From an optimization exercise on the open Yosys and OpenROAD flow, aimed at small area; shortcuts taken in it are not production practice. In this exercise RTL edits were held to simulation tests only and were not proved equivalent to the original. Power is estimated from default activity; no workload was simulated.

Fig. 1: register map, names as in the netlist
(1 px per um) Other sequential cells in the stronger grey, the rest of the logic in the fainter grey.
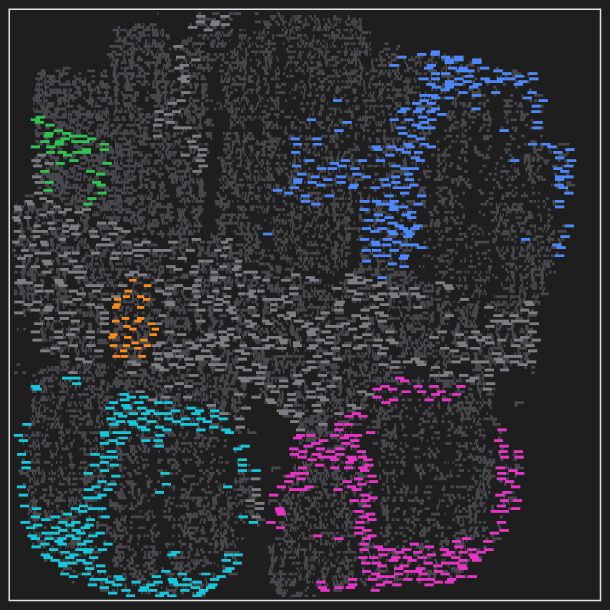
Fig. 2: nets reached from selected ports
(1 px per um)
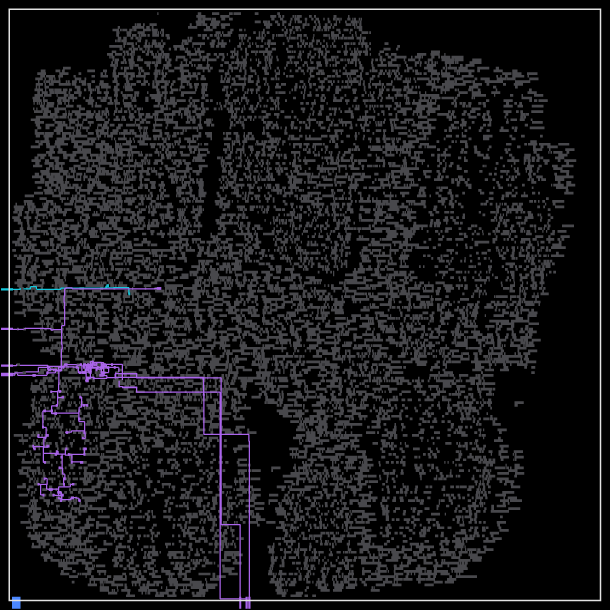
--- flow/constraint.sdc ---
create_clock -name core_clock -period 40.0 [get_ports {clk}]
set_input_delay 8.0000 -clock core_clock [delete_from_list [all_inputs] [get_ports {clk}]]
set_output_delay 8.0000 -clock core_clock [all_outputs]
set_load 0.01 [all_outputs]
--- flow/run.sh ---
#!/bin/bash
# synth_recipe.tcl (not shown) runs the flow's synth.tcl, then flattens the netlist and writes it again
# the make line also repeats each setting of config.mk as NAME=value (left out here)
make -C /OpenROAD-flow-scripts/flow DESIGN_CONFIG=/design/flow/config.mk WORK_HOME=/design/flow/orfs CLKGATE_MAP_FILE= SYNTH_SCRIPT=/design/flow/synth_recipe.tcl finish
--- flow/design.v ---
module top(sda_o,sda_t,sda_i,scl,clk,rst,donerx,donetx,doutrx,dintx,newd_uart_tx,mode,trig_newd12,I_Temp_war,I_Hum_war,en_war);
input clk,rst;
input [1:0] mode;
input trig_newd12;
input [6:0] I_Temp_war, I_Hum_war;
output scl;
output sda_o, sda_t;
input sda_i;
wire done_measure;
parameter WAIT_COUNT = 20000;  
input donerx,donetx;
input [7:0] doutrx;
output reg [7:0] dintx;
output newd_uart_tx;
output en_war;
    reg newd_aht20, newd_tx;
    reg [2:0] count_byte;
    reg cur,last;
    reg [7:0] I_Temp,D_Temp,I_RH,D_RH;
    wire [13:0] temp,hum;
    wire sda_o_oled,sda_i_oled,sda_t_oled,scl_t_oled;
    wire sda_o_sensor,sda_i_sensor,sda_t_sensor,scl_t_sensor;
    reg sel_slave; 
    reg trig_newd;
    wire done_send_data,done_init;
i2c_aht20 ic1(
    .done(done_measure),
    .ack_err(),
    .busy(),
    .clk(clk),
    .rst(rst),
    .newd(newd_aht20),
    .humidity_vl(hum),
    .temp_vl(temp),
    .stage(),
    .state_send_sen(),
    .sda_o(sda_o_sensor),
    .sda_i(sda_i_sensor),
    .sda_t(sda_t_sensor),
    .scl_t(scl_t_sensor)
);
top_oled ic2(
    .clk(clk),
    .rst(rst),
    .trig_newd0(trig_newd),
    .trig_newd12(trig_newd12),
    .I_Temp_war(I_Temp_war),
    .I_Hum_war(I_Hum_war),
    .I_Temp(I_Temp),
    .D_Temp(D_Temp),
    .I_RH(I_RH),
    .D_RH(D_RH),
    .done_send_data(done_send_data),
    .done_init(done_init),
    .mode(mode),
    .state_i2c(),
    .sda_o(sda_o_oled),
    .sda_i(sda_i_oled),
    .sda_t(sda_t_oled),
    .scl_t(scl_t_oled)
 );
beep_led_alarm ic3(.clk(clk),.rst(rst),.I_Temp(I_Temp),.I_RH(I_RH),.I_Temp_war(I_Temp_war),.I_RH_warning(I_Hum_war),.en(en_war));
parameter   START_AHT20 = 4'd0,
            WAIT_MEASURE = 4'd1,
            SEND_VL_LCD = 4'd2,
            WAIT_LCD = 4'd3,
            SET_NEWD_TO_0 = 4'd4,
            DISPLAY_ROW0 = 4'd5,
            DISPLAY_ROW1 = 4'd6,
            WAIT_LCD2 = 4'd7,
            WAIT_3S = 4'd8,
            SEND_UART = 4'd9,
            WAIT_SEND_2BYTE = 4'd10,
            WAIT_DONE_TX = 4'd11,
            DISPLAY_OLED = 4'd12,
            WAIT_INIT_OLED = 4'd13,
            TRIG_NEWD_OLED = 4'd14,
            WAIT_MODE0 = 4'd15;
integer count;
reg [3:0] state;
always@(posedge clk, posedge rst) begin
    if(rst) begin
        state <= WAIT_INIT_OLED;
        newd_aht20 <= 0;
        count <= 0;
        newd_tx <= 0;
        I_Temp <=0;
        D_Temp <= 0;
        I_RH <= 0;
        D_RH <= 0;
        count_byte <= 0;
        sel_slave <= 1;
        trig_newd <= 0;
        dintx <= 0;
    end
    else begin
        case(state) 
            WAIT_INIT_OLED: begin
                if(done_init) begin
                    state <=  START_AHT20;
                    sel_slave <= 0;
                end
                else
                     state <=  WAIT_INIT_OLED;
            end
            START_AHT20: begin
                    newd_aht20 <= 1;
                    state <=  WAIT_MEASURE;
                    count_byte <= 0;
                    sel_slave <= 0;
            end
            WAIT_MEASURE: begin
                if(done_measure == 1) begin        
                    newd_aht20 <= 0;           
                    sel_slave <= 1'b1;
                    if(mode == 2'd0) begin
                        state <= TRIG_NEWD_OLED;
                        I_Temp <= temp / 100;
                        D_Temp <= temp % 100;
                        I_RH <= hum / 100;
                        D_RH <= hum % 100; 
                    end
                    else begin
                        state <= WAIT_MODE0;
                    end
                end
                else    
                    state <= WAIT_MEASURE;
            end
            WAIT_MODE0: begin
                if(mode == 2'd0) begin
                    state <= TRIG_NEWD_OLED;
                    I_Temp <= temp / 100;
                    D_Temp <= temp % 100;
                    I_RH <= hum / 100;
                    D_RH <= hum % 100; 
                end
                else begin
                    state <= WAIT_MODE0;
                end
            end
            TRIG_NEWD_OLED: begin
                trig_newd <= !trig_newd;
                state <= DISPLAY_OLED;
            end
            DISPLAY_OLED: begin
                if(done_send_data) begin
                    state <= SEND_UART;
                    dintx <= {1'b0,I_Temp[6:0]};
                end
                else 
                    state <= DISPLAY_OLED;
            end
            SEND_UART: begin
                newd_tx <= 1;
                count_byte <= count_byte + 1;
                state <= WAIT_DONE_TX;
            end
            WAIT_DONE_TX: begin
                if(donetx == 1'b0) begin
                    state <= WAIT_DONE_TX;
                end
                else 
                    state <= WAIT_SEND_2BYTE;
            end
            WAIT_SEND_2BYTE: begin
                if(count_byte >= 4) begin
                    state <= WAIT_3S;
                    newd_tx <= 0;
                end
                else if(count_byte < 4 & donetx == 1'b1) begin
                    state <= WAIT_SEND_2BYTE;
                    case(count_byte)
                        3'd0: dintx <= {1'b0,I_Temp[6:0]};
                        3'd1: dintx <= {1'b0,D_Temp[6:0]};
                        3'd2: dintx <= {1'b1,I_RH[6:0]};
                        3'd3: dintx <= {1'b1,D_RH[6:0]};
                        default: dintx <= {1'b0,I_Temp[6:0]};
                    endcase
                end
                else    
                    state <= SEND_UART;
            end
            WAIT_3S: begin
                sel_slave <= 1'b0;  
                if(mode == 2'd0) 
                    if(count < WAIT_COUNT) begin  
                        state <= WAIT_3S;
                        count <= count + 1;
                    end
                    else begin
                        state <= START_AHT20;
                        count <= 0;
                    end
                else begin
                    sel_slave <= 1'b1;
                    count <= 0;
                    state <= WAIT_MODE0;
                end 
            end
        endcase
     end
end
assign newd_uart_tx = newd_tx;
assign scl = (sel_slave == 1'b0) ? scl_t_sensor : scl_t_oled;  
assign sda_o = (sel_slave == 1'b0) ? sda_o_sensor : sda_o_oled;  
assign sda_i_sensor = (sel_slave == 1'b0) ? sda_i  : 1'b0;
assign sda_i_oled   = (sel_slave == 1'b1) ? sda_i  : 1'b0;
assign sda_t = (sel_slave == 1'b0) ? sda_t_sensor : sda_t_oled;  
endmodule
module i2c_aht20(
    done,
    ack_err,
    busy,
    clk,
    rst,
    newd,
    humidity_vl,
    temp_vl,
    stage,
    state_send_sen,
    sda_o,
    sda_i,
    sda_t,
    scl_t
);
input clk,rst,newd;
output [13:0] temp_vl;
output [13:0] humidity_vl;
output reg done, ack_err, busy;
output [1:0] stage;
output reg [3:0] state_send_sen;
output reg  sda_o;   
input sda_i;      
output reg  sda_t;   
output reg  scl_t;
parameter sys_freq = 125_000_000; 
parameter i2c_freq = 31_250_000;  
parameter delay_45ms = 2000;  
parameter delay_20ms = 1000;  
parameter delay_200ms = 3000;  
parameter clk_count4 = sys_freq / i2c_freq;
parameter clk_count1 = clk_count4/4;
reg [1:0] stagew;
reg [1:0] pulse;
integer count1;
integer count_delay;
reg [3:0] count_byte;
reg [7:0] data_receive [0:6];
reg [7:0] data_send [0:2];
wire [19:0] temp_raw;
wire [19:0] hum_raw;
parameter CMD_INIT = 8'hbe,
          CMD_INIT_BYTE1 = 8'h08,
          CMD_INIT_BYTE2 = 8'h00,
          CMD_MEASURE = 8'hAC,
          CMD_MEASURE_BYTE1 = 8'h33,
          CMD_MEASURE_BYTE2 = 8'h00,
          ADD_WRITE = 8'h70,
          ADD_READ = 8'h71;
always @(posedge clk) begin
    if(rst) begin
        pulse <= 0;
        count1 <= 0;
    end
    else if(busy == 0) begin
        pulse <= 0;
        count1 <= 0;
    end
    else if(count1 == clk_count1-1) begin
        pulse <= 1;
        count1 <= count1+1;
    end
    else if(count1 == clk_count1*2-1) begin
        pulse <= 2;
        count1 <= count1+1;
    end
    else if(count1 == clk_count1*3-1) begin
        pulse <= 3;
        count1 <= count1+1;
    end
    else if(count1 == clk_count1*4-1) begin
        pulse <= 0;
        count1 <= 0;
    end
    else begin
        count1 <= count1 + 1;
    end
end
parameter SCALE = 1<<20; 
parameter IDLE = 4'd0, 
          START = 4'd1, 
          WRITE_ADD = 4'd2, 
          ACK_1 = 4'd3, 
          WRITE_DATA = 4'd4, 
          ACK = 4'd5, 
          STOP = 4'd8, 
          MASTER_NACK = 4'd9,
          READ_DATA = 4'd10,
          MASTER_ACK = 4'd11,
          WAIT_45MS_INIT = 4'd12,
          WAIT_15MS_AFTER_INIT = 4'd13,
          WAIT_MEASURE_90MS = 4'd14;
reg[3:0] state;
reg [7:0]tx_data,rx_data;
reg [7:0] add;
reg r_ack;
reg [3:0] bit_count;
always@(posedge clk or posedge rst) begin
    if(rst) begin
        state <= WAIT_45MS_INIT;
        bit_count <= 0;
        count_byte <= 0;
        count_delay<= 0;
        sda_t <= 1;    
        sda_o <= 0;
        scl_t <= 0;
        tx_data <= 0;
        add <= 0;
        ack_err <= 0;
        busy <= 0;
        done <= 0;
        stagew <= 2'b00;
        state_send_sen <= 0;
        r_ack <= 0;
        rx_data <= 0;
        data_receive[0] <= 0; data_receive[1] <= 0; data_receive[2] <= 0; data_receive[3] <= 0;
        data_receive[4] <= 0; data_receive[5] <= 0; data_receive[6] <= 0;
        data_send[0] <= 0; data_send[1] <= 0; data_send[2] <= 0;
    end
    else 
       case(state) 
            WAIT_45MS_INIT: begin
                state_send_sen <= 4'b0000;
                if(count_delay < delay_45ms) begin
                    count_delay <= count_delay + 1;
                end
                else begin
                    count_delay <= 0;
                    state <= IDLE;
                end
            end
            IDLE: begin
                state_send_sen <= 4'b0001;
                done <= 0;
                if(newd) begin
                    state <= START;
                    if(stage == 2'b00 || stage == 2'b01) add <= ADD_WRITE;
                    else add <= ADD_READ;
                    busy <= 1;
                    ack_err <= 0;
                end
                else begin
                    tx_data <= 0;
                    add <= 0;
                    busy <= 0;
                    ack_err <= 0;
                    stagew <= 2'b00;
                end
            end
            START: begin
                state_send_sen <= 4'b0010;
                case(pulse)
                    0,1: begin sda_t <= 1; scl_t <= 1; end 
                    2,3: begin sda_t <= 0; sda_o <= 0; scl_t <= 1; end 
                endcase
                if(count1 == clk_count1*4-1) begin
                    state <= WRITE_ADD;
                    scl_t <= 0;
                end
            end
            WRITE_ADD: begin
                state_send_sen <= 4'b0011;
                if(bit_count<=7) begin
                    case(pulse) 
                        0: begin scl_t <= 0; end
                        1: begin scl_t <= 0;
                            if(add[7-bit_count]==1'b0) begin sda_t <= 0; sda_o <= 0; end
                            else sda_t <= 1;
                        end
                        2,3: begin scl_t <= 1; end
                    endcase
                    if(count1 == clk_count1*4-1) begin
                        bit_count <= bit_count + 1;
                        scl_t <= 0;
                    end
                end
                else begin
                    bit_count <= 0;
                    state <= ACK_1;
                    scl_t <= 0;
                    sda_t <= 1; 
                end
            end
            ACK_1: begin
                state_send_sen <= 4'b0100;
                sda_t <= 1;
                case(pulse) 
                    0,1: scl_t <= 0;
                    2: begin scl_t <= 1; r_ack <= sda_i; end
                    3: scl_t <= 1;
                endcase
                if(count1 == clk_count1*4-1) begin
                    if(r_ack == 0 && add[0] == 0) begin
                        state <= WRITE_DATA;
                        if(stage == 2'b00) begin
                            data_send[0] <= CMD_INIT;
                            data_send[1] <= CMD_INIT_BYTE1;
                            data_send[2] <= CMD_INIT_BYTE2;
                        end
                        else if(stage == 2'b01) begin
                            data_send[0] <= CMD_MEASURE;
                            data_send[1] <= CMD_MEASURE_BYTE1;
                            data_send[2] <= CMD_MEASURE_BYTE2;
                        end
                        bit_count <= 0;
                    end
                    else if(r_ack == 0 && add[0] == 1) begin
                        state <= READ_DATA;
                        bit_count <= 0;
                    end
                    else begin
                        state <= STOP;
                        ack_err <= 1;
                    end
                end
            end
            WRITE_DATA: begin
                state_send_sen <= 4'b0101;
                if(bit_count == 0) begin
                    tx_data <= (count_byte < 3) ? data_send[count_byte] : 8'h00;
                end 
                if(bit_count <= 7) begin
                    case(pulse) 
                        0: scl_t <= 0;
                        1: begin scl_t <= 0;
                            if(tx_data[7-bit_count]==1'b0) begin sda_t <= 0; sda_o <= 0; end
                            else sda_t <= 1;
                        end
                        2,3: scl_t <= 1;
                    endcase
                    if(count1 == clk_count1*4-1) begin
                        bit_count <= bit_count + 1;
                        scl_t <= 0;
                    end
                end
                else begin
                    state <= ACK;
                    bit_count <= 0;
                    sda_t <= 1;
                end
            end
            ACK: begin
                state_send_sen <= 4'b0110;
                sda_t <= 1;
                case(pulse) 
                    0,1: scl_t <= 0;
                    2: begin scl_t <= 1; r_ack <= sda_i; end
                    3: scl_t <= 1;
                endcase
                if(count1 == clk_count1*4-1) begin
                    count_byte <= count_byte + 1;
                    if(r_ack == 0) begin
                        if(count_byte == 2) begin
                             state <= STOP;
                             count_byte <= 0;
                        end
                        else 
                            state <= WRITE_DATA;
                        bit_count <= 0;
                    end
                    else begin
                        state <= STOP;
                        ack_err <= 1;
                    end
                end
            end
            READ_DATA: begin
                state_send_sen <= 4'b0111;
                sda_t <= 1;
                if(bit_count <= 7) begin
                    case(pulse) 
                        0,1: scl_t <= 0;
                        2: begin scl_t <= 1;
                            if(count1 == clk_count1*2 + clk_count1/2)
                                rx_data <= {rx_data[6:0],sda_i};
                        end
                        3: scl_t <= 1;
                    endcase
                    if(count1 == clk_count1*4-1) begin
                        bit_count <= bit_count + 1;
                        scl_t <= 0;
                    end
                end
                else begin
                    data_receive[count_byte] <= rx_data;
                    count_byte <= count_byte + 1;
                    bit_count <= 0;
                    if(count_byte < 6) 
                        state <= MASTER_ACK;
                    else begin
                        state <= MASTER_NACK;
                        count_byte <= 0;
                    end
                end
            end
            MASTER_ACK: begin
                state_send_sen <= 4'b1000;
                case(pulse)
                    0: begin scl_t <= 0; sda_t <= 0; sda_o <= 0; end
                    1: scl_t <= 0;
                    2: scl_t <= 1;
                    3: scl_t <= 1;
                endcase
                if(count1 == clk_count1*4-1) begin
                    state <= READ_DATA;
                    sda_t <= 1;
                    scl_t <= 0;
                end
            end
            MASTER_NACK: begin
                state_send_sen <= 4'b1001;
                sda_t <= 1;
                case(pulse) 
                    0,1,2,3: begin sda_t <= 1; scl_t <= (pulse>=2)?1:0; end
                endcase
                if(count1== clk_count1*4-1) begin
                    scl_t <= 1;
                    sda_t <= 0; sda_o <= 0;
                    count_byte <= 0;
                    state <= STOP;
                    if(stagew == 2'b10) done <= 1'b1;
                end
            end
            STOP: begin
                state_send_sen <= 4'b1010;
                case(pulse) 
                    0: begin scl_t <= 0; sda_t <= 0; sda_o <= 0; end
                    1: begin scl_t <= 1; sda_t <= 0; sda_o <= 0; end
                    2,3: begin scl_t <= 1; sda_t <= 1; end
                endcase
                if(count1== clk_count1*4-1) begin
                    if(stage == 2'b00) begin
                        stagew <= 2'b01;
                        state <= WAIT_15MS_AFTER_INIT;
                    end
                    else if(stage == 2'b01) begin 
                        stagew <= 2'b10;
                        state <= WAIT_MEASURE_90MS;
                    end
                    else if(stagew == 2'b10) begin
                        stagew <= 2'b01;
                        state <= IDLE;
                    end
                    busy <= 0;
                    scl_t <= 0;
                end
            end
            WAIT_15MS_AFTER_INIT: begin
                state_send_sen <= 4'b1011;
                if(count_delay < delay_20ms) begin
                    count_delay <= count_delay+1;
                end
                else begin
                    count_delay <= 0;
                    state <= IDLE;
                end
            end
            WAIT_MEASURE_90MS: begin
                state_send_sen <= 4'b1100;
                if(count_delay < delay_200ms) begin
                    count_delay <= count_delay+1;
                end
                else begin
                    count_delay <= 0;
                    state <= IDLE;
                end
            end
        endcase
end
wire [63:0] temp_cal,hum_cal;
assign hum_cal = hum_raw*10000;
assign hum_raw = {data_receive[1],data_receive[2],data_receive[3][7:4]};
assign humidity_vl = hum_cal/SCALE;
assign temp_cal = temp_raw*20000;
assign temp_raw = {data_receive[3][3:0],data_receive[4],data_receive[5]};
assign temp_vl = temp_cal/SCALE-5000;
assign stage = stagew;
endmodule
module top_oled(
    clk,
    rst,
    trig_newd0,
    trig_newd12,
    I_Temp_war,
    I_Hum_war,
    I_Temp,
    D_Temp,
    I_RH,
    D_RH,
    done_send_data,
    done_init,
    mode,
    state_i2c,
    sda_o,
    sda_i,
    sda_t,
    scl_t
 );
input clk,rst, trig_newd0, trig_newd12;
input [7:0] I_Temp_war, I_Hum_war;
input [1:0] mode;
output done_send_data,done_init;
input [7:0] I_Temp, D_Temp, I_RH, D_RH;
output [3:0] state_i2c;
output sda_o;   
input sda_i;       
output sda_t;   
output scl_t ;
wire trig_newd1,trig_newd2;
wire [3:0] state_i2c_mode0,state_i2c_mode1;
wire sda_o_mode0;    
wire sda_i_mode0;        
wire sda_t_mode0;    
wire scl_t_mode0;
wire sda_o_mode1;    
wire sda_i_mode1;        
wire sda_t_mode1;    
wire scl_t_mode1;
wire sda_o_mode2;    
wire sda_i_mode2;        
wire sda_t_mode2;    
wire scl_t_mode2;
reg en_mode0, en_mode1, en_mode2;
wire done_send_data_mode0, done_init_mode0, done_send_data_mode1, done_init_mode1,done_send_data_mode2, done_init_mode2;
top_i2c_oled_mode0 mode0(
    .clk(clk),
    .rst(rst),
    .trig_newd(trig_newd0),
    .I_Temp(I_Temp),
    .D_Temp(D_Temp),
    .I_RH(I_RH),
    .D_RH(D_RH),
    .done_send_data(done_send_data_mode0),
    .done_init(done_init_mode0),
    .sda_o(sda_o_mode0),
    .sda_i(sda_i_mode0),
    .sda_t(sda_t_mode0),
    .scl_t(scl_t_mode0),
    .en(en_mode0),
    .state_i2c(state_i2c_mode0),
    .warning_temp(I_Temp_war),
    .warning_hum(I_Hum_war)
);
top_i2c_oled_mode1 mode1(
    .clk(clk),
    .rst(rst),
    .trig_newd(trig_newd1),
    .I_Temp(I_Temp_war),
    .done_send_data(done_send_data_mode1),
    .done_init(done_init_mode1),
    .state_i2c(state_i2c_mode1),
    .sda_o(sda_o_mode1),
    .sda_i(sda_i_mode1),
    .sda_t(sda_t_mode1),
    .scl_t(scl_t_mode1),
    .en(en_mode1)
);
top_i2c_oled_mode2 mode2(
    .clk(clk),
    .rst(rst),
    .trig_newd(trig_newd2),
    .I_RH(I_Hum_war),
    .done_send_data(done_send_data_mode2),
    .done_init(done_init_mode2),
    .state_i2c(state_i2c_mode2),
    .sda_o(sda_o_mode2),
    .sda_i(sda_i_mode2),
    .sda_t(sda_t_mode2),
    .scl_t(scl_t_mode2),
    .en(en_mode2)
);
always@(posedge clk, posedge rst) begin
    if(rst) begin
        en_mode0 <= 1;
        en_mode1 <= 0;
        en_mode2 <= 0;
    end       
    else begin
        if(mode == 2'd0) begin
            en_mode0 <= 1;
            en_mode1 <= 0;
            en_mode2 <= 0;
        end
        else if(mode == 2'd1) begin
            en_mode0 <= 0;
            en_mode1 <= 1;
            en_mode2 <= 0;
        end
        else if(mode == 2'd2) begin
            en_mode0 <= 0;
            en_mode1 <= 0;
            en_mode2 <= 1;
        end
    end   
end
assign sda_o = (mode == 2'd0) ? sda_o_mode0 : (mode == 2'd1) ? sda_o_mode1 : sda_o_mode2;   
assign sda_i_mode0 = (mode == 2'd0) ? sda_i: 1'b0;  
assign sda_i_mode1 = (mode == 2'd1) ? sda_i: 1'b0;   
assign sda_i_mode2 = (mode == 2'd2) ? sda_i: 1'b0;    
assign sda_t = (mode == 2'd0) ? sda_t_mode0 : (mode == 2'd1) ? sda_t_mode1 : sda_t_mode2;   
assign scl_t = (mode == 2'd0) ? scl_t_mode0 : (mode == 2'd1) ? scl_t_mode1 : scl_t_mode2;
assign done_send_data = (mode == 2'd0) ? done_send_data_mode0 : (mode == 2'd1) ? done_send_data_mode1 : done_send_data_mode2; 
assign done_init = (mode == 2'd0) ? done_init_mode0 : (mode == 2'd1) ? done_init_mode1 : done_init_mode2;
assign state_i2c = (mode == 2'd0) ? state_i2c_mode0 : (mode == 2'd1) ? state_i2c_mode1 : state_i2c_mode2;
assign trig_newd1 = (mode == 2'd1) ? trig_newd12 : 1'b0;
assign trig_newd2 = (mode == 2'd2) ? trig_newd12 : 1'b0;
endmodule
module top_i2c_oled_mode0(
    clk,
    rst,
    trig_newd,
    I_Temp,
    D_Temp,
    I_RH,
    D_RH,
    done_send_data,
    done_init,
    sda_o,
    sda_i,
    sda_t,
    scl_t,
    en,
    state_i2c,
    warning_temp,
    warning_hum
);
input clk,rst,trig_newd,en;
input [7:0] I_Temp, D_Temp,I_RH,D_RH;
input [6:0] warning_temp , warning_hum ; 
output reg done_send_data,done_init;
output [3:0] state_i2c;
output sda_o;  
input sda_i;      
output sda_t;   
output scl_t ;
reg op,newd;
wire [6:0] waddr = 7'h3C;  
reg [7:0] din;
wire [4:0] num_byte_send = 5'd2, num_byte_read = 5'd2;
reg [3:0] num_char_send;
reg [3:0] num_char_need_send;
integer i, j;
wire [3:0] I_Temp_chuc, I_Temp_dv,D_Temp_chuc,D_Temp_dv,I_RH_chuc, I_RH_dv,D_RH_chuc,D_RH_dv;
assign I_Temp_chuc = I_Temp / 10;
assign I_Temp_dv = I_Temp % 10;
assign D_Temp_chuc = D_Temp / 10;
assign D_Temp_dv = D_Temp % 10;
assign I_RH_chuc = I_RH / 10;
assign I_RH_dv = I_RH % 10;
assign D_RH_chuc = D_RH / 10;
assign D_RH_dv = D_RH % 10;
wire done,done_write;
i2c_oled_master ic1(
    .done(done),
    .ack_err(),
    .busy(),
    .clk(clk),
    .rst(rst),
    .op(op),
    .newd(newd),
    .waddr(waddr),
    .din(din),
    .dout(),
    .num_byte_send(num_byte_send),
    .num_byte_read(num_byte_read),
    .state_i2c(state_i2c),
    .done_write(done_write),
    .sda_o(sda_o),
    .sda_i(sda_i),
    .sda_t(sda_t),
    .scl_t(scl_t)
);
reg [7:0] CMD_INIT[0:24];
reg [7:0] CMD_CLEAR[0:2];
reg [7:0] num1_2page [0:1][0:6];
reg [7:0] num0_3page [0:2][0:13];
reg [7:0] num1_3page [0:2][0:13];
reg [7:0] num2_3page [0:2][0:13];
reg [7:0] num3_3page [0:2][0:13]; 
reg [7:0] num4_3page [0:2][0:13];
reg [7:0] num5_3page [0:2][0:13];  
reg [7:0] num6_3page [0:2][0:13];
reg [7:0] num7_3page [0:2][0:13]; 
reg [7:0] num8_3page [0:2][0:13]; 
reg [7:0] num9_3page [0:2][0:13];  
reg [7:0] point_3page [0:2][0:13]; 
reg [7:0] do_3page [0:2][0:13]; 
reg [7:0] percent_3page [0:2][0:13];
reg [7:0] bell1_3page [0:2][0:13];
reg [7:0] bell2_3page [0:2][0:13];
reg [7:0] bitmap_send [0:2][0:13]; 
initial begin
   CMD_INIT[0] = 8'hAE; CMD_INIT[1] = 8'hD5;  CMD_INIT[2] = 8'h80;  CMD_INIT[3] = 8'hA8;  CMD_INIT[4] = 8'h3F;  
   CMD_INIT[5] = 8'hD3; CMD_INIT[6] = 8'h00;  CMD_INIT[7] = 8'h40;  CMD_INIT[8] = 8'h8D;  CMD_INIT[9] = 8'h14;  
   CMD_INIT[10] = 8'h20; CMD_INIT[11] = 8'h00;  CMD_INIT[12] = 8'hA1;  CMD_INIT[13] = 8'hC8;  CMD_INIT[14] = 8'hDA; 
   CMD_INIT[15] = 8'h12; CMD_INIT[16] = 8'h81;  CMD_INIT[17] = 8'hCF;  CMD_INIT[18] = 8'hD9;  CMD_INIT[19] = 8'hF1;   
   CMD_INIT[20] = 8'hDB; CMD_INIT[21] = 8'h40;  CMD_INIT[22] = 8'hA4;  CMD_INIT[23] = 8'hA6;  CMD_INIT[24] = 8'hAF;  
   CMD_CLEAR[0] = 8'hB0; CMD_CLEAR[1] = 8'h00; CMD_CLEAR[2] = 8'h10; 
   num0_3page[0][0] = 8'h00; num0_3page[0][1] = 8'hf8; num0_3page[0][2] = 8'hfc; num0_3page[0][3] = 8'hfe; num0_3page[0][4] = 8'h1e;
   num0_3page[0][5] = 8'h0e; num0_3page[0][6] = 8'h0e; num0_3page[0][7] = 8'h0e; num0_3page[0][8] = 8'h0e; num0_3page[0][9] = 8'h1e;
   num0_3page[0][10] = 8'hfe; num0_3page[0][11] = 8'hfc; num0_3page[0][12] = 8'hf8; num0_3page[0][13] = 8'h00; num0_3page[1][0] = 8'h00;
   num0_3page[1][1] = 8'hff; num0_3page[1][2] = 8'hff; num0_3page[1][3] = 8'hff; num0_3page[1][4] = 8'h00; num0_3page[1][5] = 8'h00;
   num0_3page[1][6] = 8'h00; num0_3page[1][7] = 8'h00;num0_3page[1][8] = 8'h00;num0_3page[1][9] = 8'h00; num0_3page[1][10] = 8'hff;
   num0_3page[1][11] = 8'hff; num0_3page[1][12] = 8'hff; num0_3page[1][13] = 8'h00; num0_3page[2][0] = 8'h00; num0_3page[2][1] = 8'h1f;
   num0_3page[2][2] = 8'h3f; num0_3page[2][3] = 8'h7f; num0_3page[2][4] = 8'h78; num0_3page[2][5] = 8'h70; num0_3page[2][6] = 8'h70;
   num0_3page[2][7] = 8'h70; num0_3page[2][8] = 8'h70; num0_3page[2][9] = 8'h78; num0_3page[2][10] = 8'h7f; num0_3page[2][11] = 8'h3f; 
   num0_3page[2][12] = 8'h1f; num0_3page[2][13] = 8'h00;
    num1_3page[0][0]  = 8'h00; num1_3page[0][1]  = 8'hC0; num1_3page[0][2]  = 8'hE0; num1_3page[0][3]  = 8'hF0; num1_3page[0][4] = 8'hF8;
    num1_3page[0][5]  = 8'hFC; num1_3page[0][6]  = 8'hFE; num1_3page[0][7]  = 8'hFE; num1_3page[0][8]  = 8'hFE; num1_3page[0][9]  = 8'h00;
    num1_3page[0][10] = 8'h00; num1_3page[0][11] = 8'h00; num1_3page[0][12] = 8'h00; num1_3page[0][13] = 8'h00; num1_3page[1][0]  = 8'h00;
    num1_3page[1][1]  = 8'h00; num1_3page[1][2]  = 8'h00; num1_3page[1][3]  = 8'h00; num1_3page[1][4]  = 8'h00; num1_3page[1][5]  = 8'h00;
    num1_3page[1][6]  = 8'hFF; num1_3page[1][7]  = 8'hFF; num1_3page[1][8]  = 8'hFF; num1_3page[1][9]  = 8'h00; num1_3page[1][10] = 8'h00;
    num1_3page[1][11] = 8'h00; num1_3page[1][12] = 8'h00; num1_3page[1][13] = 8'h00; num1_3page[2][0]  = 8'h00; num1_3page[2][1]  = 8'h70;
    num1_3page[2][2]  = 8'h70; num1_3page[2][3]  = 8'h70; num1_3page[2][4]  = 8'h70; num1_3page[2][5]  = 8'h70; num1_3page[2][6]  = 8'h7F;
    num1_3page[2][7]  = 8'h7F; num1_3page[2][8]  = 8'h7F; num1_3page[2][9]  = 8'h70; num1_3page[2][10] = 8'h70; num1_3page[2][11] = 8'h70;
    num1_3page[2][12] = 8'h70; num1_3page[2][13] = 8'h00;
    num2_3page[0][0]  = 8'h00; num2_3page[0][1]  = 8'h78; num2_3page[0][2]  = 8'h7C; num2_3page[0][3]  = 8'h3E; num2_3page[0][4]  = 8'h1E;
    num2_3page[0][5]  = 8'h0E; num2_3page[0][6]  = 8'h0E; num2_3page[0][7]  = 8'h0E; num2_3page[0][8]  = 8'h0E; num2_3page[0][9]  = 8'h1E;
    num2_3page[0][10] = 8'h3E; num2_3page[0][11] = 8'hFC; num2_3page[0][12] = 8'hF8; num2_3page[0][13] = 8'h00; num2_3page[1][0]  = 8'h00;
    num2_3page[1][1]  = 8'h00; num2_3page[1][2]  = 8'h00; num2_3page[1][3]  = 8'h00; num2_3page[1][4]  = 8'h80; num2_3page[1][5]  = 8'hC0;
    num2_3page[1][6]  = 8'hE0; num2_3page[1][7]  = 8'hF0; num2_3page[1][8]  = 8'h78; num2_3page[1][9]  = 8'h3C; num2_3page[1][10] = 8'h1E;
    num2_3page[1][11] = 8'h0F; num2_3page[1][12] = 8'h07; num2_3page[1][13] = 8'h00; num2_3page[2][0]  = 8'h00; num2_3page[2][1]  = 8'h7C;
    num2_3page[2][2]  = 8'h7E; num2_3page[2][3]  = 8'h7F; num2_3page[2][4]  = 8'h77; num2_3page[2][5]  = 8'h73; num2_3page[2][6]  = 8'h71;
    num2_3page[2][7]  = 8'h70; num2_3page[2][8]  = 8'h70; num2_3page[2][9]  = 8'h70; num2_3page[2][10] = 8'h78; num2_3page[2][11] = 8'h78;
    num2_3page[2][12] = 8'h78; num2_3page[2][13] = 8'h00;
   num3_3page[0][0] = 8'h00; num3_3page[0][1] = 8'h00; num3_3page[0][2] = 8'h0e; num3_3page[0][3] = 8'h0e; num3_3page[0][4] = 8'h0e;
   num3_3page[0][5] = 8'h0e; num3_3page[0][6] = 8'h8e; num3_3page[0][7] = 8'hce; num3_3page[0][8] = 8'hee; num3_3page[0][9] = 8'hfe;
   num3_3page[0][10] = 8'hfe; num3_3page[0][11] = 8'h7e; num3_3page[0][12] = 8'h3e; num3_3page[0][13] = 8'h00; num3_3page[1][0] = 8'h00;
   num3_3page[1][1] = 8'h00; num3_3page[1][2] = 8'h00; num3_3page[1][3] = 8'h1c; num3_3page[1][4] = 8'h1e; num3_3page[1][5] = 8'h3f;
   num3_3page[1][6] = 8'h3f; num3_3page[1][7] = 8'h3f; num3_3page[1][8] = 8'h7f;num3_3page[1][9] = 8'h79; num3_3page[1][10] = 8'hf0;
   num3_3page[1][11] = 8'he0; num3_3page[1][12] = 8'hc0; num3_3page[1][13] = 8'h00; num3_3page[2][0] = 8'h00; num3_3page[2][1] = 8'he0;
   num3_3page[2][2] = 8'he0; num3_3page[2][3] = 8'he0; num3_3page[2][4] = 8'he0; num3_3page[2][5] = 8'he0; num3_3page[2][6] = 8'he0;
   num3_3page[2][7] = 8'he0; num3_3page[2][8] = 8'hf0; num3_3page[2][9] = 8'hf8; num3_3page[2][10] = 8'hff; num3_3page[2][11] = 8'h7f; 
   num3_3page[2][12] = 8'h3f; num3_3page[2][13] = 8'h00; 
    num4_3page[0][0]  = 8'h00; num4_3page[0][1]  = 8'h80; num4_3page[0][2]  = 8'hC0; num4_3page[0][3]  = 8'hE0;
    num4_3page[0][4]  = 8'hF0; num4_3page[0][5]  = 8'h78; num4_3page[0][6]  = 8'h3C; num4_3page[0][7]  = 8'h1E;
    num4_3page[0][8]  = 8'h0E; num4_3page[0][9]  = 8'h06; num4_3page[0][10] = 8'h82; num4_3page[0][11] = 8'h80;
    num4_3page[0][12] = 8'h80; num4_3page[0][13] = 8'h00;   
    num4_3page[1][0]  = 8'h00; num4_3page[1][1]  = 8'hFF; num4_3page[1][2]  = 8'hFF; num4_3page[1][3]  = 8'hFF;
    num4_3page[1][4]  = 8'hE0; num4_3page[1][5]  = 8'hE0; num4_3page[1][6]  = 8'hE0; num4_3page[1][7]  = 8'hE0;
    num4_3page[1][8]  = 8'hE0; num4_3page[1][9]  = 8'hE0; num4_3page[1][10] = 8'hFF; num4_3page[1][11] = 8'hFF;
    num4_3page[1][12] = 8'hFF; num4_3page[1][13] = 8'h00;
    num4_3page[2][0]  = 8'h00; num4_3page[2][1]  = 8'h00; num4_3page[2][2]  = 8'h00; num4_3page[2][3]  = 8'h00;
    num4_3page[2][4]  = 8'h00; num4_3page[2][5]  = 8'h00; num4_3page[2][6]  = 8'h00; num4_3page[2][7]  = 8'h00;
    num4_3page[2][8]  = 8'h00; num4_3page[2][9]  = 8'h7F; num4_3page[2][10] = 8'h7F; num4_3page[2][11] = 8'h7F;
    num4_3page[2][12] = 8'h7F; num4_3page[2][13] = 8'h00;
    num5_3page[0][0]  = 8'h00; num5_3page[0][1]  = 8'hFE; num5_3page[0][2]  = 8'hFE; num5_3page[0][3]  = 8'h0E;
    num5_3page[0][4]  = 8'h0E; num5_3page[0][5]  = 8'h0E; num5_3page[0][6]  = 8'h0E; num5_3page[0][7]  = 8'h0E;
    num5_3page[0][8]  = 8'h0E; num5_3page[0][9]  = 8'h0E; num5_3page[0][10] = 8'h0E; num5_3page[0][11] = 8'h0E;
    num5_3page[0][12] = 8'h00; num5_3page[0][13] = 8'h00;
    num5_3page[1][0]  = 8'h00; num5_3page[1][1]  = 8'h07; num5_3page[1][2]  = 8'h0F; num5_3page[1][3]  = 8'h0F;
    num5_3page[1][4]  = 8'h0E; num5_3page[1][5]  = 8'h0E; num5_3page[1][6]  = 8'h0E; num5_3page[1][7]  = 8'h1E;
    num5_3page[1][8]  = 8'h3E; num5_3page[1][9]  = 8'hFC; num5_3page[1][10] = 8'hF8; num5_3page[1][11] = 8'hF0;
    num5_3page[1][12] = 8'hE0; num5_3page[1][13] = 8'h00;
    num5_3page[2][0]  = 8'h00; num5_3page[2][1]  = 8'h70; num5_3page[2][2]  = 8'h70; num5_3page[2][3]  = 8'h70;
    num5_3page[2][4]  = 8'h70; num5_3page[2][5]  = 8'h78; num5_3page[2][6]  = 8'h78; num5_3page[2][7]  = 8'h7C;
    num5_3page[2][8]  = 8'h3E; num5_3page[2][9]  = 8'h1F; num5_3page[2][10] = 8'h0F; num5_3page[2][11] = 8'h07;
    num5_3page[2][12] = 8'h03; num5_3page[2][13] = 8'h00;
    num6_3page[0][0]  = 8'h00; num6_3page[0][1]  = 8'hE0; num6_3page[0][2]  = 8'hF0; num6_3page[0][3]  = 8'hF8;
    num6_3page[0][4]  = 8'h7C; num6_3page[0][5]  = 8'h3E; num6_3page[0][6]  = 8'h1E; num6_3page[0][7]  = 8'h0E;
    num6_3page[0][8]  = 8'h0E; num6_3page[0][9]  = 8'h0E; num6_3page[0][10] = 8'h0E; num6_3page[0][11] = 8'h0E;
    num6_3page[0][12] = 8'h00; num6_3page[0][13] = 8'h00;
    num6_3page[1][0]  = 8'h00; num6_3page[1][1]  = 8'hFF; num6_3page[1][2]  = 8'hFF; num6_3page[1][3]  = 8'hFF;
    num6_3page[1][4]  = 8'h7C; num6_3page[1][5]  = 8'h3C; num6_3page[1][6]  = 8'h1C; num6_3page[1][7]  = 8'h1C;
    num6_3page[1][8]  = 8'h3C; num6_3page[1][9]  = 8'h7C; num6_3page[1][10] = 8'hFC; num6_3page[1][11] = 8'hF8;
    num6_3page[1][12] = 8'hF0; num6_3page[1][13] = 8'h00;
    num6_3page[2][0]  = 8'h00; num6_3page[2][1]  = 8'h1F; num6_3page[2][2]  = 8'h3F; num6_3page[2][3]  = 8'h7F;
    num6_3page[2][4]  = 8'h7C; num6_3page[2][5]  = 8'h78; num6_3page[2][6]  = 8'h70; num6_3page[2][7]  = 8'h70;
    num6_3page[2][8]  = 8'h78; num6_3page[2][9]  = 8'h7C; num6_3page[2][10] = 8'h7F; num6_3page[2][11] = 8'h3F;
    num6_3page[2][12] = 8'h1F; num6_3page[2][13] = 8'h00;
    num7_3page[0][0]  = 8'h00; num7_3page[0][1]  = 8'h0E; num7_3page[0][2]  = 8'h0E; num7_3page[0][3]  = 8'h0E;
    num7_3page[0][4]  = 8'h0E; num7_3page[0][5]  = 8'h0E; num7_3page[0][6]  = 8'h0E; num7_3page[0][7]  = 8'h0E;
    num7_3page[0][8]  = 8'h0E; num7_3page[0][9]  = 8'hFE; num7_3page[0][10] = 8'hFE; num7_3page[0][11] = 8'hFC;
    num7_3page[0][12] = 8'h00; num7_3page[0][13] = 8'h00;
    num7_3page[1][0]  = 8'h00; num7_3page[1][1]  = 8'h00; num7_3page[1][2]  = 8'h00; num7_3page[1][3]  = 8'h00;
    num7_3page[1][4]  = 8'hF0; num7_3page[1][5]  = 8'hF8; num7_3page[1][6]  = 8'hFC; num7_3page[1][7]  = 8'hFE;
    num7_3page[1][8]  = 8'h1F; num7_3page[1][9]  = 8'h0F; num7_3page[1][10] = 8'h07; num7_3page[1][11] = 8'h03;
    num7_3page[1][12] = 8'h00; num7_3page[1][13] = 8'h00;
    num7_3page[2][0]  = 8'h00; num7_3page[2][1]  = 8'h00; num7_3page[2][2]  = 8'h00; num7_3page[2][3]  = 8'h00;
    num7_3page[2][4]  = 8'h3F; num7_3page[2][5]  = 8'h7F; num7_3page[2][6]  = 8'h7F; num7_3page[2][7]  = 8'h3F;
    num7_3page[2][8]  = 8'h00; num7_3page[2][9]  = 8'h00; num7_3page[2][10] = 8'h00; num7_3page[2][11] = 8'h00;
    num7_3page[2][12] = 8'h00; num7_3page[2][13] = 8'h00;
    num8_3page[0][0]  = 8'h00; num8_3page[0][1]  = 8'hF8; num8_3page[0][2]  = 8'hFC; num8_3page[0][3]  = 8'h1E;
    num8_3page[0][4]  = 8'h0E; num8_3page[0][5]  = 8'h06; num8_3page[0][6]  = 8'h06; num8_3page[0][7]  = 8'h06;
    num8_3page[0][8]  = 8'h06; num8_3page[0][9]  = 8'h0E; num8_3page[0][10] = 8'h1E; num8_3page[0][11] = 8'hFC;
    num8_3page[0][12] = 8'hF8; num8_3page[0][13] = 8'h00;
    num8_3page[1][0]  = 8'h00; num8_3page[1][1]  = 8'hC3; num8_3page[1][2]  = 8'hE7; num8_3page[1][3]  = 8'hFF;
    num8_3page[1][4]  = 8'h7E; num8_3page[1][5]  = 8'h3C; num8_3page[1][6]  = 8'h3C; num8_3page[1][7]  = 8'h3C;
    num8_3page[1][8]  = 8'h3C; num8_3page[1][9]  = 8'h7E; num8_3page[1][10] = 8'hFF; num8_3page[1][11] = 8'hE7;
    num8_3page[1][12] = 8'hC3; num8_3page[1][13] = 8'h00;
    num8_3page[2][0]  = 8'h00; num8_3page[2][1]  = 8'h1F; num8_3page[2][2]  = 8'h3F; num8_3page[2][3]  = 8'h78;
    num8_3page[2][4]  = 8'h70; num8_3page[2][5]  = 8'h60; num8_3page[2][6]  = 8'h60; num8_3page[2][7]  = 8'h60;
    num8_3page[2][8]  = 8'h60; num8_3page[2][9]  = 8'h70; num8_3page[2][10] = 8'h78; num8_3page[2][11] = 8'h3F;
    num8_3page[2][12] = 8'h1F; num8_3page[2][13] = 8'h00;
    num9_3page[0][0]  = 8'h00; num9_3page[0][1]  = 8'hF8; num9_3page[0][2]  = 8'hFC; num9_3page[0][3]  = 8'hFE;
    num9_3page[0][4]  = 8'h3E; num9_3page[0][5]  = 8'h1E; num9_3page[0][6]  = 8'h0E; num9_3page[0][7]  = 8'h0E;
    num9_3page[0][8]  = 8'h1E; num9_3page[0][9]  = 8'h3E; num9_3page[0][10] = 8'hFE; num9_3page[0][11] = 8'hFC;
    num9_3page[0][12] = 8'hF8; num9_3page[0][13] = 8'h00;
    num9_3page[1][0]  = 8'h00; num9_3page[1][1]  = 8'h0F; num9_3page[1][2]  = 8'h1F; num9_3page[1][3]  = 8'h3F;
    num9_3page[1][4]  = 8'h3E; num9_3page[1][5]  = 8'h3C; num9_3page[1][6]  = 8'h38; num9_3page[1][7]  = 8'h38;
    num9_3page[1][8]  = 8'h3C; num9_3page[1][9]  = 8'hBE; num9_3page[1][10] = 8'hFF; num9_3page[1][11] = 8'hFF;
    num9_3page[1][12] = 8'hFF; num9_3page[1][13] = 8'h00;
    num9_3page[2][0]  = 8'h00; num9_3page[2][1]  = 8'h70; num9_3page[2][2]  = 8'h70; num9_3page[2][3]  = 8'h70;
    num9_3page[2][4]  = 8'h70; num9_3page[2][5]  = 8'h78; num9_3page[2][6]  = 8'h7C; num9_3page[2][7]  = 8'h7E;
    num9_3page[2][8]  = 8'h3F; num9_3page[2][9]  = 8'h1F; num9_3page[2][10] = 8'h0F; num9_3page[2][11] = 8'h07;
    num9_3page[2][12] = 8'h03; num9_3page[2][13] = 8'h00;
    point_3page[0][0]  = 8'h00; point_3page[0][1]  = 8'h00; point_3page[0][2]  = 8'h00; point_3page[0][3]  = 8'h00;
    point_3page[0][4]  = 8'h00; point_3page[0][5]  = 8'h00; point_3page[0][6]  = 8'h00; point_3page[0][7]  = 8'h00;
    point_3page[0][8]  = 8'h00; point_3page[0][9]  = 8'h00; point_3page[0][10] = 8'h00; point_3page[0][11] = 8'h00;
    point_3page[0][12] = 8'h00; point_3page[0][13] = 8'h00;
    point_3page[1][0]  = 8'h00; point_3page[1][1]  = 8'h80; point_3page[1][2]  = 8'h80; point_3page[1][3]  = 8'h80;
    point_3page[1][4]  = 8'h80; point_3page[1][5]  = 8'h80; point_3page[1][6]  = 8'h80; point_3page[1][7]  = 8'h80;
    point_3page[1][8]  = 8'h80; point_3page[1][9]  = 8'h00; point_3page[1][10] = 8'h00; point_3page[1][11] = 8'h00;
    point_3page[1][12] = 8'h00; point_3page[1][13] = 8'h00;
    point_3page[2][0]  = 8'h00; point_3page[2][1]  = 8'h7F; point_3page[2][2]  = 8'h7F; point_3page[2][3]  = 8'h7F;
    point_3page[2][4]  = 8'h7F; point_3page[2][5]  = 8'h7F; point_3page[2][6]  = 8'h7F; point_3page[2][7]  = 8'h7F;
    point_3page[2][8]  = 8'h7F; point_3page[2][9]  = 8'h7F; point_3page[2][10] = 8'h00; point_3page[2][11] = 8'h00;
    point_3page[2][12] = 8'h00; point_3page[2][13] = 8'h00;
    do_3page[0][0]  = 8'h00; do_3page[0][1]  = 8'h3E; do_3page[0][2]  = 8'h22; do_3page[0][3]  = 8'h22;
    do_3page[0][4]  = 8'h3E; do_3page[0][5]  = 8'h00; do_3page[0][6]  = 8'h80; do_3page[0][7]  = 8'h80;
    do_3page[0][8]  = 8'h80; do_3page[0][9]  = 8'h80; do_3page[0][10] = 8'h80; do_3page[0][11] = 8'h80;
    do_3page[0][12] = 8'h00; do_3page[0][13] = 8'h00;
    do_3page[1][0]  = 8'h00; do_3page[1][1]  = 8'h00; do_3page[1][2]  = 8'h00; do_3page[1][3]  = 8'hFE;
    do_3page[1][4]  = 8'hFF; do_3page[1][5]  = 8'h07; do_3page[1][6]  = 8'h03; do_3page[1][7]  = 8'h03;
    do_3page[1][8]  = 8'h03; do_3page[1][9]  = 8'h03; do_3page[1][10] = 8'h03; do_3page[1][11] = 8'h03;
    do_3page[1][12] = 8'h00; do_3page[1][13] = 8'h00;
    do_3page[2][0]  = 8'h00; do_3page[2][1]  = 8'h00; do_3page[2][2]  = 8'h00; do_3page[2][3]  = 8'h1F;
    do_3page[2][4]  = 8'h3F; do_3page[2][5]  = 8'h78; do_3page[2][6]  = 8'h70; do_3page[2][7]  = 8'h70;
    do_3page[2][8]  = 8'h70; do_3page[2][9]  = 8'h70; do_3page[2][10] = 8'h70; do_3page[2][11] = 8'h30;
    do_3page[2][12] = 8'h00; do_3page[2][13] = 8'h00;
    percent_3page[0][0]  = 8'h00; percent_3page[0][1]  = 8'h7E; percent_3page[0][2]  = 8'h7E; percent_3page[0][3]  = 8'h66;
    percent_3page[0][4]  = 8'h66; percent_3page[0][5]  = 8'h7E; percent_3page[0][6]  = 8'h7E; percent_3page[0][7]  = 8'h00;
    percent_3page[0][8]  = 8'h00; percent_3page[0][9]  = 8'h80; percent_3page[0][10] = 8'hC0; percent_3page[0][11] = 8'hE0;
    percent_3page[0][12] = 8'h60; percent_3page[0][13] = 8'h00;
    percent_3page[1][0]  = 8'h00; percent_3page[1][1]  = 8'h80; percent_3page[1][2]  = 8'hC0; percent_3page[1][3]  = 8'hE0;
    percent_3page[1][4]  = 8'h70; percent_3page[1][5]  = 8'h38; percent_3page[1][6]  = 8'h1C; percent_3page[1][7]  = 8'h0E;
    percent_3page[1][8]  = 8'h07; percent_3page[1][9]  = 8'h03; percent_3page[1][10] = 8'h01; percent_3page[1][11] = 8'h00;
    percent_3page[1][12] = 8'h00; percent_3page[1][13] = 8'h00;
    percent_3page[2][0]  = 8'h00; percent_3page[2][1]  = 8'h01; percent_3page[2][2]  = 8'h01; percent_3page[2][3]  = 8'h00;
    percent_3page[2][4]  = 8'h00; percent_3page[2][5]  = 8'h00; percent_3page[2][6]  = 8'h00; percent_3page[2][7]  = 8'h7E;
    percent_3page[2][8]  = 8'h7E; percent_3page[2][9]  = 8'h66; percent_3page[2][10] = 8'h66; percent_3page[2][11] = 8'h7E;
    percent_3page[2][12] = 8'h7E; percent_3page[2][13] = 8'h00;
    bell1_3page[0][0]  = 8'h00; bell1_3page[0][1]  = 8'h00; bell1_3page[0][2]  = 8'h18; bell1_3page[0][3]  = 8'h0C;
    bell1_3page[0][4]  = 8'h66; bell1_3page[0][5]  = 8'h32; bell1_3page[0][6]  = 8'h18; bell1_3page[0][7]  = 8'h88;
    bell1_3page[0][8]  = 8'hC0; bell1_3page[0][9]  = 8'hE0; bell1_3page[0][10] = 8'hF0; bell1_3page[0][11] = 8'hF8;
    bell1_3page[0][12] = 8'hFC; bell1_3page[0][13] = 8'hFE;
    bell1_3page[1][0]  = 8'h00; bell1_3page[1][1]  = 8'h00; bell1_3page[1][2]  = 8'h00; bell1_3page[1][3]  = 8'h00;
    bell1_3page[1][4]  = 8'h00; bell1_3page[1][5]  = 8'h00; bell1_3page[1][6]  = 8'h00; bell1_3page[1][7]  = 8'hFF;
    bell1_3page[1][8]  = 8'hFF; bell1_3page[1][9]  = 8'hFF; bell1_3page[1][10] = 8'hFF; bell1_3page[1][11] = 8'hFF;
    bell1_3page[1][12] = 8'hFF; bell1_3page[1][13] = 8'hFF;
    bell1_3page[2][0]  = 8'h00; bell1_3page[2][1]  = 8'h00; bell1_3page[2][2]  = 8'h00; bell1_3page[2][3]  = 8'h00;
    bell1_3page[2][4]  = 8'h18; bell1_3page[2][5]  = 8'h1C; bell1_3page[2][6]  = 8'h1F; bell1_3page[2][7]  = 8'h1F;
    bell1_3page[2][8]  = 8'h1F; bell1_3page[2][9]  = 8'h1F; bell1_3page[2][10] = 8'h1F; bell1_3page[2][11] = 8'h3F;
    bell1_3page[2][12] = 8'h7F; bell1_3page[2][13] = 8'h7F;
    bell2_3page[0][0]  = 8'hFE; bell2_3page[0][1]  = 8'hFC; bell2_3page[0][2]  = 8'hF8; bell2_3page[0][3]  = 8'hF0;
    bell2_3page[0][4]  = 8'hE0; bell2_3page[0][5]  = 8'hC0; bell2_3page[0][6]  = 8'h88; bell2_3page[0][7]  = 8'h18;
    bell2_3page[0][8]  = 8'h32; bell2_3page[0][9]  = 8'h66; bell2_3page[0][10] = 8'h0C; bell2_3page[0][11] = 8'h18;
    bell2_3page[0][12] = 8'h00; bell2_3page[0][13] = 8'h00;
    bell2_3page[1][0]  = 8'hFF; bell2_3page[1][1]  = 8'hFF; bell2_3page[1][2]  = 8'hFF; bell2_3page[1][3]  = 8'hFF;
    bell2_3page[1][4]  = 8'hFF; bell2_3page[1][5]  = 8'hFF; bell2_3page[1][6]  = 8'hFF; bell2_3page[1][7]  = 8'h00;
    bell2_3page[1][8]  = 8'h00; bell2_3page[1][9]  = 8'h00; bell2_3page[1][10] = 8'h00; bell2_3page[1][11] = 8'h00;
    bell2_3page[1][12] = 8'h00; bell2_3page[1][13] = 8'h00;
    bell2_3page[2][0]  = 8'h7F; bell2_3page[2][1]  = 8'h7F; bell2_3page[2][2]  = 8'h3F; bell2_3page[2][3]  = 8'h1F;
    bell2_3page[2][4]  = 8'h1F; bell2_3page[2][5]  = 8'h1F; bell2_3page[2][6]  = 8'h1F; bell2_3page[2][7]  = 8'h1F;
    bell2_3page[2][8]  = 8'h1C; bell2_3page[2][9]  = 8'h18; bell2_3page[2][10] = 8'h00; bell2_3page[2][11] = 8'h00;
    bell2_3page[2][12] = 8'h00; bell2_3page[2][13] = 8'h00;
end
reg [4:0] count_byte;
reg [4:0] count_byte_cl;
reg [3:0] count_page;
reg [7:0] count_col;
reg [7:0] count_char;
reg temp_hum;
parameter   START_SEND_CMD = 5'd0,
            WAIT_DONE1_SEND_CMD = 5'd1,
            WAIT_DONE0_SEND_CMD = 5'd2,
            START_CLEAR = 5'd3,
            WAIT_DONE1_CLEAR = 5'd4,
            WAIT_DONE0_CLEAR = 5'd5,
            SEND_DATA_CLEAR = 5'd6,
            STOP = 5'd7,
            START_SEND_CMD_CONTROL = 5'd8,
            WAIT_DONE_CMD_CONTROL = 5'd9,
            START_SEND_CMD_CONTROL2 = 5'd10,
            WAIT_DONE_CMD_CONTROL2 = 5'd11,
            START_SEND_DATA_CONTROL = 5'd12,
            WAIT_DONE_DATA_CONTROL = 5'd13,
            WAIT_DONE1_SEND_DATA = 5'd14,
            WAIT_DONE0_SEND_DATA = 5'd15,
            START_SEND_CMD_CONTROL3 = 5'd16,
            WAIT_DONE_CMD_CONTROL3 = 5'd17,
            WAIT_DONE1_CMD_CONTROL3 = 5'd18,
            WAIT_DONE0_CMD_CONTROL3 = 5'd19,
            START_SEND_CHAR = 5'd20,
            START_CMD_CONTROL = 5'd21,
            WAIT_DONE_DATA_CONTROL3 =5'd22,
            SEND_CHAR = 5'd23,
            WAIT_DONE1_SEND_CHAR = 5'd24,
            WAIT_DONE0_SEND_CHAR = 5'd25,
            DELAY_200MS = 5'd26,
            WAIT_NEWD = 5'd27;
reg[4:0] state;
reg last_sta,cur_sta;
integer count_delay;
parameter DELAY_OLED = 4000;  
always@(posedge clk,posedge rst) begin
    if(rst) begin
        state <= DELAY_200MS;
        done_send_data <= 0;
        done_init <= 0;
        count_byte <= 0;
        count_byte_cl <= 0;
        count_page <= 0;
        count_col <= 0;
        newd <= 0 ;
        num_char_send <= 0;
        op <= 0;
        din <= 0;
        count_char <= 0;
        last_sta <= 0;
        cur_sta <= 0;
        count_delay <= 0;
        temp_hum <= 0;
    end
    else begin
        last_sta <= cur_sta;
        cur_sta <= trig_newd;
        case(state)
            DELAY_200MS: begin
                done_init <= 0;
                 if(count_delay >= DELAY_OLED) begin  
                    state <= START_SEND_CMD_CONTROL; 
                    count_delay <= 0;
                 end
                 else begin
                    state <= DELAY_200MS; 
                    count_delay <= count_delay+1;
                 end
            end
            START_SEND_CMD_CONTROL: begin
                op <= 0;
                done_send_data <= 0;
                newd <= 1;      
                din <= 8'h00;
                state <= WAIT_DONE_CMD_CONTROL;          
            end
            WAIT_DONE_CMD_CONTROL: begin
                if(done_write)
                    state <= START_SEND_CMD;
                else 
                    state <= WAIT_DONE_CMD_CONTROL;
            end
            START_SEND_CMD: begin
                din <= CMD_INIT[count_byte];
                state <= WAIT_DONE1_SEND_CMD;
            end
            WAIT_DONE1_SEND_CMD: begin
                if(done == 1'b1) begin
                    count_byte <= count_byte + 1;
                    count_byte_cl <= 0;
                    count_page <= 0;
                    state <= WAIT_DONE0_SEND_CMD;
                end
                else 
                   state <=  WAIT_DONE1_SEND_CMD;
            end
            WAIT_DONE0_SEND_CMD: begin
                if(done) begin
                    state <= WAIT_DONE0_SEND_CMD;
                end
                else begin
                    if(count_byte >= 25) begin
                        state <= START_SEND_CMD_CONTROL2;
                        count_byte <= 0;
                    end
                    else 
                        state <= START_SEND_CMD_CONTROL;
                end
            end
            START_SEND_CMD_CONTROL2: begin
                din <= 8'h00;
                state <= WAIT_DONE_CMD_CONTROL2;    
            end
            WAIT_DONE_CMD_CONTROL2: begin
                if(done_write)
                    state <= START_CLEAR;   
                else
                    state <= WAIT_DONE_CMD_CONTROL2;   
            end
            START_CLEAR: begin
                if(count_byte_cl == 0) 
                    din <= CMD_CLEAR[count_byte_cl] + count_page;
                else
                    din <= CMD_CLEAR[count_byte_cl];
                op <= 0;
                state <= WAIT_DONE1_CLEAR;
            end
            WAIT_DONE1_CLEAR: begin
                if(done == 1'b1) begin
                    count_byte_cl <= count_byte_cl + 1;
                    state <= WAIT_DONE0_CLEAR;
                end
                else 
                   state <=  WAIT_DONE1_CLEAR;
            end
            WAIT_DONE0_CLEAR: begin
                if(done) begin
                    state <= WAIT_DONE0_CLEAR;
                end
                else begin
                    if(count_byte_cl >= 3) begin
                        state <= START_SEND_DATA_CONTROL;
                        count_byte_cl <= 0;
                    end
                    else 
                        state <= START_SEND_CMD_CONTROL2;
                end
            end
            START_SEND_DATA_CONTROL: begin 
                din <= 8'h40;
                state <= WAIT_DONE_DATA_CONTROL;  
            end
            WAIT_DONE_DATA_CONTROL: begin
                if(done_write)
                    state <= SEND_DATA_CLEAR;
                else 
                    state <= WAIT_DONE_DATA_CONTROL;
            end
            SEND_DATA_CLEAR: begin
                din <= 8'h00;
                state <= WAIT_DONE1_SEND_DATA;
            end
            WAIT_DONE1_SEND_DATA: begin
                if(done == 1'b1) begin
                    count_col <= count_col + 1;
                    state <= WAIT_DONE0_SEND_DATA;
                end
                else 
                   state <=  WAIT_DONE1_SEND_DATA;
            end
            WAIT_DONE0_SEND_DATA: begin
               if(done) begin
                    state <= WAIT_DONE0_SEND_DATA;
               end
               else begin
                     if(count_col >= 128) begin
                        count_page <= count_page + 1;
                        count_col <= 0;
                        if(count_page >= 7) begin
                          state <= WAIT_NEWD;
                          newd <= 0;
                          count_page <= 0;
                          num_char_send <= 0;
                          done_init <= 1;
                          temp_hum <= 0;
                        end
                        else    
                          state <= START_SEND_CMD_CONTROL2;
                     end
                     else
                        state <= START_SEND_DATA_CONTROL;
               end
            end
            WAIT_NEWD: begin
                done_send_data <= 0;
                temp_hum <= 0;
                if(en) begin
                    if(last_sta != cur_sta) begin
                        state <= START_SEND_CMD_CONTROL3;
                        newd <= 1;
                    end
                    else 
                        state <= WAIT_NEWD;
                end
                else
                    state <= WAIT_NEWD;
            end
            START_SEND_CMD_CONTROL3: begin
                din <= 8'h00;
                state <= WAIT_DONE_CMD_CONTROL3;    
            end
            WAIT_DONE_CMD_CONTROL3: begin
                if(done_write)
                    state <= START_CMD_CONTROL;   
                else
                    state <= WAIT_DONE_CMD_CONTROL3;   
            end
            START_CMD_CONTROL: begin
                if(count_byte_cl == 0) begin
                    if(temp_hum == 1'b0) begin
                        din <= CMD_CLEAR[count_byte_cl] + count_page + 2;  
                    end
                    else begin
                        din <= CMD_CLEAR[count_byte_cl] + count_page + 5;
                    end
                end
                else if(count_byte_cl == 1)
                    din <= CMD_CLEAR[count_byte_cl] +((num_char_send * 14) & 8'h0f);  
                else 
                    din <= CMD_CLEAR[count_byte_cl] + ((num_char_send *14) >> 4);  
                state <= WAIT_DONE1_CMD_CONTROL3;
            end
            WAIT_DONE1_CMD_CONTROL3: begin
                if(done == 1'b1) begin
                    count_byte_cl <= count_byte_cl + 1;
                    state <= WAIT_DONE0_CMD_CONTROL3;
                end
                else 
                   state <=  WAIT_DONE1_CMD_CONTROL3;
            end
            WAIT_DONE0_CMD_CONTROL3: begin
                if(done) begin
                    state <= WAIT_DONE0_CMD_CONTROL3;
                end
                else begin
                    if(count_byte_cl >= 3) begin
                        state <= START_SEND_CHAR;
                        count_byte_cl <= 0;
                    end
                    else 
                        state <= START_SEND_CMD_CONTROL3;
                end
            end
            START_SEND_CHAR: begin 
                din <= 8'h40;
                state <= WAIT_DONE_DATA_CONTROL3;  
            end
            WAIT_DONE_DATA_CONTROL3: begin
                if(done_write)
                    state <= SEND_CHAR;
                else 
                    state <= WAIT_DONE_DATA_CONTROL3;
            end
            SEND_CHAR: begin
                if(count_page == 0)
                    din <= bitmap_send[0][count_char];
                else if(count_page == 1)
                    din <= bitmap_send[1][count_char]; 
                else if(count_page == 2)
                    din <= bitmap_send[2][count_char];                    
                state <= WAIT_DONE1_SEND_CHAR;
            end
            WAIT_DONE1_SEND_CHAR: begin
                if(done == 1'b1) begin
                    count_char <= count_char + 1;
                    state <= WAIT_DONE0_SEND_CHAR;
                end
                else 
                   state <=  WAIT_DONE1_SEND_CHAR;
                if(count_char >= 13 & count_page == 2 & num_char_send == 8 & temp_hum == 1'b1) newd <= 0;
            end
            WAIT_DONE0_SEND_CHAR: begin
               if(done) begin
                    state <= WAIT_DONE0_SEND_CHAR;
               end
               else begin
                     if(count_char >= 14) begin  
                        count_char <= 0;
                        count_page <= count_page + 1;
                        if(count_page == 2) begin
                            num_char_send <= num_char_send + 1;
                            if(num_char_send == 8) begin
                                temp_hum <= 1;
                                if(temp_hum == 1'b1) 
                                    state <= STOP;
                                else 
                                    state <= START_SEND_CMD_CONTROL3;
                                num_char_send <= 0;
                            end
                            else 
                                state <= START_SEND_CMD_CONTROL3;
                            count_page <= 0;
                        end
                        else
                            state <= START_SEND_CMD_CONTROL3;
                     end
                     else
                        state <= START_SEND_CHAR;
               end
            end
            STOP: begin state <= WAIT_NEWD; done_send_data <= 1;  end
        endcase
    end
end
always@(posedge clk, posedge rst) begin
    if(rst) begin
        for(i = 0; i<3;i = i + 1) begin
            for(j = 0; j<14; j = j + 1) begin
                bitmap_send[i][j] <= 8'd0;
            end
        end
    end
    else if(done_write) begin
        for(i = 0; i<3;i = i + 1) begin
            for(j = 0; j<14; j = j + 1) begin
                if(num_char_send == 0) begin
                    if(temp_hum == 1'b0)
                        case(I_Temp_chuc)
                            0: bitmap_send[i][j] <= num0_3page[i][j];
                            1: bitmap_send[i][j] <= num1_3page[i][j];
                            2: bitmap_send[i][j] <= num2_3page[i][j];
                            3: bitmap_send[i][j] <= num3_3page[i][j];
                            4: bitmap_send[i][j] <= num4_3page[i][j];
                            5: bitmap_send[i][j] <= num5_3page[i][j];
                            6: bitmap_send[i][j] <= num6_3page[i][j];
                            7: bitmap_send[i][j] <= num7_3page[i][j];
                            8: bitmap_send[i][j] <= num8_3page[i][j];
                            9: bitmap_send[i][j] <= num9_3page[i][j];
                            default: bitmap_send[i][j] <= num0_3page[i][j];
                        endcase 
                    else
                        case(I_RH_chuc)
                            0: bitmap_send[i][j] <= num0_3page[i][j];
                            1: bitmap_send[i][j] <= num1_3page[i][j];
                            2: bitmap_send[i][j] <= num2_3page[i][j];
                            3: bitmap_send[i][j] <= num3_3page[i][j];
                            4: bitmap_send[i][j] <= num4_3page[i][j];
                            5: bitmap_send[i][j] <= num5_3page[i][j];
                            6: bitmap_send[i][j] <= num6_3page[i][j];
                            7: bitmap_send[i][j] <= num7_3page[i][j];
                            8: bitmap_send[i][j] <= num8_3page[i][j];
                            9: bitmap_send[i][j] <= num9_3page[i][j];
                            default: bitmap_send[i][j] <= num0_3page[i][j];
                        endcase  
                end
                else if(num_char_send == 1) begin
                    if(temp_hum == 1'b0)
                        case(I_Temp_dv)
                            0: bitmap_send[i][j] <= num0_3page[i][j];
                            1: bitmap_send[i][j] <= num1_3page[i][j];
                            2: bitmap_send[i][j] <= num2_3page[i][j];
                            3: bitmap_send[i][j] <= num3_3page[i][j];
                            4: bitmap_send[i][j] <= num4_3page[i][j];
                            5: bitmap_send[i][j] <= num5_3page[i][j];
                            6: bitmap_send[i][j] <= num6_3page[i][j];
                            7: bitmap_send[i][j] <= num7_3page[i][j];
                            8: bitmap_send[i][j] <= num8_3page[i][j];
                            9: bitmap_send[i][j] <= num9_3page[i][j];
                            default: bitmap_send[i][j] <= num0_3page[i][j];
                        endcase 
                    else
                        case(I_RH_dv)
                            0: bitmap_send[i][j] <= num0_3page[i][j];
                            1: bitmap_send[i][j] <= num1_3page[i][j];
                            2: bitmap_send[i][j] <= num2_3page[i][j];
                            3: bitmap_send[i][j] <= num3_3page[i][j];
                            4: bitmap_send[i][j] <= num4_3page[i][j];
                            5: bitmap_send[i][j] <= num5_3page[i][j];
                            6: bitmap_send[i][j] <= num6_3page[i][j];
                            7: bitmap_send[i][j] <= num7_3page[i][j];
                            8: bitmap_send[i][j] <= num8_3page[i][j];
                            9: bitmap_send[i][j] <= num9_3page[i][j];
                            default: bitmap_send[i][j] <= num0_3page[i][j];
                        endcase   
                end
                else if(num_char_send == 2) begin
                     bitmap_send[i][j] <= point_3page[i][j];
                end
                else if(num_char_send == 3) begin
                     if(temp_hum == 1'b0)
                        case(D_Temp_chuc)
                            0: bitmap_send[i][j] <= num0_3page[i][j];
                            1: bitmap_send[i][j] <= num1_3page[i][j];
                            2: bitmap_send[i][j] <= num2_3page[i][j];
                            3: bitmap_send[i][j] <= num3_3page[i][j];
                            4: bitmap_send[i][j] <= num4_3page[i][j];
                            5: bitmap_send[i][j] <= num5_3page[i][j];
                            6: bitmap_send[i][j] <= num6_3page[i][j];
                            7: bitmap_send[i][j] <= num7_3page[i][j];
                            8: bitmap_send[i][j] <= num8_3page[i][j];
                            9: bitmap_send[i][j] <= num9_3page[i][j];
                            default: bitmap_send[i][j] <= num0_3page[i][j];
                        endcase 
                    else
                        case(D_RH_chuc)
                            0: bitmap_send[i][j] <= num0_3page[i][j];
                            1: bitmap_send[i][j] <= num1_3page[i][j];
                            2: bitmap_send[i][j] <= num2_3page[i][j];
                            3: bitmap_send[i][j] <= num3_3page[i][j];
                            4: bitmap_send[i][j] <= num4_3page[i][j];
                            5: bitmap_send[i][j] <= num5_3page[i][j];
                            6: bitmap_send[i][j] <= num6_3page[i][j];
                            7: bitmap_send[i][j] <= num7_3page[i][j];
                            8: bitmap_send[i][j] <= num8_3page[i][j];
                            9: bitmap_send[i][j] <= num9_3page[i][j];
                            default: bitmap_send[i][j] <= num0_3page[i][j];
                        endcase  
                end
                else if(num_char_send == 4) begin
                     if(temp_hum == 1'b0)
                        case(D_Temp_dv)
                            0: bitmap_send[i][j] <= num0_3page[i][j];
                            1: bitmap_send[i][j] <= num1_3page[i][j];
                            2: bitmap_send[i][j] <= num2_3page[i][j];
                            3: bitmap_send[i][j] <= num3_3page[i][j];
                            4: bitmap_send[i][j] <= num4_3page[i][j];
                            5: bitmap_send[i][j] <= num5_3page[i][j];
                            6: bitmap_send[i][j] <= num6_3page[i][j];
                            7: bitmap_send[i][j] <= num7_3page[i][j];
                            8: bitmap_send[i][j] <= num8_3page[i][j];
                            9: bitmap_send[i][j] <= num9_3page[i][j];
                            default: bitmap_send[i][j] <= num0_3page[i][j];
                        endcase 
                    else
                        case(D_RH_dv)
                            0: bitmap_send[i][j] <= num0_3page[i][j];
                            1: bitmap_send[i][j] <= num1_3page[i][j];
                            2: bitmap_send[i][j] <= num2_3page[i][j];
                            3: bitmap_send[i][j] <= num3_3page[i][j];
                            4: bitmap_send[i][j] <= num4_3page[i][j];
                            5: bitmap_send[i][j] <= num5_3page[i][j];
                            6: bitmap_send[i][j] <= num6_3page[i][j];
                            7: bitmap_send[i][j] <= num7_3page[i][j];
                            8: bitmap_send[i][j] <= num8_3page[i][j];
                            9: bitmap_send[i][j] <= num9_3page[i][j];
                            default: bitmap_send[i][j] <= num0_3page[i][j];
                        endcase  
                end
                else if(num_char_send == 5) begin
                    if(temp_hum == 1'b0)
                        bitmap_send[i][j] <= do_3page[i][j];
                    else
                        bitmap_send[i][j] <= percent_3page[i][j];
                end
                else if(num_char_send == 6) begin
                        bitmap_send[i][j] <= 8'd0;
                end
                else if(num_char_send == 7) begin
                        if((temp_hum == 1'b0 & I_Temp >= warning_temp) | (temp_hum == 1'b1 & I_RH >= warning_hum)) 
                            bitmap_send[i][j] <= bell1_3page[i][j];
                        else 
                            bitmap_send[i][j] <= 8'd0;    
                end
                else if(num_char_send == 8) begin
                        if((temp_hum == 1'b0 & I_Temp >= warning_temp) | (temp_hum == 1'b1 & I_RH >= warning_hum)) 
                            bitmap_send[i][j] <= bell2_3page[i][j];
                        else 
                            bitmap_send[i][j] <= 8'd0;  
                end
            end
        end
    end
end
endmodule  
module top_i2c_oled_mode1(
    clk,
    rst,
    trig_newd,
    I_Temp,
    done_send_data,
    done_init,
    state_i2c,
    sda_o,
    sda_i,
    sda_t,
    scl_t,
    en
);
input clk,rst,trig_newd,en;
input [7:0] I_Temp;
output reg done_init,done_send_data;
output [3:0] state_i2c;
output sda_o;    
input sda_i;        
output sda_t;    
output scl_t ;
reg op,newd;
wire [6:0] waddr = 7'h3C;
reg [7:0] din;
wire [4:0] num_byte_send = 5'd2, num_byte_read = 5'd2;
reg [3:0] num_char_send;
integer i, j;
reg send_firsttime;
wire [3:0] I_Temp_chuc, I_Temp_dv;
assign I_Temp_chuc = I_Temp / 10;
assign I_Temp_dv = I_Temp % 10;
wire done,done_write;
i2c_oled_master ic1(
    .done(done),
    .ack_err(),
    .busy(),
    .clk(clk),
    .rst(rst),
    .op(op),
    .newd(newd),
    .waddr(waddr),
    .din(din),
    .dout(),
    .num_byte_send(num_byte_send),
    .num_byte_read(num_byte_read),
    .state_i2c(state_i2c),
    .done_write(done_write),
    .sda_o(sda_o),
    .sda_i(sda_i),
    .sda_t(sda_t),
    .scl_t(scl_t)
);
reg [7:0] CMD_INIT[0:24];
reg [7:0] CMD_CLEAR[0:2];
reg [7:0] num1_2page [0:1][0:6];
reg [7:0] num0_3page [0:2][0:13];
reg [7:0] num1_3page [0:2][0:13];
reg [7:0] num2_3page [0:2][0:13];
reg [7:0] num3_3page [0:2][0:13]; 
reg [7:0] num4_3page [0:2][0:13];
reg [7:0] num5_3page [0:2][0:13];  
reg [7:0] num6_3page [0:2][0:13];
reg [7:0] num7_3page [0:2][0:13]; 
reg [7:0] num8_3page [0:2][0:13]; 
reg [7:0] num9_3page [0:2][0:13];  
reg [7:0] point_3page [0:2][0:13]; 
reg [7:0] do_3page [0:2][0:13];
reg [7:0] bitmap_send [0:2][0:13]; 
initial begin
   CMD_INIT[0] = 8'hAE; CMD_INIT[1] = 8'hD5;  CMD_INIT[2] = 8'h80;  CMD_INIT[3] = 8'hA8;  CMD_INIT[4] = 8'h3F;  
   CMD_INIT[5] = 8'hD3; CMD_INIT[6] = 8'h00;  CMD_INIT[7] = 8'h40;  CMD_INIT[8] = 8'h8D;  CMD_INIT[9] = 8'h14;  
   CMD_INIT[10] = 8'h20; CMD_INIT[11] = 8'h00;  CMD_INIT[12] = 8'hA1;  CMD_INIT[13] = 8'hC8;  CMD_INIT[14] = 8'hDA; 
   CMD_INIT[15] = 8'h12; CMD_INIT[16] = 8'h81;  CMD_INIT[17] = 8'hCF;  CMD_INIT[18] = 8'hD9;  CMD_INIT[19] = 8'hF1;   
   CMD_INIT[20] = 8'hDB; CMD_INIT[21] = 8'h40;  CMD_INIT[22] = 8'hA4;  CMD_INIT[23] = 8'hA6;  CMD_INIT[24] = 8'hAF;  
   CMD_CLEAR[0] = 8'hB0; CMD_CLEAR[1] = 8'h00; CMD_CLEAR[2] = 8'h10; 
   num0_3page[0][0] = 8'h00; num0_3page[0][1] = 8'hf8; num0_3page[0][2] = 8'hfc; num0_3page[0][3] = 8'hfe; num0_3page[0][4] = 8'h1e;
   num0_3page[0][5] = 8'h0e; num0_3page[0][6] = 8'h0e; num0_3page[0][7] = 8'h0e; num0_3page[0][8] = 8'h0e; num0_3page[0][9] = 8'h1e;
   num0_3page[0][10] = 8'hfe; num0_3page[0][11] = 8'hfc; num0_3page[0][12] = 8'hf8; num0_3page[0][13] = 8'h00; num0_3page[1][0] = 8'h00;
   num0_3page[1][1] = 8'hff; num0_3page[1][2] = 8'hff; num0_3page[1][3] = 8'hff; num0_3page[1][4] = 8'h00; num0_3page[1][5] = 8'h00;
   num0_3page[1][6] = 8'h00; num0_3page[1][7] = 8'h00;num0_3page[1][8] = 8'h00;num0_3page[1][9] = 8'h00; num0_3page[1][10] = 8'hff;
   num0_3page[1][11] = 8'hff; num0_3page[1][12] = 8'hff; num0_3page[1][13] = 8'h00; num0_3page[2][0] = 8'h00; num0_3page[2][1] = 8'h1f;
   num0_3page[2][2] = 8'h3f; num0_3page[2][3] = 8'h7f; num0_3page[2][4] = 8'h78; num0_3page[2][5] = 8'h70; num0_3page[2][6] = 8'h70;
   num0_3page[2][7] = 8'h70; num0_3page[2][8] = 8'h70; num0_3page[2][9] = 8'h78; num0_3page[2][10] = 8'h7f; num0_3page[2][11] = 8'h3f; 
   num0_3page[2][12] = 8'h1f; num0_3page[2][13] = 8'h00;
    num1_3page[0][0]  = 8'h00; num1_3page[0][1]  = 8'hC0; num1_3page[0][2]  = 8'hE0; num1_3page[0][3]  = 8'hF0; num1_3page[0][4] = 8'hF8;
    num1_3page[0][5]  = 8'hFC; num1_3page[0][6]  = 8'hFE; num1_3page[0][7]  = 8'hFE; num1_3page[0][8]  = 8'hFE; num1_3page[0][9]  = 8'h00;
    num1_3page[0][10] = 8'h00; num1_3page[0][11] = 8'h00; num1_3page[0][12] = 8'h00; num1_3page[0][13] = 8'h00; num1_3page[1][0]  = 8'h00;
    num1_3page[1][1]  = 8'h00; num1_3page[1][2]  = 8'h00; num1_3page[1][3]  = 8'h00; num1_3page[1][4]  = 8'h00; num1_3page[1][5]  = 8'h00;
    num1_3page[1][6]  = 8'hFF; num1_3page[1][7]  = 8'hFF; num1_3page[1][8]  = 8'hFF; num1_3page[1][9]  = 8'h00; num1_3page[1][10] = 8'h00;
    num1_3page[1][11] = 8'h00; num1_3page[1][12] = 8'h00; num1_3page[1][13] = 8'h00; num1_3page[2][0]  = 8'h00; num1_3page[2][1]  = 8'h70;
    num1_3page[2][2]  = 8'h70; num1_3page[2][3]  = 8'h70; num1_3page[2][4]  = 8'h70; num1_3page[2][5]  = 8'h70; num1_3page[2][6]  = 8'h7F;
    num1_3page[2][7]  = 8'h7F; num1_3page[2][8]  = 8'h7F; num1_3page[2][9]  = 8'h70; num1_3page[2][10] = 8'h70; num1_3page[2][11] = 8'h70;
    num1_3page[2][12] = 8'h70; num1_3page[2][13] = 8'h00;
    num2_3page[0][0]  = 8'h00; num2_3page[0][1]  = 8'h78; num2_3page[0][2]  = 8'h7C; num2_3page[0][3]  = 8'h3E; num2_3page[0][4]  = 8'h1E;
    num2_3page[0][5]  = 8'h0E; num2_3page[0][6]  = 8'h0E; num2_3page[0][7]  = 8'h0E; num2_3page[0][8]  = 8'h0E; num2_3page[0][9]  = 8'h1E;
    num2_3page[0][10] = 8'h3E; num2_3page[0][11] = 8'hFC; num2_3page[0][12] = 8'hF8; num2_3page[0][13] = 8'h00; num2_3page[1][0]  = 8'h00;
    num2_3page[1][1]  = 8'h00; num2_3page[1][2]  = 8'h00; num2_3page[1][3]  = 8'h00; num2_3page[1][4]  = 8'h80; num2_3page[1][5]  = 8'hC0;
    num2_3page[1][6]  = 8'hE0; num2_3page[1][7]  = 8'hF0; num2_3page[1][8]  = 8'h78; num2_3page[1][9]  = 8'h3C; num2_3page[1][10] = 8'h1E;
    num2_3page[1][11] = 8'h0F; num2_3page[1][12] = 8'h07; num2_3page[1][13] = 8'h00; num2_3page[2][0]  = 8'h00; num2_3page[2][1]  = 8'h7C;
    num2_3page[2][2]  = 8'h7E; num2_3page[2][3]  = 8'h7F; num2_3page[2][4]  = 8'h77; num2_3page[2][5]  = 8'h73; num2_3page[2][6]  = 8'h71;
    num2_3page[2][7]  = 8'h70; num2_3page[2][8]  = 8'h70; num2_3page[2][9]  = 8'h70; num2_3page[2][10] = 8'h78; num2_3page[2][11] = 8'h78;
    num2_3page[2][12] = 8'h78; num2_3page[2][13] = 8'h00;
   num3_3page[0][0] = 8'h00; num3_3page[0][1] = 8'h00; num3_3page[0][2] = 8'h0e; num3_3page[0][3] = 8'h0e; num3_3page[0][4] = 8'h0e;
   num3_3page[0][5] = 8'h0e; num3_3page[0][6] = 8'h8e; num3_3page[0][7] = 8'hce; num3_3page[0][8] = 8'hee; num3_3page[0][9] = 8'hfe;
   num3_3page[0][10] = 8'hfe; num3_3page[0][11] = 8'h7e; num3_3page[0][12] = 8'h3e; num3_3page[0][13] = 8'h00; num3_3page[1][0] = 8'h00;
   num3_3page[1][1] = 8'h00; num3_3page[1][2] = 8'h00; num3_3page[1][3] = 8'h1c; num3_3page[1][4] = 8'h1e; num3_3page[1][5] = 8'h3f;
   num3_3page[1][6] = 8'h3f; num3_3page[1][7] = 8'h3f; num3_3page[1][8] = 8'h7f;num3_3page[1][9] = 8'h79; num3_3page[1][10] = 8'hf0;
   num3_3page[1][11] = 8'he0; num3_3page[1][12] = 8'hc0; num3_3page[1][13] = 8'h00; num3_3page[2][0] = 8'h00; num3_3page[2][1] = 8'he0;
   num3_3page[2][2] = 8'he0; num3_3page[2][3] = 8'he0; num3_3page[2][4] = 8'he0; num3_3page[2][5] = 8'he0; num3_3page[2][6] = 8'he0;
   num3_3page[2][7] = 8'he0; num3_3page[2][8] = 8'hf0; num3_3page[2][9] = 8'hf8; num3_3page[2][10] = 8'hff; num3_3page[2][11] = 8'h7f; 
   num3_3page[2][12] = 8'h3f; num3_3page[2][13] = 8'h00; 
    num4_3page[0][0]  = 8'h00; num4_3page[0][1]  = 8'h80; num4_3page[0][2]  = 8'hC0; num4_3page[0][3]  = 8'hE0;
    num4_3page[0][4]  = 8'hF0; num4_3page[0][5]  = 8'h78; num4_3page[0][6]  = 8'h3C; num4_3page[0][7]  = 8'h1E;
    num4_3page[0][8]  = 8'h0E; num4_3page[0][9]  = 8'h06; num4_3page[0][10] = 8'h82; num4_3page[0][11] = 8'h80;
    num4_3page[0][12] = 8'h80; num4_3page[0][13] = 8'h00;   
    num4_3page[1][0]  = 8'h00; num4_3page[1][1]  = 8'hFF; num4_3page[1][2]  = 8'hFF; num4_3page[1][3]  = 8'hFF;
    num4_3page[1][4]  = 8'hE0; num4_3page[1][5]  = 8'hE0; num4_3page[1][6]  = 8'hE0; num4_3page[1][7]  = 8'hE0;
    num4_3page[1][8]  = 8'hE0; num4_3page[1][9]  = 8'hE0; num4_3page[1][10] = 8'hFF; num4_3page[1][11] = 8'hFF;
    num4_3page[1][12] = 8'hFF; num4_3page[1][13] = 8'h00;
    num4_3page[2][0]  = 8'h00; num4_3page[2][1]  = 8'h00; num4_3page[2][2]  = 8'h00; num4_3page[2][3]  = 8'h00;
    num4_3page[2][4]  = 8'h00; num4_3page[2][5]  = 8'h00; num4_3page[2][6]  = 8'h00; num4_3page[2][7]  = 8'h00;
    num4_3page[2][8]  = 8'h00; num4_3page[2][9]  = 8'h7F; num4_3page[2][10] = 8'h7F; num4_3page[2][11] = 8'h7F;
    num4_3page[2][12] = 8'h7F; num4_3page[2][13] = 8'h00;
    num5_3page[0][0]  = 8'h00; num5_3page[0][1]  = 8'hFE; num5_3page[0][2]  = 8'hFE; num5_3page[0][3]  = 8'h0E;
    num5_3page[0][4]  = 8'h0E; num5_3page[0][5]  = 8'h0E; num5_3page[0][6]  = 8'h0E; num5_3page[0][7]  = 8'h0E;
    num5_3page[0][8]  = 8'h0E; num5_3page[0][9]  = 8'h0E; num5_3page[0][10] = 8'h0E; num5_3page[0][11] = 8'h0E;
    num5_3page[0][12] = 8'h00; num5_3page[0][13] = 8'h00;
    num5_3page[1][0]  = 8'h00; num5_3page[1][1]  = 8'h07; num5_3page[1][2]  = 8'h0F; num5_3page[1][3]  = 8'h0F;
    num5_3page[1][4]  = 8'h0E; num5_3page[1][5]  = 8'h0E; num5_3page[1][6]  = 8'h0E; num5_3page[1][7]  = 8'h1E;
    num5_3page[1][8]  = 8'h3E; num5_3page[1][9]  = 8'hFC; num5_3page[1][10] = 8'hF8; num5_3page[1][11] = 8'hF0;
    num5_3page[1][12] = 8'hE0; num5_3page[1][13] = 8'h00;
    num5_3page[2][0]  = 8'h00; num5_3page[2][1]  = 8'h70; num5_3page[2][2]  = 8'h70; num5_3page[2][3]  = 8'h70;
    num5_3page[2][4]  = 8'h70; num5_3page[2][5]  = 8'h78; num5_3page[2][6]  = 8'h78; num5_3page[2][7]  = 8'h7C;
    num5_3page[2][8]  = 8'h3E; num5_3page[2][9]  = 8'h1F; num5_3page[2][10] = 8'h0F; num5_3page[2][11] = 8'h07;
    num5_3page[2][12] = 8'h03; num5_3page[2][13] = 8'h00;
    num6_3page[0][0]  = 8'h00; num6_3page[0][1]  = 8'hE0; num6_3page[0][2]  = 8'hF0; num6_3page[0][3]  = 8'hF8;
    num6_3page[0][4]  = 8'h7C; num6_3page[0][5]  = 8'h3E; num6_3page[0][6]  = 8'h1E; num6_3page[0][7]  = 8'h0E;
    num6_3page[0][8]  = 8'h0E; num6_3page[0][9]  = 8'h0E; num6_3page[0][10] = 8'h0E; num6_3page[0][11] = 8'h0E;
    num6_3page[0][12] = 8'h00; num6_3page[0][13] = 8'h00;
    num6_3page[1][0]  = 8'h00; num6_3page[1][1]  = 8'hFF; num6_3page[1][2]  = 8'hFF; num6_3page[1][3]  = 8'hFF;
    num6_3page[1][4]  = 8'h7C; num6_3page[1][5]  = 8'h3C; num6_3page[1][6]  = 8'h1C; num6_3page[1][7]  = 8'h1C;
    num6_3page[1][8]  = 8'h3C; num6_3page[1][9]  = 8'h7C; num6_3page[1][10] = 8'hFC; num6_3page[1][11] = 8'hF8;
    num6_3page[1][12] = 8'hF0; num6_3page[1][13] = 8'h00;
    num6_3page[2][0]  = 8'h00; num6_3page[2][1]  = 8'h1F; num6_3page[2][2]  = 8'h3F; num6_3page[2][3]  = 8'h7F;
    num6_3page[2][4]  = 8'h7C; num6_3page[2][5]  = 8'h78; num6_3page[2][6]  = 8'h70; num6_3page[2][7]  = 8'h70;
    num6_3page[2][8]  = 8'h78; num6_3page[2][9]  = 8'h7C; num6_3page[2][10] = 8'h7F; num6_3page[2][11] = 8'h3F;
    num6_3page[2][12] = 8'h1F; num6_3page[2][13] = 8'h00;
    num7_3page[0][0]  = 8'h00; num7_3page[0][1]  = 8'h0E; num7_3page[0][2]  = 8'h0E; num7_3page[0][3]  = 8'h0E;
    num7_3page[0][4]  = 8'h0E; num7_3page[0][5]  = 8'h0E; num7_3page[0][6]  = 8'h0E; num7_3page[0][7]  = 8'h0E;
    num7_3page[0][8]  = 8'h0E; num7_3page[0][9]  = 8'hFE; num7_3page[0][10] = 8'hFE; num7_3page[0][11] = 8'hFC;
    num7_3page[0][12] = 8'h00; num7_3page[0][13] = 8'h00;
    num7_3page[1][0]  = 8'h00; num7_3page[1][1]  = 8'h00; num7_3page[1][2]  = 8'h00; num7_3page[1][3]  = 8'h00;
    num7_3page[1][4]  = 8'hF0; num7_3page[1][5]  = 8'hF8; num7_3page[1][6]  = 8'hFC; num7_3page[1][7]  = 8'hFE;
    num7_3page[1][8]  = 8'h1F; num7_3page[1][9]  = 8'h0F; num7_3page[1][10] = 8'h07; num7_3page[1][11] = 8'h03;
    num7_3page[1][12] = 8'h00; num7_3page[1][13] = 8'h00;
    num7_3page[2][0]  = 8'h00; num7_3page[2][1]  = 8'h00; num7_3page[2][2]  = 8'h00; num7_3page[2][3]  = 8'h00;
    num7_3page[2][4]  = 8'h3F; num7_3page[2][5]  = 8'h7F; num7_3page[2][6]  = 8'h7F; num7_3page[2][7]  = 8'h3F;
    num7_3page[2][8]  = 8'h00; num7_3page[2][9]  = 8'h00; num7_3page[2][10] = 8'h00; num7_3page[2][11] = 8'h00;
    num7_3page[2][12] = 8'h00; num7_3page[2][13] = 8'h00;
    num8_3page[0][0]  = 8'h00; num8_3page[0][1]  = 8'hF8; num8_3page[0][2]  = 8'hFC; num8_3page[0][3]  = 8'h1E;
    num8_3page[0][4]  = 8'h0E; num8_3page[0][5]  = 8'h06; num8_3page[0][6]  = 8'h06; num8_3page[0][7]  = 8'h06;
    num8_3page[0][8]  = 8'h06; num8_3page[0][9]  = 8'h0E; num8_3page[0][10] = 8'h1E; num8_3page[0][11] = 8'hFC;
    num8_3page[0][12] = 8'hF8; num8_3page[0][13] = 8'h00;
    num8_3page[1][0]  = 8'h00; num8_3page[1][1]  = 8'hC3; num8_3page[1][2]  = 8'hE7; num8_3page[1][3]  = 8'hFF;
    num8_3page[1][4]  = 8'h7E; num8_3page[1][5]  = 8'h3C; num8_3page[1][6]  = 8'h3C; num8_3page[1][7]  = 8'h3C;
    num8_3page[1][8]  = 8'h3C; num8_3page[1][9]  = 8'h7E; num8_3page[1][10] = 8'hFF; num8_3page[1][11] = 8'hE7;
    num8_3page[1][12] = 8'hC3; num8_3page[1][13] = 8'h00;
    num8_3page[2][0]  = 8'h00; num8_3page[2][1]  = 8'h1F; num8_3page[2][2]  = 8'h3F; num8_3page[2][3]  = 8'h78;
    num8_3page[2][4]  = 8'h70; num8_3page[2][5]  = 8'h60; num8_3page[2][6]  = 8'h60; num8_3page[2][7]  = 8'h60;
    num8_3page[2][8]  = 8'h60; num8_3page[2][9]  = 8'h70; num8_3page[2][10] = 8'h78; num8_3page[2][11] = 8'h3F;
    num8_3page[2][12] = 8'h1F; num8_3page[2][13] = 8'h00;
    num9_3page[0][0]  = 8'h00; num9_3page[0][1]  = 8'hF8; num9_3page[0][2]  = 8'hFC; num9_3page[0][3]  = 8'hFE;
    num9_3page[0][4]  = 8'h3E; num9_3page[0][5]  = 8'h1E; num9_3page[0][6]  = 8'h0E; num9_3page[0][7]  = 8'h0E;
    num9_3page[0][8]  = 8'h1E; num9_3page[0][9]  = 8'h3E; num9_3page[0][10] = 8'hFE; num9_3page[0][11] = 8'hFC;
    num9_3page[0][12] = 8'hF8; num9_3page[0][13] = 8'h00;
    num9_3page[1][0]  = 8'h00; num9_3page[1][1]  = 8'h0F; num9_3page[1][2]  = 8'h1F; num9_3page[1][3]  = 8'h3F;
    num9_3page[1][4]  = 8'h3E; num9_3page[1][5]  = 8'h3C; num9_3page[1][6]  = 8'h38; num9_3page[1][7]  = 8'h38;
    num9_3page[1][8]  = 8'h3C; num9_3page[1][9]  = 8'hBE; num9_3page[1][10] = 8'hFF; num9_3page[1][11] = 8'hFF;
    num9_3page[1][12] = 8'hFF; num9_3page[1][13] = 8'h00;
    num9_3page[2][0]  = 8'h00; num9_3page[2][1]  = 8'h70; num9_3page[2][2]  = 8'h70; num9_3page[2][3]  = 8'h70;
    num9_3page[2][4]  = 8'h70; num9_3page[2][5]  = 8'h78; num9_3page[2][6]  = 8'h7C; num9_3page[2][7]  = 8'h7E;
    num9_3page[2][8]  = 8'h3F; num9_3page[2][9]  = 8'h1F; num9_3page[2][10] = 8'h0F; num9_3page[2][11] = 8'h07;
    num9_3page[2][12] = 8'h03; num9_3page[2][13] = 8'h00;
    point_3page[0][0]  = 8'h00; point_3page[0][1]  = 8'h00; point_3page[0][2]  = 8'h00; point_3page[0][3]  = 8'h00;
    point_3page[0][4]  = 8'h00; point_3page[0][5]  = 8'h00; point_3page[0][6]  = 8'h00; point_3page[0][7]  = 8'h00;
    point_3page[0][8]  = 8'h00; point_3page[0][9]  = 8'h00; point_3page[0][10] = 8'h00; point_3page[0][11] = 8'h00;
    point_3page[0][12] = 8'h00; point_3page[0][13] = 8'h00;
    point_3page[1][0]  = 8'h00; point_3page[1][1]  = 8'h80; point_3page[1][2]  = 8'h80; point_3page[1][3]  = 8'h80;
    point_3page[1][4]  = 8'h80; point_3page[1][5]  = 8'h80; point_3page[1][6]  = 8'h80; point_3page[1][7]  = 8'h80;
    point_3page[1][8]  = 8'h80; point_3page[1][9]  = 8'h00; point_3page[1][10] = 8'h00; point_3page[1][11] = 8'h00;
    point_3page[1][12] = 8'h00; point_3page[1][13] = 8'h00;
    point_3page[2][0]  = 8'h00; point_3page[2][1]  = 8'h7F; point_3page[2][2]  = 8'h7F; point_3page[2][3]  = 8'h7F;
    point_3page[2][4]  = 8'h7F; point_3page[2][5]  = 8'h7F; point_3page[2][6]  = 8'h7F; point_3page[2][7]  = 8'h7F;
    point_3page[2][8]  = 8'h7F; point_3page[2][9]  = 8'h7F; point_3page[2][10] = 8'h00; point_3page[2][11] = 8'h00;
    point_3page[2][12] = 8'h00; point_3page[2][13] = 8'h00;
    do_3page[0][0]  = 8'h00; do_3page[0][1]  = 8'h3E; do_3page[0][2]  = 8'h22; do_3page[0][3]  = 8'h22;
    do_3page[0][4]  = 8'h3E; do_3page[0][5]  = 8'h00; do_3page[0][6]  = 8'h80; do_3page[0][7]  = 8'h80;
    do_3page[0][8]  = 8'h80; do_3page[0][9]  = 8'h80; do_3page[0][10] = 8'h80; do_3page[0][11] = 8'h80;
    do_3page[0][12] = 8'h00; do_3page[0][13] = 8'h00;
    do_3page[1][0]  = 8'h00; do_3page[1][1]  = 8'h00; do_3page[1][2]  = 8'h00; do_3page[1][3]  = 8'hFE;
    do_3page[1][4]  = 8'hFF; do_3page[1][5]  = 8'h07; do_3page[1][6]  = 8'h03; do_3page[1][7]  = 8'h03;
    do_3page[1][8]  = 8'h03; do_3page[1][9]  = 8'h03; do_3page[1][10] = 8'h03; do_3page[1][11] = 8'h03;
    do_3page[1][12] = 8'h00; do_3page[1][13] = 8'h00;
    do_3page[2][0]  = 8'h00; do_3page[2][1]  = 8'h00; do_3page[2][2]  = 8'h00; do_3page[2][3]  = 8'h1F;
    do_3page[2][4]  = 8'h3F; do_3page[2][5]  = 8'h78; do_3page[2][6]  = 8'h70; do_3page[2][7]  = 8'h70;
    do_3page[2][8]  = 8'h70; do_3page[2][9]  = 8'h70; do_3page[2][10] = 8'h70; do_3page[2][11] = 8'h30;
    do_3page[2][12] = 8'h00; do_3page[2][13] = 8'h00;
end
reg [4:0] count_byte;
reg [4:0] count_byte_cl;
reg [3:0] count_page;
reg [7:0] count_col;
reg [7:0] count_char;
parameter   START_SEND_CMD = 5'd0,
            WAIT_DONE1_SEND_CMD = 5'd1,
            WAIT_DONE0_SEND_CMD = 5'd2,
            START_CLEAR = 5'd3,
            WAIT_DONE1_CLEAR = 5'd4,
            WAIT_DONE0_CLEAR = 5'd5,
            SEND_DATA_CLEAR = 5'd6,
            STOP = 5'd7,
            START_SEND_CMD_CONTROL = 5'd8,
            WAIT_DONE_CMD_CONTROL = 5'd9,
            START_SEND_CMD_CONTROL2 = 5'd10,
            WAIT_DONE_CMD_CONTROL2 = 5'd11,
            START_SEND_DATA_CONTROL = 5'd12,
            WAIT_DONE_DATA_CONTROL = 5'd13,
            WAIT_DONE1_SEND_DATA = 5'd14,
            WAIT_DONE0_SEND_DATA = 5'd15,
            START_SEND_CMD_CONTROL3 = 5'd16,
            WAIT_DONE_CMD_CONTROL3 = 5'd17,
            WAIT_DONE1_CMD_CONTROL3 = 5'd18,
            WAIT_DONE0_CMD_CONTROL3 = 5'd19,
            START_SEND_CHAR = 5'd20,
            START_CMD_CONTROL = 5'd21,
            WAIT_DONE_DATA_CONTROL3 =5'd22,
            SEND_CHAR = 5'd23,
            WAIT_DONE1_SEND_CHAR = 5'd24,
            WAIT_DONE0_SEND_CHAR = 5'd25,
            DELAY_200MS = 5'd26,
            WAIT_NEWD = 5'd27,
            START = 5'd28;
reg[4:0] state;
reg last_sta,cur_sta;
integer count_delay;
always@(posedge clk,posedge rst) begin
    if(rst) begin
        state <= START;
        done_init <= 0;
        done_send_data <= 0;
        count_byte <= 0;
        count_byte_cl <= 0;
        count_page <= 0;
        count_col <= 0;
        newd <= 0 ;
        num_char_send <= 0;
        op <= 0;
        din <= 0;
        count_char <= 0;
        last_sta <= 0;
        cur_sta <= 0;
        count_delay <= 0;
        send_firsttime <= 0;
    end
    else begin
        last_sta <= cur_sta;
        cur_sta <= trig_newd;
        case(state)
            START: begin
                if(en) begin 
                    state <= START_SEND_CMD_CONTROL2;
                    send_firsttime <= 0;
                    newd <= 1;
                end
                else
                    state <= START;
            end
            START_SEND_CMD_CONTROL2: begin
                din <= 8'h00;
                state <= WAIT_DONE_CMD_CONTROL2;    
            end
            WAIT_DONE_CMD_CONTROL2: begin
                if(done_write)
                    state <= START_CLEAR;   
                else
                    state <= WAIT_DONE_CMD_CONTROL2;   
            end
            START_CLEAR: begin
                if(count_byte_cl == 0) 
                    din <= CMD_CLEAR[count_byte_cl] + count_page;
                else
                    din <= CMD_CLEAR[count_byte_cl];
                op <= 0;
                state <= WAIT_DONE1_CLEAR;
            end
            WAIT_DONE1_CLEAR: begin
                if(done == 1'b1) begin
                    count_byte_cl <= count_byte_cl + 1;
                    state <= WAIT_DONE0_CLEAR;
                end
                else 
                   state <=  WAIT_DONE1_CLEAR;
            end
            WAIT_DONE0_CLEAR: begin
                if(done) begin
                    state <= WAIT_DONE0_CLEAR;
                end
                else begin
                    if(count_byte_cl >= 3) begin
                        state <= START_SEND_DATA_CONTROL;
                        count_byte_cl <= 0;
                    end
                    else 
                        state <= START_SEND_CMD_CONTROL2;
                end
            end
            START_SEND_DATA_CONTROL: begin 
                din <= 8'h40;
                state <= WAIT_DONE_DATA_CONTROL;  
            end
            WAIT_DONE_DATA_CONTROL: begin
                if(done_write)
                    state <= SEND_DATA_CLEAR;
                else 
                    state <= WAIT_DONE_DATA_CONTROL;
            end
            SEND_DATA_CLEAR: begin
                din <= 8'h00;
                state <= WAIT_DONE1_SEND_DATA;
            end
            WAIT_DONE1_SEND_DATA: begin
                if(done == 1'b1) begin
                    count_col <= count_col + 1;
                    state <= WAIT_DONE0_SEND_DATA;
                end
                else 
                   state <=  WAIT_DONE1_SEND_DATA;
            end
            WAIT_DONE0_SEND_DATA: begin
               if(done) begin
                    state <= WAIT_DONE0_SEND_DATA;
               end
               else begin
                     if(count_col >= 128) begin  
                        count_page <= count_page + 1;
                        count_col <= 0;
                        if(count_page >= 7) begin
                          state <= WAIT_NEWD;
                          count_page <= 0;
                          num_char_send <= 0;
                          done_init <= 1;
                        end
                        else    
                          state <= START_SEND_CMD_CONTROL2;
                     end
                     else
                        state <= START_SEND_DATA_CONTROL;
               end
            end
            WAIT_NEWD: begin
                done_send_data <= 0;
                if(en) begin
                    if(send_firsttime == 1'b0) begin
                        state <= START_SEND_CMD_CONTROL3;
                        newd <= 1;
                        send_firsttime <= 1;
                    end  
                    else if(last_sta != cur_sta) begin
                        state <= START_SEND_CMD_CONTROL3;
                        newd <= 1;
                    end
                    else 
                        state <= WAIT_NEWD;
                end
                else
                    state <= START;
            end
            START_SEND_CMD_CONTROL3: begin
                din <= 8'h00;
                state <= WAIT_DONE_CMD_CONTROL3;    
            end
            WAIT_DONE_CMD_CONTROL3: begin
                if(done_write)
                    state <= START_CMD_CONTROL;   
                else
                    state <= WAIT_DONE_CMD_CONTROL3;   
            end
            START_CMD_CONTROL: begin
                if(count_byte_cl == 0) begin
                    din <= CMD_CLEAR[count_byte_cl] + count_page + 2;  
                end
                else if(count_byte_cl == 1)
                    din <= CMD_CLEAR[count_byte_cl] +((num_char_send * 14) & 8'h0f);  
                else 
                    din <= CMD_CLEAR[count_byte_cl] + ((num_char_send *14) >> 4);  
                state <= WAIT_DONE1_CMD_CONTROL3;
            end
            WAIT_DONE1_CMD_CONTROL3: begin
                if(done == 1'b1) begin
                    count_byte_cl <= count_byte_cl + 1;
                    state <= WAIT_DONE0_CMD_CONTROL3;
                end
                else 
                   state <=  WAIT_DONE1_CMD_CONTROL3;
            end
            WAIT_DONE0_CMD_CONTROL3: begin
                if(done) begin
                    state <= WAIT_DONE0_CMD_CONTROL3;
                end
                else begin
                    if(count_byte_cl >= 3) begin
                        state <= START_SEND_CHAR;
                        count_byte_cl <= 0;
                    end
                    else 
                        state <= START_SEND_CMD_CONTROL3;
                end
            end
            START_SEND_CHAR: begin 
                din <= 8'h40;
                state <= WAIT_DONE_DATA_CONTROL3;  
            end
            WAIT_DONE_DATA_CONTROL3: begin
                if(done_write)
                    state <= SEND_CHAR;
                else 
                    state <= WAIT_DONE_DATA_CONTROL3;
            end
            SEND_CHAR: begin
                if(count_page == 0)
                    din <= bitmap_send[0][count_char];
                else if(count_page == 1)
                    din <= bitmap_send[1][count_char]; 
                else if(count_page == 2)
                    din <= bitmap_send[2][count_char];                    
                state <= WAIT_DONE1_SEND_CHAR;
            end
            WAIT_DONE1_SEND_CHAR: begin
                if(done == 1'b1) begin
                    count_char <= count_char + 1;
                    state <= WAIT_DONE0_SEND_CHAR;
                end
                else 
                   state <=  WAIT_DONE1_SEND_CHAR;
                if(count_char >= 13 & count_page == 2 & num_char_send == 5) newd <= 0;
            end
            WAIT_DONE0_SEND_CHAR: begin
               if(done) begin
                    state <= WAIT_DONE0_SEND_CHAR;
               end
               else begin
                     if(count_char >= 14) begin  
                        count_char <= 0;
                        count_page <= count_page + 1;
                        if(count_page == 2) begin
                            num_char_send <= num_char_send + 1;
                            if(num_char_send == 5) begin
                                state <= STOP;
                                num_char_send <= 0;
                            end
                            else 
                                state <= START_SEND_CMD_CONTROL3;
                            count_page <= 0;
                        end
                        else
                            state <= START_SEND_CMD_CONTROL3;
                     end
                     else
                        state <= START_SEND_CHAR;
               end
            end
            STOP: begin state <= WAIT_NEWD; done_send_data <= 1;  end
        endcase
    end
end
always@(posedge clk, posedge rst) begin
    if(rst) begin
        for(i = 0; i<3;i = i + 1) begin
            for(j = 0; j<14; j = j + 1) begin
                bitmap_send[i][j] <= 8'd0;
            end
        end
    end
    else if(done_write) begin
        for(i = 0; i<3;i = i + 1) begin
            for(j = 0; j<14; j = j + 1) begin
                if(num_char_send == 0) begin
                    case(I_Temp_chuc)
                        0: bitmap_send[i][j] <= num0_3page[i][j];
                        1: bitmap_send[i][j] <= num1_3page[i][j];
                        2: bitmap_send[i][j] <= num2_3page[i][j];
                        3: bitmap_send[i][j] <= num3_3page[i][j];
                        4: bitmap_send[i][j] <= num4_3page[i][j];
                        5: bitmap_send[i][j] <= num5_3page[i][j];
                        6: bitmap_send[i][j] <= num6_3page[i][j];
                        7: bitmap_send[i][j] <= num7_3page[i][j];
                        8: bitmap_send[i][j] <= num8_3page[i][j];
                        9: bitmap_send[i][j] <= num9_3page[i][j];
                        default: bitmap_send[i][j] <= num0_3page[i][j];
                    endcase   
                end
                else if(num_char_send == 1) begin
                    case(I_Temp_dv)
                        0: bitmap_send[i][j] <= num0_3page[i][j];
                        1: bitmap_send[i][j] <= num1_3page[i][j];
                        2: bitmap_send[i][j] <= num2_3page[i][j];
                        3: bitmap_send[i][j] <= num3_3page[i][j];
                        4: bitmap_send[i][j] <= num4_3page[i][j];
                        5: bitmap_send[i][j] <= num5_3page[i][j];
                        6: bitmap_send[i][j] <= num6_3page[i][j];
                        7: bitmap_send[i][j] <= num7_3page[i][j];
                        8: bitmap_send[i][j] <= num8_3page[i][j];
                        9: bitmap_send[i][j] <= num9_3page[i][j];
                        default: bitmap_send[i][j] <= num0_3page[i][j];
                    endcase   
                end
                else if(num_char_send == 2) begin
                     bitmap_send[i][j] <= point_3page[i][j];
                end
                else if(num_char_send == 3) begin
                     bitmap_send[i][j] <= num0_3page[i][j];
                end
                else if(num_char_send == 4) begin
                     bitmap_send[i][j] <= num0_3page[i][j];
                end
                else if(num_char_send == 5) begin
                     bitmap_send[i][j] <= do_3page[i][j];
                end
            end
        end
    end
end
endmodule  
module top_i2c_oled_mode2(
    clk,
    rst,
    trig_newd,
    I_RH,
    done_send_data,
    done_init,
    state_i2c,
    sda_o,
    sda_i,
    sda_t,
    scl_t,
    en
);
input clk,rst,trig_newd,en;
input [7:0] I_RH;
output reg done_init,done_send_data;
output [3:0] state_i2c;
output sda_o;    
input sda_i;        
output sda_t;    
output scl_t ;
reg op,newd;
wire [6:0] waddr = 7'h3C;
reg [7:0] din;
wire [4:0] num_byte_send = 5'd2, num_byte_read = 5'd2;
reg [3:0] num_char_send;
integer i, j;
reg send_firsttime;
wire [3:0] I_RH_chuc, I_RH_dv;
assign I_RH_chuc = I_RH / 10;
assign I_RH_dv = I_RH % 10;
wire done,done_write;
i2c_oled_master ic1(
    .done(done),
    .ack_err(),
    .busy(),
    .clk(clk),
    .rst(rst),
    .op(op),
    .newd(newd),
    .waddr(waddr),
    .din(din),
    .dout(),
    .num_byte_send(num_byte_send),
    .num_byte_read(num_byte_read),
    .state_i2c(state_i2c),
    .done_write(done_write),
    .sda_o(sda_o),
    .sda_i(sda_i),
    .sda_t(sda_t),
    .scl_t(scl_t)
);
reg [7:0] CMD_INIT[0:24];
reg [7:0] CMD_CLEAR[0:2];
reg [7:0] num1_2page [0:1][0:6];
reg [7:0] num0_3page [0:2][0:13];
reg [7:0] num1_3page [0:2][0:13];
reg [7:0] num2_3page [0:2][0:13];
reg [7:0] num3_3page [0:2][0:13]; 
reg [7:0] num4_3page [0:2][0:13];
reg [7:0] num5_3page [0:2][0:13];  
reg [7:0] num6_3page [0:2][0:13];
reg [7:0] num7_3page [0:2][0:13]; 
reg [7:0] num8_3page [0:2][0:13]; 
reg [7:0] num9_3page [0:2][0:13];  
reg [7:0] point_3page [0:2][0:13]; 
reg [7:0] do_3page [0:2][0:13]; 
reg [7:0] percent_3page [0:2][0:13];
reg [7:0] bitmap_send [0:2][0:13]; 
initial begin
   CMD_INIT[0] = 8'hAE; CMD_INIT[1] = 8'hD5;  CMD_INIT[2] = 8'h80;  CMD_INIT[3] = 8'hA8;  CMD_INIT[4] = 8'h3F;  
   CMD_INIT[5] = 8'hD3; CMD_INIT[6] = 8'h00;  CMD_INIT[7] = 8'h40;  CMD_INIT[8] = 8'h8D;  CMD_INIT[9] = 8'h14;  
   CMD_INIT[10] = 8'h20; CMD_INIT[11] = 8'h00;  CMD_INIT[12] = 8'hA1;  CMD_INIT[13] = 8'hC8;  CMD_INIT[14] = 8'hDA; 
   CMD_INIT[15] = 8'h12; CMD_INIT[16] = 8'h81;  CMD_INIT[17] = 8'hCF;  CMD_INIT[18] = 8'hD9;  CMD_INIT[19] = 8'hF1;   
   CMD_INIT[20] = 8'hDB; CMD_INIT[21] = 8'h40;  CMD_INIT[22] = 8'hA4;  CMD_INIT[23] = 8'hA6;  CMD_INIT[24] = 8'hAF;  
   CMD_CLEAR[0] = 8'hB0; CMD_CLEAR[1] = 8'h00; CMD_CLEAR[2] = 8'h10; 
   num0_3page[0][0] = 8'h00; num0_3page[0][1] = 8'hf8; num0_3page[0][2] = 8'hfc; num0_3page[0][3] = 8'hfe; num0_3page[0][4] = 8'h1e;
   num0_3page[0][5] = 8'h0e; num0_3page[0][6] = 8'h0e; num0_3page[0][7] = 8'h0e; num0_3page[0][8] = 8'h0e; num0_3page[0][9] = 8'h1e;
   num0_3page[0][10] = 8'hfe; num0_3page[0][11] = 8'hfc; num0_3page[0][12] = 8'hf8; num0_3page[0][13] = 8'h00; num0_3page[1][0] = 8'h00;
   num0_3page[1][1] = 8'hff; num0_3page[1][2] = 8'hff; num0_3page[1][3] = 8'hff; num0_3page[1][4] = 8'h00; num0_3page[1][5] = 8'h00;
   num0_3page[1][6] = 8'h00; num0_3page[1][7] = 8'h00;num0_3page[1][8] = 8'h00;num0_3page[1][9] = 8'h00; num0_3page[1][10] = 8'hff;
   num0_3page[1][11] = 8'hff; num0_3page[1][12] = 8'hff; num0_3page[1][13] = 8'h00; num0_3page[2][0] = 8'h00; num0_3page[2][1] = 8'h1f;
   num0_3page[2][2] = 8'h3f; num0_3page[2][3] = 8'h7f; num0_3page[2][4] = 8'h78; num0_3page[2][5] = 8'h70; num0_3page[2][6] = 8'h70;
   num0_3page[2][7] = 8'h70; num0_3page[2][8] = 8'h70; num0_3page[2][9] = 8'h78; num0_3page[2][10] = 8'h7f; num0_3page[2][11] = 8'h3f; 
   num0_3page[2][12] = 8'h1f; num0_3page[2][13] = 8'h00;
    num1_3page[0][0]  = 8'h00; num1_3page[0][1]  = 8'hC0; num1_3page[0][2]  = 8'hE0; num1_3page[0][3]  = 8'hF0; num1_3page[0][4] = 8'hF8;
    num1_3page[0][5]  = 8'hFC; num1_3page[0][6]  = 8'hFE; num1_3page[0][7]  = 8'hFE; num1_3page[0][8]  = 8'hFE; num1_3page[0][9]  = 8'h00;
    num1_3page[0][10] = 8'h00; num1_3page[0][11] = 8'h00; num1_3page[0][12] = 8'h00; num1_3page[0][13] = 8'h00; num1_3page[1][0]  = 8'h00;
    num1_3page[1][1]  = 8'h00; num1_3page[1][2]  = 8'h00; num1_3page[1][3]  = 8'h00; num1_3page[1][4]  = 8'h00; num1_3page[1][5]  = 8'h00;
    num1_3page[1][6]  = 8'hFF; num1_3page[1][7]  = 8'hFF; num1_3page[1][8]  = 8'hFF; num1_3page[1][9]  = 8'h00; num1_3page[1][10] = 8'h00;
    num1_3page[1][11] = 8'h00; num1_3page[1][12] = 8'h00; num1_3page[1][13] = 8'h00; num1_3page[2][0]  = 8'h00; num1_3page[2][1]  = 8'h70;
    num1_3page[2][2]  = 8'h70; num1_3page[2][3]  = 8'h70; num1_3page[2][4]  = 8'h70; num1_3page[2][5]  = 8'h70; num1_3page[2][6]  = 8'h7F;
    num1_3page[2][7]  = 8'h7F; num1_3page[2][8]  = 8'h7F; num1_3page[2][9]  = 8'h70; num1_3page[2][10] = 8'h70; num1_3page[2][11] = 8'h70;
    num1_3page[2][12] = 8'h70; num1_3page[2][13] = 8'h00;
    num2_3page[0][0]  = 8'h00; num2_3page[0][1]  = 8'h78; num2_3page[0][2]  = 8'h7C; num2_3page[0][3]  = 8'h3E; num2_3page[0][4]  = 8'h1E;
    num2_3page[0][5]  = 8'h0E; num2_3page[0][6]  = 8'h0E; num2_3page[0][7]  = 8'h0E; num2_3page[0][8]  = 8'h0E; num2_3page[0][9]  = 8'h1E;
    num2_3page[0][10] = 8'h3E; num2_3page[0][11] = 8'hFC; num2_3page[0][12] = 8'hF8; num2_3page[0][13] = 8'h00; num2_3page[1][0]  = 8'h00;
    num2_3page[1][1]  = 8'h00; num2_3page[1][2]  = 8'h00; num2_3page[1][3]  = 8'h00; num2_3page[1][4]  = 8'h80; num2_3page[1][5]  = 8'hC0;
    num2_3page[1][6]  = 8'hE0; num2_3page[1][7]  = 8'hF0; num2_3page[1][8]  = 8'h78; num2_3page[1][9]  = 8'h3C; num2_3page[1][10] = 8'h1E;
    num2_3page[1][11] = 8'h0F; num2_3page[1][12] = 8'h07; num2_3page[1][13] = 8'h00; num2_3page[2][0]  = 8'h00; num2_3page[2][1]  = 8'h7C;
    num2_3page[2][2]  = 8'h7E; num2_3page[2][3]  = 8'h7F; num2_3page[2][4]  = 8'h77; num2_3page[2][5]  = 8'h73; num2_3page[2][6]  = 8'h71;
    num2_3page[2][7]  = 8'h70; num2_3page[2][8]  = 8'h70; num2_3page[2][9]  = 8'h70; num2_3page[2][10] = 8'h78; num2_3page[2][11] = 8'h78;
    num2_3page[2][12] = 8'h78; num2_3page[2][13] = 8'h00;
   num3_3page[0][0] = 8'h00; num3_3page[0][1] = 8'h00; num3_3page[0][2] = 8'h0e; num3_3page[0][3] = 8'h0e; num3_3page[0][4] = 8'h0e;
   num3_3page[0][5] = 8'h0e; num3_3page[0][6] = 8'h8e; num3_3page[0][7] = 8'hce; num3_3page[0][8] = 8'hee; num3_3page[0][9] = 8'hfe;
   num3_3page[0][10] = 8'hfe; num3_3page[0][11] = 8'h7e; num3_3page[0][12] = 8'h3e; num3_3page[0][13] = 8'h00; num3_3page[1][0] = 8'h00;
   num3_3page[1][1] = 8'h00; num3_3page[1][2] = 8'h00; num3_3page[1][3] = 8'h1c; num3_3page[1][4] = 8'h1e; num3_3page[1][5] = 8'h3f;
   num3_3page[1][6] = 8'h3f; num3_3page[1][7] = 8'h3f; num3_3page[1][8] = 8'h7f;num3_3page[1][9] = 8'h79; num3_3page[1][10] = 8'hf0;
   num3_3page[1][11] = 8'he0; num3_3page[1][12] = 8'hc0; num3_3page[1][13] = 8'h00; num3_3page[2][0] = 8'h00; num3_3page[2][1] = 8'he0;
   num3_3page[2][2] = 8'he0; num3_3page[2][3] = 8'he0; num3_3page[2][4] = 8'he0; num3_3page[2][5] = 8'he0; num3_3page[2][6] = 8'he0;
   num3_3page[2][7] = 8'he0; num3_3page[2][8] = 8'hf0; num3_3page[2][9] = 8'hf8; num3_3page[2][10] = 8'hff; num3_3page[2][11] = 8'h7f; 
   num3_3page[2][12] = 8'h3f; num3_3page[2][13] = 8'h00; 
    num4_3page[0][0]  = 8'h00; num4_3page[0][1]  = 8'h80; num4_3page[0][2]  = 8'hC0; num4_3page[0][3]  = 8'hE0;
    num4_3page[0][4]  = 8'hF0; num4_3page[0][5]  = 8'h78; num4_3page[0][6]  = 8'h3C; num4_3page[0][7]  = 8'h1E;
    num4_3page[0][8]  = 8'h0E; num4_3page[0][9]  = 8'h06; num4_3page[0][10] = 8'h82; num4_3page[0][11] = 8'h80;
    num4_3page[0][12] = 8'h80; num4_3page[0][13] = 8'h00;   
    num4_3page[1][0]  = 8'h00; num4_3page[1][1]  = 8'hFF; num4_3page[1][2]  = 8'hFF; num4_3page[1][3]  = 8'hFF;
    num4_3page[1][4]  = 8'hE0; num4_3page[1][5]  = 8'hE0; num4_3page[1][6]  = 8'hE0; num4_3page[1][7]  = 8'hE0;
    num4_3page[1][8]  = 8'hE0; num4_3page[1][9]  = 8'hE0; num4_3page[1][10] = 8'hFF; num4_3page[1][11] = 8'hFF;
    num4_3page[1][12] = 8'hFF; num4_3page[1][13] = 8'h00;
    num4_3page[2][0]  = 8'h00; num4_3page[2][1]  = 8'h00; num4_3page[2][2]  = 8'h00; num4_3page[2][3]  = 8'h00;
    num4_3page[2][4]  = 8'h00; num4_3page[2][5]  = 8'h00; num4_3page[2][6]  = 8'h00; num4_3page[2][7]  = 8'h00;
    num4_3page[2][8]  = 8'h00; num4_3page[2][9]  = 8'h7F; num4_3page[2][10] = 8'h7F; num4_3page[2][11] = 8'h7F;
    num4_3page[2][12] = 8'h7F; num4_3page[2][13] = 8'h00;
    num5_3page[0][0]  = 8'h00; num5_3page[0][1]  = 8'hFE; num5_3page[0][2]  = 8'hFE; num5_3page[0][3]  = 8'h0E;
    num5_3page[0][4]  = 8'h0E; num5_3page[0][5]  = 8'h0E; num5_3page[0][6]  = 8'h0E; num5_3page[0][7]  = 8'h0E;
    num5_3page[0][8]  = 8'h0E; num5_3page[0][9]  = 8'h0E; num5_3page[0][10] = 8'h0E; num5_3page[0][11] = 8'h0E;
    num5_3page[0][12] = 8'h00; num5_3page[0][13] = 8'h00;
    num5_3page[1][0]  = 8'h00; num5_3page[1][1]  = 8'h07; num5_3page[1][2]  = 8'h0F; num5_3page[1][3]  = 8'h0F;
    num5_3page[1][4]  = 8'h0E; num5_3page[1][5]  = 8'h0E; num5_3page[1][6]  = 8'h0E; num5_3page[1][7]  = 8'h1E;
    num5_3page[1][8]  = 8'h3E; num5_3page[1][9]  = 8'hFC; num5_3page[1][10] = 8'hF8; num5_3page[1][11] = 8'hF0;
    num5_3page[1][12] = 8'hE0; num5_3page[1][13] = 8'h00;
    num5_3page[2][0]  = 8'h00; num5_3page[2][1]  = 8'h70; num5_3page[2][2]  = 8'h70; num5_3page[2][3]  = 8'h70;
    num5_3page[2][4]  = 8'h70; num5_3page[2][5]  = 8'h78; num5_3page[2][6]  = 8'h78; num5_3page[2][7]  = 8'h7C;
    num5_3page[2][8]  = 8'h3E; num5_3page[2][9]  = 8'h1F; num5_3page[2][10] = 8'h0F; num5_3page[2][11] = 8'h07;
    num5_3page[2][12] = 8'h03; num5_3page[2][13] = 8'h00;
    num6_3page[0][0]  = 8'h00; num6_3page[0][1]  = 8'hE0; num6_3page[0][2]  = 8'hF0; num6_3page[0][3]  = 8'hF8;
    num6_3page[0][4]  = 8'h7C; num6_3page[0][5]  = 8'h3E; num6_3page[0][6]  = 8'h1E; num6_3page[0][7]  = 8'h0E;
    num6_3page[0][8]  = 8'h0E; num6_3page[0][9]  = 8'h0E; num6_3page[0][10] = 8'h0E; num6_3page[0][11] = 8'h0E;
    num6_3page[0][12] = 8'h00; num6_3page[0][13] = 8'h00;
    num6_3page[1][0]  = 8'h00; num6_3page[1][1]  = 8'hFF; num6_3page[1][2]  = 8'hFF; num6_3page[1][3]  = 8'hFF;
    num6_3page[1][4]  = 8'h7C; num6_3page[1][5]  = 8'h3C; num6_3page[1][6]  = 8'h1C; num6_3page[1][7]  = 8'h1C;
    num6_3page[1][8]  = 8'h3C; num6_3page[1][9]  = 8'h7C; num6_3page[1][10] = 8'hFC; num6_3page[1][11] = 8'hF8;
    num6_3page[1][12] = 8'hF0; num6_3page[1][13] = 8'h00;
    num6_3page[2][0]  = 8'h00; num6_3page[2][1]  = 8'h1F; num6_3page[2][2]  = 8'h3F; num6_3page[2][3]  = 8'h7F;
    num6_3page[2][4]  = 8'h7C; num6_3page[2][5]  = 8'h78; num6_3page[2][6]  = 8'h70; num6_3page[2][7]  = 8'h70;
    num6_3page[2][8]  = 8'h78; num6_3page[2][9]  = 8'h7C; num6_3page[2][10] = 8'h7F; num6_3page[2][11] = 8'h3F;
    num6_3page[2][12] = 8'h1F; num6_3page[2][13] = 8'h00;
    num7_3page[0][0]  = 8'h00; num7_3page[0][1]  = 8'h0E; num7_3page[0][2]  = 8'h0E; num7_3page[0][3]  = 8'h0E;
    num7_3page[0][4]  = 8'h0E; num7_3page[0][5]  = 8'h0E; num7_3page[0][6]  = 8'h0E; num7_3page[0][7]  = 8'h0E;
    num7_3page[0][8]  = 8'h0E; num7_3page[0][9]  = 8'hFE; num7_3page[0][10] = 8'hFE; num7_3page[0][11] = 8'hFC;
    num7_3page[0][12] = 8'h00; num7_3page[0][13] = 8'h00;
    num7_3page[1][0]  = 8'h00; num7_3page[1][1]  = 8'h00; num7_3page[1][2]  = 8'h00; num7_3page[1][3]  = 8'h00;
    num7_3page[1][4]  = 8'hF0; num7_3page[1][5]  = 8'hF8; num7_3page[1][6]  = 8'hFC; num7_3page[1][7]  = 8'hFE;
    num7_3page[1][8]  = 8'h1F; num7_3page[1][9]  = 8'h0F; num7_3page[1][10] = 8'h07; num7_3page[1][11] = 8'h03;
    num7_3page[1][12] = 8'h00; num7_3page[1][13] = 8'h00;
    num7_3page[2][0]  = 8'h00; num7_3page[2][1]  = 8'h00; num7_3page[2][2]  = 8'h00; num7_3page[2][3]  = 8'h00;
    num7_3page[2][4]  = 8'h3F; num7_3page[2][5]  = 8'h7F; num7_3page[2][6]  = 8'h7F; num7_3page[2][7]  = 8'h3F;
    num7_3page[2][8]  = 8'h00; num7_3page[2][9]  = 8'h00; num7_3page[2][10] = 8'h00; num7_3page[2][11] = 8'h00;
    num7_3page[2][12] = 8'h00; num7_3page[2][13] = 8'h00;
    num8_3page[0][0]  = 8'h00; num8_3page[0][1]  = 8'hF8; num8_3page[0][2]  = 8'hFC; num8_3page[0][3]  = 8'h1E;
    num8_3page[0][4]  = 8'h0E; num8_3page[0][5]  = 8'h06; num8_3page[0][6]  = 8'h06; num8_3page[0][7]  = 8'h06;
    num8_3page[0][8]  = 8'h06; num8_3page[0][9]  = 8'h0E; num8_3page[0][10] = 8'h1E; num8_3page[0][11] = 8'hFC;
    num8_3page[0][12] = 8'hF8; num8_3page[0][13] = 8'h00;
    num8_3page[1][0]  = 8'h00; num8_3page[1][1]  = 8'hC3; num8_3page[1][2]  = 8'hE7; num8_3page[1][3]  = 8'hFF;
    num8_3page[1][4]  = 8'h7E; num8_3page[1][5]  = 8'h3C; num8_3page[1][6]  = 8'h3C; num8_3page[1][7]  = 8'h3C;
    num8_3page[1][8]  = 8'h3C; num8_3page[1][9]  = 8'h7E; num8_3page[1][10] = 8'hFF; num8_3page[1][11] = 8'hE7;
    num8_3page[1][12] = 8'hC3; num8_3page[1][13] = 8'h00;
    num8_3page[2][0]  = 8'h00; num8_3page[2][1]  = 8'h1F; num8_3page[2][2]  = 8'h3F; num8_3page[2][3]  = 8'h78;
    num8_3page[2][4]  = 8'h70; num8_3page[2][5]  = 8'h60; num8_3page[2][6]  = 8'h60; num8_3page[2][7]  = 8'h60;
    num8_3page[2][8]  = 8'h60; num8_3page[2][9]  = 8'h70; num8_3page[2][10] = 8'h78; num8_3page[2][11] = 8'h3F;
    num8_3page[2][12] = 8'h1F; num8_3page[2][13] = 8'h00;
    num9_3page[0][0]  = 8'h00; num9_3page[0][1]  = 8'hF8; num9_3page[0][2]  = 8'hFC; num9_3page[0][3]  = 8'hFE;
    num9_3page[0][4]  = 8'h3E; num9_3page[0][5]  = 8'h1E; num9_3page[0][6]  = 8'h0E; num9_3page[0][7]  = 8'h0E;
    num9_3page[0][8]  = 8'h1E; num9_3page[0][9]  = 8'h3E; num9_3page[0][10] = 8'hFE; num9_3page[0][11] = 8'hFC;
    num9_3page[0][12] = 8'hF8; num9_3page[0][13] = 8'h00;
    num9_3page[1][0]  = 8'h00; num9_3page[1][1]  = 8'h0F; num9_3page[1][2]  = 8'h1F; num9_3page[1][3]  = 8'h3F;
    num9_3page[1][4]  = 8'h3E; num9_3page[1][5]  = 8'h3C; num9_3page[1][6]  = 8'h38; num9_3page[1][7]  = 8'h38;
    num9_3page[1][8]  = 8'h3C; num9_3page[1][9]  = 8'hBE; num9_3page[1][10] = 8'hFF; num9_3page[1][11] = 8'hFF;
    num9_3page[1][12] = 8'hFF; num9_3page[1][13] = 8'h00;
    num9_3page[2][0]  = 8'h00; num9_3page[2][1]  = 8'h70; num9_3page[2][2]  = 8'h70; num9_3page[2][3]  = 8'h70;
    num9_3page[2][4]  = 8'h70; num9_3page[2][5]  = 8'h78; num9_3page[2][6]  = 8'h7C; num9_3page[2][7]  = 8'h7E;
    num9_3page[2][8]  = 8'h3F; num9_3page[2][9]  = 8'h1F; num9_3page[2][10] = 8'h0F; num9_3page[2][11] = 8'h07;
    num9_3page[2][12] = 8'h03; num9_3page[2][13] = 8'h00;
    point_3page[0][0]  = 8'h00; point_3page[0][1]  = 8'h00; point_3page[0][2]  = 8'h00; point_3page[0][3]  = 8'h00;
    point_3page[0][4]  = 8'h00; point_3page[0][5]  = 8'h00; point_3page[0][6]  = 8'h00; point_3page[0][7]  = 8'h00;
    point_3page[0][8]  = 8'h00; point_3page[0][9]  = 8'h00; point_3page[0][10] = 8'h00; point_3page[0][11] = 8'h00;
    point_3page[0][12] = 8'h00; point_3page[0][13] = 8'h00;
    point_3page[1][0]  = 8'h00; point_3page[1][1]  = 8'h80; point_3page[1][2]  = 8'h80; point_3page[1][3]  = 8'h80;
    point_3page[1][4]  = 8'h80; point_3page[1][5]  = 8'h80; point_3page[1][6]  = 8'h80; point_3page[1][7]  = 8'h80;
    point_3page[1][8]  = 8'h80; point_3page[1][9]  = 8'h00; point_3page[1][10] = 8'h00; point_3page[1][11] = 8'h00;
    point_3page[1][12] = 8'h00; point_3page[1][13] = 8'h00;
    point_3page[2][0]  = 8'h00; point_3page[2][1]  = 8'h7F; point_3page[2][2]  = 8'h7F; point_3page[2][3]  = 8'h7F;
    point_3page[2][4]  = 8'h7F; point_3page[2][5]  = 8'h7F; point_3page[2][6]  = 8'h7F; point_3page[2][7]  = 8'h7F;
    point_3page[2][8]  = 8'h7F; point_3page[2][9]  = 8'h7F; point_3page[2][10] = 8'h00; point_3page[2][11] = 8'h00;
    point_3page[2][12] = 8'h00; point_3page[2][13] = 8'h00;
    do_3page[0][0]  = 8'h00; do_3page[0][1]  = 8'h3E; do_3page[0][2]  = 8'h22; do_3page[0][3]  = 8'h22;
    do_3page[0][4]  = 8'h3E; do_3page[0][5]  = 8'h00; do_3page[0][6]  = 8'h80; do_3page[0][7]  = 8'h80;
    do_3page[0][8]  = 8'h80; do_3page[0][9]  = 8'h80; do_3page[0][10] = 8'h80; do_3page[0][11] = 8'h80;
    do_3page[0][12] = 8'h00; do_3page[0][13] = 8'h00;
    do_3page[1][0]  = 8'h00; do_3page[1][1]  = 8'h00; do_3page[1][2]  = 8'h00; do_3page[1][3]  = 8'hFE;
    do_3page[1][4]  = 8'hFF; do_3page[1][5]  = 8'h07; do_3page[1][6]  = 8'h03; do_3page[1][7]  = 8'h03;
    do_3page[1][8]  = 8'h03; do_3page[1][9]  = 8'h03; do_3page[1][10] = 8'h03; do_3page[1][11] = 8'h03;
    do_3page[1][12] = 8'h00; do_3page[1][13] = 8'h00;
    do_3page[2][0]  = 8'h00; do_3page[2][1]  = 8'h00; do_3page[2][2]  = 8'h00; do_3page[2][3]  = 8'h1F;
    do_3page[2][4]  = 8'h3F; do_3page[2][5]  = 8'h78; do_3page[2][6]  = 8'h70; do_3page[2][7]  = 8'h70;
    do_3page[2][8]  = 8'h70; do_3page[2][9]  = 8'h70; do_3page[2][10] = 8'h70; do_3page[2][11] = 8'h30;
    do_3page[2][12] = 8'h00; do_3page[2][13] = 8'h00;
    percent_3page[0][0]  = 8'h00; percent_3page[0][1]  = 8'h7E; percent_3page[0][2]  = 8'h7E; percent_3page[0][3]  = 8'h66;
    percent_3page[0][4]  = 8'h66; percent_3page[0][5]  = 8'h7E; percent_3page[0][6]  = 8'h7E; percent_3page[0][7]  = 8'h00;
    percent_3page[0][8]  = 8'h00; percent_3page[0][9]  = 8'h80; percent_3page[0][10] = 8'hC0; percent_3page[0][11] = 8'hE0;
    percent_3page[0][12] = 8'h60; percent_3page[0][13] = 8'h00;
    percent_3page[1][0]  = 8'h00; percent_3page[1][1]  = 8'h80; percent_3page[1][2]  = 8'hC0; percent_3page[1][3]  = 8'hE0;
    percent_3page[1][4]  = 8'h70; percent_3page[1][5]  = 8'h38; percent_3page[1][6]  = 8'h1C; percent_3page[1][7]  = 8'h0E;
    percent_3page[1][8]  = 8'h07; percent_3page[1][9]  = 8'h03; percent_3page[1][10] = 8'h01; percent_3page[1][11] = 8'h00;
    percent_3page[1][12] = 8'h00; percent_3page[1][13] = 8'h00;
    percent_3page[2][0]  = 8'h00; percent_3page[2][1]  = 8'h01; percent_3page[2][2]  = 8'h01; percent_3page[2][3]  = 8'h00;
    percent_3page[2][4]  = 8'h00; percent_3page[2][5]  = 8'h00; percent_3page[2][6]  = 8'h00; percent_3page[2][7]  = 8'h7E;
    percent_3page[2][8]  = 8'h7E; percent_3page[2][9]  = 8'h66; percent_3page[2][10] = 8'h66; percent_3page[2][11] = 8'h7E;
    percent_3page[2][12] = 8'h7E; percent_3page[2][13] = 8'h00;
end
reg [4:0] count_byte;
reg [4:0] count_byte_cl;
reg [3:0] count_page;
reg [7:0] count_col;
reg [7:0] count_char;
parameter   START_SEND_CMD = 5'd0,
            WAIT_DONE1_SEND_CMD = 5'd1,
            WAIT_DONE0_SEND_CMD = 5'd2,
            START_CLEAR = 5'd3,
            WAIT_DONE1_CLEAR = 5'd4,
            WAIT_DONE0_CLEAR = 5'd5,
            SEND_DATA_CLEAR = 5'd6,
            STOP = 5'd7,
            START_SEND_CMD_CONTROL = 5'd8,
            WAIT_DONE_CMD_CONTROL = 5'd9,
            START_SEND_CMD_CONTROL2 = 5'd10,
            WAIT_DONE_CMD_CONTROL2 = 5'd11,
            START_SEND_DATA_CONTROL = 5'd12,
            WAIT_DONE_DATA_CONTROL = 5'd13,
            WAIT_DONE1_SEND_DATA = 5'd14,
            WAIT_DONE0_SEND_DATA = 5'd15,
            START_SEND_CMD_CONTROL3 = 5'd16,
            WAIT_DONE_CMD_CONTROL3 = 5'd17,
            WAIT_DONE1_CMD_CONTROL3 = 5'd18,
            WAIT_DONE0_CMD_CONTROL3 = 5'd19,
            START_SEND_CHAR = 5'd20,
            START_CMD_CONTROL = 5'd21,
            WAIT_DONE_DATA_CONTROL3 =5'd22,
            SEND_CHAR = 5'd23,
            WAIT_DONE1_SEND_CHAR = 5'd24,
            WAIT_DONE0_SEND_CHAR = 5'd25,
            DELAY_200MS = 5'd26,
            WAIT_NEWD = 5'd27,
            START = 5'd28;
reg[4:0] state;
reg last_sta,cur_sta;
integer count_delay;
always@(posedge clk,posedge rst) begin
    if(rst) begin
        state <= START;
        done_init <= 0;
        done_send_data <= 0;
        count_byte <= 0;
        count_byte_cl <= 0;
        count_page <= 0;
        count_col <= 0;
        newd <= 0 ;
        num_char_send <= 0;
        op <= 0;
        din <= 0;
        count_char <= 0;
        last_sta <= 0;
        cur_sta <= 0;
        count_delay <= 0;
        send_firsttime <= 0;
    end
    else begin
        last_sta <= cur_sta;
        cur_sta <= trig_newd;
        case(state)
            START: begin
                if(en) begin 
                    state <= START_SEND_CMD_CONTROL2;
                    send_firsttime <= 0;
                    newd <= 1;
                end
                else
                    state <= START;
            end
            START_SEND_CMD_CONTROL2: begin
                din <= 8'h00;
                state <= WAIT_DONE_CMD_CONTROL2;    
            end
            WAIT_DONE_CMD_CONTROL2: begin
                if(done_write)
                    state <= START_CLEAR;   
                else
                    state <= WAIT_DONE_CMD_CONTROL2;   
            end
            START_CLEAR: begin
                if(count_byte_cl == 0) 
                    din <= CMD_CLEAR[count_byte_cl] + count_page;
                else
                    din <= CMD_CLEAR[count_byte_cl];
                op <= 0;
                state <= WAIT_DONE1_CLEAR;
            end
            WAIT_DONE1_CLEAR: begin
                if(done == 1'b1) begin
                    count_byte_cl <= count_byte_cl + 1;
                    state <= WAIT_DONE0_CLEAR;
                end
                else 
                   state <=  WAIT_DONE1_CLEAR;
            end
            WAIT_DONE0_CLEAR: begin
                if(done) begin
                    state <= WAIT_DONE0_CLEAR;
                end
                else begin
                    if(count_byte_cl >= 3) begin
                        state <= START_SEND_DATA_CONTROL;
                        count_byte_cl <= 0;
                    end
                    else 
                        state <= START_SEND_CMD_CONTROL2;
                end
            end
            START_SEND_DATA_CONTROL: begin 
                din <= 8'h40;
                state <= WAIT_DONE_DATA_CONTROL;  
            end
            WAIT_DONE_DATA_CONTROL: begin
                if(done_write)
                    state <= SEND_DATA_CLEAR;
                else 
                    state <= WAIT_DONE_DATA_CONTROL;
            end
            SEND_DATA_CLEAR: begin
                din <= 8'h00;
                state <= WAIT_DONE1_SEND_DATA;
            end
            WAIT_DONE1_SEND_DATA: begin
                if(done == 1'b1) begin
                    count_col <= count_col + 1;
                    state <= WAIT_DONE0_SEND_DATA;
                end
                else 
                   state <=  WAIT_DONE1_SEND_DATA;
            end
            WAIT_DONE0_SEND_DATA: begin
               if(done) begin
                    state <= WAIT_DONE0_SEND_DATA;
               end
               else begin
                     if(count_col >= 128) begin  
                        count_page <= count_page + 1;
                        count_col <= 0;
                        if(count_page >= 7) begin
                          state <= WAIT_NEWD;
                          count_page <= 0;
                          num_char_send <= 0;
                          done_init <= 1;
                        end
                        else    
                          state <= START_SEND_CMD_CONTROL2;
                     end
                     else
                        state <= START_SEND_DATA_CONTROL;
               end
            end
            WAIT_NEWD: begin
                done_send_data <= 0;
                if(en) begin
                    if(send_firsttime == 1'b0) begin
                        state <= START_SEND_CMD_CONTROL3;
                        newd <= 1;
                        send_firsttime <= 1;
                    end  
                    else if(last_sta != cur_sta) begin
                        state <= START_SEND_CMD_CONTROL3;
                        newd <= 1;
                    end
                    else 
                        state <= WAIT_NEWD;
                end
                else
                    state <= START;
            end
            START_SEND_CMD_CONTROL3: begin
                din <= 8'h00;
                state <= WAIT_DONE_CMD_CONTROL3;    
            end
            WAIT_DONE_CMD_CONTROL3: begin
                if(done_write)
                    state <= START_CMD_CONTROL;   
                else
                    state <= WAIT_DONE_CMD_CONTROL3;   
            end
            START_CMD_CONTROL: begin
                if(count_byte_cl == 0) begin
                    din <= CMD_CLEAR[count_byte_cl] + count_page + 2;  
                end
                else if(count_byte_cl == 1)
                    din <= CMD_CLEAR[count_byte_cl] +((num_char_send * 14) & 8'h0f);  
                else 
                    din <= CMD_CLEAR[count_byte_cl] + ((num_char_send *14) >> 4);  
                state <= WAIT_DONE1_CMD_CONTROL3;
            end
            WAIT_DONE1_CMD_CONTROL3: begin
                if(done == 1'b1) begin
                    count_byte_cl <= count_byte_cl + 1;
                    state <= WAIT_DONE0_CMD_CONTROL3;
                end
                else 
                   state <=  WAIT_DONE1_CMD_CONTROL3;
            end
            WAIT_DONE0_CMD_CONTROL3: begin
                if(done) begin
                    state <= WAIT_DONE0_CMD_CONTROL3;
                end
                else begin
                    if(count_byte_cl >= 3) begin
                        state <= START_SEND_CHAR;
                        count_byte_cl <= 0;
                    end
                    else 
                        state <= START_SEND_CMD_CONTROL3;
                end
            end
            START_SEND_CHAR: begin 
                din <= 8'h40;
                state <= WAIT_DONE_DATA_CONTROL3;  
            end
            WAIT_DONE_DATA_CONTROL3: begin
                if(done_write)
                    state <= SEND_CHAR;
                else 
                    state <= WAIT_DONE_DATA_CONTROL3;
            end
            SEND_CHAR: begin
                if(count_page == 0)
                    din <= bitmap_send[0][count_char];
                else if(count_page == 1)
                    din <= bitmap_send[1][count_char]; 
                else if(count_page == 2)
                    din <= bitmap_send[2][count_char];                    
                state <= WAIT_DONE1_SEND_CHAR;
            end
            WAIT_DONE1_SEND_CHAR: begin
                if(done == 1'b1) begin
                    count_char <= count_char + 1;
                    state <= WAIT_DONE0_SEND_CHAR;
                end
                else 
                   state <=  WAIT_DONE1_SEND_CHAR;
                if(count_char >= 13 & count_page == 2 & num_char_send == 5) newd <= 0;
            end
            WAIT_DONE0_SEND_CHAR: begin
               if(done) begin
                    state <= WAIT_DONE0_SEND_CHAR;
               end
               else begin
                     if(count_char >= 14) begin  
                        count_char <= 0;
                        count_page <= count_page + 1;
                        if(count_page == 2) begin
                            num_char_send <= num_char_send + 1;
                            if(num_char_send == 5) begin
                                state <= STOP;
                                num_char_send <= 0;
                            end
                            else 
                                state <= START_SEND_CMD_CONTROL3;
                            count_page <= 0;
                        end
                        else
                            state <= START_SEND_CMD_CONTROL3;
                     end
                     else
                        state <= START_SEND_CHAR;
               end
            end
            STOP: begin state <= WAIT_NEWD; done_send_data <= 1;  end
        endcase
    end
end
always@(posedge clk, posedge rst) begin
    if(rst) begin
        for(i = 0; i<3;i = i + 1) begin
            for(j = 0; j<14; j = j + 1) begin
                bitmap_send[i][j] <= 8'd0;
            end
        end
    end
    else if(done_write) begin
        for(i = 0; i<3;i = i + 1) begin
            for(j = 0; j<14; j = j + 1) begin
                if(num_char_send == 0) begin
                    case(I_RH_chuc)
                        0: bitmap_send[i][j] <= num0_3page[i][j];
                        1: bitmap_send[i][j] <= num1_3page[i][j];
                        2: bitmap_send[i][j] <= num2_3page[i][j];
                        3: bitmap_send[i][j] <= num3_3page[i][j];
                        4: bitmap_send[i][j] <= num4_3page[i][j];
                        5: bitmap_send[i][j] <= num5_3page[i][j];
                        6: bitmap_send[i][j] <= num6_3page[i][j];
                        7: bitmap_send[i][j] <= num7_3page[i][j];
                        8: bitmap_send[i][j] <= num8_3page[i][j];
                        9: bitmap_send[i][j] <= num9_3page[i][j];
                        default: bitmap_send[i][j] <= num0_3page[i][j];
                    endcase   
                end
                else if(num_char_send == 1) begin
                    case(I_RH_dv)
                        0: bitmap_send[i][j] <= num0_3page[i][j];
                        1: bitmap_send[i][j] <= num1_3page[i][j];
                        2: bitmap_send[i][j] <= num2_3page[i][j];
                        3: bitmap_send[i][j] <= num3_3page[i][j];
                        4: bitmap_send[i][j] <= num4_3page[i][j];
                        5: bitmap_send[i][j] <= num5_3page[i][j];
                        6: bitmap_send[i][j] <= num6_3page[i][j];
                        7: bitmap_send[i][j] <= num7_3page[i][j];
                        8: bitmap_send[i][j] <= num8_3page[i][j];
                        9: bitmap_send[i][j] <= num9_3page[i][j];
                        default: bitmap_send[i][j] <= num0_3page[i][j];
                    endcase   
                end
                else if(num_char_send == 2) begin
                     bitmap_send[i][j] <= point_3page[i][j];
                end
                else if(num_char_send == 3) begin
                     bitmap_send[i][j] <= num0_3page[i][j];
                end
                else if(num_char_send == 4) begin
                     bitmap_send[i][j] <= num0_3page[i][j];
                end
                else if(num_char_send == 5) begin
                     bitmap_send[i][j] <= percent_3page[i][j];
                end
            end
        end
    end
end
endmodule  
module i2c_oled_master(
    done,
    ack_err,
    busy,
    clk,
    rst,
    op,
    newd,
    waddr,
    din,
    dout,
    num_byte_send,
    num_byte_read,
    state_i2c,
    done_write,
    sda_o,
    sda_i,
    sda_t,
    scl_t
);
input clk,rst,newd,op;
input [6:0] waddr;
input [7:0] din;
input [4:0] num_byte_send,num_byte_read;
output reg [7:0] dout;
output reg done, ack_err, busy;
output [3:0] state_i2c;
output reg done_write;
output reg  sda_o;    
input sda_i;        
output reg  sda_t;    
output reg  scl_t;
parameter sys_freq = 125_000_000; 
parameter i2c_freq = 31_250_000;  
parameter clk_count4 = sys_freq / i2c_freq;
parameter clk_count1 = clk_count4/4;
reg [1:0] pulse;
integer count1;
reg [4:0] count_byte1;
reg [4:0] count_byte2;
reg [4:0] num_byte_send_m;
reg [4:0] num_byte_read_m;
always @(posedge clk) begin
    if(rst) begin
        pulse <= 0;
        count1 <= 0;
    end
    else if(busy == 0) begin
        pulse <= 0;
        count1 <= 0;
    end
    else if(count1 == clk_count1-1) begin
        pulse <= 1;
        count1 <= count1+1;
    end
    else if(count1 == clk_count1*2-1) begin
        pulse <= 2;
        count1 <= count1+1;
    end
    else if(count1 == clk_count1*3-1) begin
        pulse <= 3;
        count1 <= count1+1;
    end
    else if(count1 == clk_count1*4-1) begin
        pulse <= 0;
        count1 <= 0;
    end
    else begin
        count1 <= count1 + 1;
    end
end
parameter IDLE = 4'd0, 
          START = 4'd1, 
          WRITE_ADD = 4'd2, 
          ACK_1 = 4'd3, 
          WRITE_DATA = 4'd4, 
          ACK = 4'd5, 
          STOP = 4'd8, 
          MASTER_NACK = 4'd9,
          READ_DATA = 4'd10,
          MASTER_ACK = 4'd11;
reg[3:0] state;
reg [7:0]tx_data,rx_data;
reg [7:0] add;
reg r_ack;
reg [3:0] bit_count;
always@(posedge clk or posedge rst) begin
    if(rst) begin
        state <= IDLE;
        bit_count <= 0;
        count_byte1 <= 0;
        count_byte2 <= 0;
        sda_t <= 1;    
        sda_o <= 0;
        scl_t <= 1;
        tx_data <= 0;
        add <= 0;
        ack_err <= 0;
        busy <= 0;
        done <= 0;
        add <= 0;
        done_write <= 0;
        dout <= 0;
        rx_data <= 0;
        r_ack <= 0;
    end
    else 
       case(state) 
            IDLE: begin
                done <= 0;
                done_write <= 0;
                if(newd) begin
                    state <= START;
                    add <= {waddr,op};
                    busy <= 1;
                    ack_err <= 0;
                end
                else begin
                    tx_data <= 0;
                    add <= 0;
                    busy <= 0;
                    ack_err <= 0;
                end
            end
            START: begin
                case(pulse)
                    0,1: begin sda_t <= 1; scl_t <= 1; end 
                    2,3: begin sda_t <= 0; sda_o <= 0; scl_t <= 1; end 
                endcase
                if(count1 == clk_count1*4-1) begin
                    state <= WRITE_ADD;
                    scl_t <= 0;
                end
            end
            WRITE_ADD: begin
                if(bit_count<=7) begin
                    case(pulse) 
                        0: begin scl_t <= 0; end
                        1: begin scl_t <= 0;
                            if(add[7-bit_count]==1'b0) begin sda_t <= 0; sda_o <= 0; end
                            else sda_t <= 1;
                        end
                        2,3: begin scl_t <= 1; end
                    endcase
                    if(count1 == clk_count1*4-1) begin
                        bit_count <= bit_count + 1;
                        scl_t <= 0;
                    end
                end
                else begin
                    bit_count <= 0;
                    state <= ACK_1;
                    scl_t <= 0;
                    sda_t <= 1; 
                end
            end
            ACK_1: begin
                sda_t <= 1;
                case(pulse) 
                    0,1: scl_t <= 0;
                    2: begin scl_t <= 1; r_ack <= sda_i; end
                    3: scl_t <= 1;
                endcase
                if(count1 == clk_count1*4-1) begin
                    if(r_ack == 0 && add[0] == 0) begin
                        state <= WRITE_DATA;
                        bit_count <= 0;
                        tx_data <= din;
                    end
                    else if(r_ack == 0 && add[0] == 1) begin
                        state <= READ_DATA;
                        bit_count <= 0;
                    end
                    else begin
                        state <= STOP;
                        ack_err <= 1;
                    end
                end
            end
            WRITE_DATA: begin
                if(bit_count <= 7) begin
                    case(pulse) 
                        0: scl_t <= 0;
                        1: begin scl_t <= 0;
                            if(tx_data[7-bit_count]==1'b0) begin sda_t <= 0; sda_o <= 0; end
                            else sda_t <= 1;
                        end
                        2,3: scl_t <= 1;
                    endcase
                    if(count1 == clk_count1*4-1) begin
                        bit_count <= bit_count + 1;
                        scl_t <= 0;
                    end
                end
                else begin
                    count_byte1 <= count_byte1 + 1;
                    state <= ACK;
                    bit_count <= 0;
                    sda_t <= 1;
                    done_write <= 1;
                end
            end
            ACK: begin
                sda_t <= 1;
                case(pulse) 
                    0,1: scl_t <= 0;
                    2: begin scl_t <= 1; r_ack <= sda_i; end
                    3: scl_t <= 1;
                endcase
                if(count1 == clk_count1*4-1) begin
                    if(r_ack == 0) begin
                        if(count_byte1 >= num_byte_send_m) begin
                            state <= STOP;
                            count_byte1 <= 0;
                        end
                        else 
                            state <= WRITE_DATA;
                        bit_count <= 0;
                        done_write <= 0;
                        tx_data <= din;
                    end
                    else begin
                        state <= STOP;
                        ack_err <= 1;
                    end
                end
            end
            READ_DATA: begin
                sda_t <= 1;
                if(bit_count <= 7) begin
                    case(pulse) 
                        0,1: scl_t <= 0;
                        2: begin 
                            scl_t <= 1;
                            if(count1 == clk_count1*2 + clk_count1/2)
                                rx_data <= {rx_data[6:0],sda_i};
                        end
                        3: scl_t <= 1;
                    endcase
                    if(count1 == clk_count1*4-1) begin
                        bit_count <= bit_count + 1;
                        scl_t <= 0;
                        dout <= rx_data;
                    end
                end
                else begin
                    count_byte2 <= count_byte2 + 1;
                    bit_count <= 0;
                    if(count_byte2 < num_byte_send-1) 
                        state <= MASTER_ACK;
                    else begin
                        state <= MASTER_NACK;
                        count_byte2 <= 0;
                    end
                end
            end
            MASTER_ACK: begin
                case(pulse)
                    0: begin scl_t <= 0; sda_t <= 0; sda_o <= 0; end
                    1: scl_t <= 0;
                    2: scl_t <= 1;
                    3: scl_t <= 1;
                endcase
                if(count1 == clk_count1*4-1) begin
                    state <= READ_DATA;
                    sda_t <= 1;
                    scl_t <= 0;
                end
            end
            MASTER_NACK: begin
                sda_t <= 1;
                case(pulse) 
                    0,1,2,3: begin sda_t <= 1; scl_t <= (pulse>=2)?1:0; end
                endcase
                if(count1== clk_count1*4-1) begin
                    scl_t <= 1;
                    sda_t <= 0; sda_o <= 0;
                    state <= STOP;
                end
            end
            STOP: begin
                case(pulse) 
                    0: begin scl_t <= 0; sda_t <= 0; sda_o <= 0; end
                    1: begin scl_t <= 1; sda_t <= 0; sda_o <= 0; end
                    2,3: begin scl_t <= 1; sda_t <= 1; end
                endcase
                if(count1== clk_count1*4-1) begin      
                    busy <= 0;
                    scl_t <= 0;
                    state <= IDLE;   
                    done <= 1;          
                end
            end
        endcase
end
always@(posedge clk, posedge rst) begin
    if(rst) begin
        num_byte_send_m <= 0;
        num_byte_read_m <= 0;
    end
    else begin
        num_byte_send_m <= num_byte_send;
        num_byte_read_m <= num_byte_read;
    end
end
assign state_i2c = state;
endmodule
module beep_led_alarm(clk,rst,I_Temp,I_RH,I_Temp_war,I_RH_warning,en);
input clk,rst;
input [7:0] I_Temp, I_RH, I_Temp_war, I_RH_warning;
output reg en;
always@(posedge clk,posedge rst) begin
    if(rst)
        en <= 0;
    else if((I_Temp >= I_Temp_war) | (I_RH >= I_RH_warning))
        en <= 1;
    else
        en <= 0;
end
endmodule
--- flow/config.mk ---
export PLATFORM = sky130hd
export DESIGN_NAME = top
export DESIGN_NICKNAME = top
export VERILOG_FILES = /design/flow/design.v
export SDC_FILE = /design/flow/constraint.sdc
export NUM_CORES = 8
export LEC_CHECK = 0
export CAP_MARGIN = 20
export CORE_MARGIN = 2
export CORE_UTILIZATION = 30
export PLACE_DENSITY = 0.5
export SLEW_MARGIN = 20
==> run summary <==
outcome: timing/DRC/antenna clean
GRT overflow: 0
first-pass GRT wire length: 792000 um
max-slew violations: 0
# Post-CTS Setup Buffers: 0
most frequent cells in the layout: 1730 x nor2_1, 1719 x nand2_1, 1230 x o21ai_0
Placed Area: 0.109 mm^2
unrepaired setup endpoints after global routing: false
# clock sinks: 1264
Clock Path Buffers: 4
Yosys cell types: 124
CTS resizes: 0
Setup Skew: 89.5 ps
final worst-path cycle share: 46.3%
Commonest cells post-synth: 1759 x nor2_1, 1721 x nand2_1, 1232 x o21ai_0
final period demand of the worst path: 18540 ps
EDFF count, synth: 0
hold crit path type: reg -> reg
Design Area, Final: 0.115 mm^2
Worst-Margin Slew: 1300 ps
Syn Inst Count: 13658
DRC: 0
Post-DRT Antenna Nets: 0
async set-reset flop share out of synthesis: 89.2%
H-Tree Depth: 4
dominant cell type by area after synthesis: dfrtp_1
Reg2Reg Launch Point: ic1.data_receive[4][1]$_DFFE_PP0P_
num rows: 215
Worst IR Drop VDD: 0.0984 mV
share of cells above drive strength 1: 7.41%
LEAKAGE: 46.4 nW
initial antenna violation count: 28
Die Wd: 590 um
Fmax: 0.0539 GHz
Placer Congestion: 1.09
Vias per Instance: 6.38
data arrival at the endpoint of the critical path: 10540 ps
crit path from: mode[0]
wire per inst: 30.8 um
headroom to the max-slew limit: 13.3%
Detailed Route Iter0 Violations: 18395
DP Worst Slack: 21520 ps
largest cells by area after synthesis: dfrtp_1 27%, nor2_1 6.4%, nand2_1 6.3%
core footprint: 0.342 mm^2
worst path required time: 32000 ps
Setup Viol. Count Final: 0
Starting Density: 30.1%
dpl cells: 17770
DIE HEIGHT: 590 um
Mapped Avg Cell Area: 7.54 um^2
Post-DP HPWL: 410000 um
register area share after synthesis: 30.1%
pwr/cell area: 58.3 mW/mm^2
Synth-to-Final Area Change: 11.3%
Syn. warnings: 21
Die Area: 0.348 mm^2
final hold vios: 0
WL final: 558000 um
worst skew pair latency: 920 ps
Num CTS Buffers: 164
synthesized cell area: 0.103 mm^2
worst flop-to-flop path endpoint: D_Temp[4]$_DFFE_PP0P_
final worst slack: 21460 ps
CP Max Fanout: 14
Hold Buf Count CTS: 0
vias post-DR: 115329
number of max-cap violations: 0
Finished Layout Cells: 18089
Tot GR Track Use: 30.7%
crit path kind: in -> out
most frequent cell after synthesis: nor2_1
crit start category: input pin
Fin Setup TNS: 0 ps
Worst-path clk slew: 60 ps
post-synth top area share: 26.9%
worst hold stages: 0
flop-to-flop setup slack: 27190 ps
Synth Flop Type: dfrtp_1
nets@finish: 13847
vias in the first global route: 106121
FF+latch count, synth: 1264
root buffer cell: clkbuf_16
CTS tree: built
Syn Nets: 14123
hold path start: ic2.mode1.cur_sta$_DFF_PP0_
worst r2r path cells: 44
largest net degree at the start of global routing: 85
end of the worst hold path: ic2.mode1.last_sta$_DFF_PP0_
commonest non-fill, non-tap cell in the layout: nor2_1
crit end category: output pin
first-pass detailed-route iteration total: 15
## Picture notes: Fig. 1
[`ic2.mode2.ic1.count1`] orange | sequential cells: 32 | where: middle left
[`ic1.data_receive`] green | sequential cells: 40 | where: upper left
[`ic2.mode0.bitmap_send`] blue | sequential cells: 229
[`ic2.mode1.bitmap_send`] magenta | sequential cells: 207
[`ic2.mode2.bitmap_send`] cyan | sequential cells: 215 | where: lower left
Reg area: 0.0310 mm^2
seq pwr: 1.41 mW
Finished Core Util: 33.5%
sequential cell area share: 27.0%

## Picture notes: Fig. 2
[`doutrx`] blue | bits: 8 | direction: input | edge: bottom | end cells: 0 | buffers: 0
[`sda_i`] cyan | bits: 1 | direction: input | edge: left | end cells: 2 | buffers: 1 | wire: 132 um
[`I_Hum_war`] purple | bits: 7 | direction: input | edge: 4 left, 3 bottom | end cells: 91 | buffers: 8 | wire: 2350 um
I/O pin cnt: 43
Port Buffer Count: 32

worst max-delay path, cell delays in order:
cell,delay [ps]
clkdlybuf4s50_1,450
buf_4,320
mux2i_1,560
o21ai_0,280
mux2_2,390
clkdlybuf4s50_1,500
report_power, final:
part | total, mW | internal (mW) | leakage (nW) | switching [mW]
logic | 3.72 | 0.950 | 29.1 | 2.77
clock network | 1.55 | 0.903 | 2.73 | 0.650
registers | 1.41 | 1.32 | 14.6 | 0.0923
total | 6.68 | 3.17 | 46.4 | 3.51
cell families after synthesis:
group	synth area share (%)
XOR/XNOR	2.91
other	0.00729
AND/OR/NAND/NOR	23.1
multiplexers	1.75
flip-flops	30.1
AO/OA/AOI/OAI	31.1
adder cells (fa/ha/maj)	6.12
buffers and inverters	4.91
layer usage:
| layer | vias to the layer above | track usage, % | share of wire, % | wire [um] |
|---|---|---|---|---|
| li1 | 50036 | - | - | - |
| met1 | 55805 | 41.5 | 41 | 231000 |
| met2 | 7464 | 43.4 | 40 | 223000 |
| met3 | 2002 | 9.00 | 12 | 64500 |
| met4 | 22 | 17.1 | 7.1 | 39400 |
| met5 | - | 0.383 | 0.056 | 314 |
area by class of cell:
class | count | area [um^2]
Antenna cell | 17 | 42.5
Clock buffer | 221 | 4750
Clock inverter | 78 | 800
Fill cell | 36750 | 228000
Inverter | 462 | 1740
Multi-Input combinational cell | 11057 | 67300
Sequential cell | 1264 | 31000
Tap cell | 4557 | 5700
Timing Repair Buffer | 433 | 3310
how the worst max path moves through the flow:
stage / cells after the start / to
floorplan: 1 / D_RH[0]$_DFFE_PP0P_
global placement: 6 / scl
detailed placement: 6 / scl
CTS: 6 / scl
global route: 6 / sda_t
finish: 6 / scl
stage by stage:
step / hold WS [ps] / power, mW / utilization (%)
after CTS: 407 / 6.49 / 33.5
after detailed placement: 393 / 4.90 / 31.9
after global placement: 383 / 4.93 / 31.8
after global routing: 410 / 6.89 / 33.5
final: 400 / 6.68 / 33.5
after floorplan: 372 / 3.48 / -
state kept, by name, indices dropped and copies added, names as in the netlist, 40 cells and up:
register / count
ic2.mode0.bitmap_send: 229
ic2.mode2.bitmap_send: 215
ic2.mode1.bitmap_send: 207
ic1.data_receive: 40

port drivers added, routing unchanged:
The results above use ideal ports. As a check the final layout listed here was re-extracted and re-timed, cells and wires unchanged. Step 1, drivers: a clkbuf_16 drives clk and a buf_2 each remaining input, both assumed. Step 2, shift: input delay + t, output delay - t, t = (earliest + latest rising clock arrival at the registers) / 2. This alone moves slack from input paths to output paths. Slacks: ideal / step 1 / step 2; pairs: ideal / step 1.
t, ns: 0.966
slack for setup (ns): 21.463 / 21.441 / 21.441
hold WS [ns]: 0.400 / 0.400 / 0.400
cell pins on the clock port's net: 1
After both steps setup and hold are still met in this run. The setup slack of this run moves by -0.022 ns with the drivers and by -0.022 ns with both steps.
